This is an optimization exercise on Yosys and OpenROAD, whose aim is small area, not a production implementation. RTL that was checked went through simulation tests only; none was proved equivalent to the original. Not every run is shown, and edits may drop behaviour that the tests do not exercise. Only the layout flow was run in runs 2 and 3; the RTL was not checked for function there. Power and IR drop assume default switching activity.

==> flow/design.v <==
`timescale  1 ns / 10 ps
module counter_64
(
	clk, 
	rst,
	init_value,
	ceiling_value, 
	count, 
	ud, 
	counter_value
);
input		clk, rst, count, ud;
input	[5:0]	init_value;
input	[5:0]	ceiling_value;
output	[5:0]	counter_value;
wire	[5:0]	counter_value_preserver;
reg	[5:0]	counter_value;
always@(posedge clk)
begin
	if(rst == 1'b1 || counter_value > ceiling_value)
		counter_value <= init_value;
	else begin
	case({count,ud})
		2'b00: counter_value <= counter_value_preserver;
		2'b01: counter_value <= init_value;
		2'b10: counter_value <= counter_value_preserver - 1;
		2'b11: counter_value <= counter_value_preserver + 1;
		default: counter_value <= init_value;
	endcase
	end
end
assign counter_value_preserver = counter_value;
endmodule
`timescale  1 ns / 10 ps
module counter_128
(
	clk, 
	rst, 
	count, 
	ud, 
	counter_value
);
input		clk, rst, count, ud;
output	[6:0]	counter_value;
wire	[6:0]	counter_value_preserver;
reg	[6:0]	counter_value;
always@(posedge clk)
begin
	if(rst == 1'b1)
		counter_value <= 7'h00;
	else begin
	case({count,ud})
		2'b00: counter_value <= counter_value_preserver;
		2'b01: counter_value <= 7'h00;
		2'b10: counter_value <= counter_value_preserver - 1;
		2'b11: counter_value <= counter_value_preserver + 1;
		default: counter_value <= 7'h00;
	endcase
	end
end
assign counter_value_preserver = counter_value;
endmodule
`timescale  1 ns / 10 ps
module counter_16bit
(
	clk, 
	rst, 
	count, 
	ud, 
	counter_value
);
input		clk, rst, count, ud;
output	[15:0]	counter_value;
wire	[15:0]	counter_value_preserver;
reg	[15:0]	counter_value;
always@(posedge clk)
begin
	if(rst == 1'b1)
		counter_value <= 16'h0000;
	else begin
	case({count,ud})
		2'b00: counter_value <= counter_value_preserver;
		2'b01: counter_value <= 16'h0000;
		2'b10: counter_value <= counter_value_preserver - 1;
		2'b11: counter_value <= counter_value_preserver + 1;
		default: counter_value <= 16'h0000;
	endcase
	end
end
assign counter_value_preserver = counter_value;
endmodule
`timescale  1 ns / 10 ps
module sfi5_rx_barrel_shifter_16bit
(
	i_CLK,
	i_SYNC_RST,
	iv_SHIFT_VALUE,
	iv_DATA,
	ov_DATA
);
input			i_CLK;		 
input			i_SYNC_RST;	 
input	[5:0]		iv_SHIFT_VALUE;	 
input	[15:0]		iv_DATA;	 
output	[15:0]		ov_DATA;	 
reg	[15:0]		ov_DATA;
reg	[78:0]		latched_data;	 
wire	[46:0]		data_mux_1;          
wire	[30:0]		data_mux_2;          
reg	[22:0]		data_mux_3;           
wire	[18:0]		data_mux_4;          
wire	[16:0]		data_mux_5;          
reg	[5:0]		shift_value_rt1;
always @ (posedge i_CLK) begin
	if (i_SYNC_RST) begin
		latched_data    <= 79'd0;
		ov_DATA         <= 16'd0;
	end
	else begin
		shift_value_rt1 <= iv_SHIFT_VALUE;					 
		latched_data <= {iv_DATA,latched_data[78:16]};				 
		data_mux_3 <= (~iv_SHIFT_VALUE[3]) ? data_mux_2[30:8] : data_mux_2[22:0]; 
		ov_DATA <= (~shift_value_rt1[0]) ? data_mux_5[16:1] : data_mux_5[15:0];	 
   	end
end
assign data_mux_1 = (~iv_SHIFT_VALUE[5]) ? latched_data[78:32] : latched_data[46:0];	 
assign data_mux_2 = (~iv_SHIFT_VALUE[4]) ? data_mux_1[46:16] : data_mux_1[30:0];	 
assign data_mux_4 = (~shift_value_rt1[2]) ? data_mux_3[22:4] : data_mux_3[18:0];	 
assign data_mux_5 = (~shift_value_rt1[1]) ? data_mux_4[18:2] : data_mux_4[16:0];	 
endmodule
`timescale 1ns / 1ps
module sfi5_rx_frame_sync
(
	i_CLK,
	i_RST,
	i_FRAMES2LOCK,
	i_FRAMES2UNLOCK,
	i_CLEAR_FRAME_ERRORS,
	iv_DESKEW_CHANNEL,
	ov_DESKEW_CHANNEL,
	o_RXLOF,
	o_RXLOF_HISTORY,
	ov_FRAME_ERRORS,
	ov_FRAMES_RECEIVED,
	o_FRAME_START,
	ov_RXFRAME_SHIFT
);
input		i_CLK;			 
input		i_RST;			 
input	[6:0]	i_FRAMES2LOCK;		 
input	[6:0]	i_FRAMES2UNLOCK;	 
input		i_CLEAR_FRAME_ERRORS;	 
input	[15:0]	iv_DESKEW_CHANNEL;	 
output	[15:0]	ov_DESKEW_CHANNEL;	 
output		o_RXLOF;		 
output		o_RXLOF_HISTORY;	 
output	[15:0]	ov_FRAME_ERRORS;	 
output	[15:0]	ov_FRAMES_RECEIVED;	 
output		o_FRAME_START;		 
output	[5:0]	ov_RXFRAME_SHIFT;	 
reg		o_RXLOF_HISTORY;
reg	[3:0]	CURRENT_STATE;
reg	[3:0]	NEXT_STATE;
reg		count_bitslip;
reg		ud_bitslip;
reg		count_timer;
reg		count_frames2lock;
reg		ud_frames2lock;
reg		count_frames2unlock;
reg		ud_frames2unlock;
reg		count_frames_received;
reg		ud_frames_received;
wire	[5:0]	shift_value;
wire	[6:0]	count_value;
wire	[6:0]	frames2lock;
wire	[15:0]	frames2unlock;
parameter	RESET		= 4'h0;
parameter	FRAME_FIND1	= 4'h1;
parameter	FRAME_FIND2	= 4'h2;
parameter	BITSLIP		= 4'h3;
parameter	WAIT_FRAME_LOCK1= 4'h4;
parameter	WAIT_FRAME_LOCK2= 4'h5;
parameter	FRAME_LOCK1	= 4'h6;
parameter	FRAME_LOCK2	= 4'h7;
parameter	FRAME1_MISMATCH	= 4'h8;
parameter	FRAME2_MISMATCH	= 4'h9;
assign		o_RXLOF		= ~(CURRENT_STATE == 4'h6 || CURRENT_STATE == 4'h7 || CURRENT_STATE == 4'h8 || CURRENT_STATE == 4'h9);
assign		ov_FRAME_ERRORS	= frames2unlock;
assign		o_FRAME_START	= (CURRENT_STATE == FRAME_LOCK2);
assign		ov_RXFRAME_SHIFT = shift_value;
always @(posedge i_CLK) begin
	if (i_CLEAR_FRAME_ERRORS)
		o_RXLOF_HISTORY <= 1'b0;
	else if (o_RXLOF)
		o_RXLOF_HISTORY <= 1'b1;
	else
		o_RXLOF_HISTORY <= o_RXLOF_HISTORY;
end
sfi5_rx_barrel_shifter_16bit sfi5_rx_barrel_shifter_16bit_dsc
(
	.i_CLK(i_CLK),
	.i_SYNC_RST(i_RST),
	.iv_SHIFT_VALUE(shift_value),
	.iv_DATA(iv_DESKEW_CHANNEL),
	.ov_DATA(ov_DESKEW_CHANNEL)
);
counter_64 counter_64_0
(
	.clk(i_CLK), 
	.rst(i_RST),
	.init_value(6'd24),
	.ceiling_value(6'd39), 
	.count(count_bitslip), 
	.ud(ud_bitslip), 
	.counter_value(shift_value)
);
counter_128 counter_128_0
(
	.clk(i_CLK), 
	.rst(i_RST), 
	.count(count_timer), 
	.ud(1'b1), 
	.counter_value(count_value)
);
counter_128 counter_128_1
(
	.clk(i_CLK), 
	.rst(i_RST), 
	.count(count_frames2lock), 
	.ud(ud_frames2lock), 
	.counter_value(frames2lock)
);
counter_16bit counter_32bit_0
(
	.clk(i_CLK), 
	.rst(i_RST || i_CLEAR_FRAME_ERRORS), 
	.count(count_frames2unlock), 
	.ud(ud_frames2unlock), 
	.counter_value(frames2unlock)
);
counter_16bit counter_32bit_1
(
	.clk(i_CLK), 
	.rst(i_RST), 
	.count(count_frames_received), 
	.ud(ud_frames_received), 
	.counter_value(ov_FRAMES_RECEIVED)
);
always @ (posedge i_CLK)
begin
	if (i_RST)
		CURRENT_STATE <= RESET;
	else
		CURRENT_STATE <= NEXT_STATE;
end
always @ (CURRENT_STATE or count_value or ov_DESKEW_CHANNEL or frames2lock or frames2unlock or i_FRAMES2LOCK or i_FRAMES2UNLOCK)
begin
	case (CURRENT_STATE)
		RESET:			NEXT_STATE <= FRAME_FIND1;
		FRAME_FIND1:		begin
					if (ov_DESKEW_CHANNEL == 16'hF6F6)
						NEXT_STATE <= FRAME_FIND2;
					else if (count_value < 7'd127)
						NEXT_STATE <= FRAME_FIND1;
					else
						NEXT_STATE <= BITSLIP;
					end
		FRAME_FIND2:		begin
					if (ov_DESKEW_CHANNEL == 16'h2828)
						NEXT_STATE <= WAIT_FRAME_LOCK1;
					else
						NEXT_STATE <= FRAME_FIND1;
					end
		BITSLIP:		NEXT_STATE <= FRAME_FIND1;
		WAIT_FRAME_LOCK1:	begin					
					if (count_value == 7'd66)
						begin
						if (ov_DESKEW_CHANNEL == 16'hF6F6)
							NEXT_STATE <= WAIT_FRAME_LOCK2;
						else
							NEXT_STATE <= FRAME_FIND1;
						end
					else
						NEXT_STATE <= WAIT_FRAME_LOCK1;
					end	
		WAIT_FRAME_LOCK2:	begin
					if (ov_DESKEW_CHANNEL == 16'h2828) 
						begin
						if (frames2lock == i_FRAMES2LOCK)
							NEXT_STATE <= FRAME_LOCK1;
						else
							NEXT_STATE <= WAIT_FRAME_LOCK1;
						end
					else	
						NEXT_STATE <= FRAME_FIND1;		
					end
		FRAME_LOCK1:		begin					
					if (count_value == 7'd66)
						begin
						if (ov_DESKEW_CHANNEL == 16'hF6F6)
							NEXT_STATE <= FRAME_LOCK2;
						else
							NEXT_STATE <= FRAME1_MISMATCH;
						end
					else
						NEXT_STATE <= FRAME_LOCK1;
					end
		FRAME_LOCK2:		begin
					if (ov_DESKEW_CHANNEL == 16'h2828) 
						NEXT_STATE <= FRAME_LOCK1;
					else	
						NEXT_STATE <= FRAME2_MISMATCH;		
					end
		FRAME1_MISMATCH:	begin
					if (frames2unlock == i_FRAMES2UNLOCK)
						NEXT_STATE <= FRAME_FIND1;
					else
						NEXT_STATE <= FRAME_LOCK1;
					end
		FRAME2_MISMATCH:	begin
					if (frames2unlock == i_FRAMES2UNLOCK)
						NEXT_STATE <= FRAME_FIND1;
					else
						NEXT_STATE <= FRAME_LOCK1;
					end
		default:		NEXT_STATE <= FRAME_FIND1;
	endcase
end
always @ (CURRENT_STATE)
begin
	case (CURRENT_STATE)
		RESET:			begin
					count_bitslip		<= 1'b0;
					ud_bitslip		<= 1'b1;
					count_timer		<= 1'b0;
					count_frames2lock	<= 1'b0;
					ud_frames2lock		<= 1'b1;
					count_frames2unlock	<= 1'b0;
					ud_frames2unlock	<= 1'b1;
					count_frames_received	<= 1'b0;
					ud_frames_received	<= 1'b1;
					end		
		FRAME_FIND1:		begin
					count_bitslip		<= 1'b0;
					ud_bitslip		<= 1'b0;
					count_timer		<= 1'b1;
					count_frames2lock	<= 1'b0;
					ud_frames2lock		<= 1'b1;
					count_frames2unlock	<= 1'b0;
					ud_frames2unlock	<= 1'b1;
					count_frames_received	<= 1'b0;
					ud_frames_received	<= 1'b1;
					end		
		FRAME_FIND2:		begin
					count_bitslip		<= 1'b0;
					ud_bitslip		<= 1'b0;
					count_timer		<= 1'b0;
					count_frames2lock	<= 1'b0;
					ud_frames2lock		<= 1'b1;
					count_frames2unlock	<= 1'b0;
					ud_frames2unlock	<= 1'b1;
					count_frames_received	<= 1'b0;
					ud_frames_received	<= 1'b1;
					end		
		BITSLIP:		begin
					count_bitslip		<= 1'b1;
					ud_bitslip		<= 1'b1;
					count_timer		<= 1'b0;
					count_frames2lock	<= 1'b0;
					ud_frames2lock		<= 1'b1;
					count_frames2unlock	<= 1'b0;
					ud_frames2unlock	<= 1'b1;
					count_frames_received	<= 1'b0;
					ud_frames_received	<= 1'b1;
					end		
		WAIT_FRAME_LOCK1:	begin
					count_bitslip		<= 1'b0;
					ud_bitslip		<= 1'b0;
					count_timer		<= 1'b1;
					count_frames2lock	<= 1'b0;
					ud_frames2lock		<= 1'b0;
					count_frames2unlock	<= 1'b0;
					ud_frames2unlock	<= 1'b1;
					count_frames_received	<= 1'b0;
					ud_frames_received	<= 1'b1;
					end
		WAIT_FRAME_LOCK2:	begin
					count_bitslip		<= 1'b0;
					ud_bitslip		<= 1'b0;
					count_timer		<= 1'b0;
					count_frames2lock	<= 1'b1;
					ud_frames2lock		<= 1'b1;
					count_frames2unlock	<= 1'b0;
					ud_frames2unlock	<= 1'b1;
					count_frames_received	<= 1'b0;
					ud_frames_received	<= 1'b1;
					end
		FRAME_LOCK1:		begin
					count_bitslip		<= 1'b0;
					ud_bitslip		<= 1'b0;
					count_timer		<= 1'b1;
					count_frames2lock	<= 1'b0;
					ud_frames2lock		<= 1'b0;
					count_frames2unlock	<= 1'b0;
					ud_frames2unlock	<= 1'b0;
					count_frames_received	<= 1'b0;
					ud_frames_received	<= 1'b0;
					end
		FRAME_LOCK2:		begin
					count_bitslip		<= 1'b0;
					ud_bitslip		<= 1'b0;
					count_timer		<= 1'b0;
					count_frames2lock	<= 1'b0;
					ud_frames2lock		<= 1'b0;
					count_frames2unlock	<= 1'b0;
					ud_frames2unlock	<= 1'b0;
					count_frames_received	<= 1'b1;
					ud_frames_received	<= 1'b1;
					end				
		FRAME1_MISMATCH:	begin
					count_bitslip		<= 1'b0;
					ud_bitslip		<= 1'b0;
					count_timer		<= 1'b0;
					count_frames2lock	<= 1'b0;
					ud_frames2lock		<= 1'b0;
					count_frames2unlock	<= 1'b1;
					ud_frames2unlock	<= 1'b1;
					count_frames_received	<= 1'b0;
					ud_frames_received	<= 1'b0;
					end
		FRAME2_MISMATCH:	begin
					count_bitslip		<= 1'b0;
					ud_bitslip		<= 1'b0;
					count_timer		<= 1'b1;
					count_frames2lock	<= 1'b0;
					ud_frames2lock		<= 1'b0;
					count_frames2unlock	<= 1'b1;
					ud_frames2unlock	<= 1'b1;
					count_frames_received	<= 1'b0;
					ud_frames_received	<= 1'b0;
					end
		default:		begin
					count_bitslip		<= 1'b0;
					ud_bitslip		<= 1'b1;
					count_timer		<= 1'b0;
					count_frames2lock	<= 1'b0;
					ud_frames2lock		<= 1'b1;
					count_frames2unlock	<= 1'b0;
					ud_frames2unlock	<= 1'b1;
					count_frames_received	<= 1'b0;
					ud_frames_received	<= 1'b1;
					end		
	endcase
end
endmodule
`timescale 1ns / 1ps
module sfi5_rx_data_sync
(
	i_CLK,
	i_RST,
	iv_DATA,
	iv_DSC,
	i_RXLOF,
	i_FRAME_START,
	iv_CHANNEL_OFFSET,
	iv_MISMATCHES_2_UNLOCK,
	i_CLEAR_MISMATCHES,
	ov_DATA,
	o_RXOOA,
	ov_RXDATA_SHIFT,
	ov_DATA_MISMATCHES
);
input		i_CLK;			 
input		i_RST;			 
input	[15:0]	iv_DATA;		 
input	[15:0]	iv_DSC;			 
input		i_RXLOF;		 
input		i_FRAME_START;		 
input	[4:0]	iv_CHANNEL_OFFSET;	 
input	[6:0]	iv_MISMATCHES_2_UNLOCK;	 
input		i_CLEAR_MISMATCHES;	 
output	[15:0]	ov_DATA;		 
output		o_RXOOA;		 
output	[5:0]	ov_RXDATA_SHIFT;	 
output	[15:0]	ov_DATA_MISMATCHES;	 
reg		rxooa;
reg		rxooa_enable;
reg	[3:0]	CURRENT_STATE;
reg	[3:0]	NEXT_STATE;
reg		count_data_position;
reg		count_consec_mismatch;
reg		ud_consec_mismatch;
reg		count_mismatch;
reg		ud_mismatch;
reg		count_shift_data;
reg		ud_shift_data;
wire	[6:0]	consecutive_mismatches;
wire	[6:0]	data_position;
wire	[5:0]	shift_data;
wire	[6:0]	channel_offset;
parameter	WAIT_FRAME_SYNC		= 4'h0;
parameter	WAIT_FRAME_START	= 4'h1;
parameter	WAIT_DATA_POSITION	= 4'h2;
parameter	DATA_MATCH_0		= 4'h3;
parameter	DATA_MATCH_1		= 4'h4;
parameter	DATA_MATCH_2		= 4'h5;
parameter	DATA_MATCH_3		= 4'h6;
parameter	COMPARE_ERROR		= 4'h7;
parameter	DATA_SHIFT		= 4'h8;
assign		channel_offset		= iv_CHANNEL_OFFSET*4 + 2;
assign		ov_RXDATA_SHIFT		= shift_data;
sfi5_rx_barrel_shifter_16bit sfi5_rx_barrel_shifter_16bit_0
(
	.i_CLK(i_CLK),
	.i_SYNC_RST(i_RST),
	.iv_SHIFT_VALUE(shift_data),
	.iv_DATA(iv_DATA),
	.ov_DATA(ov_DATA)
);
counter_64 counter_64_0
(
	.clk(i_CLK), 
	.rst(i_RST),
	.init_value(6'd0),
	.ceiling_value(6'd63), 
	.count(count_shift_data), 
	.ud(ud_shift_data), 
	.counter_value(shift_data)
);
counter_128 counter_128_0
(
	.clk(i_CLK), 
	.rst(i_RST), 
	.count(count_data_position), 
	.ud(1'b1), 
	.counter_value(data_position)
);
counter_128 counter_128_1
(
	.clk(i_CLK), 
	.rst(i_RST), 
	.count(count_consec_mismatch), 
	.ud(ud_consec_mismatch), 
	.counter_value(consecutive_mismatches)
);
counter_16bit counter_32bit_0
(
	.clk(i_CLK), 
	.rst(i_RST || i_CLEAR_MISMATCHES), 
	.count(count_mismatch), 
	.ud(ud_mismatch), 
	.counter_value(ov_DATA_MISMATCHES)
);
reg		o_RXOOA;
always @ (posedge i_CLK)
begin
	if (rxooa_enable)
		o_RXOOA <= rxooa;
end
always @ (posedge i_CLK)
begin
	if (i_RST || i_RXLOF)
		CURRENT_STATE <= WAIT_FRAME_SYNC;
	else
		CURRENT_STATE <= NEXT_STATE;
end
always @ (CURRENT_STATE or i_FRAME_START or channel_offset or data_position or iv_DSC or ov_DATA or consecutive_mismatches or iv_MISMATCHES_2_UNLOCK)
begin
	case (CURRENT_STATE)
		WAIT_FRAME_SYNC:	NEXT_STATE <= WAIT_FRAME_START;
		WAIT_FRAME_START:	begin
					if (i_FRAME_START)
						NEXT_STATE <= WAIT_DATA_POSITION;
					else
						NEXT_STATE <= WAIT_FRAME_START;
					end
		WAIT_DATA_POSITION:	begin
					if (data_position == channel_offset)
						begin
						if (ov_DATA == iv_DSC)
							NEXT_STATE <= DATA_MATCH_0;
						else
							NEXT_STATE <= COMPARE_ERROR;
						end
					else
						NEXT_STATE <= WAIT_DATA_POSITION;
					end
		DATA_MATCH_0:		begin
					if (ov_DATA == iv_DSC)
						NEXT_STATE <= DATA_MATCH_1;
					else
						NEXT_STATE <= COMPARE_ERROR;
					end
		DATA_MATCH_1:		begin
					if (ov_DATA == iv_DSC)
						NEXT_STATE <= DATA_MATCH_2;
					else
						NEXT_STATE <= COMPARE_ERROR;
					end
		DATA_MATCH_2:		begin
					if (ov_DATA == iv_DSC)
						NEXT_STATE <= DATA_MATCH_3;
					else
						NEXT_STATE <= COMPARE_ERROR;
					end
		DATA_MATCH_3:		NEXT_STATE <= WAIT_FRAME_START;
		COMPARE_ERROR:		begin
					if (consecutive_mismatches >= iv_MISMATCHES_2_UNLOCK)
						NEXT_STATE <= DATA_SHIFT;
					else
						NEXT_STATE <= WAIT_FRAME_START;
					end
		DATA_SHIFT:		NEXT_STATE <= WAIT_FRAME_SYNC;
		default:		NEXT_STATE <= WAIT_FRAME_SYNC;
	endcase
end
always @ (CURRENT_STATE)
begin
	case (CURRENT_STATE)
		WAIT_FRAME_SYNC:	begin
					count_data_position	<= 1'b0;
					count_shift_data	<= 1'b0;
					ud_shift_data		<= 1'b0;
					count_consec_mismatch	<= 1'b0;
					ud_consec_mismatch	<= 1'b1;
					count_mismatch		<= 1'b0;
					ud_mismatch		<= 1'b1;
					rxooa			<= 1'b1;
					rxooa_enable		<= 1'b1;
					end
		WAIT_FRAME_START:	begin
					count_data_position	<= 1'b0;
					count_shift_data	<= 1'b0;
					ud_shift_data		<= 1'b0;
					count_consec_mismatch	<= 1'b0;
					ud_consec_mismatch	<= 1'b0;
					count_mismatch		<= 1'b0;
					ud_mismatch		<= 1'b0;
					rxooa			<= 1'b0;
					rxooa_enable		<= 1'b0;
					end
		WAIT_DATA_POSITION:	begin
					count_data_position	<= 1'b1;
					count_shift_data	<= 1'b0;
					ud_shift_data		<= 1'b0;
					count_consec_mismatch	<= 1'b0;
					ud_consec_mismatch	<= 1'b0;
					count_mismatch		<= 1'b0;
					ud_mismatch		<= 1'b0;
					rxooa			<= 1'b0;
					rxooa_enable		<= 1'b0;
					end
		DATA_MATCH_0:		begin
					count_data_position	<= 1'b0;
					count_shift_data	<= 1'b0;
					ud_shift_data		<= 1'b0;
					count_consec_mismatch	<= 1'b0;
					ud_consec_mismatch	<= 1'b0;
					count_mismatch		<= 1'b0;
					ud_mismatch		<= 1'b0;
					rxooa			<= 1'b0;
					rxooa_enable		<= 1'b0;
					end
		DATA_MATCH_1:		begin
					count_data_position	<= 1'b0;
					count_shift_data	<= 1'b0;
					ud_shift_data		<= 1'b0;
					count_consec_mismatch	<= 1'b0;
					ud_consec_mismatch	<= 1'b0;
					count_mismatch		<= 1'b0;
					ud_mismatch		<= 1'b0;
					rxooa			<= 1'b0;
					rxooa_enable		<= 1'b0;
					end
		DATA_MATCH_2:		begin
					count_data_position	<= 1'b0;
					count_shift_data	<= 1'b0;
					ud_shift_data		<= 1'b0;
					count_consec_mismatch	<= 1'b0;
					ud_consec_mismatch	<= 1'b0;
					count_mismatch		<= 1'b0;
					ud_mismatch		<= 1'b0;
					rxooa			<= 1'b0;
					rxooa_enable		<= 1'b0;
					end
		DATA_MATCH_3:		begin
					count_data_position	<= 1'b0;
					count_shift_data	<= 1'b0;
					ud_shift_data		<= 1'b0;
					count_consec_mismatch	<= 1'b0;
					ud_consec_mismatch	<= 1'b1;
					count_mismatch		<= 1'b0;
					ud_mismatch		<= 1'b0;
					rxooa			<= 1'b0;
					rxooa_enable		<= 1'b1;
					end
		COMPARE_ERROR:		begin
					count_data_position	<= 1'b0;
					count_shift_data	<= 1'b0;
					ud_shift_data		<= 1'b0;
					count_consec_mismatch	<= 1'b1;
					ud_consec_mismatch	<= 1'b1;
					count_mismatch		<= 1'b1;
					ud_mismatch		<= 1'b1;
					rxooa			<= 1'b0;
					rxooa_enable		<= 1'b0;
					end
		DATA_SHIFT:		begin
					count_data_position	<= 1'b0;
					count_shift_data	<= 1'b1;
					ud_shift_data		<= 1'b1;
					count_consec_mismatch	<= 1'b0;
					ud_consec_mismatch	<= 1'b1;
					count_mismatch		<= 1'b0;
					ud_mismatch		<= 1'b0;
					rxooa			<= 1'b1;
					rxooa_enable		<= 1'b1;
					end
		default:		begin
					count_data_position	<= 1'b0;
					count_shift_data	<= 1'b0;
					ud_shift_data		<= 1'b0;
					count_consec_mismatch	<= 1'b0;
					ud_consec_mismatch	<= 1'b1;
					count_mismatch		<= 1'b0;
					ud_mismatch		<= 1'b1;
					rxooa			<= 1'b1;
					rxooa_enable		<= 1'b1;
					end
	endcase
end    
endmodule
`timescale 1ns / 1ps
module sfi5_rx_if_v6_16bit
(
	i_CLK,
	i_RST,
	iv_RXDATA00,
	iv_RXDATA01,
	iv_RXDATA02,
	iv_RXDATA03,
	iv_RXDATA04,
	iv_RXDATA05,
	iv_RXDATA06,
	iv_RXDATA07,
	iv_RXDATA08,
	iv_RXDATA09,
	iv_RXDATA10,
	iv_RXDATA11,
	iv_RXDATA12,
	iv_RXDATA13,
	iv_RXDATA14,
	iv_RXDATA15,
	iv_DESKEW_CHANNEL,
	i_FRAMES2LOCK,
	i_FRAMES2UNLOCK,
	iv_MISMATCHES_2_UNLOCK,
	i_CLEAR_FRAME_ERRORS,
	i_CLEAR_MISMATCHES,
	ov_RXDATA00,
	ov_RXDATA01,
	ov_RXDATA02,
	ov_RXDATA03,
	ov_RXDATA04,
	ov_RXDATA05,
	ov_RXDATA06,
	ov_RXDATA07,
	ov_RXDATA08,
	ov_RXDATA09,
	ov_RXDATA10,
	ov_RXDATA11,
	ov_RXDATA12,
	ov_RXDATA13,
	ov_RXDATA14,
	ov_RXDATA15,
	o_RXLOF,
	o_RXLOF_HISTORY,
	ov_FRAME_ERRORS,
	ov_FRAMES_RECEIVED,
	ov_DATA_MISMATCHES_CH00,
	ov_DATA_MISMATCHES_CH01,
	ov_DATA_MISMATCHES_CH02,
	ov_DATA_MISMATCHES_CH03,
	ov_DATA_MISMATCHES_CH04,
	ov_DATA_MISMATCHES_CH05,
	ov_DATA_MISMATCHES_CH06,
	ov_DATA_MISMATCHES_CH07,
	ov_DATA_MISMATCHES_CH08,
	ov_DATA_MISMATCHES_CH09,
	ov_DATA_MISMATCHES_CH10,
	ov_DATA_MISMATCHES_CH11,
	ov_DATA_MISMATCHES_CH12,
	ov_DATA_MISMATCHES_CH13,
	ov_DATA_MISMATCHES_CH14,
	ov_DATA_MISMATCHES_CH15,
	ov_RXFRAME_SHIFT,
	ov_RXDATA_SHIFT_CH00,
	ov_RXDATA_SHIFT_CH01,
	ov_RXDATA_SHIFT_CH02,
	ov_RXDATA_SHIFT_CH03,
	ov_RXDATA_SHIFT_CH04,
	ov_RXDATA_SHIFT_CH05,
	ov_RXDATA_SHIFT_CH06,
	ov_RXDATA_SHIFT_CH07,
	ov_RXDATA_SHIFT_CH08,
	ov_RXDATA_SHIFT_CH09,
	ov_RXDATA_SHIFT_CH10,
	ov_RXDATA_SHIFT_CH11,
	ov_RXDATA_SHIFT_CH12,
	ov_RXDATA_SHIFT_CH13,
	ov_RXDATA_SHIFT_CH14,
	ov_RXDATA_SHIFT_CH15,
	o_RXOOA
);
input		i_CLK;			 
input		i_RST;			 
input	[15:0]	iv_RXDATA00;		 
input	[15:0]	iv_RXDATA01;		 
input	[15:0]	iv_RXDATA02;		 
input	[15:0]	iv_RXDATA03;		 
input	[15:0]	iv_RXDATA04;		 
input	[15:0]	iv_RXDATA05;		 
input	[15:0]	iv_RXDATA06;		 
input	[15:0]	iv_RXDATA07;		 
input	[15:0]	iv_RXDATA08;		 
input	[15:0]	iv_RXDATA09;		 
input	[15:0]	iv_RXDATA10;		 
input	[15:0]	iv_RXDATA11;		 
input	[15:0]	iv_RXDATA12;		 
input	[15:0]	iv_RXDATA13;		 
input	[15:0]	iv_RXDATA14;		 
input	[15:0]	iv_RXDATA15;		 
input	[15:0]	iv_DESKEW_CHANNEL;	 
input	[6:0]	i_FRAMES2LOCK;		 
input	[6:0]	i_FRAMES2UNLOCK;	 
input	[6:0]	iv_MISMATCHES_2_UNLOCK;	 
input		i_CLEAR_FRAME_ERRORS;	 
input		i_CLEAR_MISMATCHES;	 
output	[15:0]	ov_RXDATA00;		 
output	[15:0]	ov_RXDATA01;		 
output	[15:0]	ov_RXDATA02;		 
output	[15:0]	ov_RXDATA03;		 
output	[15:0]	ov_RXDATA04;		 
output	[15:0]	ov_RXDATA05;		 
output	[15:0]	ov_RXDATA06;		 
output	[15:0]	ov_RXDATA07;		 
output	[15:0]	ov_RXDATA08;		 
output	[15:0]	ov_RXDATA09;		 
output	[15:0]	ov_RXDATA10;		 
output	[15:0]	ov_RXDATA11;		 
output	[15:0]	ov_RXDATA12;		 
output	[15:0]	ov_RXDATA13;		 
output	[15:0]	ov_RXDATA14;		 
output	[15:0]	ov_RXDATA15;		 
output		o_RXLOF;		 
output		o_RXLOF_HISTORY;	 
output	[15:0]	ov_FRAME_ERRORS;	 
output	[15:0]	ov_FRAMES_RECEIVED;	 
output	[15:0]	ov_DATA_MISMATCHES_CH00; 
output	[15:0]	ov_DATA_MISMATCHES_CH01; 
output	[15:0]	ov_DATA_MISMATCHES_CH02; 
output	[15:0]	ov_DATA_MISMATCHES_CH03; 
output	[15:0]	ov_DATA_MISMATCHES_CH04; 
output	[15:0]	ov_DATA_MISMATCHES_CH05; 
output	[15:0]	ov_DATA_MISMATCHES_CH06; 
output	[15:0]	ov_DATA_MISMATCHES_CH07; 
output	[15:0]	ov_DATA_MISMATCHES_CH08; 
output	[15:0]	ov_DATA_MISMATCHES_CH09; 
output	[15:0]	ov_DATA_MISMATCHES_CH10; 
output	[15:0]	ov_DATA_MISMATCHES_CH11; 
output	[15:0]	ov_DATA_MISMATCHES_CH12; 
output	[15:0]	ov_DATA_MISMATCHES_CH13; 
output	[15:0]	ov_DATA_MISMATCHES_CH14; 
output	[15:0]	ov_DATA_MISMATCHES_CH15; 
output	[5:0]	ov_RXFRAME_SHIFT;	 
output	[5:0]	ov_RXDATA_SHIFT_CH00;	 
output	[5:0]	ov_RXDATA_SHIFT_CH01;	 
output	[5:0]	ov_RXDATA_SHIFT_CH02;	 
output	[5:0]	ov_RXDATA_SHIFT_CH03;	 
output	[5:0]	ov_RXDATA_SHIFT_CH04;	 
output	[5:0]	ov_RXDATA_SHIFT_CH05;	 
output	[5:0]	ov_RXDATA_SHIFT_CH06;	 
output	[5:0]	ov_RXDATA_SHIFT_CH07;	 
output	[5:0]	ov_RXDATA_SHIFT_CH08;	 
output	[5:0]	ov_RXDATA_SHIFT_CH09;	 
output	[5:0]	ov_RXDATA_SHIFT_CH10;	 
output	[5:0]	ov_RXDATA_SHIFT_CH11;	 
output	[5:0]	ov_RXDATA_SHIFT_CH12;	 
output	[5:0]	ov_RXDATA_SHIFT_CH13;	 
output	[5:0]	ov_RXDATA_SHIFT_CH14;	 
output	[5:0]	ov_RXDATA_SHIFT_CH15;	 
output	[15:0]	o_RXOOA;		 
wire	[15:0]	aligned_deskew_channel;
wire		rxlof;
wire		frame_start;
wire	[3:0]	CURRENT_STATE_OUTPUT;
assign		o_RXLOF		= rxlof;
sfi5_rx_frame_sync sfi5_rx_frame_sync_0
(
	.i_CLK(i_CLK),
	.i_RST(i_RST),
	.i_FRAMES2LOCK(i_FRAMES2LOCK),
	.i_FRAMES2UNLOCK(i_FRAMES2UNLOCK),
	.i_CLEAR_FRAME_ERRORS(i_CLEAR_FRAME_ERRORS),
	.iv_DESKEW_CHANNEL(iv_DESKEW_CHANNEL),
	.ov_DESKEW_CHANNEL(aligned_deskew_channel),
	.o_RXLOF(rxlof),
	.o_RXLOF_HISTORY(o_RXLOF_HISTORY),
	.ov_FRAME_ERRORS(ov_FRAME_ERRORS),
	.ov_FRAMES_RECEIVED(ov_FRAMES_RECEIVED),
	.o_FRAME_START(frame_start),
	.ov_RXFRAME_SHIFT(ov_RXFRAME_SHIFT)
);
sfi5_rx_data_sync sfi5_rx_data_sync_CH00
(
	.i_CLK(i_CLK),
	.i_RST(i_RST),
	.iv_DATA(iv_RXDATA00),
	.iv_DSC(aligned_deskew_channel),
	.i_RXLOF(rxlof),
	.i_FRAME_START(frame_start),
	.iv_CHANNEL_OFFSET(5'd15),
	.iv_MISMATCHES_2_UNLOCK(iv_MISMATCHES_2_UNLOCK),
	.i_CLEAR_MISMATCHES(i_CLEAR_MISMATCHES),
	.ov_DATA(ov_RXDATA00),
	.o_RXOOA(o_RXOOA[0]),
	.ov_RXDATA_SHIFT(ov_RXDATA_SHIFT_CH00),
	.ov_DATA_MISMATCHES(ov_DATA_MISMATCHES_CH00)
);
sfi5_rx_data_sync sfi5_rx_data_sync_CH01
(
	.i_CLK(i_CLK),
	.i_RST(i_RST),
	.iv_DATA(iv_RXDATA01),
	.iv_DSC(aligned_deskew_channel),
	.i_RXLOF(rxlof),
	.i_FRAME_START(frame_start),
	.iv_CHANNEL_OFFSET(5'd14),
	.iv_MISMATCHES_2_UNLOCK(iv_MISMATCHES_2_UNLOCK),
	.i_CLEAR_MISMATCHES(i_CLEAR_MISMATCHES),
	.ov_DATA(ov_RXDATA01),
	.o_RXOOA(o_RXOOA[1]),
	.ov_RXDATA_SHIFT(ov_RXDATA_SHIFT_CH01),
	.ov_DATA_MISMATCHES(ov_DATA_MISMATCHES_CH01)
);
sfi5_rx_data_sync sfi5_rx_data_sync_CH02
(
	.i_CLK(i_CLK),
	.i_RST(i_RST),
	.iv_DATA(iv_RXDATA02),
	.iv_DSC(aligned_deskew_channel),
	.i_RXLOF(rxlof),
	.i_FRAME_START(frame_start),
	.iv_CHANNEL_OFFSET(5'd13),
	.iv_MISMATCHES_2_UNLOCK(iv_MISMATCHES_2_UNLOCK),
	.i_CLEAR_MISMATCHES(i_CLEAR_MISMATCHES),
	.ov_DATA(ov_RXDATA02),
	.o_RXOOA(o_RXOOA[2]),
	.ov_RXDATA_SHIFT(ov_RXDATA_SHIFT_CH02),
	.ov_DATA_MISMATCHES(ov_DATA_MISMATCHES_CH02)
);
sfi5_rx_data_sync sfi5_rx_data_sync_CH03
(
	.i_CLK(i_CLK),
	.i_RST(i_RST),
	.iv_DATA(iv_RXDATA03),
	.iv_DSC(aligned_deskew_channel),
	.i_RXLOF(rxlof),
	.i_FRAME_START(frame_start),
	.iv_CHANNEL_OFFSET(5'd12),
	.iv_MISMATCHES_2_UNLOCK(iv_MISMATCHES_2_UNLOCK),
	.i_CLEAR_MISMATCHES(i_CLEAR_MISMATCHES),
	.ov_DATA(ov_RXDATA03),
	.o_RXOOA(o_RXOOA[3]),
	.ov_RXDATA_SHIFT(ov_RXDATA_SHIFT_CH03),
	.ov_DATA_MISMATCHES(ov_DATA_MISMATCHES_CH03)
);
sfi5_rx_data_sync sfi5_rx_data_sync_CH04
(
	.i_CLK(i_CLK),
	.i_RST(i_RST),
	.iv_DATA(iv_RXDATA04),
	.iv_DSC(aligned_deskew_channel),
	.i_RXLOF(rxlof),
	.i_FRAME_START(frame_start),
	.iv_CHANNEL_OFFSET(5'd11),
	.iv_MISMATCHES_2_UNLOCK(iv_MISMATCHES_2_UNLOCK),
	.i_CLEAR_MISMATCHES(i_CLEAR_MISMATCHES),
	.ov_DATA(ov_RXDATA04),
	.o_RXOOA(o_RXOOA[4]),
	.ov_RXDATA_SHIFT(ov_RXDATA_SHIFT_CH04),
	.ov_DATA_MISMATCHES(ov_DATA_MISMATCHES_CH04)
);
sfi5_rx_data_sync sfi5_rx_data_sync_CH05
(
	.i_CLK(i_CLK),
	.i_RST(i_RST),
	.iv_DATA(iv_RXDATA05),
	.iv_DSC(aligned_deskew_channel),
	.i_RXLOF(rxlof),
	.i_FRAME_START(frame_start),
	.iv_CHANNEL_OFFSET(5'd10),
	.iv_MISMATCHES_2_UNLOCK(iv_MISMATCHES_2_UNLOCK),
	.i_CLEAR_MISMATCHES(i_CLEAR_MISMATCHES),
	.ov_DATA(ov_RXDATA05),
	.o_RXOOA(o_RXOOA[5]),
	.ov_RXDATA_SHIFT(ov_RXDATA_SHIFT_CH05),
	.ov_DATA_MISMATCHES(ov_DATA_MISMATCHES_CH05)
);
sfi5_rx_data_sync sfi5_rx_data_sync_CH06
(
	.i_CLK(i_CLK),
	.i_RST(i_RST),
	.iv_DATA(iv_RXDATA06),
	.iv_DSC(aligned_deskew_channel),
	.i_RXLOF(rxlof),
	.i_FRAME_START(frame_start),
	.iv_CHANNEL_OFFSET(5'd9),
	.iv_MISMATCHES_2_UNLOCK(iv_MISMATCHES_2_UNLOCK),
	.i_CLEAR_MISMATCHES(i_CLEAR_MISMATCHES),
	.ov_DATA(ov_RXDATA06),
	.o_RXOOA(o_RXOOA[6]),
	.ov_RXDATA_SHIFT(ov_RXDATA_SHIFT_CH06),
	.ov_DATA_MISMATCHES(ov_DATA_MISMATCHES_CH06)
);
sfi5_rx_data_sync sfi5_rx_data_sync_CH07
(
	.i_CLK(i_CLK),
	.i_RST(i_RST),
	.iv_DATA(iv_RXDATA07),
	.iv_DSC(aligned_deskew_channel),
	.i_RXLOF(rxlof),
	.i_FRAME_START(frame_start),
	.iv_CHANNEL_OFFSET(5'd8),
	.iv_MISMATCHES_2_UNLOCK(iv_MISMATCHES_2_UNLOCK),
	.i_CLEAR_MISMATCHES(i_CLEAR_MISMATCHES),
	.ov_DATA(ov_RXDATA07),
	.o_RXOOA(o_RXOOA[7]),
	.ov_RXDATA_SHIFT(ov_RXDATA_SHIFT_CH07),
	.ov_DATA_MISMATCHES(ov_DATA_MISMATCHES_CH07)
);
sfi5_rx_data_sync sfi5_rx_data_sync_CH08
(
	.i_CLK(i_CLK),
	.i_RST(i_RST),
	.iv_DATA(iv_RXDATA08),
	.iv_DSC(aligned_deskew_channel),
	.i_RXLOF(rxlof),
	.i_FRAME_START(frame_start),
	.iv_CHANNEL_OFFSET(5'd7),
	.iv_MISMATCHES_2_UNLOCK(iv_MISMATCHES_2_UNLOCK),
	.i_CLEAR_MISMATCHES(i_CLEAR_MISMATCHES),
	.ov_DATA(ov_RXDATA08),
	.o_RXOOA(o_RXOOA[8]),
	.ov_RXDATA_SHIFT(ov_RXDATA_SHIFT_CH08),
	.ov_DATA_MISMATCHES(ov_DATA_MISMATCHES_CH08)
);
sfi5_rx_data_sync sfi5_rx_data_sync_CH09
(
	.i_CLK(i_CLK),
	.i_RST(i_RST),
	.iv_DATA(iv_RXDATA09),
	.iv_DSC(aligned_deskew_channel),
	.i_RXLOF(rxlof),
	.i_FRAME_START(frame_start),
	.iv_CHANNEL_OFFSET(5'd6),
	.iv_MISMATCHES_2_UNLOCK(iv_MISMATCHES_2_UNLOCK),
	.i_CLEAR_MISMATCHES(i_CLEAR_MISMATCHES),
	.ov_DATA(ov_RXDATA09),
	.o_RXOOA(o_RXOOA[9]),
	.ov_RXDATA_SHIFT(ov_RXDATA_SHIFT_CH09),
	.ov_DATA_MISMATCHES(ov_DATA_MISMATCHES_CH09)
);
sfi5_rx_data_sync sfi5_rx_data_sync_CH10
(
	.i_CLK(i_CLK),
	.i_RST(i_RST),
	.iv_DATA(iv_RXDATA10),
	.iv_DSC(aligned_deskew_channel),
	.i_RXLOF(rxlof),
	.i_FRAME_START(frame_start),
	.iv_CHANNEL_OFFSET(5'd5),
	.iv_MISMATCHES_2_UNLOCK(iv_MISMATCHES_2_UNLOCK),
	.i_CLEAR_MISMATCHES(i_CLEAR_MISMATCHES),
	.ov_DATA(ov_RXDATA10),
	.o_RXOOA(o_RXOOA[10]),
	.ov_RXDATA_SHIFT(ov_RXDATA_SHIFT_CH10),
	.ov_DATA_MISMATCHES(ov_DATA_MISMATCHES_CH10)
);
sfi5_rx_data_sync sfi5_rx_data_sync_CH11
(
	.i_CLK(i_CLK),
	.i_RST(i_RST),
	.iv_DATA(iv_RXDATA11),
	.iv_DSC(aligned_deskew_channel),
	.i_RXLOF(rxlof),
	.i_FRAME_START(frame_start),
	.iv_CHANNEL_OFFSET(5'd4),
	.iv_MISMATCHES_2_UNLOCK(iv_MISMATCHES_2_UNLOCK),
	.i_CLEAR_MISMATCHES(i_CLEAR_MISMATCHES),
	.ov_DATA(ov_RXDATA11),
	.o_RXOOA(o_RXOOA[11]),
	.ov_RXDATA_SHIFT(ov_RXDATA_SHIFT_CH11),
	.ov_DATA_MISMATCHES(ov_DATA_MISMATCHES_CH11)
);
sfi5_rx_data_sync sfi5_rx_data_sync_CH12
(
	.i_CLK(i_CLK),
	.i_RST(i_RST),
	.iv_DATA(iv_RXDATA12),
	.iv_DSC(aligned_deskew_channel),
	.i_RXLOF(rxlof),
	.i_FRAME_START(frame_start),
	.iv_CHANNEL_OFFSET(5'd3),
	.iv_MISMATCHES_2_UNLOCK(iv_MISMATCHES_2_UNLOCK),
	.i_CLEAR_MISMATCHES(i_CLEAR_MISMATCHES),
	.ov_DATA(ov_RXDATA12),
	.o_RXOOA(o_RXOOA[12]),
	.ov_RXDATA_SHIFT(ov_RXDATA_SHIFT_CH12),
	.ov_DATA_MISMATCHES(ov_DATA_MISMATCHES_CH12)
);
sfi5_rx_data_sync sfi5_rx_data_sync_CH13
(
	.i_CLK(i_CLK),
	.i_RST(i_RST),
	.iv_DATA(iv_RXDATA13),
	.iv_DSC(aligned_deskew_channel),
	.i_RXLOF(rxlof),
	.i_FRAME_START(frame_start),
	.iv_CHANNEL_OFFSET(5'd2),
	.iv_MISMATCHES_2_UNLOCK(iv_MISMATCHES_2_UNLOCK),
	.i_CLEAR_MISMATCHES(i_CLEAR_MISMATCHES),
	.ov_DATA(ov_RXDATA13),
	.o_RXOOA(o_RXOOA[13]),
	.ov_RXDATA_SHIFT(ov_RXDATA_SHIFT_CH13),
	.ov_DATA_MISMATCHES(ov_DATA_MISMATCHES_CH13)
);
sfi5_rx_data_sync sfi5_rx_data_sync_CH14
(
	.i_CLK(i_CLK),
	.i_RST(i_RST),
	.iv_DATA(iv_RXDATA14),
	.iv_DSC(aligned_deskew_channel),
	.i_RXLOF(rxlof),
	.i_FRAME_START(frame_start),
	.iv_CHANNEL_OFFSET(5'd1),
	.iv_MISMATCHES_2_UNLOCK(iv_MISMATCHES_2_UNLOCK),
	.i_CLEAR_MISMATCHES(i_CLEAR_MISMATCHES),
	.ov_DATA(ov_RXDATA14),
	.o_RXOOA(o_RXOOA[14]),
	.ov_RXDATA_SHIFT(ov_RXDATA_SHIFT_CH14),
	.ov_DATA_MISMATCHES(ov_DATA_MISMATCHES_CH14)
);
sfi5_rx_data_sync sfi5_rx_data_sync_CH15
(
	.i_CLK(i_CLK),
	.i_RST(i_RST),
	.iv_DATA(iv_RXDATA15),
	.iv_DSC(aligned_deskew_channel),
	.i_RXLOF(rxlof),
	.i_FRAME_START(frame_start),
	.iv_CHANNEL_OFFSET(5'd0),
	.iv_MISMATCHES_2_UNLOCK(iv_MISMATCHES_2_UNLOCK),
	.i_CLEAR_MISMATCHES(i_CLEAR_MISMATCHES),
	.ov_DATA(ov_RXDATA15),
	.o_RXOOA(o_RXOOA[15]),
	.ov_RXDATA_SHIFT(ov_RXDATA_SHIFT_CH15),
	.ov_DATA_MISMATCHES(ov_DATA_MISMATCHES_CH15)
);
endmodule
==> flow/run.sh <==
#!/bin/bash
# synth_recipe.tcl (not shown) runs the flow's synth.tcl, then flattens the netlist and writes it again
# the make line also repeats each setting of config.mk as NAME=value (left out here)
make -C /OpenROAD-flow-scripts/flow DESIGN_CONFIG=/design/flow/config.mk WORK_HOME=/design/flow/orfs CLKGATE_MAP_FILE= SYNTH_SCRIPT=/design/flow/synth_recipe.tcl finish
==> flow/config.mk <==
export PLATFORM = sky130hd
export DESIGN_NAME = sfi5_rx_if_v6_16bit
export DESIGN_NICKNAME = sfi5_rx_if_v6_16bit
export VERILOG_FILES = /design/flow/design.v
export SDC_FILE = /design/flow/constraint.sdc
export NUM_CORES = 4
export LEC_CHECK = 0
export CAP_MARGIN = 20
export CORE_MARGIN = 2
export CORE_UTILIZATION = 40
export SLEW_MARGIN = 20
==> flow/constraint.sdc <==
create_clock -name core_clock -period 5.0 [get_ports {i_CLK}]
set_input_delay 1.0000 -clock core_clock [delete_from_list [all_inputs] [get_ports {i_CLK}]]
set_output_delay 1.0000 -clock core_clock [all_outputs]
set_load 0.01 [all_outputs]
==> impl_metrics.tcl, run 1 <==
set metrics [dict create \
    run_status "no timing/DRC/antenna violations" \
    crit_end "o_RXLOF" \
    cts_buffers 329 \
    h-tree-depth 5 \
    setup_viol_count_final 0 \
    fin_skew_ns 0.0647 \
    synth_xor_xnor_area_share_pct 4.49 \
    slowest_delay_ns 0.79 \
    power-top-group "sequential cells" \
    routed-wl-met2_mm 160 \
    path_cells "nor2_2 > a22oi_1 > clkdlybuf4s50_1" \
    clock_latency_ns 0.93 \
    startpoint_type "flip-flop" \
    design.seq.count 2891 \
    cp.depth 3 \
    finalCritPeriodShare_pct 82.3 \
    synth-compound-area-share_pct 8.37 \
    final_common_cell "dfxtp_1" \
    seq_area_um2 62500 \
    ys_warn_count 6 \
    clock_path_buffers 4 \
    taps 4557 \
    place.gp.congestion 0.855 \
    cell_internal_pwr_w 0.0406 \
    switchingPower_w 0.0125 \
    arrival_ns 3.11 \
    ys.flop_type "dfxtp_1" \
    timing.hold.worst_path_depth 0 \
    wl_met3_mm 22.2 \
    largestClassByArea "multi-input gates" \
    cts_root_buffer "clkbuf_16" \
    peakVddDrop_v 0.000286 \
    port_buffers 960 \
    hold_end "sfi5_rx_data_sync_CH15.o_RXOOA$_DFFE_PP_" \
    drt-met1-wl_mm 174 \
    netlist_instances 13100 \
    syn_area_per_cell_um2 10.5 \
    cts-resized-gates 0 \
    nNetsFinal 14600 \
    drive_above_1_share_pct 12.2 \
    hp-start "sfi5_rx_data_sync_CH15.rxooa$_SDFF_PP1_" \
    rows 215 \
    nClkBuffers 468 \
    crit_type "flip-flop to output port" \
    p_seq_share_pct 47.5 \
    endpoint_kind "output port" \
    cts_sinks 2891 \
    r2r-start "sfi5_rx_data_sync_CH11.counter_32bit_0.ud$_DFF_P_" \
    clk_pin_slew_ns 0.06 \
    total_power_w 0.0531 \
    post-synth-top-area-cell "dfxtp_1" \
    die-area_um2 348000 \
    synthSimpleGateAreaFrac_pct 16.0 \
    tightest_slew_ns 1.10 \
    synthArstFlopShare_pct 0 \
    p_clk_w 0.0249 \
    nMultiInputCombCells 9033 \
    worstRegToRegCells 11 \
    grt_setup_unrepaired "false" \
    slew_viol_final 0 \
    multi_input_comb_area_um2 70500 \
    pin_count 961 \
    power_per_cell_area_nw_per_um2 328 \
    synth_mux_area_share_pct 16.5 \
    clk_share_pct 6.94 \
    synth_top_family_by_area "multiplexers" \
    synthAdderAreaFrac_pct 5.79 \
    hpwl_mm 265 \
    critPathMaxFanout 10 \
    grt_util_met3_pct 4.08 \
    design_area_um2 162000 \
    syn_area_um2 137000 \
    die_x_um 590 \
    fill_cells 31400 \
    first_iter_violations 5779 \
    syn_to_final_growth_pct 17.9 \
    first_pass_iters 6 \
    fin_ws_ns 0.887 \
    via_count 95500 \
    viasPerCell 5.15 \
    fp.dieH_um 590 \
    tns_ns 0 \
    drt-total-wl_mm 371 \
    top_layer_used "met5" \
    synth_cell_types 96 \
    grt_max_degree 230 \
    timing.hold.ws_ns 0.371 \
    syn_nets 14000 \
    path_delay_family "compound AO/OA/AOI/OAI gates" \
    fin_cells 18500 \
    finalCriticalPeriod_ns 4.11 \
    utilization_pct 47.3 \
    yosys-top-cells-area "dfxtp_1 35%, edfxtp_1 10%, mux4_2 7.3%, nor2b_1 6.5%, mux2i_1 5.5%" \
    p_seq_w 0.0252 \
    maxCapViolations 0 \
    coreArea_um2 342000 \
    p_leak_nw 62.2 \
    cts_setup_buffers 0 \
]
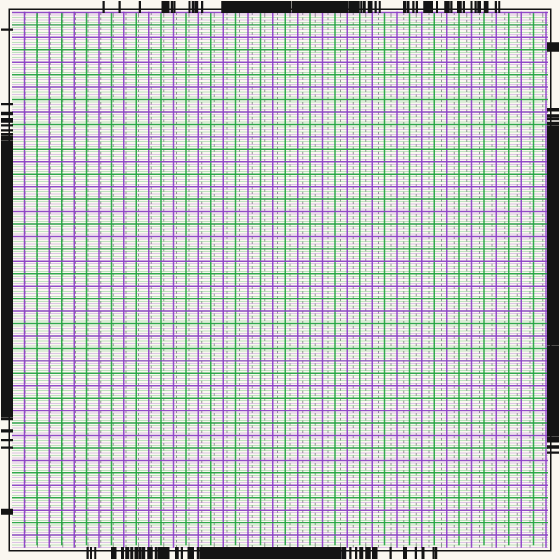
**Above:** run 1 (PDN straps and rails).
Pins as bars on the die edge. Tap cells in grey.
[VDD] green
[VSS] purple
met4 straps: 43
rows: 215
tap cells: 4,557
signal pins: 961
met1 rails: 216

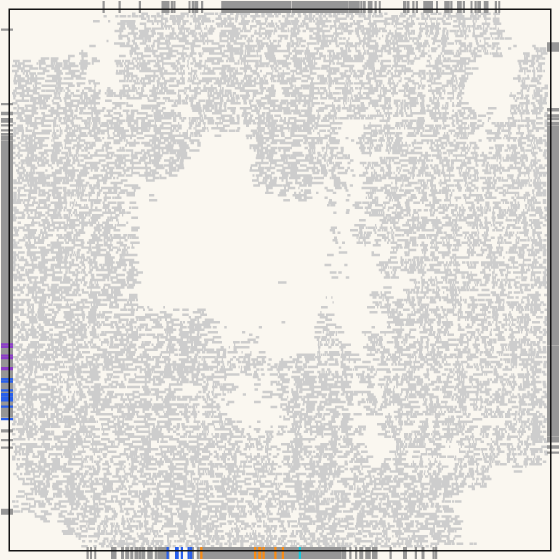
**Above:** run 1 (ports around the boundary).
Pins as bars across the die edge, other pins in grey.
[ov_RXDATA_SHIFT_CH15] purple | pins: 6 | direction: output | edge: west
[iv_RXDATA14] blue | pins: 16 | direction: input | edge: 10 west, 6 south
[i_FRAMES2UNLOCK] orange | pins: 7 | direction: input | edge: south
[o_RXLOF_HISTORY] cyan | pins: 1 | direction: output | edge: south
all pins by edge: 269 east, 244 west, 234 south, 214 north

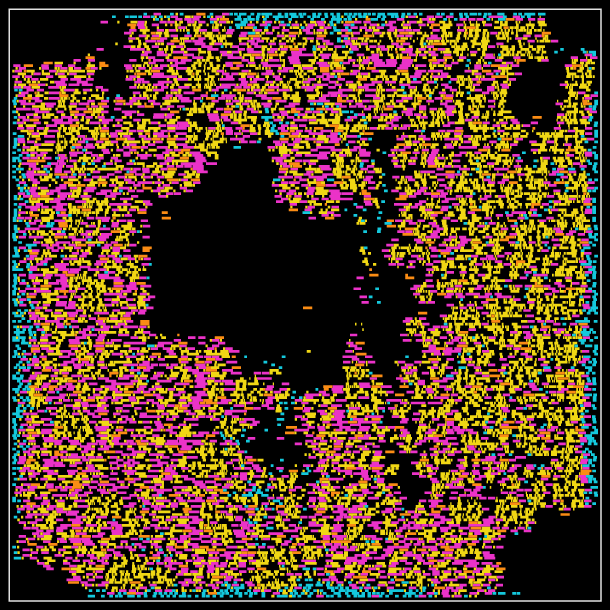
**Above:** run 1 (placement by cell class).
Scale: 1 px per um.
[remaining logic cells] yellow | cells: 9,391 | share of their area: 46%
[clock drivers and dummy loads] orange | cells: 607 | share of their area: 7.2%
[remaining buffers and delay cells] cyan | cells: 1,087 | share of their area: 6.9%
[registers] magenta | cells: 2,891 | share of their area: 40%

**Run 1: IR drop over the die**

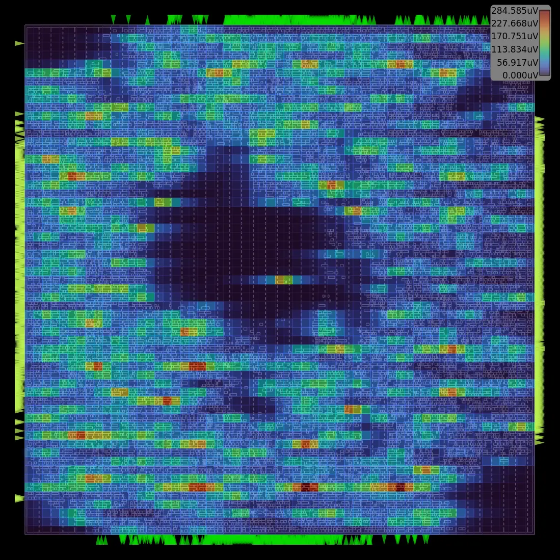

## Run 2: files that changed since run 1, shown whole
==> flow/design.v <==
`timescale 1 ns / 10 ps
module sfi5_rx_mux2n
(
	input	a,
	input	b,
	input	s,
	input	sn,
	output	y
);
assign y = ~((a | s) & (b | sn));
endmodule
module sfi5_rx_barrel_shifter_16bit
(
	input			i_CLK,
	input			i_SYNC_RST,
	input		[5:0]	iv_SHIFT_VALUE,
	input		[4:0]	iv_AGE,
	input		[15:0]	iv_DATA,
	output	reg	[15:0]	ov_DATA
);
reg	[78:0]	L;
reg	[15:0]	Q;
wire	[5:0]	s = iv_SHIFT_VALUE;
wire	[5:0]	sn = ~iv_SHIFT_VALUE;
wire	vh0 = s[5] ? iv_AGE[2] : iv_AGE[0];	 
wire	vh1 = s[5] ? iv_AGE[3] : iv_AGE[1];	 
wire	vl1 = s[5] ? iv_AGE[4] : iv_AGE[2];	 
wire	nah = s[4] | ~vh0;	 
wire	nbh = sn[4] | ~vh1;	 
wire	nal = s[4] | ~vh1;	 
wire	nbl = sn[4] | ~vl1;	 
wire	[46:0]	m1n;	 
wire	[30:0]	m2;
wire	[22:0]	m3n;	 
wire	[18:0]	m4;
wire	[16:0]	m5n;	 
wire	[15:0]	m6;
genvar i;
generate
	for (i = 0; i < 47; i = i + 1) begin : g_1
		sfi5_rx_mux2n u (.a(L[32+i]), .b(L[i]), .s(s[5]), .sn(sn[5]), .y(m1n[i]));
	end
	for (i = 0; i < 31; i = i + 1) begin : g_2
		sfi5_rx_mux2n u (.a(m1n[16+i]), .b(m1n[i]), .s((i >= 15) ? nah : nal), .sn((i >= 15) ? nbh : nbl), .y(m2[i]));
	end
	for (i = 0; i < 23; i = i + 1) begin : g_3
		sfi5_rx_mux2n u (.a(m2[8+i]), .b(m2[i]), .s(s[3]), .sn(sn[3]), .y(m3n[i]));
	end
	for (i = 0; i < 19; i = i + 1) begin : g_4
		sfi5_rx_mux2n u (.a(m3n[4+i]), .b(m3n[i]), .s(s[2]), .sn(sn[2]), .y(m4[i]));
	end
	for (i = 0; i < 17; i = i + 1) begin : g_5
		sfi5_rx_mux2n u (.a(m4[2+i]), .b(m4[i]), .s(s[1]), .sn(sn[1]), .y(m5n[i]));
	end
	for (i = 0; i < 16; i = i + 1) begin : g_6
		sfi5_rx_mux2n u (.a(m5n[1+i]), .b(m5n[i]), .s(s[0]), .sn(sn[0]), .y(m6[i]));
	end
endgenerate
always @(posedge i_CLK) begin
	L <= {iv_DATA, L[78:16]};
	Q <= m6;
	ov_DATA <= i_SYNC_RST ? 16'd0 : Q;
end
endmodule
`timescale 1ns / 1ps
module sfi5_rx_frame_sync
(
	input			i_CLK,
	input			i_RST,
	input		[6:0]	i_FRAMES2LOCK,
	input		[6:0]	i_FRAMES2UNLOCK,
	input			i_CLEAR_FRAME_ERRORS,
	input		[15:0]	iv_DESKEW_CHANNEL,
	output	reg	[15:0]	ov_DESKEW_CHANNEL,
	output			o_RXLOF,
	output	reg		o_RXLOF_HISTORY,
	output	reg	[15:0]	ov_FRAME_ERRORS,
	output	reg	[15:0]	ov_FRAMES_RECEIVED,
	output			o_FRAME_START,
	output		[5:0]	ov_RXFRAME_SHIFT,
	output	reg	[6:0]	ov_TIMER,
	output	reg	[4:0]	ov_AGE
);
localparam	RESET		= 4'h0;
localparam	FRAME_FIND1	= 4'h1;
localparam	FRAME_FIND2	= 4'h2;
localparam	BITSLIP		= 4'h3;
localparam	WAIT_FRAME_LOCK1= 4'h4;
localparam	WAIT_FRAME_LOCK2= 4'h5;
localparam	FRAME_LOCK1	= 4'h6;
localparam	FRAME_LOCK2	= 4'h7;
localparam	FRAME1_MISMATCH	= 4'h8;
localparam	FRAME2_MISMATCH	= 4'h9;
reg	[3:0]	state;
reg	[3:0]	next_state;
reg	[4:0]	t;
reg	[6:0]	f2l;
always @(posedge i_CLK)
	ov_AGE <= i_RST ? 5'd0 : {ov_AGE[3:0], 1'b1};
reg	[78:23]	L;
reg	[15:0]	Qn;	 
wire	[31:0]	X = L[54:23] & {{8{ov_AGE[1]}}, {16{ov_AGE[2]}}, {8{ov_AGE[3]}}};
wire	[4:0]	tn = ~t;
wire	[30:0]	s4n;	 
wire	[22:0]	s3;	 
wire	[18:0]	s2n;	 
wire	[16:0]	s1;	 
wire	[15:0]	s0n;
genvar	i;
generate
	for (i = -15; i < 16; i = i + 1) begin : g_4
		if (i >= 0) begin : g_m
			sfi5_rx_mux2n u (.a(X[16+i]), .b(X[i]), .s(t[4]), .sn(tn[4]), .y(s4n[i+15]));
		end else begin : g_w
			assign s4n[i+15] = ~X[16+i];
		end
	end
	for (i = -7; i < 16; i = i + 1) begin : g_3
		sfi5_rx_mux2n u (.a(s4n[i+15]), .b(s4n[i+7]), .s(t[3]), .sn(tn[3]), .y(s3[i+7]));
	end
	for (i = -3; i < 16; i = i + 1) begin : g_2
		sfi5_rx_mux2n u (.a(s3[i+7]), .b(s3[i+3]), .s(t[2]), .sn(tn[2]), .y(s2n[i+3]));
	end
	for (i = -1; i < 16; i = i + 1) begin : g_1
		sfi5_rx_mux2n u (.a(s2n[i+3]), .b(s2n[i+1]), .s(t[1]), .sn(tn[1]), .y(s1[i+1]));
	end
	for (i = 0; i < 16; i = i + 1) begin : g_0
		sfi5_rx_mux2n u (.a(s1[i+1]), .b(s1[i]), .s(t[0]), .sn(tn[0]), .y(s0n[i]));
	end
endgenerate
always @(posedge i_CLK) begin
	L <= {iv_DESKEW_CHANNEL, L[78:39]};
	if (!i_RST)
		Qn <= s0n;	 
	ov_DESKEW_CHANNEL <= ~(Qn | {16{i_RST}});
end
wire	t34 = t[4] | t[3];
assign	ov_RXFRAME_SHIFT = {t34, ~t34, ~t[3], t[2:0]};
wire	is_f6 = (ov_DESKEW_CHANNEL == 16'hF6F6);
wire	is_28 = (ov_DESKEW_CHANNEL == 16'h2828);
wire	locked = (state == FRAME_LOCK1) || (state == FRAME_LOCK2) || (state == FRAME1_MISMATCH) || (state == FRAME2_MISMATCH);
assign	o_RXLOF = ~locked;
assign	o_FRAME_START = (state == FRAME_LOCK2);
always @(*) begin
	case (state)
		RESET:			next_state = FRAME_FIND1;
		FRAME_FIND1:		next_state = is_f6 ? FRAME_FIND2 : ((ov_TIMER != 7'd127) ? FRAME_FIND1 : BITSLIP);
		FRAME_FIND2:		next_state = is_28 ? WAIT_FRAME_LOCK1 : FRAME_FIND1;
		BITSLIP:		next_state = FRAME_FIND1;
		WAIT_FRAME_LOCK1:	next_state = (ov_TIMER == 7'd66) ? (is_f6 ? WAIT_FRAME_LOCK2 : FRAME_FIND1) : WAIT_FRAME_LOCK1;
		WAIT_FRAME_LOCK2:	next_state = is_28 ? ((f2l == i_FRAMES2LOCK) ? FRAME_LOCK1 : WAIT_FRAME_LOCK1) : FRAME_FIND1;
		FRAME_LOCK1:		next_state = (ov_TIMER == 7'd66) ? (is_f6 ? FRAME_LOCK2 : FRAME1_MISMATCH) : FRAME_LOCK1;
		FRAME_LOCK2:		next_state = is_28 ? FRAME_LOCK1 : FRAME2_MISMATCH;
		FRAME1_MISMATCH,
		FRAME2_MISMATCH:	next_state = (ov_FRAME_ERRORS == {9'd0, i_FRAMES2UNLOCK}) ? FRAME_FIND1 : FRAME_LOCK1;
		default:		next_state = FRAME_FIND1;
	endcase
end
wire	count_timer = (state == FRAME_FIND1) || (state == WAIT_FRAME_LOCK1) || (state == FRAME_LOCK1) || (state == FRAME2_MISMATCH);
wire	hold_f2l = (state == WAIT_FRAME_LOCK1) || locked;
wire	hold_fe = (state == FRAME_LOCK1) || (state == FRAME_LOCK2);
wire	inc_fe = (state == FRAME1_MISMATCH) || (state == FRAME2_MISMATCH);
wire	hold_fr = (state == FRAME_LOCK1) || inc_fe;
wire	init_t = (state == RESET) || (state > FRAME2_MISMATCH);
always @(posedge i_CLK) begin
	state <= i_RST ? RESET : next_state;
	if (i_RST || t[4] || init_t)
		t <= 5'd0;
	else if (state == BITSLIP)
		t <= t + 5'd1;
	if (i_RST || !count_timer)
		ov_TIMER <= 7'd0;
	else
		ov_TIMER <= ov_TIMER + 7'd1;
	if (i_RST)
		f2l <= 7'd0;
	else if (state == WAIT_FRAME_LOCK2)
		f2l <= f2l + 7'd1;
	else if (!hold_f2l)
		f2l <= 7'd0;
	if (i_RST || i_CLEAR_FRAME_ERRORS)
		ov_FRAME_ERRORS <= 16'd0;
	else if (inc_fe)
		ov_FRAME_ERRORS <= ov_FRAME_ERRORS + 16'd1;
	else if (!hold_fe)
		ov_FRAME_ERRORS <= 16'd0;
	if (i_RST)
		ov_FRAMES_RECEIVED <= 16'd0;
	else if (state == FRAME_LOCK2)
		ov_FRAMES_RECEIVED <= ov_FRAMES_RECEIVED + 16'd1;
	else if (!hold_fr)
		ov_FRAMES_RECEIVED <= 16'd0;
	if (i_CLEAR_FRAME_ERRORS)
		o_RXLOF_HISTORY <= 1'b0;
	else if (o_RXLOF)
		o_RXLOF_HISTORY <= 1'b1;
end
endmodule
`timescale 1ns / 1ps
module sfi5_rx_data_sync
(
	input			i_CLK,
	input			i_RST,
	input		[15:0]	iv_DATA,
	input		[15:0]	iv_DSC,
	input			i_RXLOF,
	input			i_FRAME_START,
	input			i_WIN,
	input			i_END,
	input		[4:0]	iv_AGE,
	input		[6:0]	iv_MISMATCHES_2_UNLOCK,
	input			i_CLEAR_MISMATCHES,
	output		[15:0]	ov_DATA,
	output	reg		o_RXOOA,
	output	reg	[5:0]	ov_RXDATA_SHIFT,
	output	reg	[15:0]	ov_DATA_MISMATCHES
);
reg	[2:0]	state;
reg	[6:0]	consec;
sfi5_rx_barrel_shifter_16bit shifter
(
	.i_CLK(i_CLK),
	.i_SYNC_RST(i_RST),
	.iv_SHIFT_VALUE(ov_RXDATA_SHIFT),
	.iv_AGE(iv_AGE),
	.iv_DATA(iv_DATA),
	.ov_DATA(ov_DATA)
);
wire	match = (ov_DATA == iv_DSC);
wire	s_wfs = ~state[1] & ~state[0];
wire	s_wst = ~state[1] & state[0];
wire	s_ce = state[1] & ~state[0];
wire	s_act = ~state[2] & state[1] & state[0];
wire	s_ds = state[2];
wire	s_dm3 = s_act & i_END;
wire	ge = (consec >= iv_MISMATCHES_2_UNLOCK);
wire	go = ~(i_RST | i_RXLOF);
always @(posedge i_CLK) begin
	state[0] <= go & ~s_ds & ~(s_act & i_WIN & ~match);
	state[1] <= go & ((s_wst & i_FRAME_START) | (s_act & (i_WIN | ~i_END)) | (s_ce & ge));
	state[2] <= go & s_ce & ge;
	if (i_RST)
		ov_RXDATA_SHIFT <= 6'd0;
	else if (s_ds)
		ov_RXDATA_SHIFT <= ov_RXDATA_SHIFT + 6'd1;
	if (i_RST || s_wfs || s_ds || s_dm3)
		consec <= 7'd0;
	else if (s_ce)
		consec <= consec + 7'd1;
	if (i_RST || i_CLEAR_MISMATCHES || s_wfs)
		ov_DATA_MISMATCHES <= 16'd0;
	else if (s_ce)
		ov_DATA_MISMATCHES <= ov_DATA_MISMATCHES + 16'd1;
	if (s_wfs || s_ds)
		o_RXOOA <= 1'b1;
	else if (s_dm3)
		o_RXOOA <= 1'b0;
end
endmodule
`timescale 1ns / 1ps
module sfi5_rx_if_v6_16bit
(
	i_CLK,
	i_RST,
	iv_RXDATA00,
	iv_RXDATA01,
	iv_RXDATA02,
	iv_RXDATA03,
	iv_RXDATA04,
	iv_RXDATA05,
	iv_RXDATA06,
	iv_RXDATA07,
	iv_RXDATA08,
	iv_RXDATA09,
	iv_RXDATA10,
	iv_RXDATA11,
	iv_RXDATA12,
	iv_RXDATA13,
	iv_RXDATA14,
	iv_RXDATA15,
	iv_DESKEW_CHANNEL,
	i_FRAMES2LOCK,
	i_FRAMES2UNLOCK,
	iv_MISMATCHES_2_UNLOCK,
	i_CLEAR_FRAME_ERRORS,
	i_CLEAR_MISMATCHES,
	ov_RXDATA00,
	ov_RXDATA01,
	ov_RXDATA02,
	ov_RXDATA03,
	ov_RXDATA04,
	ov_RXDATA05,
	ov_RXDATA06,
	ov_RXDATA07,
	ov_RXDATA08,
	ov_RXDATA09,
	ov_RXDATA10,
	ov_RXDATA11,
	ov_RXDATA12,
	ov_RXDATA13,
	ov_RXDATA14,
	ov_RXDATA15,
	o_RXLOF,
	o_RXLOF_HISTORY,
	ov_FRAME_ERRORS,
	ov_FRAMES_RECEIVED,
	ov_DATA_MISMATCHES_CH00,
	ov_DATA_MISMATCHES_CH01,
	ov_DATA_MISMATCHES_CH02,
	ov_DATA_MISMATCHES_CH03,
	ov_DATA_MISMATCHES_CH04,
	ov_DATA_MISMATCHES_CH05,
	ov_DATA_MISMATCHES_CH06,
	ov_DATA_MISMATCHES_CH07,
	ov_DATA_MISMATCHES_CH08,
	ov_DATA_MISMATCHES_CH09,
	ov_DATA_MISMATCHES_CH10,
	ov_DATA_MISMATCHES_CH11,
	ov_DATA_MISMATCHES_CH12,
	ov_DATA_MISMATCHES_CH13,
	ov_DATA_MISMATCHES_CH14,
	ov_DATA_MISMATCHES_CH15,
	ov_RXFRAME_SHIFT,
	ov_RXDATA_SHIFT_CH00,
	ov_RXDATA_SHIFT_CH01,
	ov_RXDATA_SHIFT_CH02,
	ov_RXDATA_SHIFT_CH03,
	ov_RXDATA_SHIFT_CH04,
	ov_RXDATA_SHIFT_CH05,
	ov_RXDATA_SHIFT_CH06,
	ov_RXDATA_SHIFT_CH07,
	ov_RXDATA_SHIFT_CH08,
	ov_RXDATA_SHIFT_CH09,
	ov_RXDATA_SHIFT_CH10,
	ov_RXDATA_SHIFT_CH11,
	ov_RXDATA_SHIFT_CH12,
	ov_RXDATA_SHIFT_CH13,
	ov_RXDATA_SHIFT_CH14,
	ov_RXDATA_SHIFT_CH15,
	o_RXOOA
);
input		i_CLK;			 
input		i_RST;			 
input	[15:0]	iv_RXDATA00;		 
input	[15:0]	iv_RXDATA01;		 
input	[15:0]	iv_RXDATA02;		 
input	[15:0]	iv_RXDATA03;		 
input	[15:0]	iv_RXDATA04;		 
input	[15:0]	iv_RXDATA05;		 
input	[15:0]	iv_RXDATA06;		 
input	[15:0]	iv_RXDATA07;		 
input	[15:0]	iv_RXDATA08;		 
input	[15:0]	iv_RXDATA09;		 
input	[15:0]	iv_RXDATA10;		 
input	[15:0]	iv_RXDATA11;		 
input	[15:0]	iv_RXDATA12;		 
input	[15:0]	iv_RXDATA13;		 
input	[15:0]	iv_RXDATA14;		 
input	[15:0]	iv_RXDATA15;		 
input	[15:0]	iv_DESKEW_CHANNEL;	 
input	[6:0]	i_FRAMES2LOCK;		 
input	[6:0]	i_FRAMES2UNLOCK;	 
input	[6:0]	iv_MISMATCHES_2_UNLOCK;	 
input		i_CLEAR_FRAME_ERRORS;	 
input		i_CLEAR_MISMATCHES;	 
output	[15:0]	ov_RXDATA00;		 
output	[15:0]	ov_RXDATA01;		 
output	[15:0]	ov_RXDATA02;		 
output	[15:0]	ov_RXDATA03;		 
output	[15:0]	ov_RXDATA04;		 
output	[15:0]	ov_RXDATA05;		 
output	[15:0]	ov_RXDATA06;		 
output	[15:0]	ov_RXDATA07;		 
output	[15:0]	ov_RXDATA08;		 
output	[15:0]	ov_RXDATA09;		 
output	[15:0]	ov_RXDATA10;		 
output	[15:0]	ov_RXDATA11;		 
output	[15:0]	ov_RXDATA12;		 
output	[15:0]	ov_RXDATA13;		 
output	[15:0]	ov_RXDATA14;		 
output	[15:0]	ov_RXDATA15;		 
output		o_RXLOF;		 
output		o_RXLOF_HISTORY;	 
output	[15:0]	ov_FRAME_ERRORS;	 
output	[15:0]	ov_FRAMES_RECEIVED;	 
output	[15:0]	ov_DATA_MISMATCHES_CH00; 
output	[15:0]	ov_DATA_MISMATCHES_CH01; 
output	[15:0]	ov_DATA_MISMATCHES_CH02; 
output	[15:0]	ov_DATA_MISMATCHES_CH03; 
output	[15:0]	ov_DATA_MISMATCHES_CH04; 
output	[15:0]	ov_DATA_MISMATCHES_CH05; 
output	[15:0]	ov_DATA_MISMATCHES_CH06; 
output	[15:0]	ov_DATA_MISMATCHES_CH07; 
output	[15:0]	ov_DATA_MISMATCHES_CH08; 
output	[15:0]	ov_DATA_MISMATCHES_CH09; 
output	[15:0]	ov_DATA_MISMATCHES_CH10; 
output	[15:0]	ov_DATA_MISMATCHES_CH11; 
output	[15:0]	ov_DATA_MISMATCHES_CH12; 
output	[15:0]	ov_DATA_MISMATCHES_CH13; 
output	[15:0]	ov_DATA_MISMATCHES_CH14; 
output	[15:0]	ov_DATA_MISMATCHES_CH15; 
output	[5:0]	ov_RXFRAME_SHIFT;	 
output	[5:0]	ov_RXDATA_SHIFT_CH00;	 
output	[5:0]	ov_RXDATA_SHIFT_CH01;	 
output	[5:0]	ov_RXDATA_SHIFT_CH02;	 
output	[5:0]	ov_RXDATA_SHIFT_CH03;	 
output	[5:0]	ov_RXDATA_SHIFT_CH04;	 
output	[5:0]	ov_RXDATA_SHIFT_CH05;	 
output	[5:0]	ov_RXDATA_SHIFT_CH06;	 
output	[5:0]	ov_RXDATA_SHIFT_CH07;	 
output	[5:0]	ov_RXDATA_SHIFT_CH08;	 
output	[5:0]	ov_RXDATA_SHIFT_CH09;	 
output	[5:0]	ov_RXDATA_SHIFT_CH10;	 
output	[5:0]	ov_RXDATA_SHIFT_CH11;	 
output	[5:0]	ov_RXDATA_SHIFT_CH12;	 
output	[5:0]	ov_RXDATA_SHIFT_CH13;	 
output	[5:0]	ov_RXDATA_SHIFT_CH14;	 
output	[5:0]	ov_RXDATA_SHIFT_CH15;	 
output	[15:0]	o_RXOOA;		 
wire	[15:0]	dsc;
wire		rxlof;
wire		frame_start;
wire	[6:0]	timer;
wire	[4:0]	age;
assign		o_RXLOF		= rxlof;
sfi5_rx_frame_sync sfi5_rx_frame_sync_0
(
	.i_CLK(i_CLK),
	.i_RST(i_RST),
	.i_FRAMES2LOCK(i_FRAMES2LOCK),
	.i_FRAMES2UNLOCK(i_FRAMES2UNLOCK),
	.i_CLEAR_FRAME_ERRORS(i_CLEAR_FRAME_ERRORS),
	.iv_DESKEW_CHANNEL(iv_DESKEW_CHANNEL),
	.ov_DESKEW_CHANNEL(dsc),
	.o_RXLOF(rxlof),
	.o_RXLOF_HISTORY(o_RXLOF_HISTORY),
	.ov_FRAME_ERRORS(ov_FRAME_ERRORS),
	.ov_FRAMES_RECEIVED(ov_FRAMES_RECEIVED),
	.o_FRAME_START(frame_start),
	.ov_RXFRAME_SHIFT(ov_RXFRAME_SHIFT),
	.ov_TIMER(timer),
	.ov_AGE(age)
);
wire	[16:0]	pos;
genvar	k;
generate
	for (k = 0; k < 17; k = k + 1) begin : g_pos
		assign pos[k] = (timer[6:2] == k);
	end
endgenerate
wire	[15:0]	lane_in [0:15];
wire	[15:0]	lane_out [0:15];
wire	[15:0]	lane_mm [0:15];
wire	[5:0]	lane_shift [0:15];
assign lane_in[0] = iv_RXDATA00;
assign lane_in[1] = iv_RXDATA01;
assign lane_in[2] = iv_RXDATA02;
assign lane_in[3] = iv_RXDATA03;
assign lane_in[4] = iv_RXDATA04;
assign lane_in[5] = iv_RXDATA05;
assign lane_in[6] = iv_RXDATA06;
assign lane_in[7] = iv_RXDATA07;
assign lane_in[8] = iv_RXDATA08;
assign lane_in[9] = iv_RXDATA09;
assign lane_in[10] = iv_RXDATA10;
assign lane_in[11] = iv_RXDATA11;
assign lane_in[12] = iv_RXDATA12;
assign lane_in[13] = iv_RXDATA13;
assign lane_in[14] = iv_RXDATA14;
assign lane_in[15] = iv_RXDATA15;
generate
	for (k = 0; k < 16; k = k + 1) begin : g_lane
		wire win = timer[1] ? pos[15-k] : pos[16-k];
		wire fin = pos[16-k] & timer[1] & ~timer[0];
		sfi5_rx_data_sync lane
		(
			.i_CLK(i_CLK),
			.i_RST(i_RST),
			.iv_DATA(lane_in[k]),
			.iv_DSC(dsc),
			.i_RXLOF(rxlof),
			.i_FRAME_START(frame_start),
			.i_WIN(win),
			.i_END(fin),
			.iv_AGE(age),
			.iv_MISMATCHES_2_UNLOCK(iv_MISMATCHES_2_UNLOCK),
			.i_CLEAR_MISMATCHES(i_CLEAR_MISMATCHES),
			.ov_DATA(lane_out[k]),
			.o_RXOOA(o_RXOOA[k]),
			.ov_RXDATA_SHIFT(lane_shift[k]),
			.ov_DATA_MISMATCHES(lane_mm[k])
		);
	end
endgenerate
assign ov_RXDATA00 = lane_out[0];
assign ov_RXDATA01 = lane_out[1];
assign ov_RXDATA02 = lane_out[2];
assign ov_RXDATA03 = lane_out[3];
assign ov_RXDATA04 = lane_out[4];
assign ov_RXDATA05 = lane_out[5];
assign ov_RXDATA06 = lane_out[6];
assign ov_RXDATA07 = lane_out[7];
assign ov_RXDATA08 = lane_out[8];
assign ov_RXDATA09 = lane_out[9];
assign ov_RXDATA10 = lane_out[10];
assign ov_RXDATA11 = lane_out[11];
assign ov_RXDATA12 = lane_out[12];
assign ov_RXDATA13 = lane_out[13];
assign ov_RXDATA14 = lane_out[14];
assign ov_RXDATA15 = lane_out[15];
assign ov_DATA_MISMATCHES_CH00 = lane_mm[0];
assign ov_DATA_MISMATCHES_CH01 = lane_mm[1];
assign ov_DATA_MISMATCHES_CH02 = lane_mm[2];
assign ov_DATA_MISMATCHES_CH03 = lane_mm[3];
assign ov_DATA_MISMATCHES_CH04 = lane_mm[4];
assign ov_DATA_MISMATCHES_CH05 = lane_mm[5];
assign ov_DATA_MISMATCHES_CH06 = lane_mm[6];
assign ov_DATA_MISMATCHES_CH07 = lane_mm[7];
assign ov_DATA_MISMATCHES_CH08 = lane_mm[8];
assign ov_DATA_MISMATCHES_CH09 = lane_mm[9];
assign ov_DATA_MISMATCHES_CH10 = lane_mm[10];
assign ov_DATA_MISMATCHES_CH11 = lane_mm[11];
assign ov_DATA_MISMATCHES_CH12 = lane_mm[12];
assign ov_DATA_MISMATCHES_CH13 = lane_mm[13];
assign ov_DATA_MISMATCHES_CH14 = lane_mm[14];
assign ov_DATA_MISMATCHES_CH15 = lane_mm[15];
assign ov_RXDATA_SHIFT_CH00 = lane_shift[0];
assign ov_RXDATA_SHIFT_CH01 = lane_shift[1];
assign ov_RXDATA_SHIFT_CH02 = lane_shift[2];
assign ov_RXDATA_SHIFT_CH03 = lane_shift[3];
assign ov_RXDATA_SHIFT_CH04 = lane_shift[4];
assign ov_RXDATA_SHIFT_CH05 = lane_shift[5];
assign ov_RXDATA_SHIFT_CH06 = lane_shift[6];
assign ov_RXDATA_SHIFT_CH07 = lane_shift[7];
assign ov_RXDATA_SHIFT_CH08 = lane_shift[8];
assign ov_RXDATA_SHIFT_CH09 = lane_shift[9];
assign ov_RXDATA_SHIFT_CH10 = lane_shift[10];
assign ov_RXDATA_SHIFT_CH11 = lane_shift[11];
assign ov_RXDATA_SHIFT_CH12 = lane_shift[12];
assign ov_RXDATA_SHIFT_CH13 = lane_shift[13];
assign ov_RXDATA_SHIFT_CH14 = lane_shift[14];
assign ov_RXDATA_SHIFT_CH15 = lane_shift[15];
endmodule
==> flow/config.mk <==
export PLATFORM = sky130hd
export DESIGN_NAME = sfi5_rx_if_v6_16bit
export DESIGN_NICKNAME = sfi5_rx_if_v6_16bit
export VERILOG_FILES = /design/flow/design.v
export SDC_FILE = /design/flow/constraint.sdc
export NUM_CORES = 4
export LEC_CHECK = 0
export CAP_MARGIN = 20
export CORE_MARGIN = 2
export CORE_UTILIZATION = 40
export CTS_BUF_LIST = sky130_fd_sc_hd__clkbuf_8
export CTS_CLUSTER_DIAMETER = 60
export CTS_CLUSTER_SIZE = 20
export SLEW_MARGIN = 20
export SYNTH_HIERARCHICAL = 1
export SYNTH_MINIMUM_KEEP_SIZE = 0
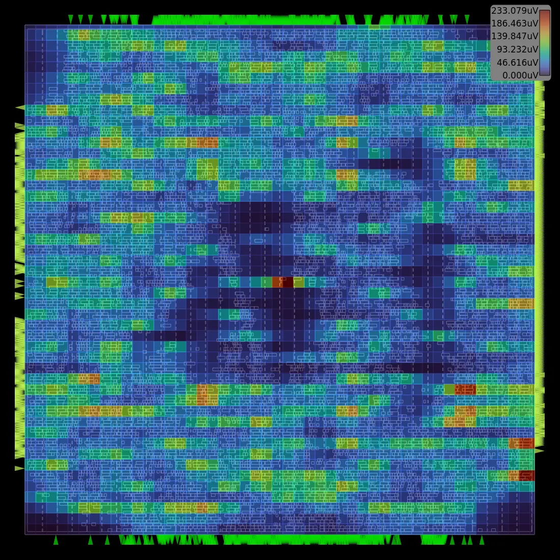
**Above:** run 2 (IR drop over the die).
Tot Pwr: 0.0345 W
Pwr Density: 325 nW/um^2
Switch Pwr: 0.00868 W
Int Pwr: 0.0258 W

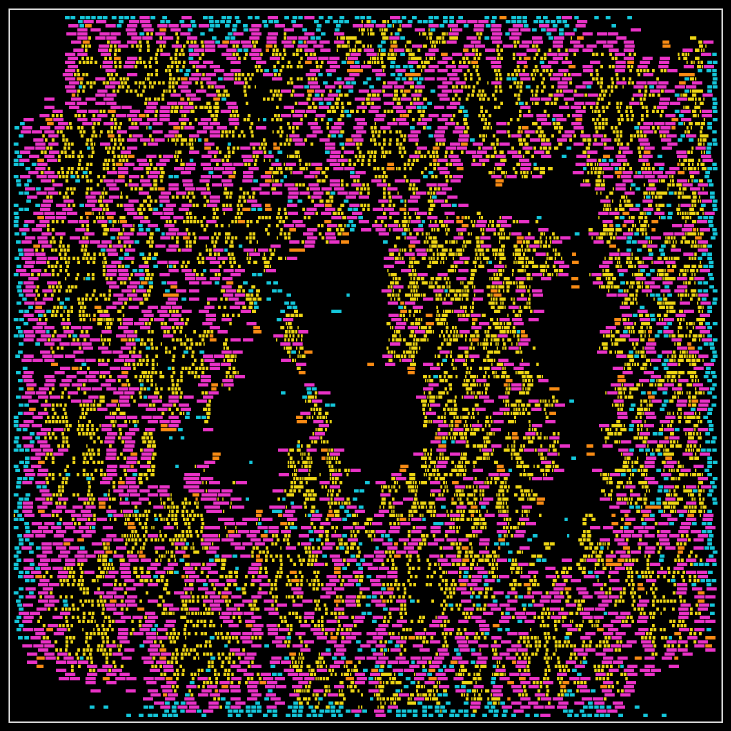
**Above:** run 2 (placement by cell class).
Scale: 1.5 px per um.
[clock drivers and dummy loads] orange | cells: 307 | share of their area: 3.9%
[remaining buffers and delay cells] cyan | cells: 1,049 | share of their area: 10%
[registers] magenta | cells: 2,453 | share of their area: 48%
[remaining logic cells] yellow | cells: 5,990 | share of their area: 38%

==> run 2 against run 1 <==
Cell count fell by 31%. Register-to-register slack better by 0.78 ns. Count of clock-buffer cells in the layout is 274 lower. Critical path type unchanged.
==> impl_metrics.tcl, run 2 <==
set metrics [dict create \
    final_common_cell "o22ai_1" \
    fin_ws_ns 0.674 \
    nNetsFinal 10100 \
    synth_mux_area_share_pct 1.43 \
    nClkBuffers 194 \
    synth_cell_types 69 \
    fill_cells 20300 \
    syn_area_um2 88500 \
    drive_above_1_share_pct 6.24 \
    grt_setup_unrepaired "false" \
    die_x_um 474 \
    startpoint_type "flip-flop" \
    arrival_ns 3.33 \
    drt-total-wl_mm 289 \
    critPathMaxFanout 18 \
    crit_type "flip-flop to output port" \
    finalCriticalPeriod_ns 4.33 \
    cts_tree "yes" \
    clock_path_buffers 3 \
    worstRegToRegCells 8 \
    r2r-start "sfi5_rx_frame_sync_0.ov_AGE[1]$_SDFF_PP0_" \
    setup_viol_count_final 0 \
    pin_count 961 \
    ys_ff_latch 2453 \
    rows 172 \
    p_clk_w 0.0115 \
    top_layer_used "met5" \
    design.seq.count 2453 \
    syn_area_per_cell_um2 10.3 \
    fin_cells 12800 \
    path_delay_family "buffers and inverters" \
    grt_max_degree 168 \
    tns_ns 0 \
    slew_viol_final 0 \
    path_cells "or3b_2 > nand2_1 > buf_4 > clkinv_2 > clkdlybuf4s50_1" \
    cp_slowest_cell "dfxtp_1" \
    synthArstFlopShare_pct 0 \
    cp.depth 5 \
    comb_power_share_pct 6.1 \
    seq_area_um2 49300 \
    largestClassByArea "sequential cells" \
    routed-wl-met2_mm 131 \
    yosys-top-cells-area "dfxtp_1 55%, o22ai_1 18%, xnor2_1 4.0%, ha_1 2.3%, nor2_1 2.1%" \
    port_buffers 960 \
    synth_top_family_by_area "compound AO/OA/AOI/OAI gates" \
    syn_to_final_growth_pct 19.8 \
    peakVddDrop_v 0.000242 \
    crit_end "o_RXLOF" \
    p_seq_share_pct 60.5 \
    clock_latency_ns 0.99 \
    design_area_um2 106000 \
    multi_input_comb_area_um2 37700 \
    post_drt_wl_per_cell_um 22.6 \
    grt_busiest_layer "met2" \
    swShare_pct 25.2 \
    synthAdderAreaFrac_pct 2.35 \
    ys.flop_type "dfxtp_1" \
    nMultiInputCombCells 5736 \
    grt_pass1_vias 68300 \
    first_iter_violations 5381 \
    p_leak_nw 36.4 \
    ys_warn_count 10 \
    timing.hold.ws_ns 0.314 \
    viasPerCell 5.67 \
    slowest_delay_ns 0.67 \
    cts_setup_buffers 0 \
    hp-start "g_lane[15].lane.shifter.L[18]$_DFF_P_" \
    synth-compound-area-share_pct 20.5 \
    clk_share_pct 3.75 \
    dp_cells 12500 \
    finalCritPeriodShare_pct 86.5 \
    cts_sinks 2453 \
    syn_nets 9033 \
    utilization_pct 48.2 \
    fin_skew_ns 0.0529 \
    place.gp.congestion 0.933 \
    r2r-end "g_lane[9].lane.shifter.Q[8]$_DFF_P_" \
    coreArea_um2 220000 \
    grt_util_met3_pct 4.87 \
    timing.hold.worst_path_depth 0 \
    via_count 72400 \
    maxCapViolations 0 \
    run_status "no timing/DRC/antenna violations" \
    synthTopCellsByCount "2,541 x o22ai_1, 2,437 x dfxtp_1, 502 x nor2_1" \
    cts_root_buffer "clkbuf_8" \
    nNonClkBuffers 1049 \
    ant_nets 0 \
    h-tree-depth 4 \
    synth_xor_xnor_area_share_pct 6.10 \
    drt-met1-wl_mm 126 \
    cts_buffers 182 \
    wl_met3_mm 17.9 \
    tightest_slew_ns 1.13 \
    taps 2958 \
    yosysMostFrequentCell "o22ai_1" \
    power-top-group "sequential cells" \
    post-synth-top-area-cell "dfxtp_1" \
    cts-resized-gates 0 \
    p_seq_w 0.0208 \
    synthSimpleGateAreaFrac_pct 12.2 \
    netlist_instances 8570 \
    endpoint_kind "output port" \
    hold_end "g_lane[15].lane.shifter.L[2]$_DFF_P_" \
    hpwl_mm 211 \
    first_pass_iters 6 \
    fp.dieH_um 474 \
    clk_pin_slew_ns 0.12 \
    die-area_um2 225000 \
    clock_power_share_pct 33.4 \
]
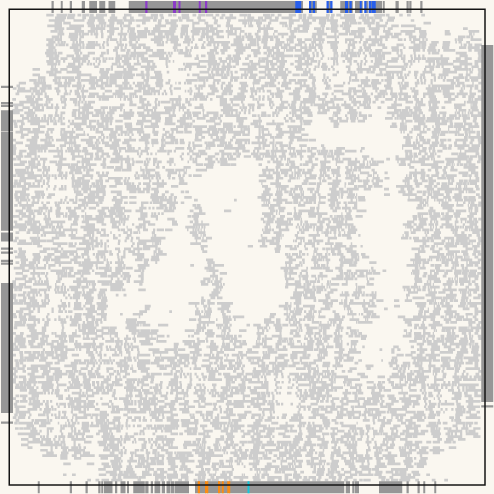
**Above:** run 2 (ports around the boundary).
Scale: 1 px per um. Pins as bars across the die edge, other pins in grey.
[o_RXLOF_HISTORY] cyan | pins: 1 | direction: output | edge: south
[iv_RXDATA14] blue | pins: 16 | direction: input | edge: north
[i_FRAMES2UNLOCK] orange | pins: 7 | direction: input | edge: south
[ov_RXDATA_SHIFT_CH15] purple | pins: 6 | direction: output | edge: north
all pins by edge: 263 east, 254 north, 248 south, 196 west

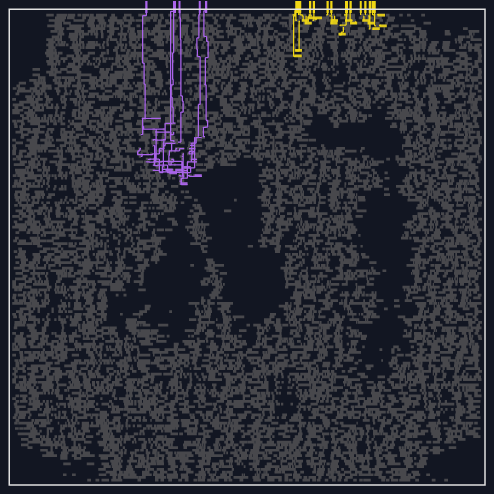
**Above:** run 2 (port wiring).
Scale: 1 px per um.
[iv_RXDATA14] yellow | bits: 16 | direction: input | edge: north | end cells: 16 | buffers: 16 | wire: 310 um
[ov_RXDATA_SHIFT_CH15] purple | bits: 6 | direction: output | edge: north | end cells: 6 | buffers: 6 | wire: 1,510 um

**Run 2: where the registers sit**

Scale: 1.5 px per um. Other sequential cells in the stronger grey, the rest of the logic in the fainter grey.
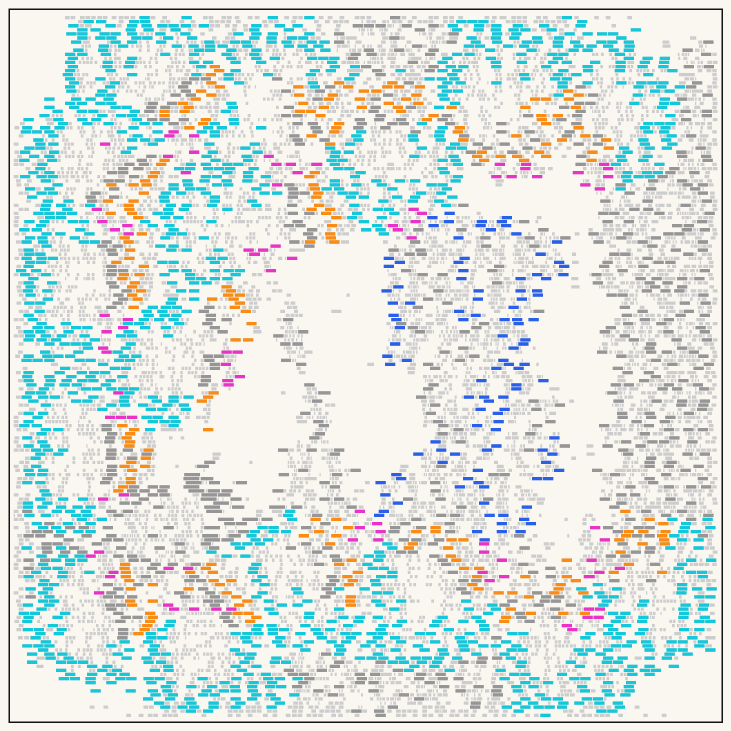

==> inputs of run 3 (changes only) <==
==> flow/flow/run.sh (new file) <==
#!/bin/bash
# The standard layout (standard.sh, standard synthesis unchanged) with two
# changes: ports are buffered with the smallest buffer, and clock tree synthesis
# uses small buffers without dummy loads. Each tool's output goes to its own log
# under orfs/logs; make's own output goes to flow_make.log here.
set -euo pipefail
export BUFFER_PORTS_ARGS="-buffer_cell sky130_fd_sc_hd__buf_1"
export CTS_ARGS="-sink_clustering_enable -repair_clock_nets -dont_use_dummy_load -buf_list sky130_fd_sc_hd__clkbuf_8 -sink_clustering_size 14 -sink_clustering_max_diameter 80"
bash standard.sh > flow_make.log 2>&1
==> flow/standard.sh (new file) <==
#!/bin/bash
# synth_recipe.tcl (not shown) runs the flow's synth.tcl, then flattens the netlist and writes it again
# the make line also repeats each setting of config.mk as NAME=value (left out here)
make -C /OpenROAD-flow-scripts/flow DESIGN_CONFIG=/design/flow/config.mk WORK_HOME=/design/flow/orfs CLKGATE_MAP_FILE= SYNTH_SCRIPT=/design/flow/synth_recipe.tcl "${@:-finish}"
--- a/flow/config.mk
+++ b/flow/config.mk
@@ -9,8 +9,8 @@
 export CORE_MARGIN = 2
 export CORE_UTILIZATION = 40
 export CTS_BUF_LIST = sky130_fd_sc_hd__clkbuf_8
-export CTS_CLUSTER_DIAMETER = 60
-export CTS_CLUSTER_SIZE = 20
+export CTS_CLUSTER_DIAMETER = 80
+export CTS_CLUSTER_SIZE = 14
 export SLEW_MARGIN = 20
 export SYNTH_HIERARCHICAL = 1
 export SYNTH_MINIMUM_KEEP_SIZE = 0
removed: flow/run.sh
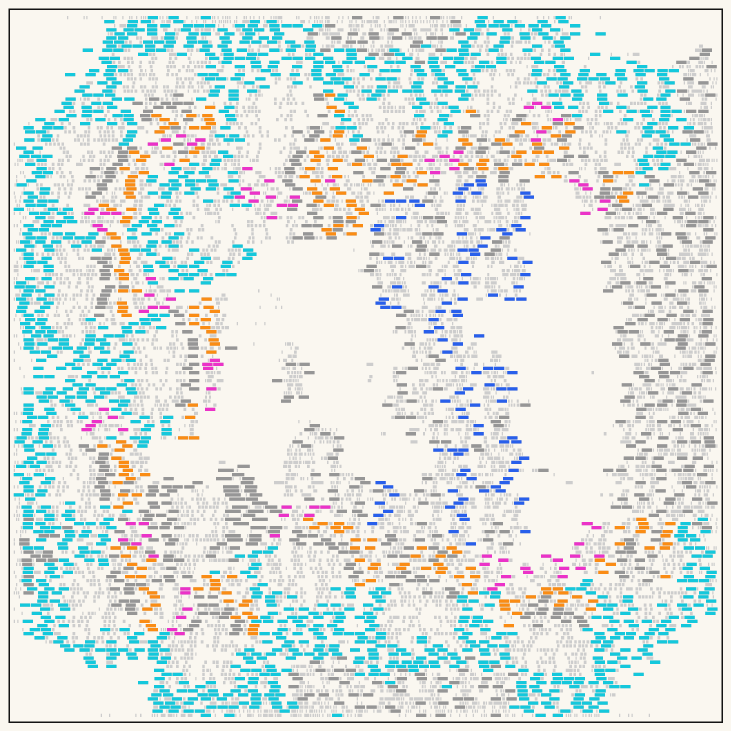
**Above:** run 3 (where the registers sit).
Scale: 1.5 px per um. Other sequential cells in the stronger grey, the rest of the logic in the fainter grey.
[g_lane.lane.shifter.L] cyan | flops: 1,264 | where: all over the die
[g_lane.lane.shifter.ov_DATA] orange | flops: 256 | where: all over the die
[g_lane.lane.consec] blue | flops: 112
[g_lane.lane.ov_RXDATA_SHIFT] magenta | flops: 96 | where: all over the die
not coloured: 725

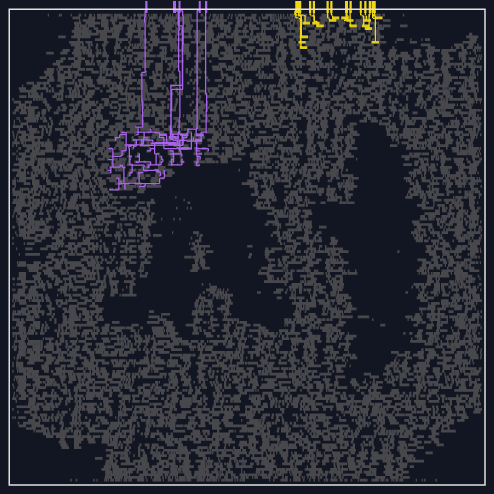
**Above:** run 3 (port wiring).
Scale: 1 px per um.
[iv_RXDATA14] yellow | bits: 16 | direction: input | edge: north | end cells: 16 | buffers: 16 | wire: 320 um
[ov_RXDATA_SHIFT_CH15] purple | bits: 6 | direction: output | edge: north | end cells: 6 | buffers: 8 | wire: 1,830 um

==> run 3 against run 2 <==
Still clean. Clock skew up 0.070 ns. Design area down 6.5%. Sequential power about the same. Cell count down 0.61%. Combinational power down 11%. Critical path type unchanged.
==> impl_metrics.tcl, run 3 <==
set metrics [dict create \
    run_status "no timing/DRC/antenna violations" \
    hpwl_mm 207 \
    drt-met1-wl_mm 124 \
    first_iter_violations 5175 \
    syn_area_um2 88500 \
    ys_ff_latch 2453 \
    coreArea_um2 220000 \
    setup_viol_count_final 0 \
    ys.flop_type "dfxtp_1" \
    finalCriticalPeriod_ns 3.95 \
    netlist_instances 8570 \
    path_cells "inv_1 > nand2_1 > inv_1 > buf_1" \
    p_seq_share_pct 64.3 \
    routed-wl-met2_mm 125 \
    clk_pin_slew_ns 0.09 \
    clock_latency_ns 1.04 \
    critPathMaxFanout 27 \
    r2r-start "sfi5_rx_frame_sync_0.ov_AGE[2]$_SDFF_PP0_" \
    fin_cells 12700 \
    slew_viol_final 0 \
    yosysMostFrequentCell "o22ai_1" \
    power-top-group "sequential cells" \
    synthArstFlopShare_pct 0 \
    synthSimpleGateAreaFrac_pct 12.2 \
    grt_pass1_vias 67900 \
    startpoint_type "flip-flop" \
    synth_xor_xnor_area_share_pct 6.10 \
    syn_nets 9033 \
    design_area_um2 99100 \
    fill_cells 21100 \
    crit_type "flip-flop to output port" \
    tightest_slew_ns 1.13 \
    ant_nets 0 \
    ys_warn_count 10 \
    synth_mux_area_share_pct 1.43 \
    via_count 72600 \
    grt_util_met3_pct 4.58 \
    die-area_um2 225000 \
    cts_setup_buffers 0 \
    r2r-end "g_lane[2].lane.shifter.Q[2]$_DFF_P_" \
    path_delay_family "flip-flops" \
    grt_busiest_layer "met2" \
    synth-compound-area-share_pct 20.5 \
    h-tree-depth 4 \
    port_buffers 960 \
    hold_end "g_lane[10].lane.shifter.L[70]$_DFF_P_" \
    cts_tree "yes" \
    drt-total-wl_mm 286 \
    viasPerCell 5.72 \
    synth_cell_types 69 \
    p_clk_w 0.00971 \
    final_common_cell "o22ai_1" \
    yosys-top-cells-area "dfxtp_1 55%, o22ai_1 18%, xnor2_1 4.0%, ha_1 2.3%, nor2_1 2.1%" \
    cts-resized-gates 0 \
    place.gp.congestion 0.925 \
    design.seq.count 2453 \
]
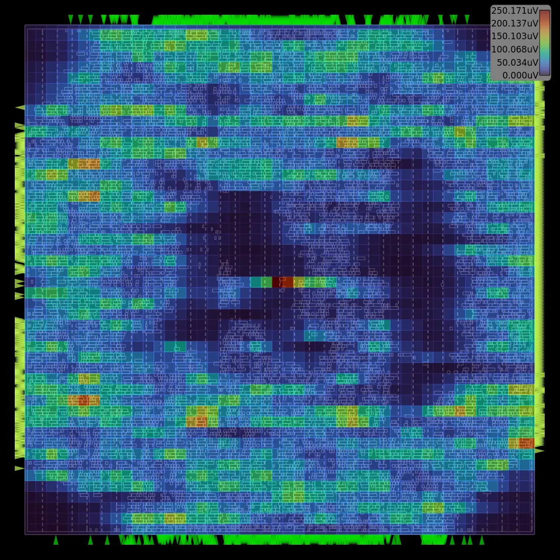
**Above:** run 3 (IR drop over the die).
Switch Pwr: 0.00774 W
Pwr Density: 327 nW/um^2
Tot Pwr: 0.0324 W
Int Pwr: 0.0247 W

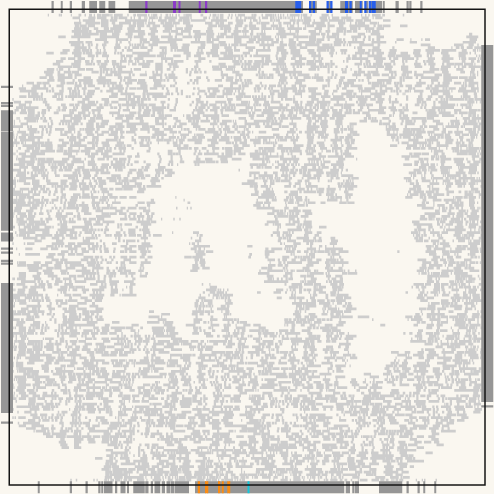
**Above:** run 3 (ports around the boundary).
Scale: 1 px per um. Pins as bars across the die edge, other pins in grey.
[ov_RXDATA_SHIFT_CH15] purple | pins: 6 | direction: output | edge: north
[i_FRAMES2UNLOCK] orange | pins: 7 | direction: input | edge: south
[iv_RXDATA14] blue | pins: 16 | direction: input | edge: north
[o_RXLOF_HISTORY] cyan | pins: 1 | direction: output | edge: south
all pins by edge: 263 east, 254 north, 248 south, 196 west

**Run 3: placement by cell class**

Scale: 1.5 px per um.
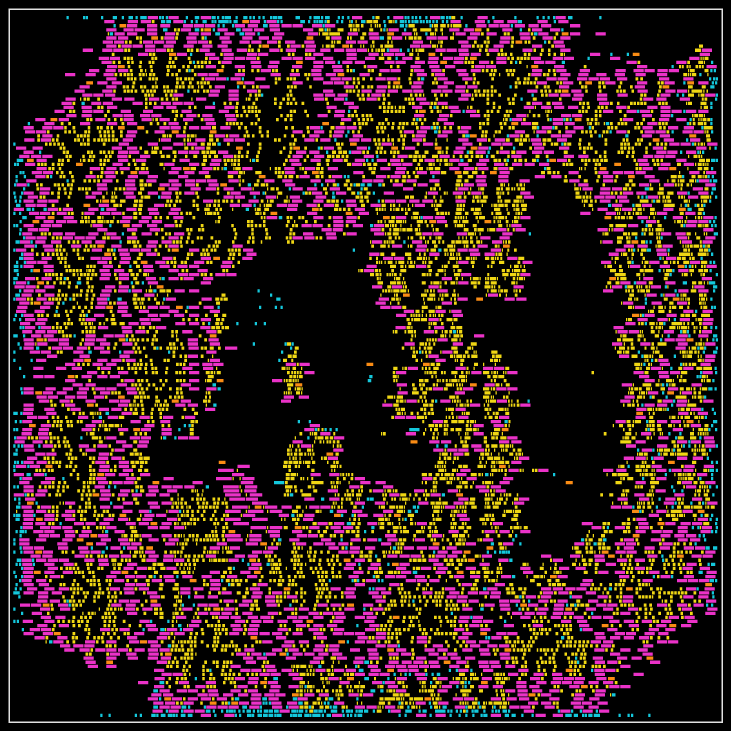

==> inputs of run 4 (changes only) <==
--- a/flow/design.v
+++ b/flow/design.v
@@ -1,14 +1,4 @@
 `timescale 1 ns / 10 ps
-module sfi5_rx_mux2n
-(
-	input	a,
-	input	b,
-	input	s,
-	input	sn,
-	output	y
-);
-assign y = ~((a | s) & (b | sn));
-endmodule
 module sfi5_rx_barrel_shifter_16bit
 (
 	input			i_CLK,
@@ -20,45 +10,21 @@
 );
 reg	[78:0]	L;
 reg	[15:0]	Q;
-wire	[5:0]	s = iv_SHIFT_VALUE;
-wire	[5:0]	sn = ~iv_SHIFT_VALUE;
-wire	vh0 = s[5] ? iv_AGE[2] : iv_AGE[0];	 
-wire	vh1 = s[5] ? iv_AGE[3] : iv_AGE[1];	 
-wire	vl1 = s[5] ? iv_AGE[4] : iv_AGE[2];	 
-wire	nah = s[4] | ~vh0;	 
-wire	nbh = sn[4] | ~vh1;	 
-wire	nal = s[4] | ~vh1;	 
-wire	nbl = sn[4] | ~vl1;	 
-wire	[46:0]	m1n;	 
-wire	[30:0]	m2;
-wire	[22:0]	m3n;	 
-wire	[18:0]	m4;
-wire	[16:0]	m5n;	 
-wire	[15:0]	m6;
-genvar i;
-generate
-	for (i = 0; i < 47; i = i + 1) begin : g_1
-		sfi5_rx_mux2n u (.a(L[32+i]), .b(L[i]), .s(s[5]), .sn(sn[5]), .y(m1n[i]));
-	end
-	for (i = 0; i < 31; i = i + 1) begin : g_2
-		sfi5_rx_mux2n u (.a(m1n[16+i]), .b(m1n[i]), .s((i >= 15) ? nah : nal), .sn((i >= 15) ? nbh : nbl), .y(m2[i]));
-	end
-	for (i = 0; i < 23; i = i + 1) begin : g_3
-		sfi5_rx_mux2n u (.a(m2[8+i]), .b(m2[i]), .s(s[3]), .sn(sn[3]), .y(m3n[i]));
-	end
-	for (i = 0; i < 19; i = i + 1) begin : g_4
-		sfi5_rx_mux2n u (.a(m3n[4+i]), .b(m3n[i]), .s(s[2]), .sn(sn[2]), .y(m4[i]));
-	end
-	for (i = 0; i < 17; i = i + 1) begin : g_5
-		sfi5_rx_mux2n u (.a(m4[2+i]), .b(m4[i]), .s(s[1]), .sn(sn[1]), .y(m5n[i]));
-	end
-	for (i = 0; i < 16; i = i + 1) begin : g_6
-		sfi5_rx_mux2n u (.a(m5n[1+i]), .b(m5n[i]), .s(s[0]), .sn(sn[0]), .y(m6[i]));
-	end
-endgenerate
+reg	[30:0]	m2;
+reg		vu, vl;
+always @(*) begin
+	case (iv_SHIFT_VALUE[5:4])
+		2'd0: begin m2 = L[78:48]; vu = iv_AGE[0]; vl = iv_AGE[1]; end
+		2'd1: begin m2 = L[62:32]; vu = iv_AGE[1]; vl = iv_AGE[2]; end
+		2'd2: begin m2 = L[46:16]; vu = iv_AGE[2]; vl = iv_AGE[3]; end
+		default: begin m2 = L[30:0]; vu = iv_AGE[3]; vl = iv_AGE[4]; end
+	endcase
+end
+wire	[30:0]	m2m = {m2[30:15] & {16{vu}}, m2[14:0] & {15{vl}}};
+wire	[15:0]	w = m2m >> (5'd15 - {1'b0, iv_SHIFT_VALUE[3:0]});
 always @(posedge i_CLK) begin
 	L <= {iv_DATA, L[78:16]};
-	Q <= m6;
+	Q <= w;
 	ov_DATA <= i_SYNC_RST ? 16'd0 : Q;
 end
 endmodule
@@ -98,41 +64,14 @@
 always @(posedge i_CLK)
 	ov_AGE <= i_RST ? 5'd0 : {ov_AGE[3:0], 1'b1};
 reg	[78:23]	L;
-reg	[15:0]	Qn;	 
+reg	[15:0]	Q;
 wire	[31:0]	X = L[54:23] & {{8{ov_AGE[1]}}, {16{ov_AGE[2]}}, {8{ov_AGE[3]}}};
-wire	[4:0]	tn = ~t;
-wire	[30:0]	s4n;	 
-wire	[22:0]	s3;	 
-wire	[18:0]	s2n;	 
-wire	[16:0]	s1;	 
-wire	[15:0]	s0n;
-genvar	i;
-generate
-	for (i = -15; i < 16; i = i + 1) begin : g_4
-		if (i >= 0) begin : g_m
-			sfi5_rx_mux2n u (.a(X[16+i]), .b(X[i]), .s(t[4]), .sn(tn[4]), .y(s4n[i+15]));
-		end else begin : g_w
-			assign s4n[i+15] = ~X[16+i];
-		end
-	end
-	for (i = -7; i < 16; i = i + 1) begin : g_3
-		sfi5_rx_mux2n u (.a(s4n[i+15]), .b(s4n[i+7]), .s(t[3]), .sn(tn[3]), .y(s3[i+7]));
-	end
-	for (i = -3; i < 16; i = i + 1) begin : g_2
-		sfi5_rx_mux2n u (.a(s3[i+7]), .b(s3[i+3]), .s(t[2]), .sn(tn[2]), .y(s2n[i+3]));
-	end
-	for (i = -1; i < 16; i = i + 1) begin : g_1
-		sfi5_rx_mux2n u (.a(s2n[i+3]), .b(s2n[i+1]), .s(t[1]), .sn(tn[1]), .y(s1[i+1]));
-	end
-	for (i = 0; i < 16; i = i + 1) begin : g_0
-		sfi5_rx_mux2n u (.a(s1[i+1]), .b(s1[i]), .s(t[0]), .sn(tn[0]), .y(s0n[i]));
-	end
-endgenerate
+wire	[31:0]	Xs = X >> (5'd16 - t);
 always @(posedge i_CLK) begin
 	L <= {iv_DESKEW_CHANNEL, L[78:39]};
 	if (!i_RST)
-		Qn <= s0n;	 
-	ov_DESKEW_CHANNEL <= ~(Qn | {16{i_RST}});
+		Q <= Xs[15:0];	 
+	ov_DESKEW_CHANNEL <= i_RST ? 16'd0 : Q;
 end
 wire	t34 = t[4] | t[3];
 assign	ov_RXFRAME_SHIFT = {t34, ~t34, ~t[3], t[2:0]};
@@ -215,7 +154,13 @@
 	output	reg	[5:0]	ov_RXDATA_SHIFT,
 	output	reg	[15:0]	ov_DATA_MISMATCHES
 );
+localparam	WAIT_FRAME_SYNC		= 3'd0;
+localparam	WAIT_FRAME_START	= 3'd1;
+localparam	ACTIVE			= 3'd3;	 
+localparam	COMPARE_ERROR		= 3'd2;
+localparam	DATA_SHIFT		= 3'd6;
 reg	[2:0]	state;
+reg	[2:0]	next_state;
 reg	[6:0]	consec;
 sfi5_rx_barrel_shifter_16bit shifter
 (
@@ -227,18 +172,24 @@
 	.ov_DATA(ov_DATA)
 );
 wire	match = (ov_DATA == iv_DSC);
-wire	s_wfs = ~state[1] & ~state[0];
-wire	s_wst = ~state[1] & state[0];
-wire	s_ce = state[1] & ~state[0];
-wire	s_act = ~state[2] & state[1] & state[0];
-wire	s_ds = state[2];
-wire	s_dm3 = s_act & i_END;
-wire	ge = (consec >= iv_MISMATCHES_2_UNLOCK);
-wire	go = ~(i_RST | i_RXLOF);
+wire	s_wfs = (state == WAIT_FRAME_SYNC) || (state == 3'd4) || (state == 3'd5) || (state == 3'd7);
+wire	s_ce = (state == COMPARE_ERROR);
+wire	s_ds = (state == DATA_SHIFT);
+wire	s_dm3 = (state == ACTIVE) && i_END;
+always @(*) begin
+	case (state)
+		WAIT_FRAME_SYNC:	next_state = WAIT_FRAME_START;
+		WAIT_FRAME_START:	next_state = i_FRAME_START ? ACTIVE : WAIT_FRAME_START;
+		ACTIVE:			next_state = i_WIN ? (match ? ACTIVE : COMPARE_ERROR) : (i_END ? WAIT_FRAME_START : ACTIVE);
+		COMPARE_ERROR:		next_state = (consec >= iv_MISMATCHES_2_UNLOCK) ? DATA_SHIFT : WAIT_FRAME_START;
+		default:		next_state = WAIT_FRAME_SYNC;
+	endcase
+end
 always @(posedge i_CLK) begin
-	state[0] <= go & ~s_ds & ~(s_act & i_WIN & ~match);
-	state[1] <= go & ((s_wst & i_FRAME_START) | (s_act & (i_WIN | ~i_END)) | (s_ce & ge));
-	state[2] <= go & s_ce & ge;
+	if (i_RST || i_RXLOF)
+		state <= WAIT_FRAME_SYNC;
+	else
+		state <= next_state;
 	if (i_RST)
 		ov_RXDATA_SHIFT <= 6'd0;
 	else if (s_ds)
==> flow/run.sh (new file) <==
#!/bin/bash
# synth_recipe.tcl (not shown) runs the flow's synth.tcl, then flattens the netlist and writes it again
# the make line also repeats each setting of config.mk as NAME=value (left out here)
make -C /OpenROAD-flow-scripts/flow DESIGN_CONFIG=/design/flow/config.mk WORK_HOME=/design/flow/orfs CLKGATE_MAP_FILE= SYNTH_SCRIPT=/design/flow/synth_recipe.tcl finish
==> flow/config.mk (replaced) <==
export PLATFORM = sky130hd
export DESIGN_NAME = sfi5_rx_if_v6_16bit
export DESIGN_NICKNAME = sfi5_rx_if_v6_16bit
export VERILOG_FILES = /design/flow/design.v
export SDC_FILE = /design/flow/constraint.sdc
export NUM_CORES = 4
export LEC_CHECK = 0
export ABC_AREA = 1
export CAP_MARGIN = 20
export CORE_MARGIN = 2
export CORE_UTILIZATION = 40
export SLEW_MARGIN = 20
removed: flow/flow/run.sh
removed: flow/standard.sh
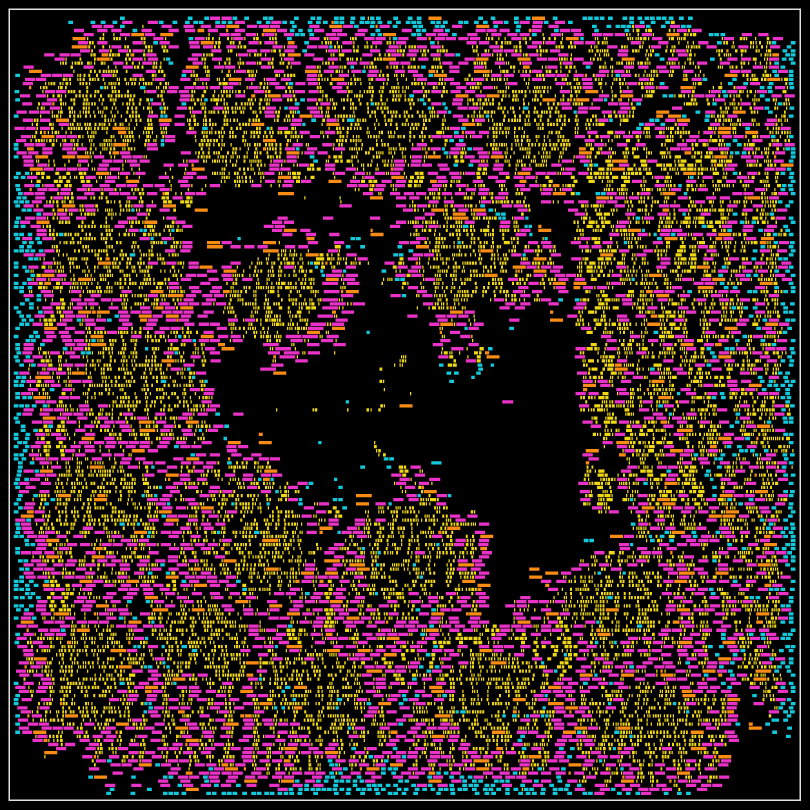
**Above:** run 4 (placement by cell class).
Scale: 1.5 px per um.
[remaining logic cells] yellow | cells: 11,845 | share of their area: 45%
[registers] magenta | cells: 2,453 | share of their area: 39%
[remaining buffers and delay cells] cyan | cells: 1,134 | share of their area: 8.7%
[clock drivers and dummy loads] orange | cells: 501 | share of their area: 7.6%

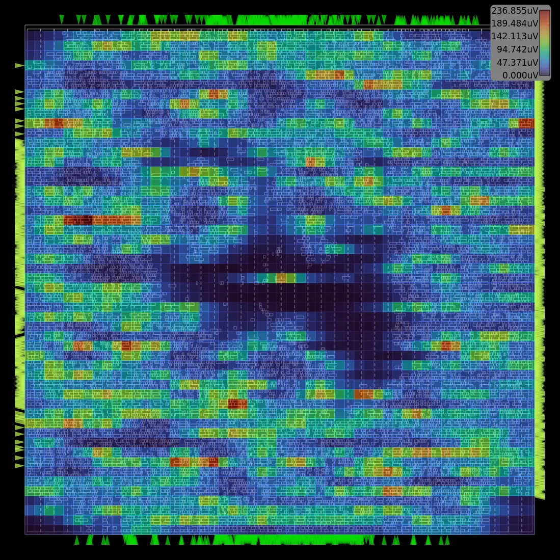
**Above:** run 4 (IR drop over the die).
Pwr Density: 342 nW/um^2
Int Pwr: 0.0340 W
Switch Pwr: 0.0105 W

==> run 4 against run 3 <==
Still clean. Routed wire length rose by 37%. Flip-flop and latch count did not move. Synthesized cell count rose by 77%. Global-route usage rose by 2.9 points. Worst hold slack improved by 0.24 ns. Setup slack improved by 0.0069 ns.
==> impl_metrics.tcl, run 4 <==
set metrics [dict create \
    routed-wl-met2_mm 166 \
    clock_path_buffers 4 \
    peakVddDrop_v 0.000332 \
    final_common_cell "nand3_1" \
    p_clk_w 0.0213 \
    timing.hold.worst_path_depth 0 \
    cts_setup_buffers 0 \
    synthSimpleGateAreaFrac_pct 37.1 \
    crit_end "ov_RXDATA_SHIFT_CH00[5]" \
    drt-total-wl_mm 390 \
    via_count 104000 \
    wl_met3_mm 28.2 \
    rows 191 \
    nNetsFinal 16200 \
    nNonClkBuffers 1134 \
    ys_warn_count 4 \
    syn_to_final_growth_pct 19.6 \
    first_pass_iters 6 \
    synthTopCellsByCount "3,567 x nand3_1, 3,493 x nand2_1, 2,437 x dfxtp_1" \
    synth_mux_area_share_pct 0.0734 \
    path_cells "buf_4 > clkdlybuf4s50_1" \
    fill_cells 27100 \
    p_leak_nw 54.1 \
    slowest_delay_ns 0.88 \
    h-tree-depth 5 \
    design.seq.count 2453 \
    r2r-start "g_lane[0].lane.ov_RXDATA_SHIFT[5]$_SDFFE_PP0P_" \
    clock_power_share_pct 47.9 \
    grt_busiest_layer "met2" \
    cts_tree "yes" \
    viasPerCell 5.31 \
    top_layer_used "met5" \
    cp.depth 2 \
    largestClassByArea "multi-input gates" \
    post-synth-top-area-cell "dfxtp_1" \
    grt_max_degree 144 \
    coreArea_um2 271000 \
    critPathMaxFanout 25 \
    grt_util_met3_pct 4.88 \
    synth_top_family_by_area "simple AND/OR/NAND/NOR gates" \
    timing.hold.ws_ns 0.324 \
    nMultiInputCombCells 10600 \
    hp-start "sfi5_rx_frame_sync_0.L[61]$_DFF_P_" \
    run_status "no timing/DRC/antenna violations" \
    taps 3570 \
    startpoint_type "flip-flop" \
    fin_cells 19500 \
    nClkBuffers 396 \
    first_iter_violations 9756 \
    pin_count 961 \
    tightest_slew_ns 1.24 \
    setup_viol_count_final 0 \
    grt_pass1_vias 93300 \
    cts_buffers 280 \
    hold_end "sfi5_rx_frame_sync_0.L[45]$_DFF_P_" \
    tns_ns 0 \
    p_seq_share_pct 47.1 \
    grtUsageTotal_pct 27.0 \
    fin_skew_ns 0.0503 \
    ys.flop_type "dfxtp_1" \
    endpoint_kind "output port" \
    synthArstFlopShare_pct 0 \
    drt-met1-wl_mm 171 \
    arrival_ns 2.94 \
    synthAdderAreaFrac_pct 1.91 \
    cts-resized-gates 0 \
    finalCriticalPeriod_ns 3.94 \
    design_area_um2 131000 \
    fin_ws_ns 1.06 \
    finalCritPeriodShare_pct 78.8 \
    slew_viol_final 0 \
    cp_slowest_cell "dfxtp_1" \
    utilization_pct 48.2 \
    antenna_found_initial 24 \
    maxCapViolations 0 \
    place.gp.congestion 0.958 \
    clock_latency_ns 0.91 \
    yosysMostFrequentCell "nand3_1" \
    ant_nets 0 \
    yosys-top-cells-area "dfxtp_1 45%, nand3_1 16%, nand2_1 12%, inv_1 4.1%, nor2_1 3.3%" \
    cts_sinks 2453 \
    grt_setup_unrepaired "false" \
    power-top-group "clock" \
    seq_area_um2 49400 \
    dp_cells 19000 \
    netlist_instances 15100 \
    clk_share_pct 7.32 \
    worstRegToRegCells 11 \
    ys_ff_latch 2453 \
    die-area_um2 277000 \
    comb_power_share_pct 5.0 \
    hpwl_mm 280 \
    r2r-end "g_lane[0].lane.shifter.Q[11]$_DFF_P_" \
    drive_above_1_share_pct 6.17 \
]
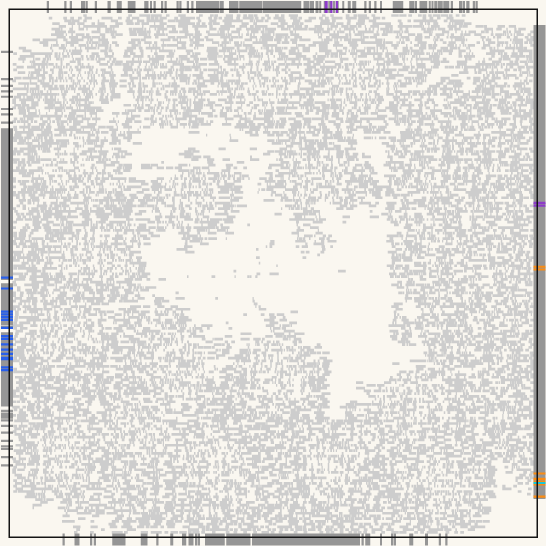
**Above:** run 4 (ports around the boundary).
Scale: 1 px per um. Pins as bars across the die edge, other pins in grey.
die width: 526 um
die height: 526 um
Port Buf Inserts: 960

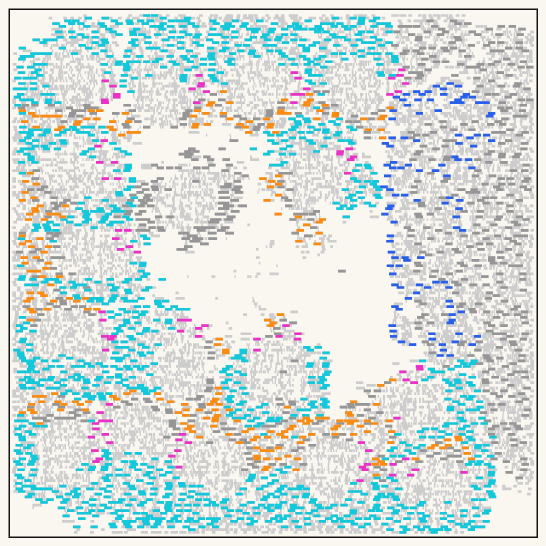
**Above:** run 4 (where the registers sit).
Scale: 1 px per um. Other sequential cells in the stronger grey, the rest of the logic in the fainter grey.
[g_lane.lane.shifter.ov_DATA] orange | flops: 256 | where: all over the die
[g_lane.lane.shifter.L] cyan | flops: 1,264 | where: all over the die
[g_lane.lane.ov_RXDATA_SHIFT] magenta | flops: 96
[g_lane.lane.consec] blue | flops: 112
not coloured: 725

**Run 4: port wiring**

Scale: 1 px per um.
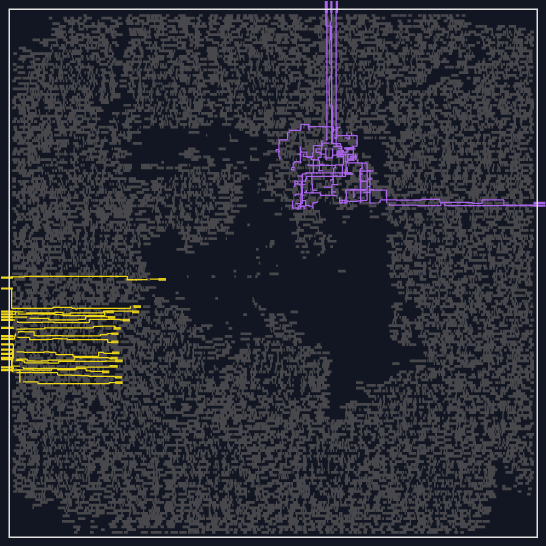

==> inputs of run 5 (changes only) <==
--- a/flow/design.v
+++ b/flow/design.v
@@ -1,4 +1,12 @@
 `timescale 1 ns / 10 ps
+module sfi5_rx_mux4oh
+(
+	input	[3:0]	d,
+	input	[3:0]	s,
+	output		y
+);
+assign y = |(d & s);
+endmodule
 module sfi5_rx_barrel_shifter_16bit
 (
 	input			i_CLK,
@@ -10,21 +18,30 @@
 );
 reg	[78:0]	L;
 reg	[15:0]	Q;
-reg	[30:0]	m2;
-reg		vu, vl;
-always @(*) begin
-	case (iv_SHIFT_VALUE[5:4])
-		2'd0: begin m2 = L[78:48]; vu = iv_AGE[0]; vl = iv_AGE[1]; end
-		2'd1: begin m2 = L[62:32]; vu = iv_AGE[1]; vl = iv_AGE[2]; end
-		2'd2: begin m2 = L[46:16]; vu = iv_AGE[2]; vl = iv_AGE[3]; end
-		default: begin m2 = L[30:0]; vu = iv_AGE[3]; vl = iv_AGE[4]; end
-	endcase
-end
-wire	[30:0]	m2m = {m2[30:15] & {16{vu}}, m2[14:0] & {15{vl}}};
-wire	[15:0]	w = m2m >> (5'd15 - {1'b0, iv_SHIFT_VALUE[3:0]});
+wire	[5:0]	s = iv_SHIFT_VALUE;
+wire	[3:0]	a = {s[5:4] == 2'd3, s[5:4] == 2'd2, s[5:4] == 2'd1, s[5:4] == 2'd0};
+wire	[3:0]	au = a & iv_AGE[3:0];	 
+wire	[3:0]	al = a & iv_AGE[4:1];	 
+wire	[3:0]	b = {s[3:2] == 2'd3, s[3:2] == 2'd2, s[3:2] == 2'd1, s[3:2] == 2'd0};
+wire	[3:0]	c = {s[1:0] == 2'd3, s[1:0] == 2'd2, s[1:0] == 2'd1, s[1:0] == 2'd0};
+wire	[30:0]	m2;	 
+wire	[18:0]	m4;	 
+wire	[15:0]	m6;	 
+genvar i;
+generate
+	for (i = 0; i < 31; i = i + 1) begin : g_a
+		sfi5_rx_mux4oh u (.d({L[i], L[16+i], L[32+i], L[48+i]}), .s((i >= 15) ? au : al), .y(m2[i]));
+	end
+	for (i = 0; i < 19; i = i + 1) begin : g_b
+		sfi5_rx_mux4oh u (.d({m2[i], m2[i+4], m2[i+8], m2[i+12]}), .s(b), .y(m4[i]));
+	end
+	for (i = 0; i < 16; i = i + 1) begin : g_c
+		sfi5_rx_mux4oh u (.d({m4[i], m4[i+1], m4[i+2], m4[i+3]}), .s(c), .y(m6[i]));
+	end
+endgenerate
 always @(posedge i_CLK) begin
 	L <= {iv_DATA, L[78:16]};
-	Q <= w;
+	Q <= m6;
 	ov_DATA <= i_SYNC_RST ? 16'd0 : Q;
 end
 endmodule
--- a/flow/config.mk
+++ b/flow/config.mk
@@ -5,8 +5,11 @@
 export SDC_FILE = /design/flow/constraint.sdc
 export NUM_CORES = 4
 export LEC_CHECK = 0
-export ABC_AREA = 1
 export CAP_MARGIN = 20
 export CORE_MARGIN = 2
 export CORE_UTILIZATION = 40
+export CTS_BUF_LIST = sky130_fd_sc_hd__clkbuf_4 sky130_fd_sc_hd__clkbuf_8
+export CTS_CLUSTER_SIZE = 30
 export SLEW_MARGIN = 20
+export SYNTH_HIERARCHICAL = 1
+export SYNTH_MINIMUM_KEEP_SIZE = 0
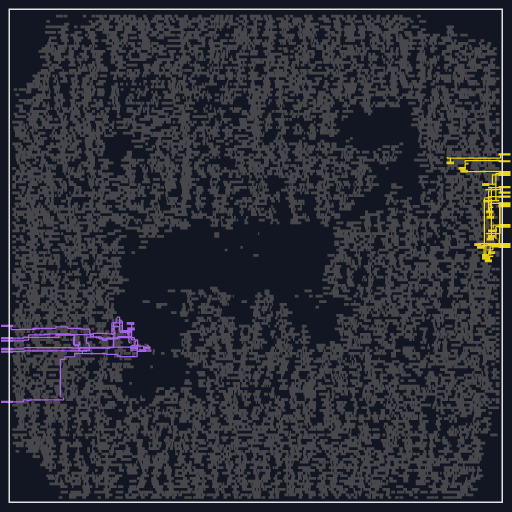
**Above:** run 5 (port wiring).
Scale: 1 px per um.
IO Count: 961

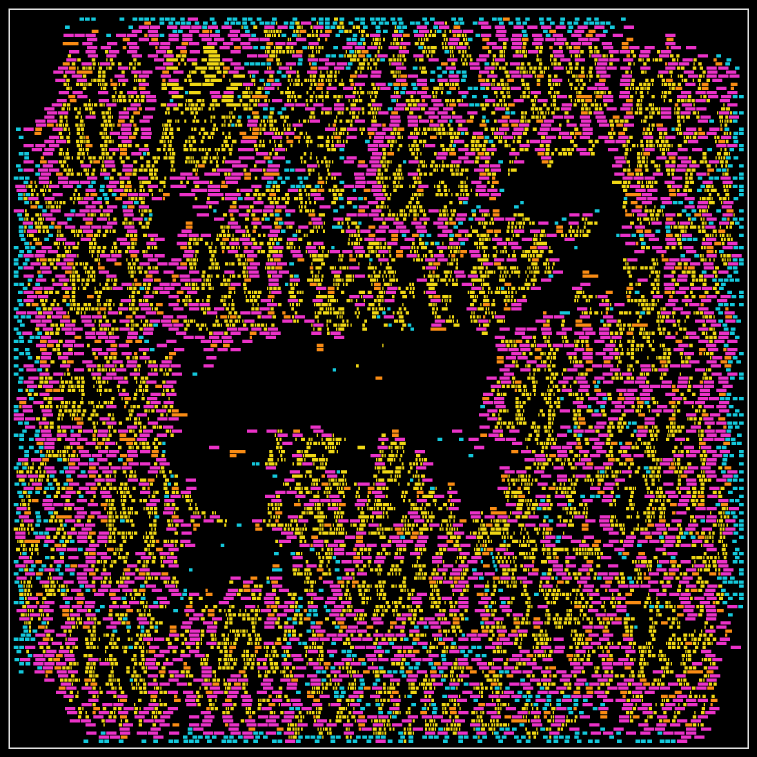
**Above:** run 5 (placement by cell class).
Scale: 1.5 px per um.
[remaining logic cells] yellow | cells: 6,944 | share of their area: 40%
[clock drivers and dummy loads] orange | cells: 748 | share of their area: 8.2%
[remaining buffers and delay cells] cyan | cells: 1,049 | share of their area: 9.0%
[registers] magenta | cells: 2,453 | share of their area: 43%

==> run 5 against run 4 <==
Now fails the layout checks on antenna rules. First-iteration DRC count down 26%. Flip-flop and latch count unchanged. Setup slack worse by 0.46 ns. Clock skew rose by 0.077 ns. Die area down 13%. Design area is 9.5% lower. Via count down 22%. Total power decreased by 3.9%. Critical path type unchanged. Critical endpoint is now o_RXLOF.
==> impl_metrics.tcl, run 5 <==
set metrics [dict create \
    run_status "finished with violations" \
    so.violations "antenna rules" \
    timing.hold.worst_path_depth 0 \
    grt_busiest_layer "met2" \
    p_clk_w 0.0198 \
    syn_area_um2 95100 \
    finalCritPeriodShare_pct 87.9 \
    synthTopCellsByCount "2,437 x dfxtp_1, 2,118 x a22oi_1, 1,329 x nand2_1" \
    design.seq.count 2453 \
    routed-wl-met2_mm 155 \
    r2r-end "g_lane[6].lane.shifter.Q[15]$_DFF_P_" \
    slew_viol_final 0 \
    place.gp.congestion 0.917 \
    utilization_pct 50.1 \
    post_drt_wl_per_cell_um 23.3 \
    cts_root_buffer "clkbuf_8" \
    cts_sinks 2453 \
    nMultiInputCombCells 6771 \
    synth-compound-area-share_pct 19.6 \
    cp_slowest_cell "clkdlybuf4s50_1" \
    tns_ns 0 \
    synthSimpleGateAreaFrac_pct 17.9 \
    drt-total-wl_mm 335 \
    arrival_ns 3.40 \
    power-top-group "sequential cells" \
    fin_skew_ns 0.128 \
    viasPerCell 5.64 \
    yosysMostFrequentCell "dfxtp_1" \
    coreArea_um2 236000 \
    grt_max_degree 106 \
    nNonClkBuffers 1049 \
    h-tree-depth 5 \
    p_leak_nw 45.7 \
    peakVddDrop_v 0.000243 \
    syn_area_per_cell_um2 9.98 \
    nNetsFinal 11300 \
    swShare_pct 23.3 \
    fill_cells 21400 \
    startpoint_type "flip-flop" \
    largestClassByArea "sequential cells" \
    wl_met3_mm 24.0 \
    syn_nets 9995 \
    drive_above_1_share_pct 11.3 \
    ant_nets 1 \
    die_x_um 492 \
    cts_tree "yes" \
    netlist_instances 9531 \
]
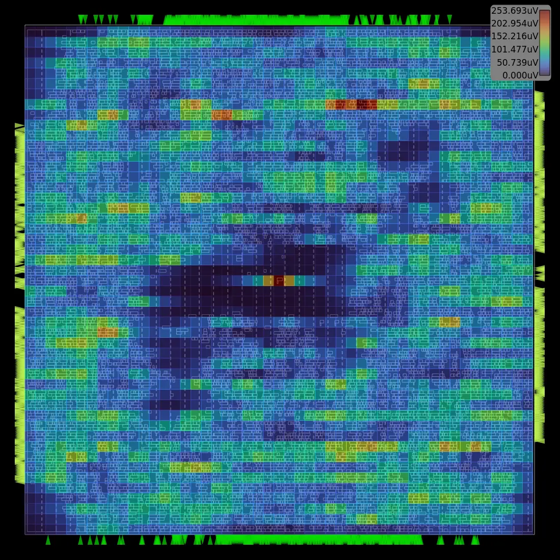
**Above:** run 5 (IR drop over the die).
Pwr Density: 363 nW/um^2
Tot Pwr: 0.0429 W
Switch Pwr: 0.0100 W
Int Pwr: 0.0329 W

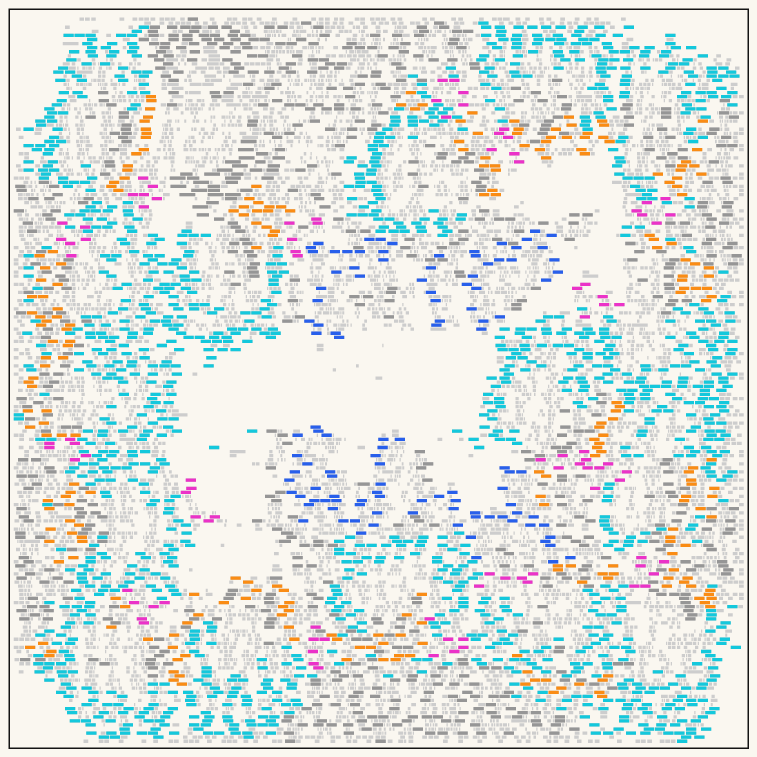
**Above:** run 5 (where the registers sit).
Scale: 1.5 px per um. Other sequential cells in the stronger grey, the rest of the logic in the fainter grey.
[g_lane.lane.ov_RXDATA_SHIFT] magenta | flops: 96 | where: all over the die
[g_lane.lane.consec] blue | flops: 112
[g_lane.lane.shifter.L] cyan | flops: 1,264 | where: all over the die
[g_lane.lane.shifter.ov_DATA] orange | flops: 256 | where: all over the die
not coloured: 725

**Run 5: ports around the boundary**

Scale: 1 px per um. Pins as bars across the die edge, other pins in grey.
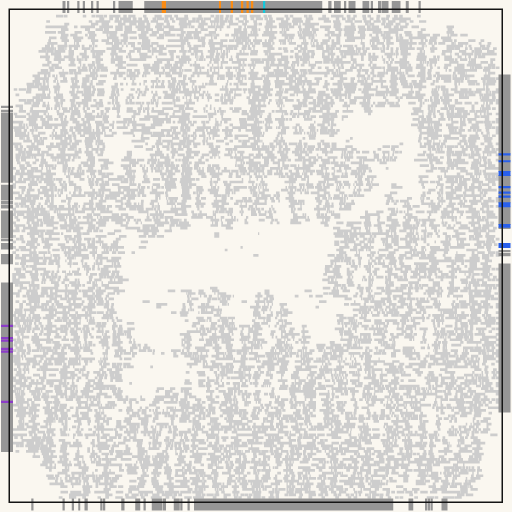

==> inputs of run 6 (changes only) <==
--- a/flow/config.mk
+++ b/flow/config.mk
@@ -8,8 +8,6 @@
 export CAP_MARGIN = 20
 export CORE_MARGIN = 2
 export CORE_UTILIZATION = 40
-export CTS_BUF_LIST = sky130_fd_sc_hd__clkbuf_4 sky130_fd_sc_hd__clkbuf_8
-export CTS_CLUSTER_SIZE = 30
 export SLEW_MARGIN = 20
 export SYNTH_HIERARCHICAL = 1
 export SYNTH_MINIMUM_KEEP_SIZE = 0
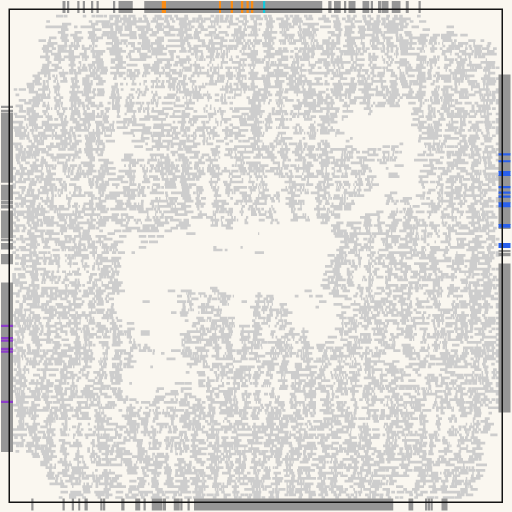
**Above:** run 6 (ports around the boundary).
Scale: 1 px per um. Pins as bars across the die edge, other pins in grey.
[iv_RXDATA14] blue | pins: 16 | direction: input | edge: east
[o_RXLOF_HISTORY] cyan | pins: 1 | direction: output | edge: north
[i_FRAMES2UNLOCK] orange | pins: 7 | direction: input | edge: north
[ov_RXDATA_SHIFT_CH15] purple | pins: 6 | direction: output | edge: west
all pins by edge: 258 south, 251 north, 228 east, 224 west

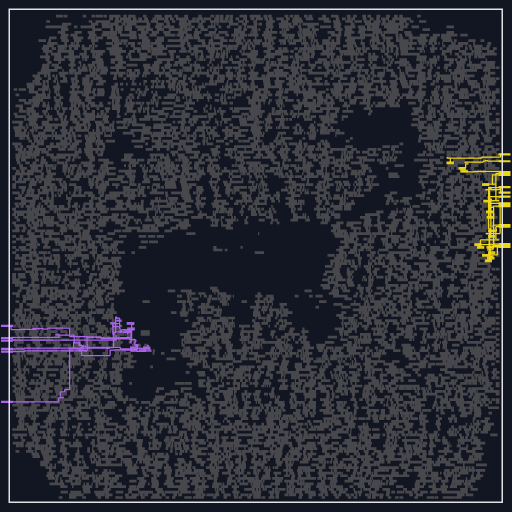
**Above:** run 6 (port wiring).
Scale: 1 px per um.
[iv_RXDATA14] yellow | bits: 16 | direction: input | edge: east | end cells: 16 | buffers: 16 | wire: 723 um
[ov_RXDATA_SHIFT_CH15] purple | bits: 6 | direction: output | edge: west | end cells: 6 | buffers: 6 | wire: 1,110 um

==> run 6 against run 5 <==
Still fails the layout checks on antenna rules. Flip-flop and latch count unchanged. Core utilization is 0.12 points lower. Highest routed layer unchanged. Sequential share of layout area rose by 0.10 points. Setup slack better by 0.16 ns. Clock power is 3% higher. First-iteration DRC count is 6.3% higher. Critical path depth unchanged. Critical path type unchanged. Die area unchanged.
==> impl_metrics.tcl, run 6 <==
set metrics [dict create \
    nMultiInputCombCells 6771 \
    synth_cell_types 84 \
    timing.hold.worst_path_depth 0 \
    slew_viol_final 0 \
    routed-wl-met2_mm 154 \
    critPathMaxFanout 19 \
    netlist_instances 9531 \
    synth_xor_xnor_area_share_pct 5.77 \
    finalCriticalPeriod_ns 4.23 \
    grt_busiest_layer "met2" \
    fin_skew_ns 0.0642 \
    crit_end "o_RXLOF" \
    fin_cells 14100 \
    die_x_um 492 \
    rows 178 \
    fill_cells 21300 \
    seq_area_um2 49300 \
    clk_share_pct 7.68 \
    first_iter_violations 7703 \
    top_layer_used "met5" \
    cell_internal_pwr_w 0.0335 \
    run_status "finished with violations" \
    pin_count 961 \
    comb_power_share_pct 4.6 \
    taps 3150 \
    ant_nets 1 \
    ys_ff_latch 2453 \
    finalCritPeriodShare_pct 84.7 \
    fp.dieH_um 492 \
    grt_setup_unrepaired "false" \
    r2r-start "sfi5_rx_frame_sync_0.ov_AGE[2]$_SDFF_PP0_" \
    nNonClkBuffers 1049 \
    cts_sinks 2453 \
    synth-compound-area-share_pct 19.6 \
    so.violations "antenna rules" \
    p_seq_share_pct 48.4 \
    power-top-group "sequential cells" \
    port_buffers 960 \
    largestClassByArea "sequential cells" \
    tightest_slew_ns 1.14 \
    cts_buffers 282 \
    clock_latency_ns 0.94 \
    swShare_pct 22.8 \
    worstRegToRegCells 8 \
    synthTopCellsByCount "2,437 x dfxtp_1, 2,118 x a22oi_1, 1,329 x nand2_1" \
    maxCapViolations 0 \
    nNetsFinal 11200 \
    p_clk_w 0.0204 \
    p_leak_nw 45.2 \
    post_drt_wl_per_cell_um 23.6 \
    grt_pass1_vias 76400 \
    cp.depth 4 \
]
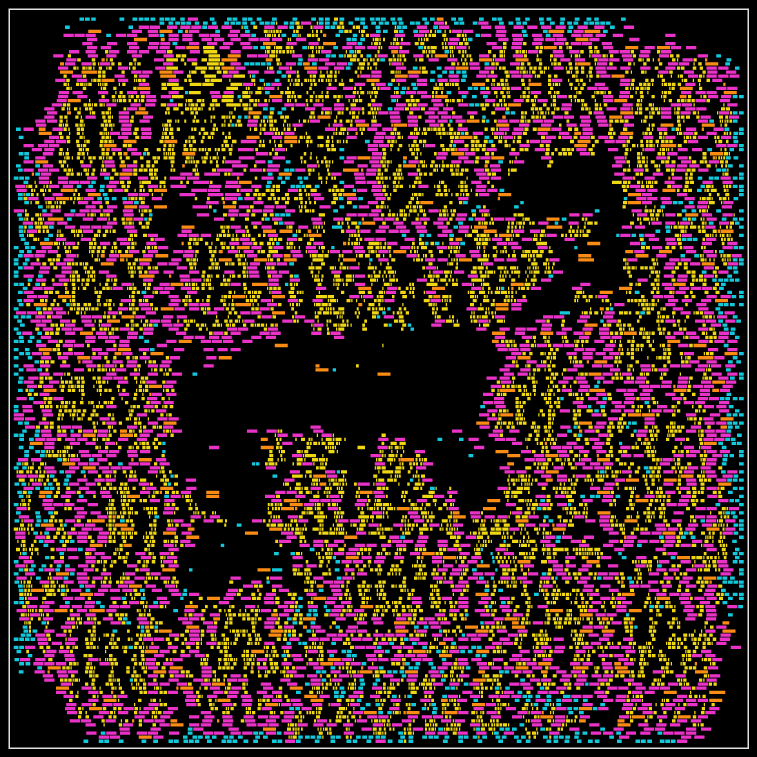
**Above:** run 6 (placement by cell class).
Scale: 1.5 px per um.
final cell area excluding filler cells: 118,000 um^2
Layout Utilization: 50.0%

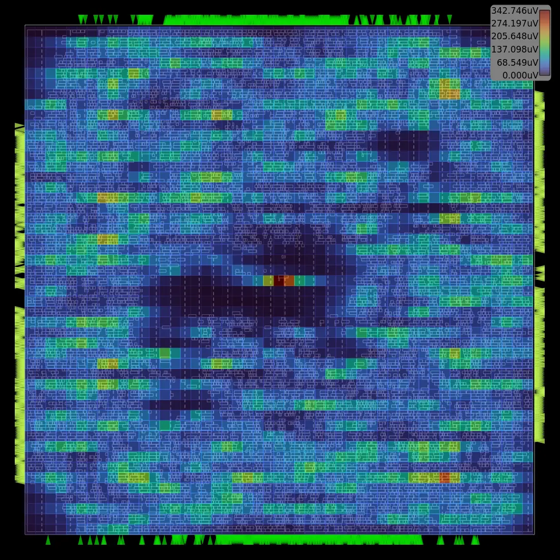
**Above:** run 6 (IR drop over the die).
Pwr Density: 368 nW/um^2
Tot Pwr: 0.0434 W
Switch Pwr: 0.00989 W

**Run 6: where the registers sit**

Scale: 1.5 px per um. Other sequential cells in the stronger grey, the rest of the logic in the fainter grey.
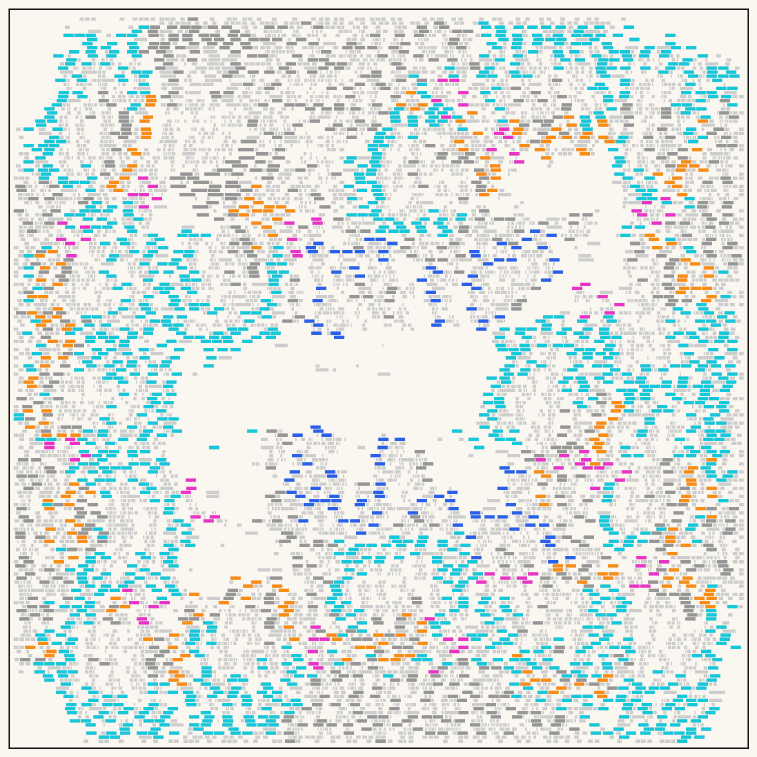

==> inputs of run 7 (changes only) <==
--- a/flow/design.v
+++ b/flow/design.v
@@ -1,42 +1,56 @@
 `timescale 1 ns / 10 ps
-module sfi5_rx_mux4oh
+module sfi5_rx_mux2n
 (
-	input	[3:0]	d,
-	input	[3:0]	s,
-	output		y
+	input	a,
+	input	b,
+	input	s,
+	input	sn,
+	output	y
 );
-assign y = |(d & s);
+assign y = ~((a | s) & (b | sn));
 endmodule
 module sfi5_rx_barrel_shifter_16bit
 (
 	input			i_CLK,
 	input			i_SYNC_RST,
 	input		[5:0]	iv_SHIFT_VALUE,
-	input		[4:0]	iv_AGE,
+	input			i_NEW,	 
 	input		[15:0]	iv_DATA,
 	output	reg	[15:0]	ov_DATA
 );
 reg	[78:0]	L;
 reg	[15:0]	Q;
 wire	[5:0]	s = iv_SHIFT_VALUE;
-wire	[3:0]	a = {s[5:4] == 2'd3, s[5:4] == 2'd2, s[5:4] == 2'd1, s[5:4] == 2'd0};
-wire	[3:0]	au = a & iv_AGE[3:0];	 
-wire	[3:0]	al = a & iv_AGE[4:1];	 
-wire	[3:0]	b = {s[3:2] == 2'd3, s[3:2] == 2'd2, s[3:2] == 2'd1, s[3:2] == 2'd0};
-wire	[3:0]	c = {s[1:0] == 2'd3, s[1:0] == 2'd2, s[1:0] == 2'd1, s[1:0] == 2'd0};
-wire	[30:0]	m2;	 
-wire	[18:0]	m4;	 
-wire	[15:0]	m6;	 
+wire	[5:0]	sn = ~iv_SHIFT_VALUE;
+wire	nah = s[4] | (sn[5] & ~i_NEW);	 
+wire	nbh = sn[4];			 
+wire	nal = s[4];			 
+wire	nbl = sn[4];			 
+wire	[46:0]	m1n;	 
+wire	[30:0]	m2;
+wire	[22:0]	m3n;	 
+wire	[18:0]	m4;
+wire	[16:0]	m5n;	 
+wire	[15:0]	m6;
 genvar i;
 generate
-	for (i = 0; i < 31; i = i + 1) begin : g_a
-		sfi5_rx_mux4oh u (.d({L[i], L[16+i], L[32+i], L[48+i]}), .s((i >= 15) ? au : al), .y(m2[i]));
+	for (i = 0; i < 47; i = i + 1) begin : g_1
+		sfi5_rx_mux2n u (.a(L[32+i]), .b(L[i]), .s(s[5]), .sn(sn[5]), .y(m1n[i]));
 	end
-	for (i = 0; i < 19; i = i + 1) begin : g_b
-		sfi5_rx_mux4oh u (.d({m2[i], m2[i+4], m2[i+8], m2[i+12]}), .s(b), .y(m4[i]));
+	for (i = 0; i < 31; i = i + 1) begin : g_2
+		sfi5_rx_mux2n u (.a(m1n[16+i]), .b(m1n[i]), .s((i >= 15) ? nah : nal), .sn((i >= 15) ? nbh : nbl), .y(m2[i]));
 	end
-	for (i = 0; i < 16; i = i + 1) begin : g_c
-		sfi5_rx_mux4oh u (.d({m4[i], m4[i+1], m4[i+2], m4[i+3]}), .s(c), .y(m6[i]));
+	for (i = 0; i < 23; i = i + 1) begin : g_3
+		sfi5_rx_mux2n u (.a(m2[8+i]), .b(m2[i]), .s(s[3]), .sn(sn[3]), .y(m3n[i]));
+	end
+	for (i = 0; i < 19; i = i + 1) begin : g_4
+		sfi5_rx_mux2n u (.a(m3n[4+i]), .b(m3n[i]), .s(s[2]), .sn(sn[2]), .y(m4[i]));
+	end
+	for (i = 0; i < 17; i = i + 1) begin : g_5
+		sfi5_rx_mux2n u (.a(m4[2+i]), .b(m4[i]), .s(s[1]), .sn(sn[1]), .y(m5n[i]));
+	end
+	for (i = 0; i < 16; i = i + 1) begin : g_6
+		sfi5_rx_mux2n u (.a(m5n[1+i]), .b(m5n[i]), .s(s[0]), .sn(sn[0]), .y(m6[i]));
 	end
 endgenerate
 always @(posedge i_CLK) begin
@@ -62,7 +76,7 @@
 	output			o_FRAME_START,
 	output		[5:0]	ov_RXFRAME_SHIFT,
 	output	reg	[6:0]	ov_TIMER,
-	output	reg	[4:0]	ov_AGE
+	output	reg	[2:0]	ov_AGE
 );
 localparam	RESET		= 4'h0;
 localparam	FRAME_FIND1	= 4'h1;
@@ -79,16 +93,43 @@
 reg	[4:0]	t;
 reg	[6:0]	f2l;
 always @(posedge i_CLK)
-	ov_AGE <= i_RST ? 5'd0 : {ov_AGE[3:0], 1'b1};
+	ov_AGE <= i_RST ? 3'd0 : {ov_AGE[1:0], 1'b1};
 reg	[78:23]	L;
-reg	[15:0]	Q;
-wire	[31:0]	X = L[54:23] & {{8{ov_AGE[1]}}, {16{ov_AGE[2]}}, {8{ov_AGE[3]}}};
-wire	[31:0]	Xs = X >> (5'd16 - t);
+reg	[15:0]	Qn;	 
+wire	[31:0]	X = {L[54:47] & {8{ov_AGE[1]}}, L[46:39] & {8{ov_AGE[2]}}, L[38:23]};
+wire	[4:0]	tn = ~t;
+wire	[30:0]	s4n;	 
+wire	[22:0]	s3;	 
+wire	[18:0]	s2n;	 
+wire	[16:0]	s1;	 
+wire	[15:0]	s0n;
+genvar	i;
+generate
+	for (i = 0; i < 31; i = i + 1) begin : g_4
+		if (i >= 15) begin : g_m
+			sfi5_rx_mux2n u (.a(X[i+1]), .b(X[i-15]), .s(t[4]), .sn(tn[4]), .y(s4n[i]));
+		end else begin : g_w
+			assign s4n[i] = ~X[i+1];
+		end
+	end
+	for (i = 0; i < 23; i = i + 1) begin : g_3
+		sfi5_rx_mux2n u (.a(s4n[i+8]), .b(s4n[i]), .s(t[3]), .sn(tn[3]), .y(s3[i]));
+	end
+	for (i = 0; i < 19; i = i + 1) begin : g_2
+		sfi5_rx_mux2n u (.a(s3[i+4]), .b(s3[i]), .s(t[2]), .sn(tn[2]), .y(s2n[i]));
+	end
+	for (i = 0; i < 17; i = i + 1) begin : g_1
+		sfi5_rx_mux2n u (.a(s2n[i+2]), .b(s2n[i]), .s(t[1]), .sn(tn[1]), .y(s1[i]));
+	end
+	for (i = 0; i < 16; i = i + 1) begin : g_0
+		sfi5_rx_mux2n u (.a(s1[i+1]), .b(s1[i]), .s(t[0]), .sn(tn[0]), .y(s0n[i]));
+	end
+endgenerate
 always @(posedge i_CLK) begin
 	L <= {iv_DESKEW_CHANNEL, L[78:39]};
 	if (!i_RST)
-		Q <= Xs[15:0];	 
-	ov_DESKEW_CHANNEL <= i_RST ? 16'd0 : Q;
+		Qn <= s0n;	 
+	ov_DESKEW_CHANNEL <= ~(Qn | {16{i_RST}});
 end
 wire	t34 = t[4] | t[3];
 assign	ov_RXFRAME_SHIFT = {t34, ~t34, ~t[3], t[2:0]};
@@ -118,34 +159,38 @@
 wire	inc_fe = (state == FRAME1_MISMATCH) || (state == FRAME2_MISMATCH);
 wire	hold_fr = (state == FRAME_LOCK1) || inc_fe;
 wire	init_t = (state == RESET) || (state > FRAME2_MISMATCH);
+wire	inc_f2l = (state == WAIT_FRAME_LOCK2);
+wire	inc_fr = (state == FRAME_LOCK2);
+wire	[5:0]	c_t;
+wire	[7:0]	c_v;
+wire	[7:0]	c_l;
+wire	[16:0]	c_e;
+wire	[16:0]	c_r;
+assign	c_t[0] = (state == BITSLIP);
+assign	c_v[0] = 1'b1;
+assign	c_l[0] = inc_f2l;
+assign	c_e[0] = inc_fe;
+assign	c_r[0] = inc_fr;
+generate
+	for (i = 0; i < 5; i = i + 1) begin : g_ct
+		assign c_t[i+1] = c_t[i] & t[i];
+	end
+	for (i = 0; i < 7; i = i + 1) begin : g_cv
+		assign c_v[i+1] = c_v[i] & ov_TIMER[i];
+		assign c_l[i+1] = c_l[i] & f2l[i];
+	end
+	for (i = 0; i < 16; i = i + 1) begin : g_ce
+		assign c_e[i+1] = c_e[i] & ov_FRAME_ERRORS[i];
+		assign c_r[i+1] = c_r[i] & ov_FRAMES_RECEIVED[i];
+	end
+endgenerate
 always @(posedge i_CLK) begin
 	state <= i_RST ? RESET : next_state;
-	if (i_RST || t[4] || init_t)
-		t <= 5'd0;
-	else if (state == BITSLIP)
-		t <= t + 5'd1;
-	if (i_RST || !count_timer)
-		ov_TIMER <= 7'd0;
-	else
-		ov_TIMER <= ov_TIMER + 7'd1;
-	if (i_RST)
-		f2l <= 7'd0;
-	else if (state == WAIT_FRAME_LOCK2)
-		f2l <= f2l + 7'd1;
-	else if (!hold_f2l)
-		f2l <= 7'd0;
-	if (i_RST || i_CLEAR_FRAME_ERRORS)
-		ov_FRAME_ERRORS <= 16'd0;
-	else if (inc_fe)
-		ov_FRAME_ERRORS <= ov_FRAME_ERRORS + 16'd1;
-	else if (!hold_fe)
-		ov_FRAME_ERRORS <= 16'd0;
-	if (i_RST)
-		ov_FRAMES_RECEIVED <= 16'd0;
-	else if (state == FRAME_LOCK2)
-		ov_FRAMES_RECEIVED <= ov_FRAMES_RECEIVED + 16'd1;
-	else if (!hold_fr)
-		ov_FRAMES_RECEIVED <= 16'd0;
+	t <= (t ^ c_t[4:0]) & {5{~(i_RST | t[4] | init_t)}};
+	ov_TIMER <= (ov_TIMER ^ c_v[6:0]) & {7{~(i_RST | ~count_timer)}};
+	f2l <= (f2l ^ c_l[6:0]) & {7{~(i_RST | ~(inc_f2l | hold_f2l))}};
+	ov_FRAME_ERRORS <= (ov_FRAME_ERRORS ^ c_e[15:0]) & {16{~(i_RST | i_CLEAR_FRAME_ERRORS | ~(inc_fe | hold_fe))}};
+	ov_FRAMES_RECEIVED <= (ov_FRAMES_RECEIVED ^ c_r[15:0]) & {16{~(i_RST | ~(inc_fr | hold_fr))}};
 	if (i_CLEAR_FRAME_ERRORS)
 		o_RXLOF_HISTORY <= 1'b0;
 	else if (o_RXLOF)
@@ -163,7 +208,7 @@
 	input			i_FRAME_START,
 	input			i_WIN,
 	input			i_END,
-	input		[4:0]	iv_AGE,
+	input			i_NEW,
 	input		[6:0]	iv_MISMATCHES_2_UNLOCK,
 	input			i_CLEAR_MISMATCHES,
 	output		[15:0]	ov_DATA,
@@ -171,54 +216,55 @@
 	output	reg	[5:0]	ov_RXDATA_SHIFT,
 	output	reg	[15:0]	ov_DATA_MISMATCHES
 );
-localparam	WAIT_FRAME_SYNC		= 3'd0;
-localparam	WAIT_FRAME_START	= 3'd1;
-localparam	ACTIVE			= 3'd3;	 
-localparam	COMPARE_ERROR		= 3'd2;
-localparam	DATA_SHIFT		= 3'd6;
 reg	[2:0]	state;
-reg	[2:0]	next_state;
 reg	[6:0]	consec;
 sfi5_rx_barrel_shifter_16bit shifter
 (
 	.i_CLK(i_CLK),
 	.i_SYNC_RST(i_RST),
 	.iv_SHIFT_VALUE(ov_RXDATA_SHIFT),
-	.iv_AGE(iv_AGE),
+	.i_NEW(i_NEW),
 	.iv_DATA(iv_DATA),
 	.ov_DATA(ov_DATA)
 );
 wire	match = (ov_DATA == iv_DSC);
-wire	s_wfs = (state == WAIT_FRAME_SYNC) || (state == 3'd4) || (state == 3'd5) || (state == 3'd7);
-wire	s_ce = (state == COMPARE_ERROR);
-wire	s_ds = (state == DATA_SHIFT);
-wire	s_dm3 = (state == ACTIVE) && i_END;
-always @(*) begin
-	case (state)
-		WAIT_FRAME_SYNC:	next_state = WAIT_FRAME_START;
-		WAIT_FRAME_START:	next_state = i_FRAME_START ? ACTIVE : WAIT_FRAME_START;
-		ACTIVE:			next_state = i_WIN ? (match ? ACTIVE : COMPARE_ERROR) : (i_END ? WAIT_FRAME_START : ACTIVE);
-		COMPARE_ERROR:		next_state = (consec >= iv_MISMATCHES_2_UNLOCK) ? DATA_SHIFT : WAIT_FRAME_START;
-		default:		next_state = WAIT_FRAME_SYNC;
-	endcase
-end
+wire	s_wfs = ~state[1] & ~state[0];
+wire	s_wst = ~state[1] & state[0];
+wire	s_ce = state[1] & ~state[0];
+wire	s_act = ~state[2] & state[1] & state[0];
+wire	s_ds = state[2];
+wire	s_dm3 = s_act & i_END;
+wire	ge;
+wire	go = ~(i_RST | i_RXLOF);
+wire	[6:0]	c_s;
+wire	[7:0]	c_c;
+wire	[16:0]	c_m;
+wire	[7:0]	c_g;
+assign	c_s[0] = s_ds;
+assign	c_c[0] = s_ce;
+assign	c_m[0] = s_ce;
+assign	c_g[0] = 1'b1;
+genvar	i;
+generate
+	for (i = 0; i < 6; i = i + 1) begin : g_s
+		assign c_s[i+1] = c_s[i] & ov_RXDATA_SHIFT[i];
+	end
+	for (i = 0; i < 7; i = i + 1) begin : g_c
+		assign c_c[i+1] = c_c[i] & consec[i];
+		assign c_g[i+1] = (consec[i] & ~iv_MISMATCHES_2_UNLOCK[i]) | ((consec[i] | ~iv_MISMATCHES_2_UNLOCK[i]) & c_g[i]);
+	end
+	for (i = 0; i < 16; i = i + 1) begin : g_m
+		assign c_m[i+1] = c_m[i] & ov_DATA_MISMATCHES[i];
+	end
+endgenerate
+assign	ge = c_g[7];
 always @(posedge i_CLK) begin
-	if (i_RST || i_RXLOF)
-		state <= WAIT_FRAME_SYNC;
-	else
-		state <= next_state;
-	if (i_RST)
-		ov_RXDATA_SHIFT <= 6'd0;
-	else if (s_ds)
-		ov_RXDATA_SHIFT <= ov_RXDATA_SHIFT + 6'd1;
-	if (i_RST || s_wfs || s_ds || s_dm3)
-		consec <= 7'd0;
-	else if (s_ce)
-		consec <= consec + 7'd1;
-	if (i_RST || i_CLEAR_MISMATCHES || s_wfs)
-		ov_DATA_MISMATCHES <= 16'd0;
-	else if (s_ce)
-		ov_DATA_MISMATCHES <= ov_DATA_MISMATCHES + 16'd1;
+	state[0] <= go & ~s_ds & ~(s_act & i_WIN & ~match);
+	state[1] <= go & ((s_wst & i_FRAME_START) | (s_act & (i_WIN | ~i_END)) | (s_ce & ge));
+	state[2] <= go & s_ce & ge;
+	ov_RXDATA_SHIFT <= (ov_RXDATA_SHIFT ^ c_s[5:0]) & {6{~i_RST}};
+	consec <= (consec ^ c_c[6:0]) & {7{~(i_RST | s_wfs | s_ds | s_dm3)}};
+	ov_DATA_MISMATCHES <= (ov_DATA_MISMATCHES ^ c_m[15:0]) & {16{~(i_RST | i_CLEAR_MISMATCHES | s_wfs)}};
 	if (s_wfs || s_ds)
 		o_RXOOA <= 1'b1;
 	else if (s_dm3)
@@ -389,7 +435,7 @@
 wire		rxlof;
 wire		frame_start;
 wire	[6:0]	timer;
-wire	[4:0]	age;
+wire	[2:0]	age;
 assign		o_RXLOF		= rxlof;
 sfi5_rx_frame_sync sfi5_rx_frame_sync_0
 (
@@ -450,7 +496,7 @@
 			.i_FRAME_START(frame_start),
 			.i_WIN(win),
 			.i_END(fin),
-			.iv_AGE(age),
+			.i_NEW(age[0]),
 			.iv_MISMATCHES_2_UNLOCK(iv_MISMATCHES_2_UNLOCK),
 			.i_CLEAR_MISMATCHES(i_CLEAR_MISMATCHES),
 			.ov_DATA(lane_out[k]),
--- a/flow/config.mk
+++ b/flow/config.mk
@@ -7,7 +7,10 @@
 export LEC_CHECK = 0
 export CAP_MARGIN = 20
 export CORE_MARGIN = 2
-export CORE_UTILIZATION = 40
+export CORE_UTILIZATION = 60
+export CTS_BUF_LIST = sky130_fd_sc_hd__clkbuf_8
+export CTS_CLUSTER_DIAMETER = 80
+export CTS_CLUSTER_SIZE = 14
 export SLEW_MARGIN = 20
 export SYNTH_HIERARCHICAL = 1
 export SYNTH_MINIMUM_KEEP_SIZE = 0
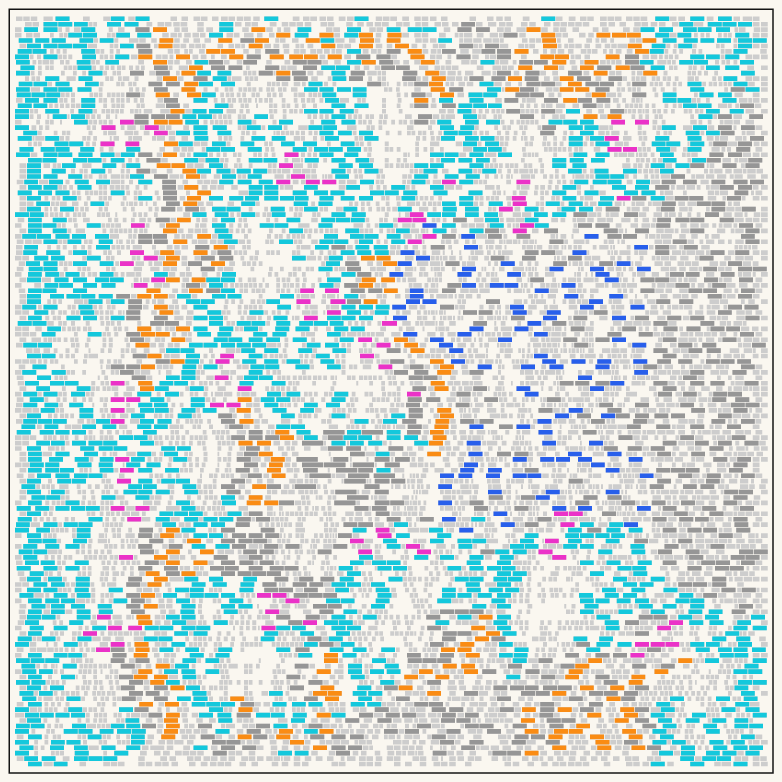
**Above:** run 7 (where the registers sit).
Scale: 2 px per um. Other sequential cells in the stronger grey, the rest of the logic in the fainter grey.
[g_lane.lane.shifter.ov_DATA] orange | flops: 256
[g_lane.lane.ov_RXDATA_SHIFT] magenta | flops: 96 | where: all over the die
[g_lane.lane.shifter.L] cyan | flops: 1,264 | where: all over the die
[g_lane.lane.consec] blue | flops: 112

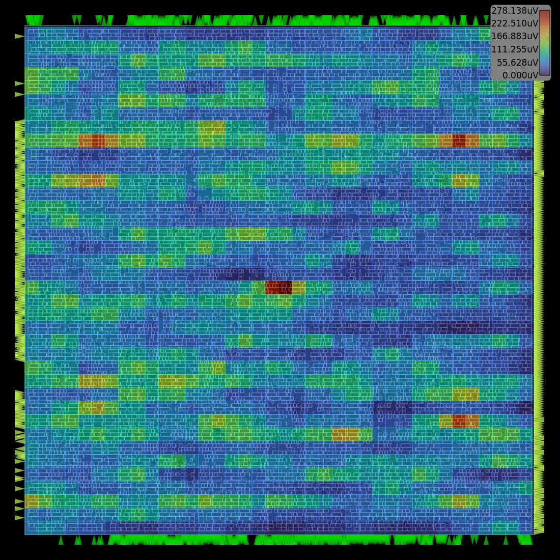
**Above:** run 7 (IR drop over the die).
Pwr Density: 323 nW/um^2
Switch Pwr: 0.00752 W
Tot Pwr: 0.0324 W
Int Pwr: 0.0249 W

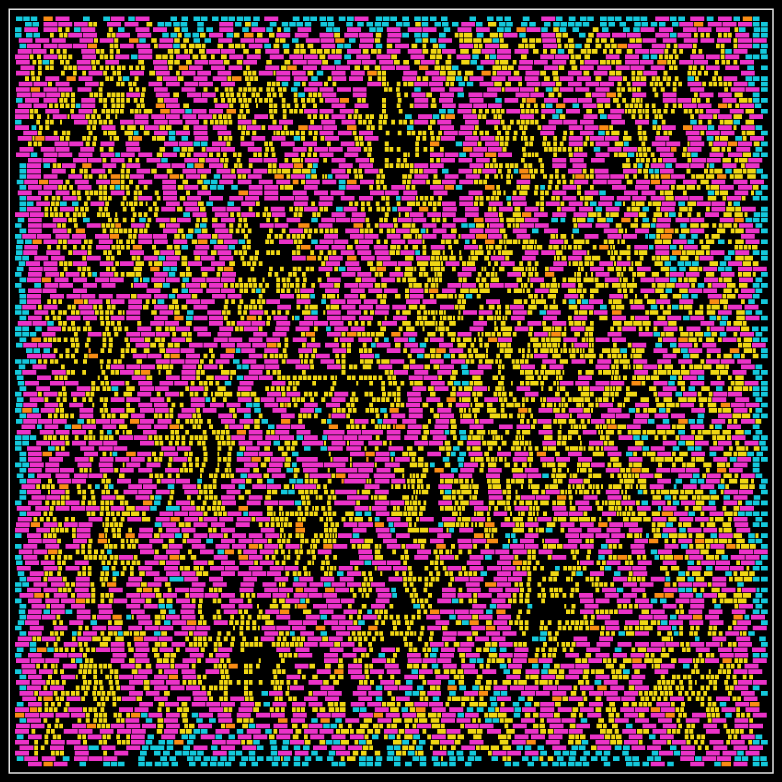
**Above:** run 7 (placement by cell class).
Scale: 2 px per um.
[remaining logic cells] yellow | cells: 5,047 | share of their area: 36%
[remaining buffers and delay cells] cyan | cells: 1,045 | share of their area: 10%
[clock drivers and dummy loads] orange | cells: 216 | share of their area: 3.0%
[registers] magenta | cells: 2,451 | share of their area: 50%

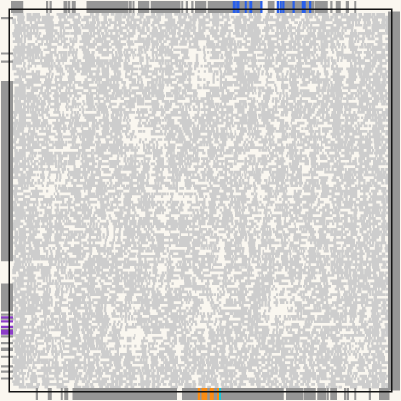
**Above:** run 7 (ports around the boundary).
Scale: 1 px per um. Pins as bars across the die edge, other pins in grey.
die width: 381 um
die height: 381 um

==> run 7 against run 6 <==
The run now finishes clean. Flip-flop and latch count shrank 2. Total power shrank 25%. Combinational power is essentially flat. Fmax shrank 0.49%. Clock skew shrank 0.023 ns. Critical endpoint is now ov_RXFRAME_SHIFT[5]. Non-clock buffer count shrank 4. Global-route usage grew 6.1 points. Largest cell class unchanged. Clock power shrank 53%.
==> impl_metrics.tcl, run 7 <==
set metrics [dict create \
    synth_cell_types 63 \
    fin_ws_ns 0.746 \
    dp_cells 10400 \
    nNonClkBuffers 1045 \
    finalCritPeriodShare_pct 85.1 \
    p_seq_share_pct 64.0 \
    arrival_ns 3.25 \
    cts_buffers 193 \
    cts_setup_buffers 0 \
    top_layer_used "met5" \
    cp.depth 3 \
    clk_pin_slew_ns 0.09 \
    pin_count 961 \
    die-area_um2 145000 \
    synth-compound-area-share_pct 20.3 \
    post_drt_wl_per_cell_um 23.1 \
    grt_pass1_vias 61000 \
    crit_end "ov_RXFRAME_SHIFT[5]" \
    final_common_cell "o22ai_1" \
    synthTopCellsByCount "2,557 x o22ai_1, 2,435 x dfxtp_1, 462 x ha_1" \
    drt-met1-wl_mm 99.4 \
    critPathMaxFanout 25 \
    nNetsFinal 9497 \
    design.seq.count 2451 \
    synth_mux_area_share_pct 0.199 \
    via_count 65600 \
    drive_above_1_share_pct 6.93 \
    utilization_pct 71.0 \
    routed-wl-met2_mm 113 \
    nClkBuffers 195 \
    p_seq_w 0.0207 \
    run_status "no timing/DRC/antenna violations" \
    antenna_found_initial 36 \
    rows 138 \
    place.gp.congestion 0.958 \
    worstRegToRegCells 20 \
    hp-start "sfi5_rx_frame_sync_0.L[55]$_DFF_P_" \
    finalCriticalPeriod_ns 4.25 \
    fin_cells 10700 \
    design_area_um2 100000 \
    netlist_instances 7548 \
    clk_share_pct 2.88 \
    p_clk_w 0.00966 \
]
**Run 7: port wiring**

Scale: 1 px per um.
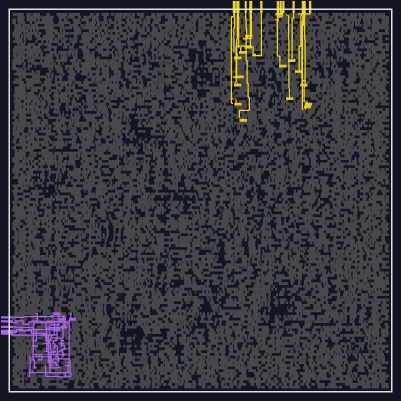

==> inputs of run 8 (changes only) <==
==> flow/flow/run.sh (new file) <==
#!/bin/bash
# The standard layout (standard.sh, standard synthesis unchanged) with two
# changes: ports are buffered with the smallest buffer, and clock tree synthesis
# uses small buffers without dummy loads. Each tool's output goes to its own log
# under orfs/logs; make's own output goes to flow_make.log here.
set -euo pipefail
export BUFFER_PORTS_ARGS="-buffer_cell sky130_fd_sc_hd__buf_1"
export CTS_ARGS="-sink_clustering_enable -repair_clock_nets -dont_use_dummy_load -buf_list sky130_fd_sc_hd__clkbuf_8 -sink_clustering_size 14 -sink_clustering_max_diameter 80"
bash standard.sh > flow_make.log 2>&1
==> flow/standard.sh (new file) <==
#!/bin/bash
# synth_recipe.tcl (not shown) runs the flow's synth.tcl, then flattens the netlist and writes it again
# the make line also repeats each setting of config.mk as NAME=value (left out here)
make -C /OpenROAD-flow-scripts/flow DESIGN_CONFIG=/design/flow/config.mk WORK_HOME=/design/flow/orfs CLKGATE_MAP_FILE= SYNTH_SCRIPT=/design/flow/synth_recipe.tcl "${@:-finish}"
--- a/flow/config.mk
+++ b/flow/config.mk
@@ -7,7 +7,7 @@
 export LEC_CHECK = 0
 export CAP_MARGIN = 20
 export CORE_MARGIN = 2
-export CORE_UTILIZATION = 60
+export CORE_UTILIZATION = 75
 export CTS_BUF_LIST = sky130_fd_sc_hd__clkbuf_8
 export CTS_CLUSTER_DIAMETER = 80
 export CTS_CLUSTER_SIZE = 14
removed: flow/run.sh
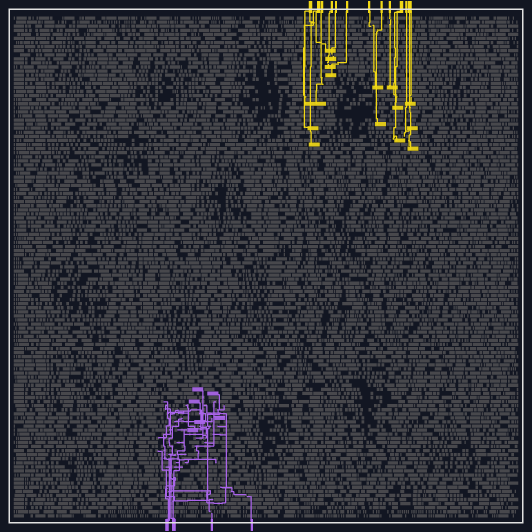
**Above:** run 8 (port wiring).
Scale: 1.5 px per um.

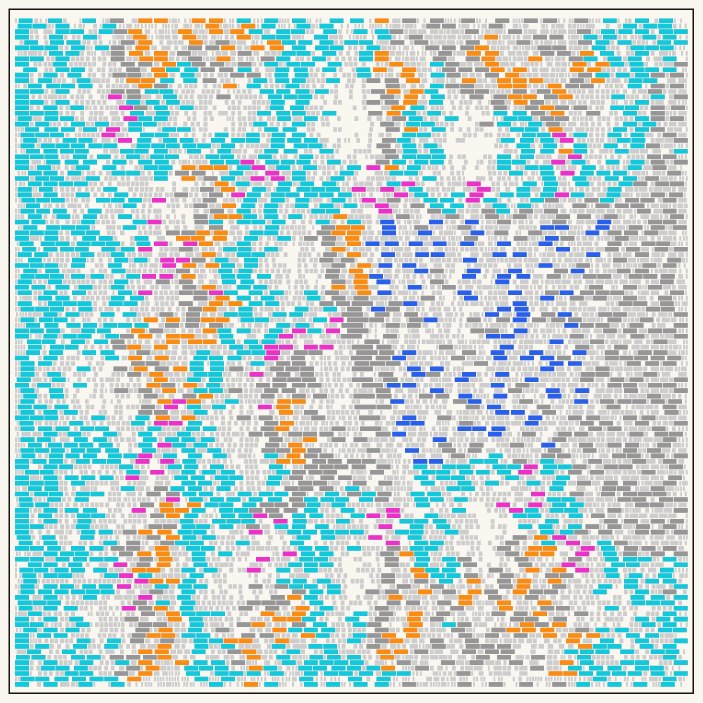
**Above:** run 8 (where the registers sit).
Scale: 2 px per um. Other sequential cells in the stronger grey, the rest of the logic in the fainter grey.
Seq/total area: 52.5%
Reg area: 49,200 um^2
seq pwr: 0.0208 W
Layout Utilization: 83.3%

==> run 8 against run 7 <==
Still clean. Combinational power fell by 11%. Area after synthesis unchanged. Sequential share of layout area is 3.5 points higher. Largest cell class unchanged.
==> impl_metrics.tcl, run 8 <==
set metrics [dict create \
    drt-met1-wl_mm 91.2 \
    crit_end "sfi5_rx_frame_sync_0.ov_FRAMES_RECEIVED[15]$_DFF_P_" \
    grt_pass1_vias 65100 \
    clk_pin_slew_ns 0.09 \
    fp.dieH_um 341 \
    antenna_found_initial 32 \
    path_delay_family "adder cells" \
    routed-wl-met2_mm 115 \
    place.gp.congestion 0.984 \
    pin_count 961 \
    top_layer_used "met5" \
    taps 1500 \
    slew_viol_final 0 \
    synthSimpleGateAreaFrac_pct 10.1 \
    ant_nets 0 \
    cp.depth 20 \
    first_pass_iters 6 \
    first_iter_violations 6819 \
    post-synth-top-area-cell "dfxtp_1" \
    setup_viol_count_final 0 \
    cts_tree "yes" \
    tns_ns 0 \
    design_area_um2 93800 \
    multi_input_comb_area_um2 34900 \
    hpwl_mm 181 \
    rows 123 \
    syn_area_per_cell_um2 11.3 \
    peakVddDrop_v 0.000447 \
    ys_warn_count 10 \
    arrival_ns 4.83 \
    slowest_delay_ns 0.55 \
    nNonClkBuffers 1050 \
    synth_top_family_by_area "compound AO/OA/AOI/OAI gates" \
    synth_xor_xnor_area_share_pct 3.32 \
    viasPerCell 6.72 \
    clock_power_share_pct 29.3 \
    run_status "no timing/DRC/antenna violations" \
    startpoint_type "flip-flop" \
    fill_cells 6517 \
    dp_cells 10000 \
    fin_skew_ns 0.0650 \
    clock_latency_ns 0.92 \
    coreArea_um2 113000 \
    critPathMaxFanout 12 \
    hold_end "g_lane[4].lane.shifter.L[67]$_DFF_P_" \
    swShare_pct 23.2 \
    syn_area_um2 85300 \
    r2r-end "sfi5_rx_frame_sync_0.ov_FRAMES_RECEIVED[15]$_DFF_P_" \
    timing.hold.worst_path_depth 1 \
    netlist_instances 7548 \
    drive_above_1_share_pct 6.78 \
    fin_ws_ns 0.927 \
    timing.hold.ws_ns 0.139 \
    largestClassByArea "sequential cells" \
    path_cells "and2b_4 > nand3_1 > inv_1 > ha_1 > ha_1 > ha_1 > ha_1 > ha_1 > ha_1 > ha_1 > ha_1 > ha_1 > ha_1 > ha_1 > ha_1 > ha_1 > ha_1 > ha_1 > xnor2_1 > nor3_1" \
    synth_mux_area_share_pct 0.199 \
    ys.flop_type "dfxtp_1" \
    grt_max_degree 90 \
    nNetsFinal 9502 \
    syn_to_final_growth_pct 9.99 \
    synthTopCellsByCount "2,557 x o22ai_1, 2,435 x dfxtp_1, 462 x ha_1" \
    cts_setup_buffers 0 \
    maxCapViolations 0 \
    cts_root_buffer "clkbuf_8" \
    wl_met3_mm 25.5 \
    finalCriticalPeriod_ns 4.07 \
]
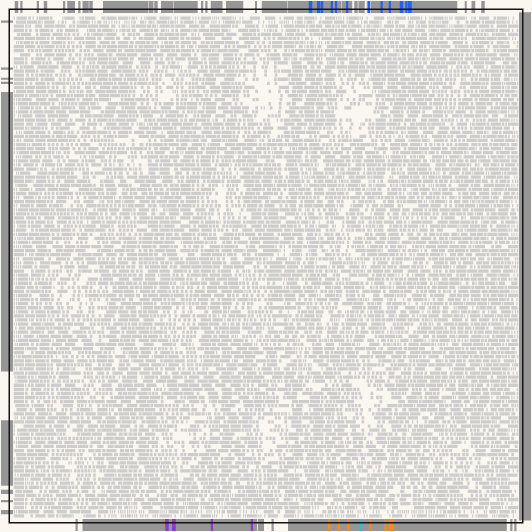
**Above:** run 8 (ports around the boundary).
Scale: 1.5 px per um. Pins as bars across the die edge, other pins in grey.
[ov_RXDATA_SHIFT_CH15] purple | pins: 6 | direction: output | edge: south
[iv_RXDATA14] blue | pins: 16 | direction: input | edge: north
[o_RXLOF_HISTORY] cyan | pins: 1 | direction: output | edge: south
[i_FRAMES2UNLOCK] orange | pins: 7 | direction: input | edge: south
all pins by edge: 292 south, 249 east, 242 north, 178 west

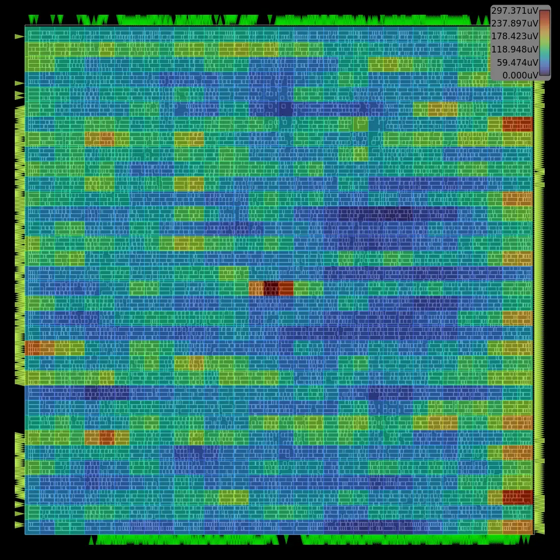
**Above:** run 8 (IR drop over the die).
Switch Pwr: 0.00741 W
Int Pwr: 0.0245 W
Tot Pwr: 0.0319 W
Pwr Density: 340 nW/um^2

**Run 8: placement by cell class**

Scale: 2 px per um.
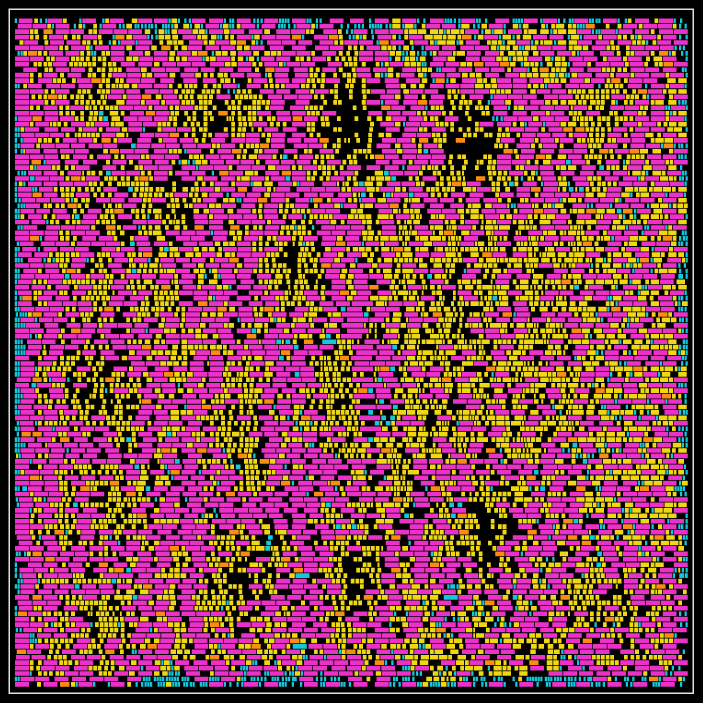

==> inputs of run 9 (changes only) <==
--- a/flow/config.mk
+++ b/flow/config.mk
@@ -7,7 +7,7 @@
 export LEC_CHECK = 0
 export CAP_MARGIN = 20
 export CORE_MARGIN = 2
-export CORE_UTILIZATION = 75
+export CORE_UTILIZATION = 60
 export CTS_BUF_LIST = sky130_fd_sc_hd__clkbuf_8
 export CTS_CLUSTER_DIAMETER = 80
 export CTS_CLUSTER_SIZE = 14
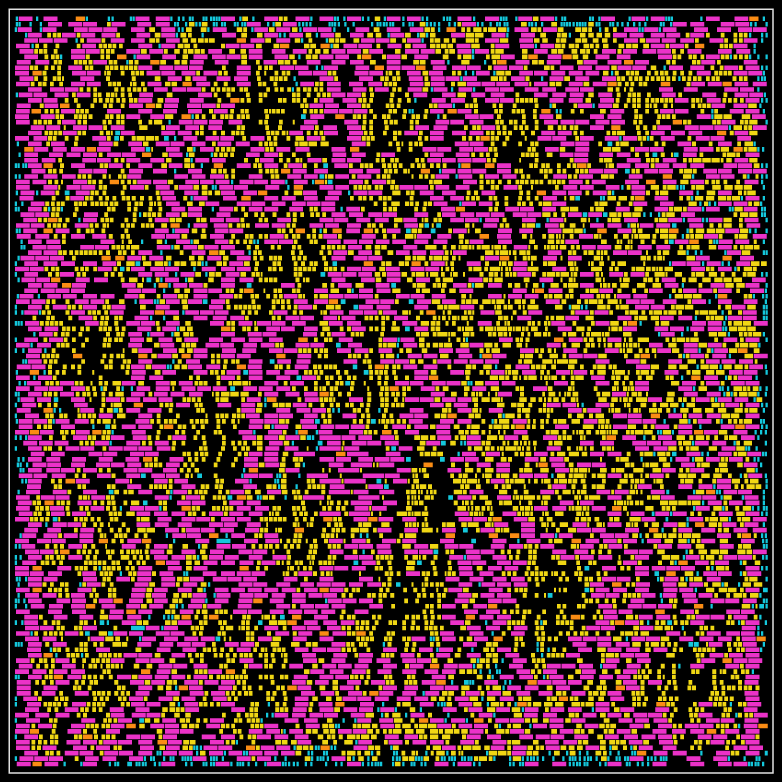
**Above:** run 9 (placement by cell class).
Scale: 2 px per um.
Seq/total area: 52.2%
area of the core: 141,000 um^2
final cell area excluding filler cells: 94,300 um^2
row cnt: 138

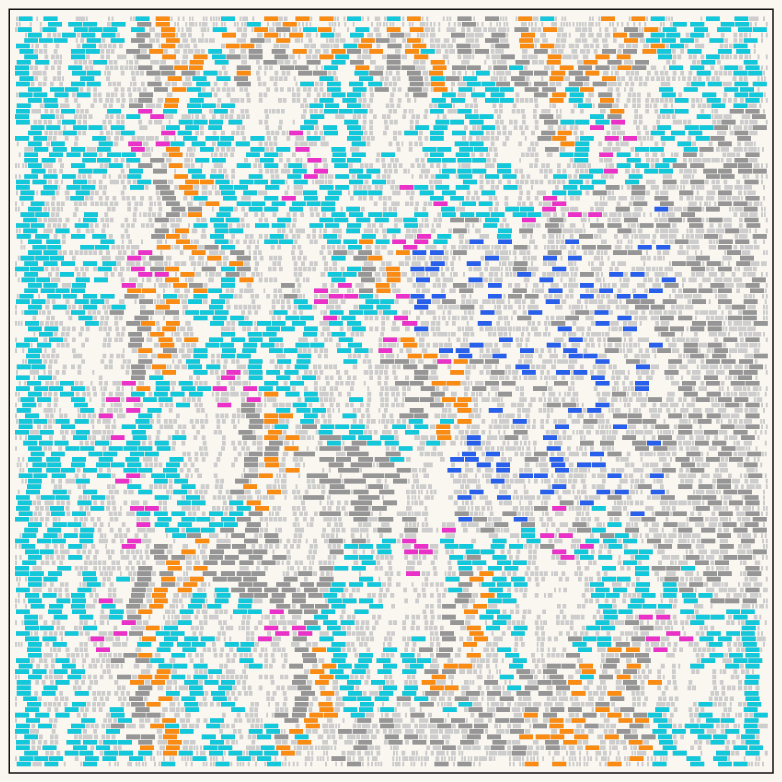
**Above:** run 9 (where the registers sit).
Scale: 2 px per um. Other sequential cells in the stronger grey, the rest of the logic in the fainter grey.
Layout Utilization: 66.7%
Reg area: 49,300 um^2
seq pwr: 0.0207 W

==> run 9 against run 8 <==
Area after synthesis unchanged. Clock skew increased by 0.0080 ns. Still clean on timing, DRC and antenna. Worst hold slack better by 0.011 ns. Die area is 25% higher. Largest cell class unchanged. Cell count rose by 3.6%.
==> impl_metrics.tcl, run 9 <==
set metrics [dict create \
    nNetsFinal 9501 \
    endpoint_kind "flip-flop" \
    run_status "no timing/DRC/antenna violations" \
    antenna_found_initial 23 \
    peakVddDrop_v 0.000318 \
    switchingPower_w 0.00732 \
    ys.flop_type "dfxtp_1" \
    clock_path_buffers 3 \
    timing.hold.worst_path_depth 1 \
    startpoint_type "flip-flop" \
    yosys-top-cells-area "dfxtp_1 57%, o22ai_1 19%, ha_1 6.8%, and2_1 2.9%, xor2_1 2.7%" \
    timing.hold.ws_ns 0.150 \
    cts_setup_buffers 0 \
    first_pass_iters 6 \
    power-top-group "sequential cells" \
    clock_power_share_pct 29.3 \
    synthArstFlopShare_pct 0 \
    grt_util_met3_pct 8.53 \
    grt_pass1_vias 60600 \
    grt_busiest_layer "met2" \
    nNonClkBuffers 1049 \
    nClkBuffers 193 \
    drt-total-wl_mm 244 \
    dp_cells 10400 \
    fin_ws_ns 0.833 \
    clock_latency_ns 0.93 \
    largestClassByArea "sequential cells" \
    clk_pin_slew_ns 0.10 \
    power_per_cell_area_nw_per_um2 338 \
    r2r-start "sfi5_rx_frame_sync_0.state[3]$_SDFF_PP0_" \
    wl_met3_mm 19.4 \
    ant_nets 0 \
    setup_viol_count_final 0 \
    final_common_cell "o22ai_1" \
    worstRegToRegCells 20 \
    syn_to_final_growth_pct 10.5 \
    tns_ns 0 \
    grt_setup_unrepaired "false" \
    drive_above_1_share_pct 6.80 \
    cts_root_buffer "clkbuf_8" \
    p_leak_nw 38.0 \
    r2r-end "sfi5_rx_frame_sync_0.ov_FRAMES_RECEIVED[15]$_DFF_P_" \
    clk_share_pct 2.82 \
    cts_sinks 2451 \
    slowest_delay_ns 0.54 \
    cts_tree "yes" \
    comb_power_share_pct 5.6 \
    critPathMaxFanout 12 \
    die_x_um 381 \
    fill_cells 11500 \
    crit_end "sfi5_rx_frame_sync_0.ov_FRAMES_RECEIVED[15]$_DFF_P_" \
    swShare_pct 23.0 \
    hpwl_mm 180 \
    synth_mux_area_share_pct 0.199 \
    port_buffers 960 \
    hold_end "g_lane[15].lane.shifter.L[71]$_DFF_P_" \
    fin_cells 10600 \
    via_count 65600 \
    cts-resized-gates 0 \
    finalCriticalPeriod_ns 4.17 \
    tightest_slew_ns 1.15 \
    p_clk_w 0.00932 \
    post-synth-top-area-cell "dfxtp_1" \
    synth-compound-area-share_pct 20.3 \
    total_power_w 0.0319 \
    arrival_ns 4.93 \
    die-area_um2 145000 \
    hp-start "iv_RXDATA15[8]" \
    first_iter_violations 4825 \
    viasPerCell 6.17 \
    routed-wl-met2_mm 111 \
    fin_skew_ns 0.0730 \
    syn_area_um2 85300 \
    synth_cell_types 63 \
    finalCritPeriodShare_pct 83.3 \
    taps 1890 \
    pin_count 961 \
    synthTopCellsByCount "2,557 x o22ai_1, 2,435 x dfxtp_1, 462 x ha_1" \
    cp.depth 20 \
    path_cells "and2b_4 > nand3_1 > inv_1 > ha_1 > ha_1 > ha_1 > ha_1 > ha_1 > ha_1 > ha_1 > ha_1 > ha_1 > ha_1 > ha_1 > ha_1 > ha_1 > ha_1 > ha_1 > xnor2_1 > nor3_1" \
    syn_nets 8307 \
    place.gp.congestion 0.968 \
]
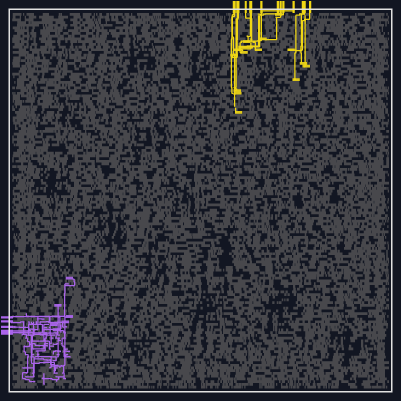
**Above:** run 9 (port wiring).
Scale: 1 px per um.
[ov_RXDATA_SHIFT_CH15] purple | bits: 6 | direction: output | edge: west | end cells: 6 | buffers: 7 | wire: 1,330 um
[iv_RXDATA14] yellow | bits: 16 | direction: input | edge: north | end cells: 16 | buffers: 16 | wire: 1,020 um

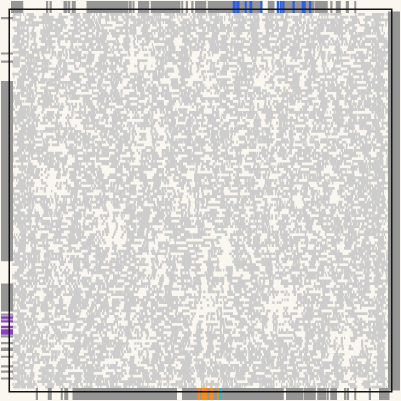
**Above:** run 9 (ports around the boundary).
Scale: 1 px per um. Pins as bars across the die edge, other pins in grey.
[iv_RXDATA14] blue | pins: 16 | direction: input | edge: north
[o_RXLOF_HISTORY] cyan | pins: 1 | direction: output | edge: south
[i_FRAMES2UNLOCK] orange | pins: 7 | direction: input | edge: south
[ov_RXDATA_SHIFT_CH15] purple | pins: 6 | direction: output | edge: west
all pins by edge: 282 south, 278 east, 229 north, 172 west

**Run 9: IR drop over the die**

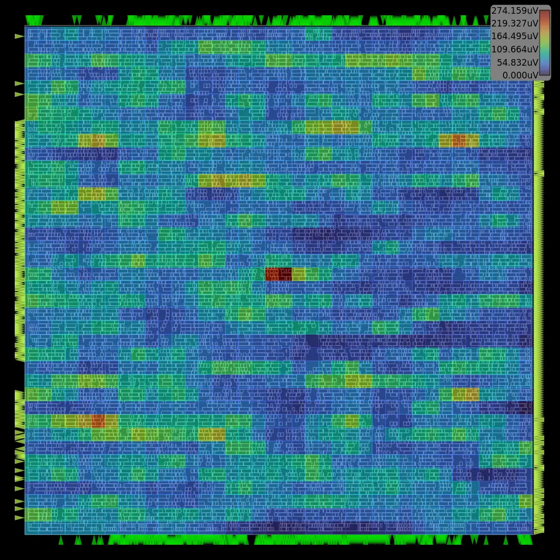

==> inputs of run 10 (changes only) <==
--- a/flow/design.v
+++ b/flow/design.v
@@ -19,7 +19,8 @@
 	output	reg	[15:0]	ov_DATA
 );
 reg	[78:0]	L;
-reg	[15:0]	Q;
+reg	[16:0]	Qn;	 
+reg		s0d;	 
 wire	[5:0]	s = iv_SHIFT_VALUE;
 wire	[5:0]	sn = ~iv_SHIFT_VALUE;
 wire	nah = s[4] | (sn[5] & ~i_NEW);	 
@@ -32,6 +33,8 @@
 wire	[18:0]	m4;
 wire	[16:0]	m5n;	 
 wire	[15:0]	m6;
+wire		s6 = s0d | i_SYNC_RST;
+wire		s6n = ~s0d | i_SYNC_RST;
 genvar i;
 generate
 	for (i = 0; i < 47; i = i + 1) begin : g_1
@@ -50,13 +53,14 @@
 		sfi5_rx_mux2n u (.a(m4[2+i]), .b(m4[i]), .s(s[1]), .sn(sn[1]), .y(m5n[i]));
 	end
 	for (i = 0; i < 16; i = i + 1) begin : g_6
-		sfi5_rx_mux2n u (.a(m5n[1+i]), .b(m5n[i]), .s(s[0]), .sn(sn[0]), .y(m6[i]));
+		sfi5_rx_mux2n u (.a(Qn[1+i]), .b(Qn[i]), .s(s6), .sn(s6n), .y(m6[i]));
 	end
 endgenerate
 always @(posedge i_CLK) begin
 	L <= {iv_DATA, L[78:16]};
-	Q <= m6;
-	ov_DATA <= i_SYNC_RST ? 16'd0 : Q;
+	Qn <= m5n;
+	s0d <= s[0];
+	ov_DATA <= m6;
 end
 endmodule
 `timescale 1ns / 1ps
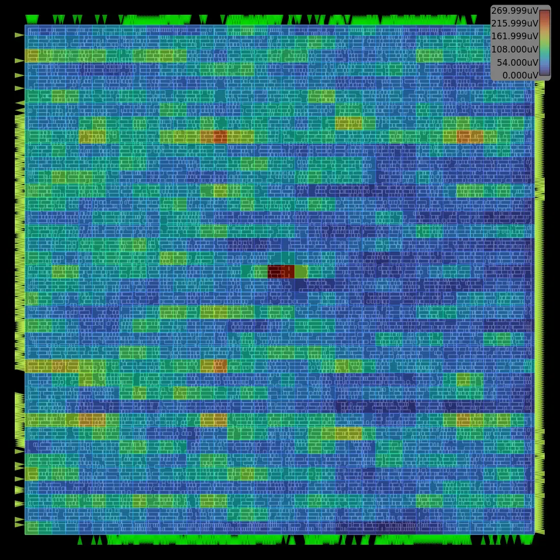
**Above:** run 10 (IR drop over the die).
Pwr Density: 346 nW/um^2
Int Pwr: 0.0248 W
Tot Pwr: 0.0322 W
Switch Pwr: 0.00742 W

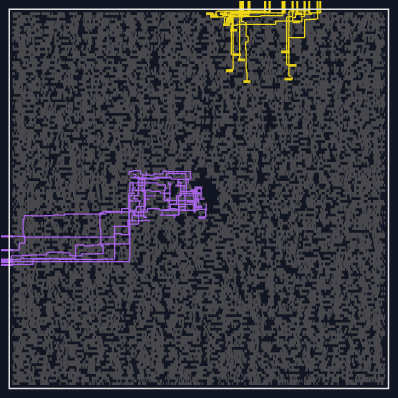
**Above:** run 10 (port wiring).
Scale: 1 px per um.
[ov_RXDATA_SHIFT_CH15] purple | bits: 6 | direction: output | edge: west | end cells: 6 | buffers: 9 | wire: 2,210 um
[iv_RXDATA14] yellow | bits: 16 | direction: input | edge: north | end cells: 16 | buffers: 16 | wire: 979 um

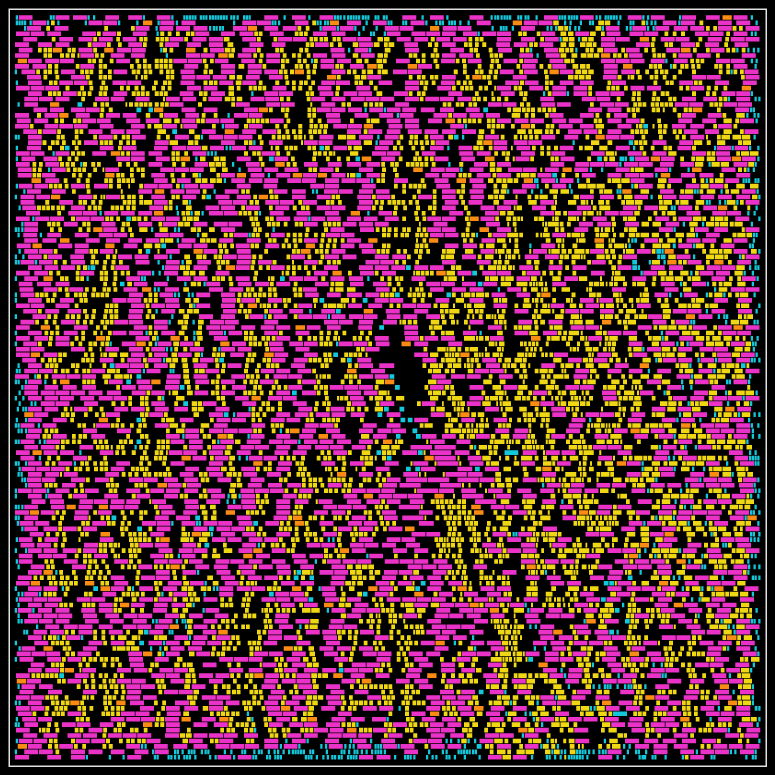
**Above:** run 10 (placement by cell class).
Scale: 2 px per um.
[clock-net drivers] orange | cells: 195 | share of their area: 3.0%
[remaining logic cells] yellow | cells: 4,807 | share of their area: 37%
[remaining buffers and delay cells] cyan | cells: 1,058 | share of their area: 4.8%
[registers] magenta | cells: 2,483 | share of their area: 55%

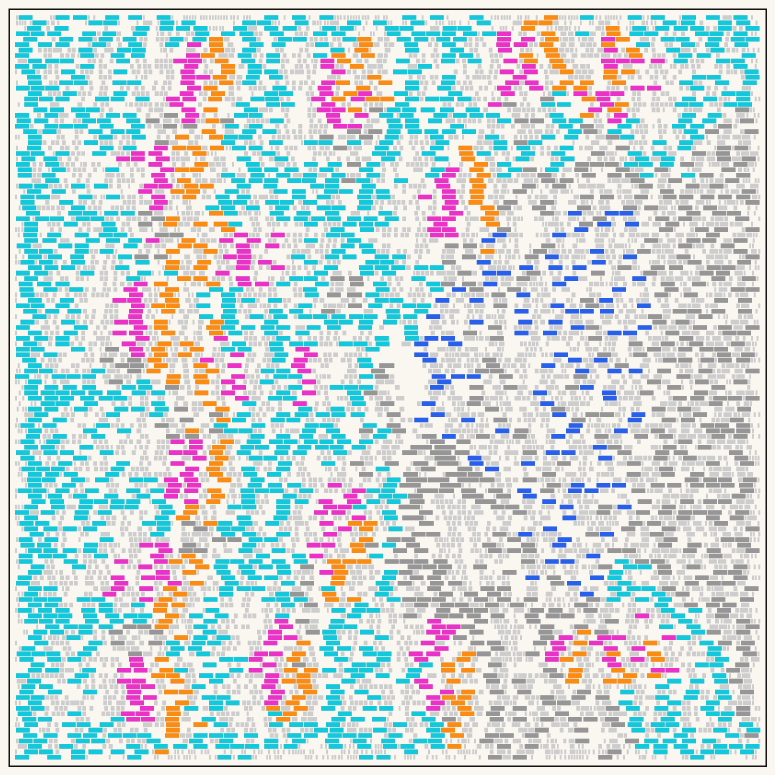
**Above:** run 10 (where the registers sit).
Scale: 2 px per um. Other sequential cells in the stronger grey, the rest of the logic in the fainter grey.
[g_lane.lane.shifter.ov_DATA] orange | flops: 256
[g_lane.lane.shifter.L] cyan | flops: 1,264 | where: all over the die
[g_lane.lane.consec] blue | flops: 112 | where: east
[g_lane.lane.shifter.Qn] magenta | flops: 272 | where: all over the die

==> run 10 against run 9 <==
Sequential power increased by 2%. Worst hold slack got worse by 0.0064 ns. Synthesized cell count decreased by 3.0%. Non-clock buffer count increased by 9. Clock power increased by 2%. Routed wire length increased by 0.27%. Still clean on timing, DRC and antenna. Critical path depth unchanged. Register-to-register slack improved by 0.21 ns. Combinational power decreased by 9%. Design area decreased by 1.3%. Via count decreased by 1.4%. Critical path type unchanged. Cell count decreased by 2.0%.
==> impl_metrics.tcl, run 10 <==
set metrics [dict create \
    syn_to_final_growth_pct 11.0 \
    syn_area_um2 83800 \
    comb_power_share_pct 5.0 \
    fin_cells 10400 \
    fin_skew_ns 0.0730 \
    synthArstFlopShare_pct 0 \
    clk_share_pct 2.89 \
    slew_viol_final 0 \
    pin_count 961 \
    hold_end "g_lane[7].lane.shifter.L[77]$_DFF_P_" \
    viasPerCell 6.20 \
    grt_util_met3_pct 9.09 \
    setup_viol_count_final 0 \
    cts-resized-gates 0 \
    netlist_instances 7324 \
    nNonClkBuffers 1058 \
    fp.dieH_um 378 \
    routed-wl-met2_mm 108 \
    seq_area_um2 49900 \
    power-top-group "sequential cells" \
    finalCritPeriodShare_pct 79.1 \
    cp.depth 20 \
    top_layer_used "met5" \
    run_status "no timing/DRC/antenna violations" \
    timing.hold.worst_path_depth 1 \
    startpoint_type "flip-flop" \
    place.gp.congestion 0.971 \
    via_count 64700 \
    tightest_slew_ns 1.22 \
    p_seq_share_pct 65.5 \
    grt_pass1_vias 59500 \
    fin_ws_ns 1.04 \
    p_seq_w 0.0211 \
    swShare_pct 23.0 \
    hp-start "iv_RXDATA07[14]" \
    synth-compound-area-share_pct 20.7 \
    h-tree-depth 4 \
    cts_buffers 195 \
    utilization_pct 66.9 \
    tns_ns 0 \
    die_x_um 378 \
    ant_nets 0 \
    p_clk_w 0.00949 \
    crit_end "sfi5_rx_frame_sync_0.ov_FRAMES_RECEIVED[15]$_DFF_P_" \
    coreArea_um2 139000 \
    hpwl_mm 179 \
]
**Run 10: ports around the boundary**

Scale: 1 px per um. Pins as bars across the die edge, other pins in grey.
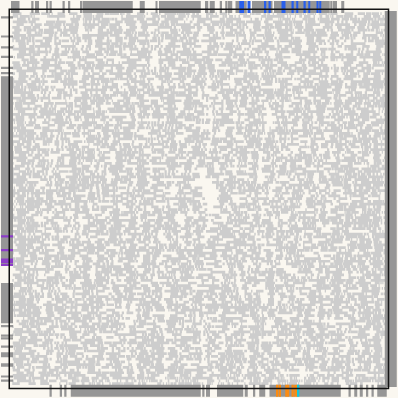

==> inputs of run 11 (changes only) <==
--- a/flow/flow/run.sh
+++ b/flow/flow/run.sh
@@ -5,5 +5,5 @@
 # under orfs/logs; make's own output goes to flow_make.log here.
 set -euo pipefail
 export BUFFER_PORTS_ARGS="-buffer_cell sky130_fd_sc_hd__buf_1"
-export CTS_ARGS="-sink_clustering_enable -repair_clock_nets -dont_use_dummy_load -buf_list sky130_fd_sc_hd__clkbuf_8 -sink_clustering_size 14 -sink_clustering_max_diameter 80"
+export CTS_ARGS="-sink_clustering_enable -repair_clock_nets -dont_use_dummy_load -buf_list sky130_fd_sc_hd__clkbuf_8 -sink_clustering_size 15 -sink_clustering_max_diameter 120"
 bash standard.sh > flow_make.log 2>&1
--- a/flow/config.mk
+++ b/flow/config.mk
@@ -8,9 +8,6 @@
 export CAP_MARGIN = 20
 export CORE_MARGIN = 2
 export CORE_UTILIZATION = 60
-export CTS_BUF_LIST = sky130_fd_sc_hd__clkbuf_8
-export CTS_CLUSTER_DIAMETER = 80
-export CTS_CLUSTER_SIZE = 14
 export SLEW_MARGIN = 20
 export SYNTH_HIERARCHICAL = 1
 export SYNTH_MINIMUM_KEEP_SIZE = 0
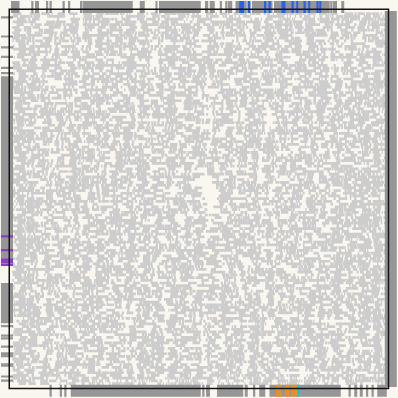
**Above:** run 11 (ports around the boundary).
Scale: 1 px per um. Pins as bars across the die edge, other pins in grey.
[ov_RXDATA_SHIFT_CH15] purple | pins: 6 | direction: output | edge: west
[iv_RXDATA14] blue | pins: 16 | direction: input | edge: north
[i_FRAMES2UNLOCK] orange | pins: 7 | direction: input | edge: south
[o_RXLOF_HISTORY] cyan | pins: 1 | direction: output | edge: south
all pins by edge: 276 east, 274 south, 226 north, 185 west

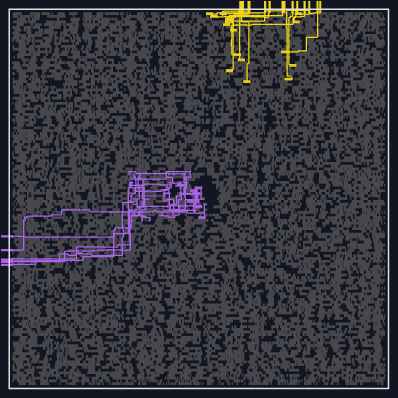
**Above:** run 11 (port wiring).
Scale: 1 px per um.
[iv_RXDATA14] yellow | bits: 16 | direction: input | edge: north | end cells: 16 | buffers: 16 | wire: 989 um
[ov_RXDATA_SHIFT_CH15] purple | bits: 6 | direction: output | edge: west | end cells: 6 | buffers: 9 | wire: 2,180 um

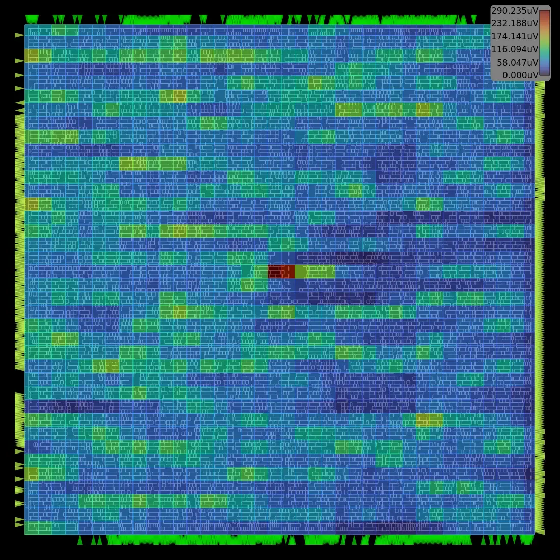
**Above:** run 11 (IR drop over the die).
Tot Pwr: 0.0319 W
Switch Pwr: 0.00734 W
Int Pwr: 0.0246 W
Pwr Density: 344 nW/um^2

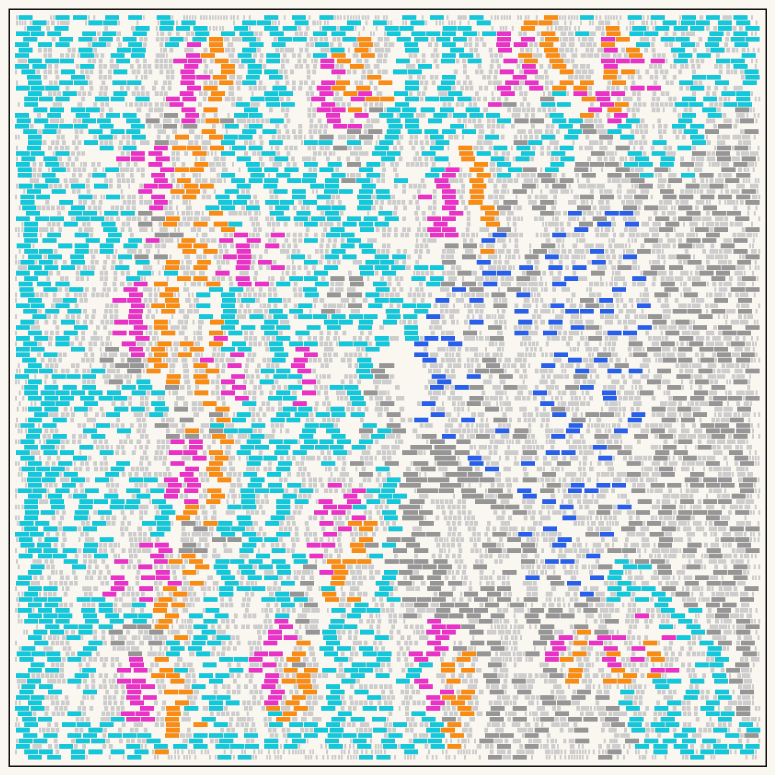
**Above:** run 11 (where the registers sit).
Scale: 2 px per um. Other sequential cells in the stronger grey, the rest of the logic in the fainter grey.
[g_lane.lane.consec] blue | flops: 112 | where: east
[g_lane.lane.shifter.ov_DATA] orange | flops: 256
[g_lane.lane.shifter.Qn] magenta | flops: 272 | where: all over the die
[g_lane.lane.shifter.L] cyan | flops: 1,264 | where: all over the die
not coloured: 579

==> run 11 against run 10 <==
Still clean on timing, DRC and antenna. Fmax about the same. Routed wire length down 0.21%. First-iteration DRC count up 4.2%. Sequential share of layout area up 0.10 points. Cell count down 0.15%. Count of clock-buffer cells in the layout down 12. Die area unchanged. Critical path depth unchanged. Non-clock buffer count unchanged. Synthesized cell count unchanged. Total power down 0.85%. Clock power down 2.8%. Critical path type unchanged. Critical endpoint unchanged.
==> impl_metrics.tcl, run 11 <==
set metrics [dict create \
    nNonClkBuffers 1058 \
    grt_util_met3_pct 8.85 \
    nMultiInputCombCells 4620 \
    grt_setup_unrepaired "false" \
    port_buffers 960 \
    syn_nets 8083 \
    grt_max_degree 79 \
    run_status "no timing/DRC/antenna violations" \
    r2r-start "sfi5_rx_frame_sync_0.state[3]$_SDFF_PP0_" \
    first_pass_iters 6 \
    clk_pin_slew_ns 0.10 \
    coreArea_um2 139000 \
    antenna_found_initial 29 \
    synthArstFlopShare_pct 0 \
    cts_tree "yes" \
    cts-resized-gates 0 \
    endpoint_kind "flip-flop" \
    ys_ff_latch 2483 \
    timing.hold.worst_path_depth 1 \
    cts_setup_buffers 0 \
    syn_area_um2 83800 \
    rows 137 \
    setup_viol_count_final 0 \
    cp.depth 20 \
    nClkBuffers 183 \
    r2r-end "sfi5_rx_frame_sync_0.ov_FRAMES_RECEIVED[15]$_DFF_P_" \
    post_drt_wl_per_cell_um 23.5 \
    crit_type "flip-flop to flip-flop" \
    timing.hold.ws_ns 0.133 \
    synthSimpleGateAreaFrac_pct 7.99 \
    clk_share_pct 2.71 \
    design_area_um2 92800 \
    routed-wl-met2_mm 108 \
    fill_cells 11300 \
    tns_ns 0 \
    ys.flop_type "dfxtp_1" \
    hpwl_mm 179 \
    ant_nets 0 \
    syn_area_per_cell_um2 11.4 \
    cts_root_buffer "clkbuf_8" \
    grt_busiest_layer "met2" \
    cts_sinks 2483 \
]
**Run 11: placement by cell class**

Scale: 2 px per um.
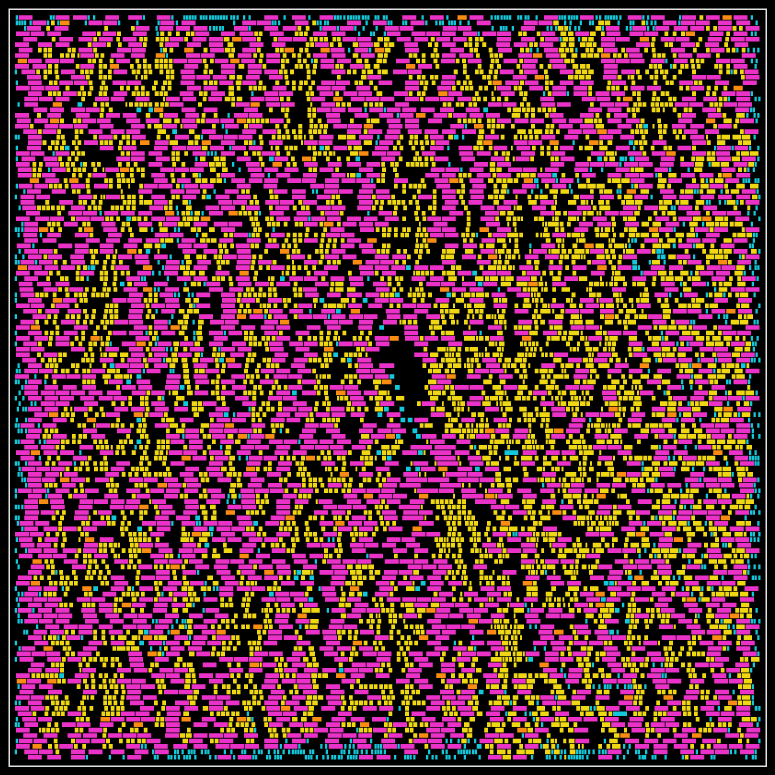

==> inputs of run 12 (changes only) <==
--- a/flow/config.mk
+++ b/flow/config.mk
@@ -7,7 +7,7 @@
 export LEC_CHECK = 0
 export CAP_MARGIN = 20
 export CORE_MARGIN = 2
-export CORE_UTILIZATION = 60
+export CORE_UTILIZATION = 70
 export SLEW_MARGIN = 20
 export SYNTH_HIERARCHICAL = 1
 export SYNTH_MINIMUM_KEEP_SIZE = 0
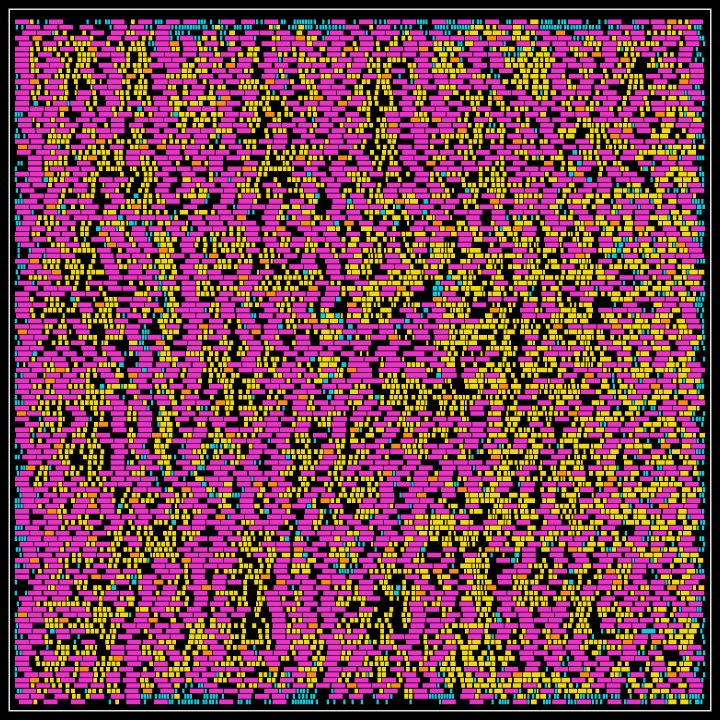
**Above:** run 12 (placement by cell class).
Scale: 2 px per um.
[clock-net drivers] orange | cells: 183 | share of their area: 2.8%
[remaining buffers and delay cells] cyan | cells: 1,047 | share of their area: 4.7%
[remaining logic cells] yellow | cells: 4,807 | share of their area: 37%
[registers] magenta | cells: 2,483 | share of their area: 55%

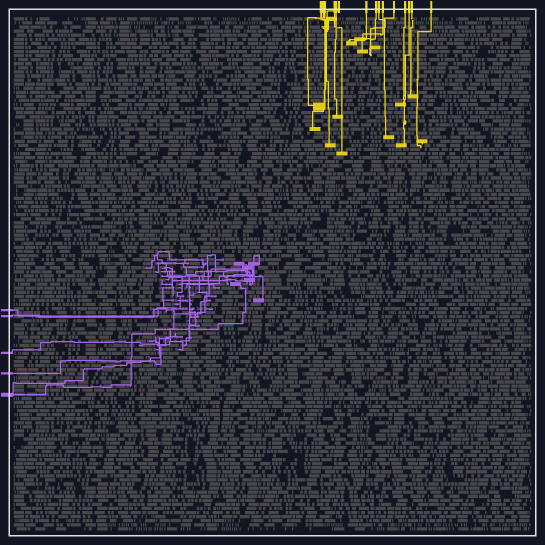
**Above:** run 12 (port wiring).
Scale: 1.5 px per um.
[iv_RXDATA14] yellow | bits: 16 | direction: input | edge: north | end cells: 16 | buffers: 16 | wire: 1,150 um
[ov_RXDATA_SHIFT_CH15] purple | bits: 6 | direction: output | edge: west | end cells: 6 | buffers: 9 | wire: 1,890 um

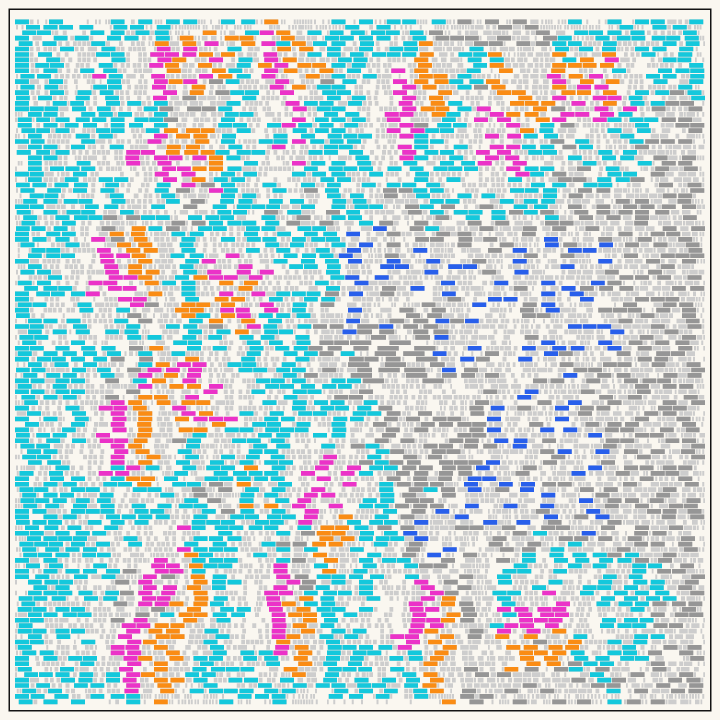
**Above:** run 12 (where the registers sit).
Scale: 2 px per um. Other sequential cells in the stronger grey, the rest of the logic in the fainter grey.
[g_lane.lane.shifter.Qn] magenta | flops: 272
[g_lane.lane.consec] blue | flops: 112
[g_lane.lane.shifter.ov_DATA] orange | flops: 256
[g_lane.lane.shifter.L] cyan | flops: 1,264 | where: all over the die
not coloured: 579

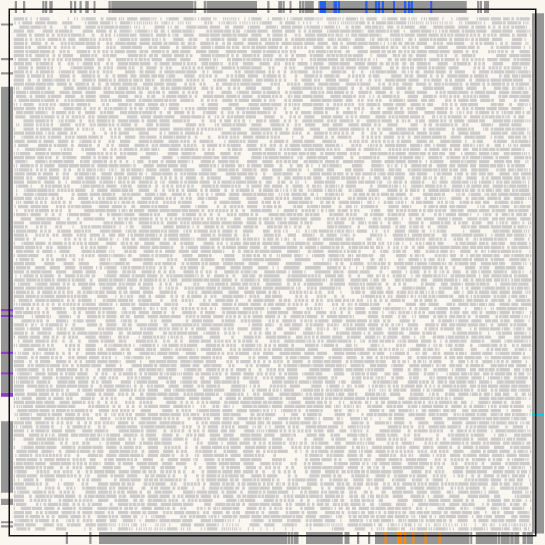
**Above:** run 12 (ports around the boundary).
Scale: 1.5 px per um. Pins as bars across the die edge, other pins in grey.
die height: 350 um
die width: 350 um

==> run 12 against run 11 <==
Fmax shrank 5.4%. Global-route usage grew 4.8 points. Die area shrank 14%. Clock skew grew 0.0022 ns. Highest routed layer unchanged. Clock power shrank 0.7%. Non-clock buffer count shrank 11. Area after synthesis is the same. First-iteration DRC count grew 22%. Still clean. Sequential share of layout area grew 0.20 points. Register-to-register slack lost 0.23 ns. Count of clock-buffer cells in the layout is the same. Setup slack lost 0.23 ns.
==> impl_metrics.tcl, run 12 <==
set metrics [dict create \
    ys.flop_type "dfxtp_1" \
    synth_xor_xnor_area_share_pct 3.38 \
    nNonClkBuffers 1047 \
    timing.hold.worst_path_depth 1 \
    post_drt_wl_per_cell_um 23.6 \
    r2r-end "sfi5_rx_frame_sync_0.ov_FRAMES_RECEIVED[15]$_DFF_P_" \
    crit_end "sfi5_rx_frame_sync_0.ov_FRAMES_RECEIVED[15]$_DFF_P_" \
    startpoint_type "flip-flop" \
    cell_internal_pwr_w 0.0246 \
    syn_to_final_growth_pct 10.3 \
    yosysMostFrequentCell "o22ai_1" \
    endpoint_kind "flip-flop" \
    total_power_w 0.0318 \
    syn_area_per_cell_um2 11.4 \
    clk_share_pct 2.72 \
    cts_root_buffer "clkbuf_8" \
    arrival_ns 4.96 \
    coreArea_um2 118000 \
    cts-resized-gates 0 \
    synthAdderAreaFrac_pct 7.09 \
    syn_area_um2 83800 \
    comb_power_share_pct 5.1 \
    cts_sinks 2483 \
    fin_skew_ns 0.0789 \
    slowest_delay_ns 0.54 \
    hp-start "iv_RXDATA07[7]" \
    fin_ws_ns 0.815 \
    rows 126 \
    synth_mux_area_share_pct 0.203 \
    h-tree-depth 4 \
    p_seq_share_pct 66.2 \
    grt_busiest_layer "met2" \
    clock_path_buffers 3 \
    fin_cells 10200 \
    die-area_um2 123000 \
    r2r-start "sfi5_rx_frame_sync_0.state[3]$_SDFF_PP0_" \
    crit_type "flip-flop to flip-flop" \
    tightest_slew_ns 1.11 \
    yosys-top-cells-area "dfxtp_1 59%, o22ai_1 19%, ha_1 6.9%, and2_1 3.0%, xor2_1 2.8%" \
    port_buffers 960 \
    worstRegToRegCells 20 \
    syn_nets 8083 \
    clk_pin_slew_ns 0.10 \
    viasPerCell 6.47 \
    synthTopCellsByCount "2,557 x o22ai_1, 2,467 x dfxtp_1, 462 x ha_1" \
    finalCritPeriodShare_pct 83.7 \
    nNetsFinal 9281 \
    design_area_um2 92500 \
    grt_setup_unrepaired "false" \
    first_pass_iters 6 \
    synth-compound-area-share_pct 20.7 \
    grt_util_met3_pct 10.9 \
    grt_pass1_vias 60900 \
    grtUsageTotal_pct 37.5 \
    synth_top_family_by_area "compound AO/OA/AOI/OAI gates" \
    utilization_pct 78.1 \
    run_status "no timing/DRC/antenna violations" \
    peakVddDrop_v 0.000377 \
    final_common_cell "o22ai_1" \
    ys_warn_count 10 \
    p_seq_w 0.0211 \
    top_layer_used "met5" \
    power-top-group "sequential cells" \
    cts_setup_buffers 0 \
    synth_cell_types 62 \
    multi_input_comb_area_um2 33000 \
    maxCapViolations 0 \
    slew_viol_final 0 \
    sh_seq_area_pct 54.0 \
    cp_slowest_cell "dfxtp_1" \
    pin_count 961 \
    grt_max_degree 85 \
    switchingPower_w 0.00728 \
    via_count 65700 \
]

[separate check: timing with driven ports]
In the flow no input, the clock included, has a driving cell. The finished layouts below were timed again as built, in two steps. Step 1 (the two cells are an assumption about what drives the block):
set clk [get_ports {i_CLK}]
set_driving_cell -lib_cell sky130_fd_sc_hd__clkbuf_16 $clk
set_driving_cell -lib_cell sky130_fd_sc_hd__buf_2 [delete_from_list [all_inputs] $clk]
Step 2, shift: input delay + t, output delay - t, t = (earliest + latest rising clock arrival at the registers) / 2. This alone moves slack from input paths to output paths. a / b / c = no drivers / after step 1 / after step 2; a / b = the first two.
run	t, ns	setup WS [ns]	hold WS [ns]	worst setup path after step 2	cell pins on the clock port's net
run 1	1.010	0.887 / 0.780 / 0.672	0.371 / 0.371 / 0.371	input to register	1
run 2	1.039	0.674 / 0.592 / 1.380	0.314 / 0.314 / 0.314	input to register	1
run 3	1.046	1.054 / 0.970 / 1.631	0.084 / 0.023 / 0.279	register to register	1
run 4	0.980	1.061 / 0.962 / 1.367	0.324 / 0.324 / 0.324	input to register	1
run 5	1.120	0.605 / 0.509 / 1.629	0.303 / 0.303 / 0.303	register to output	1
run 6	0.988	0.767 / 0.680 / 1.668	0.320 / 0.320 / 0.320	register to output	1
run 7	1.014	0.746 / 0.662 / 0.872	0.315 / 0.315 / 0.315	register to register	1
run 8	0.981	0.927 / 0.927 / 0.927	0.139 / 0.087 / 0.294	register to register	1
run 9	0.977	0.833 / 0.833 / 0.833	0.150 / 0.090 / 0.305	register to register	1
run 10	0.982	1.043 / 1.043 / 1.043	0.144 / 0.081 / 0.307	register to register	1
run 11	0.985	1.043 / 1.043 / 1.043	0.133 / 0.080 / 0.312	register to register	1
run 12	0.990	0.815 / 0.815 / 0.815	0.141 / 0.082 / 0.310	register to register	1
For run 1, which loses most, drivers alone change the setup slack by -0.107 ns; drivers and shift together by -0.215 ns.
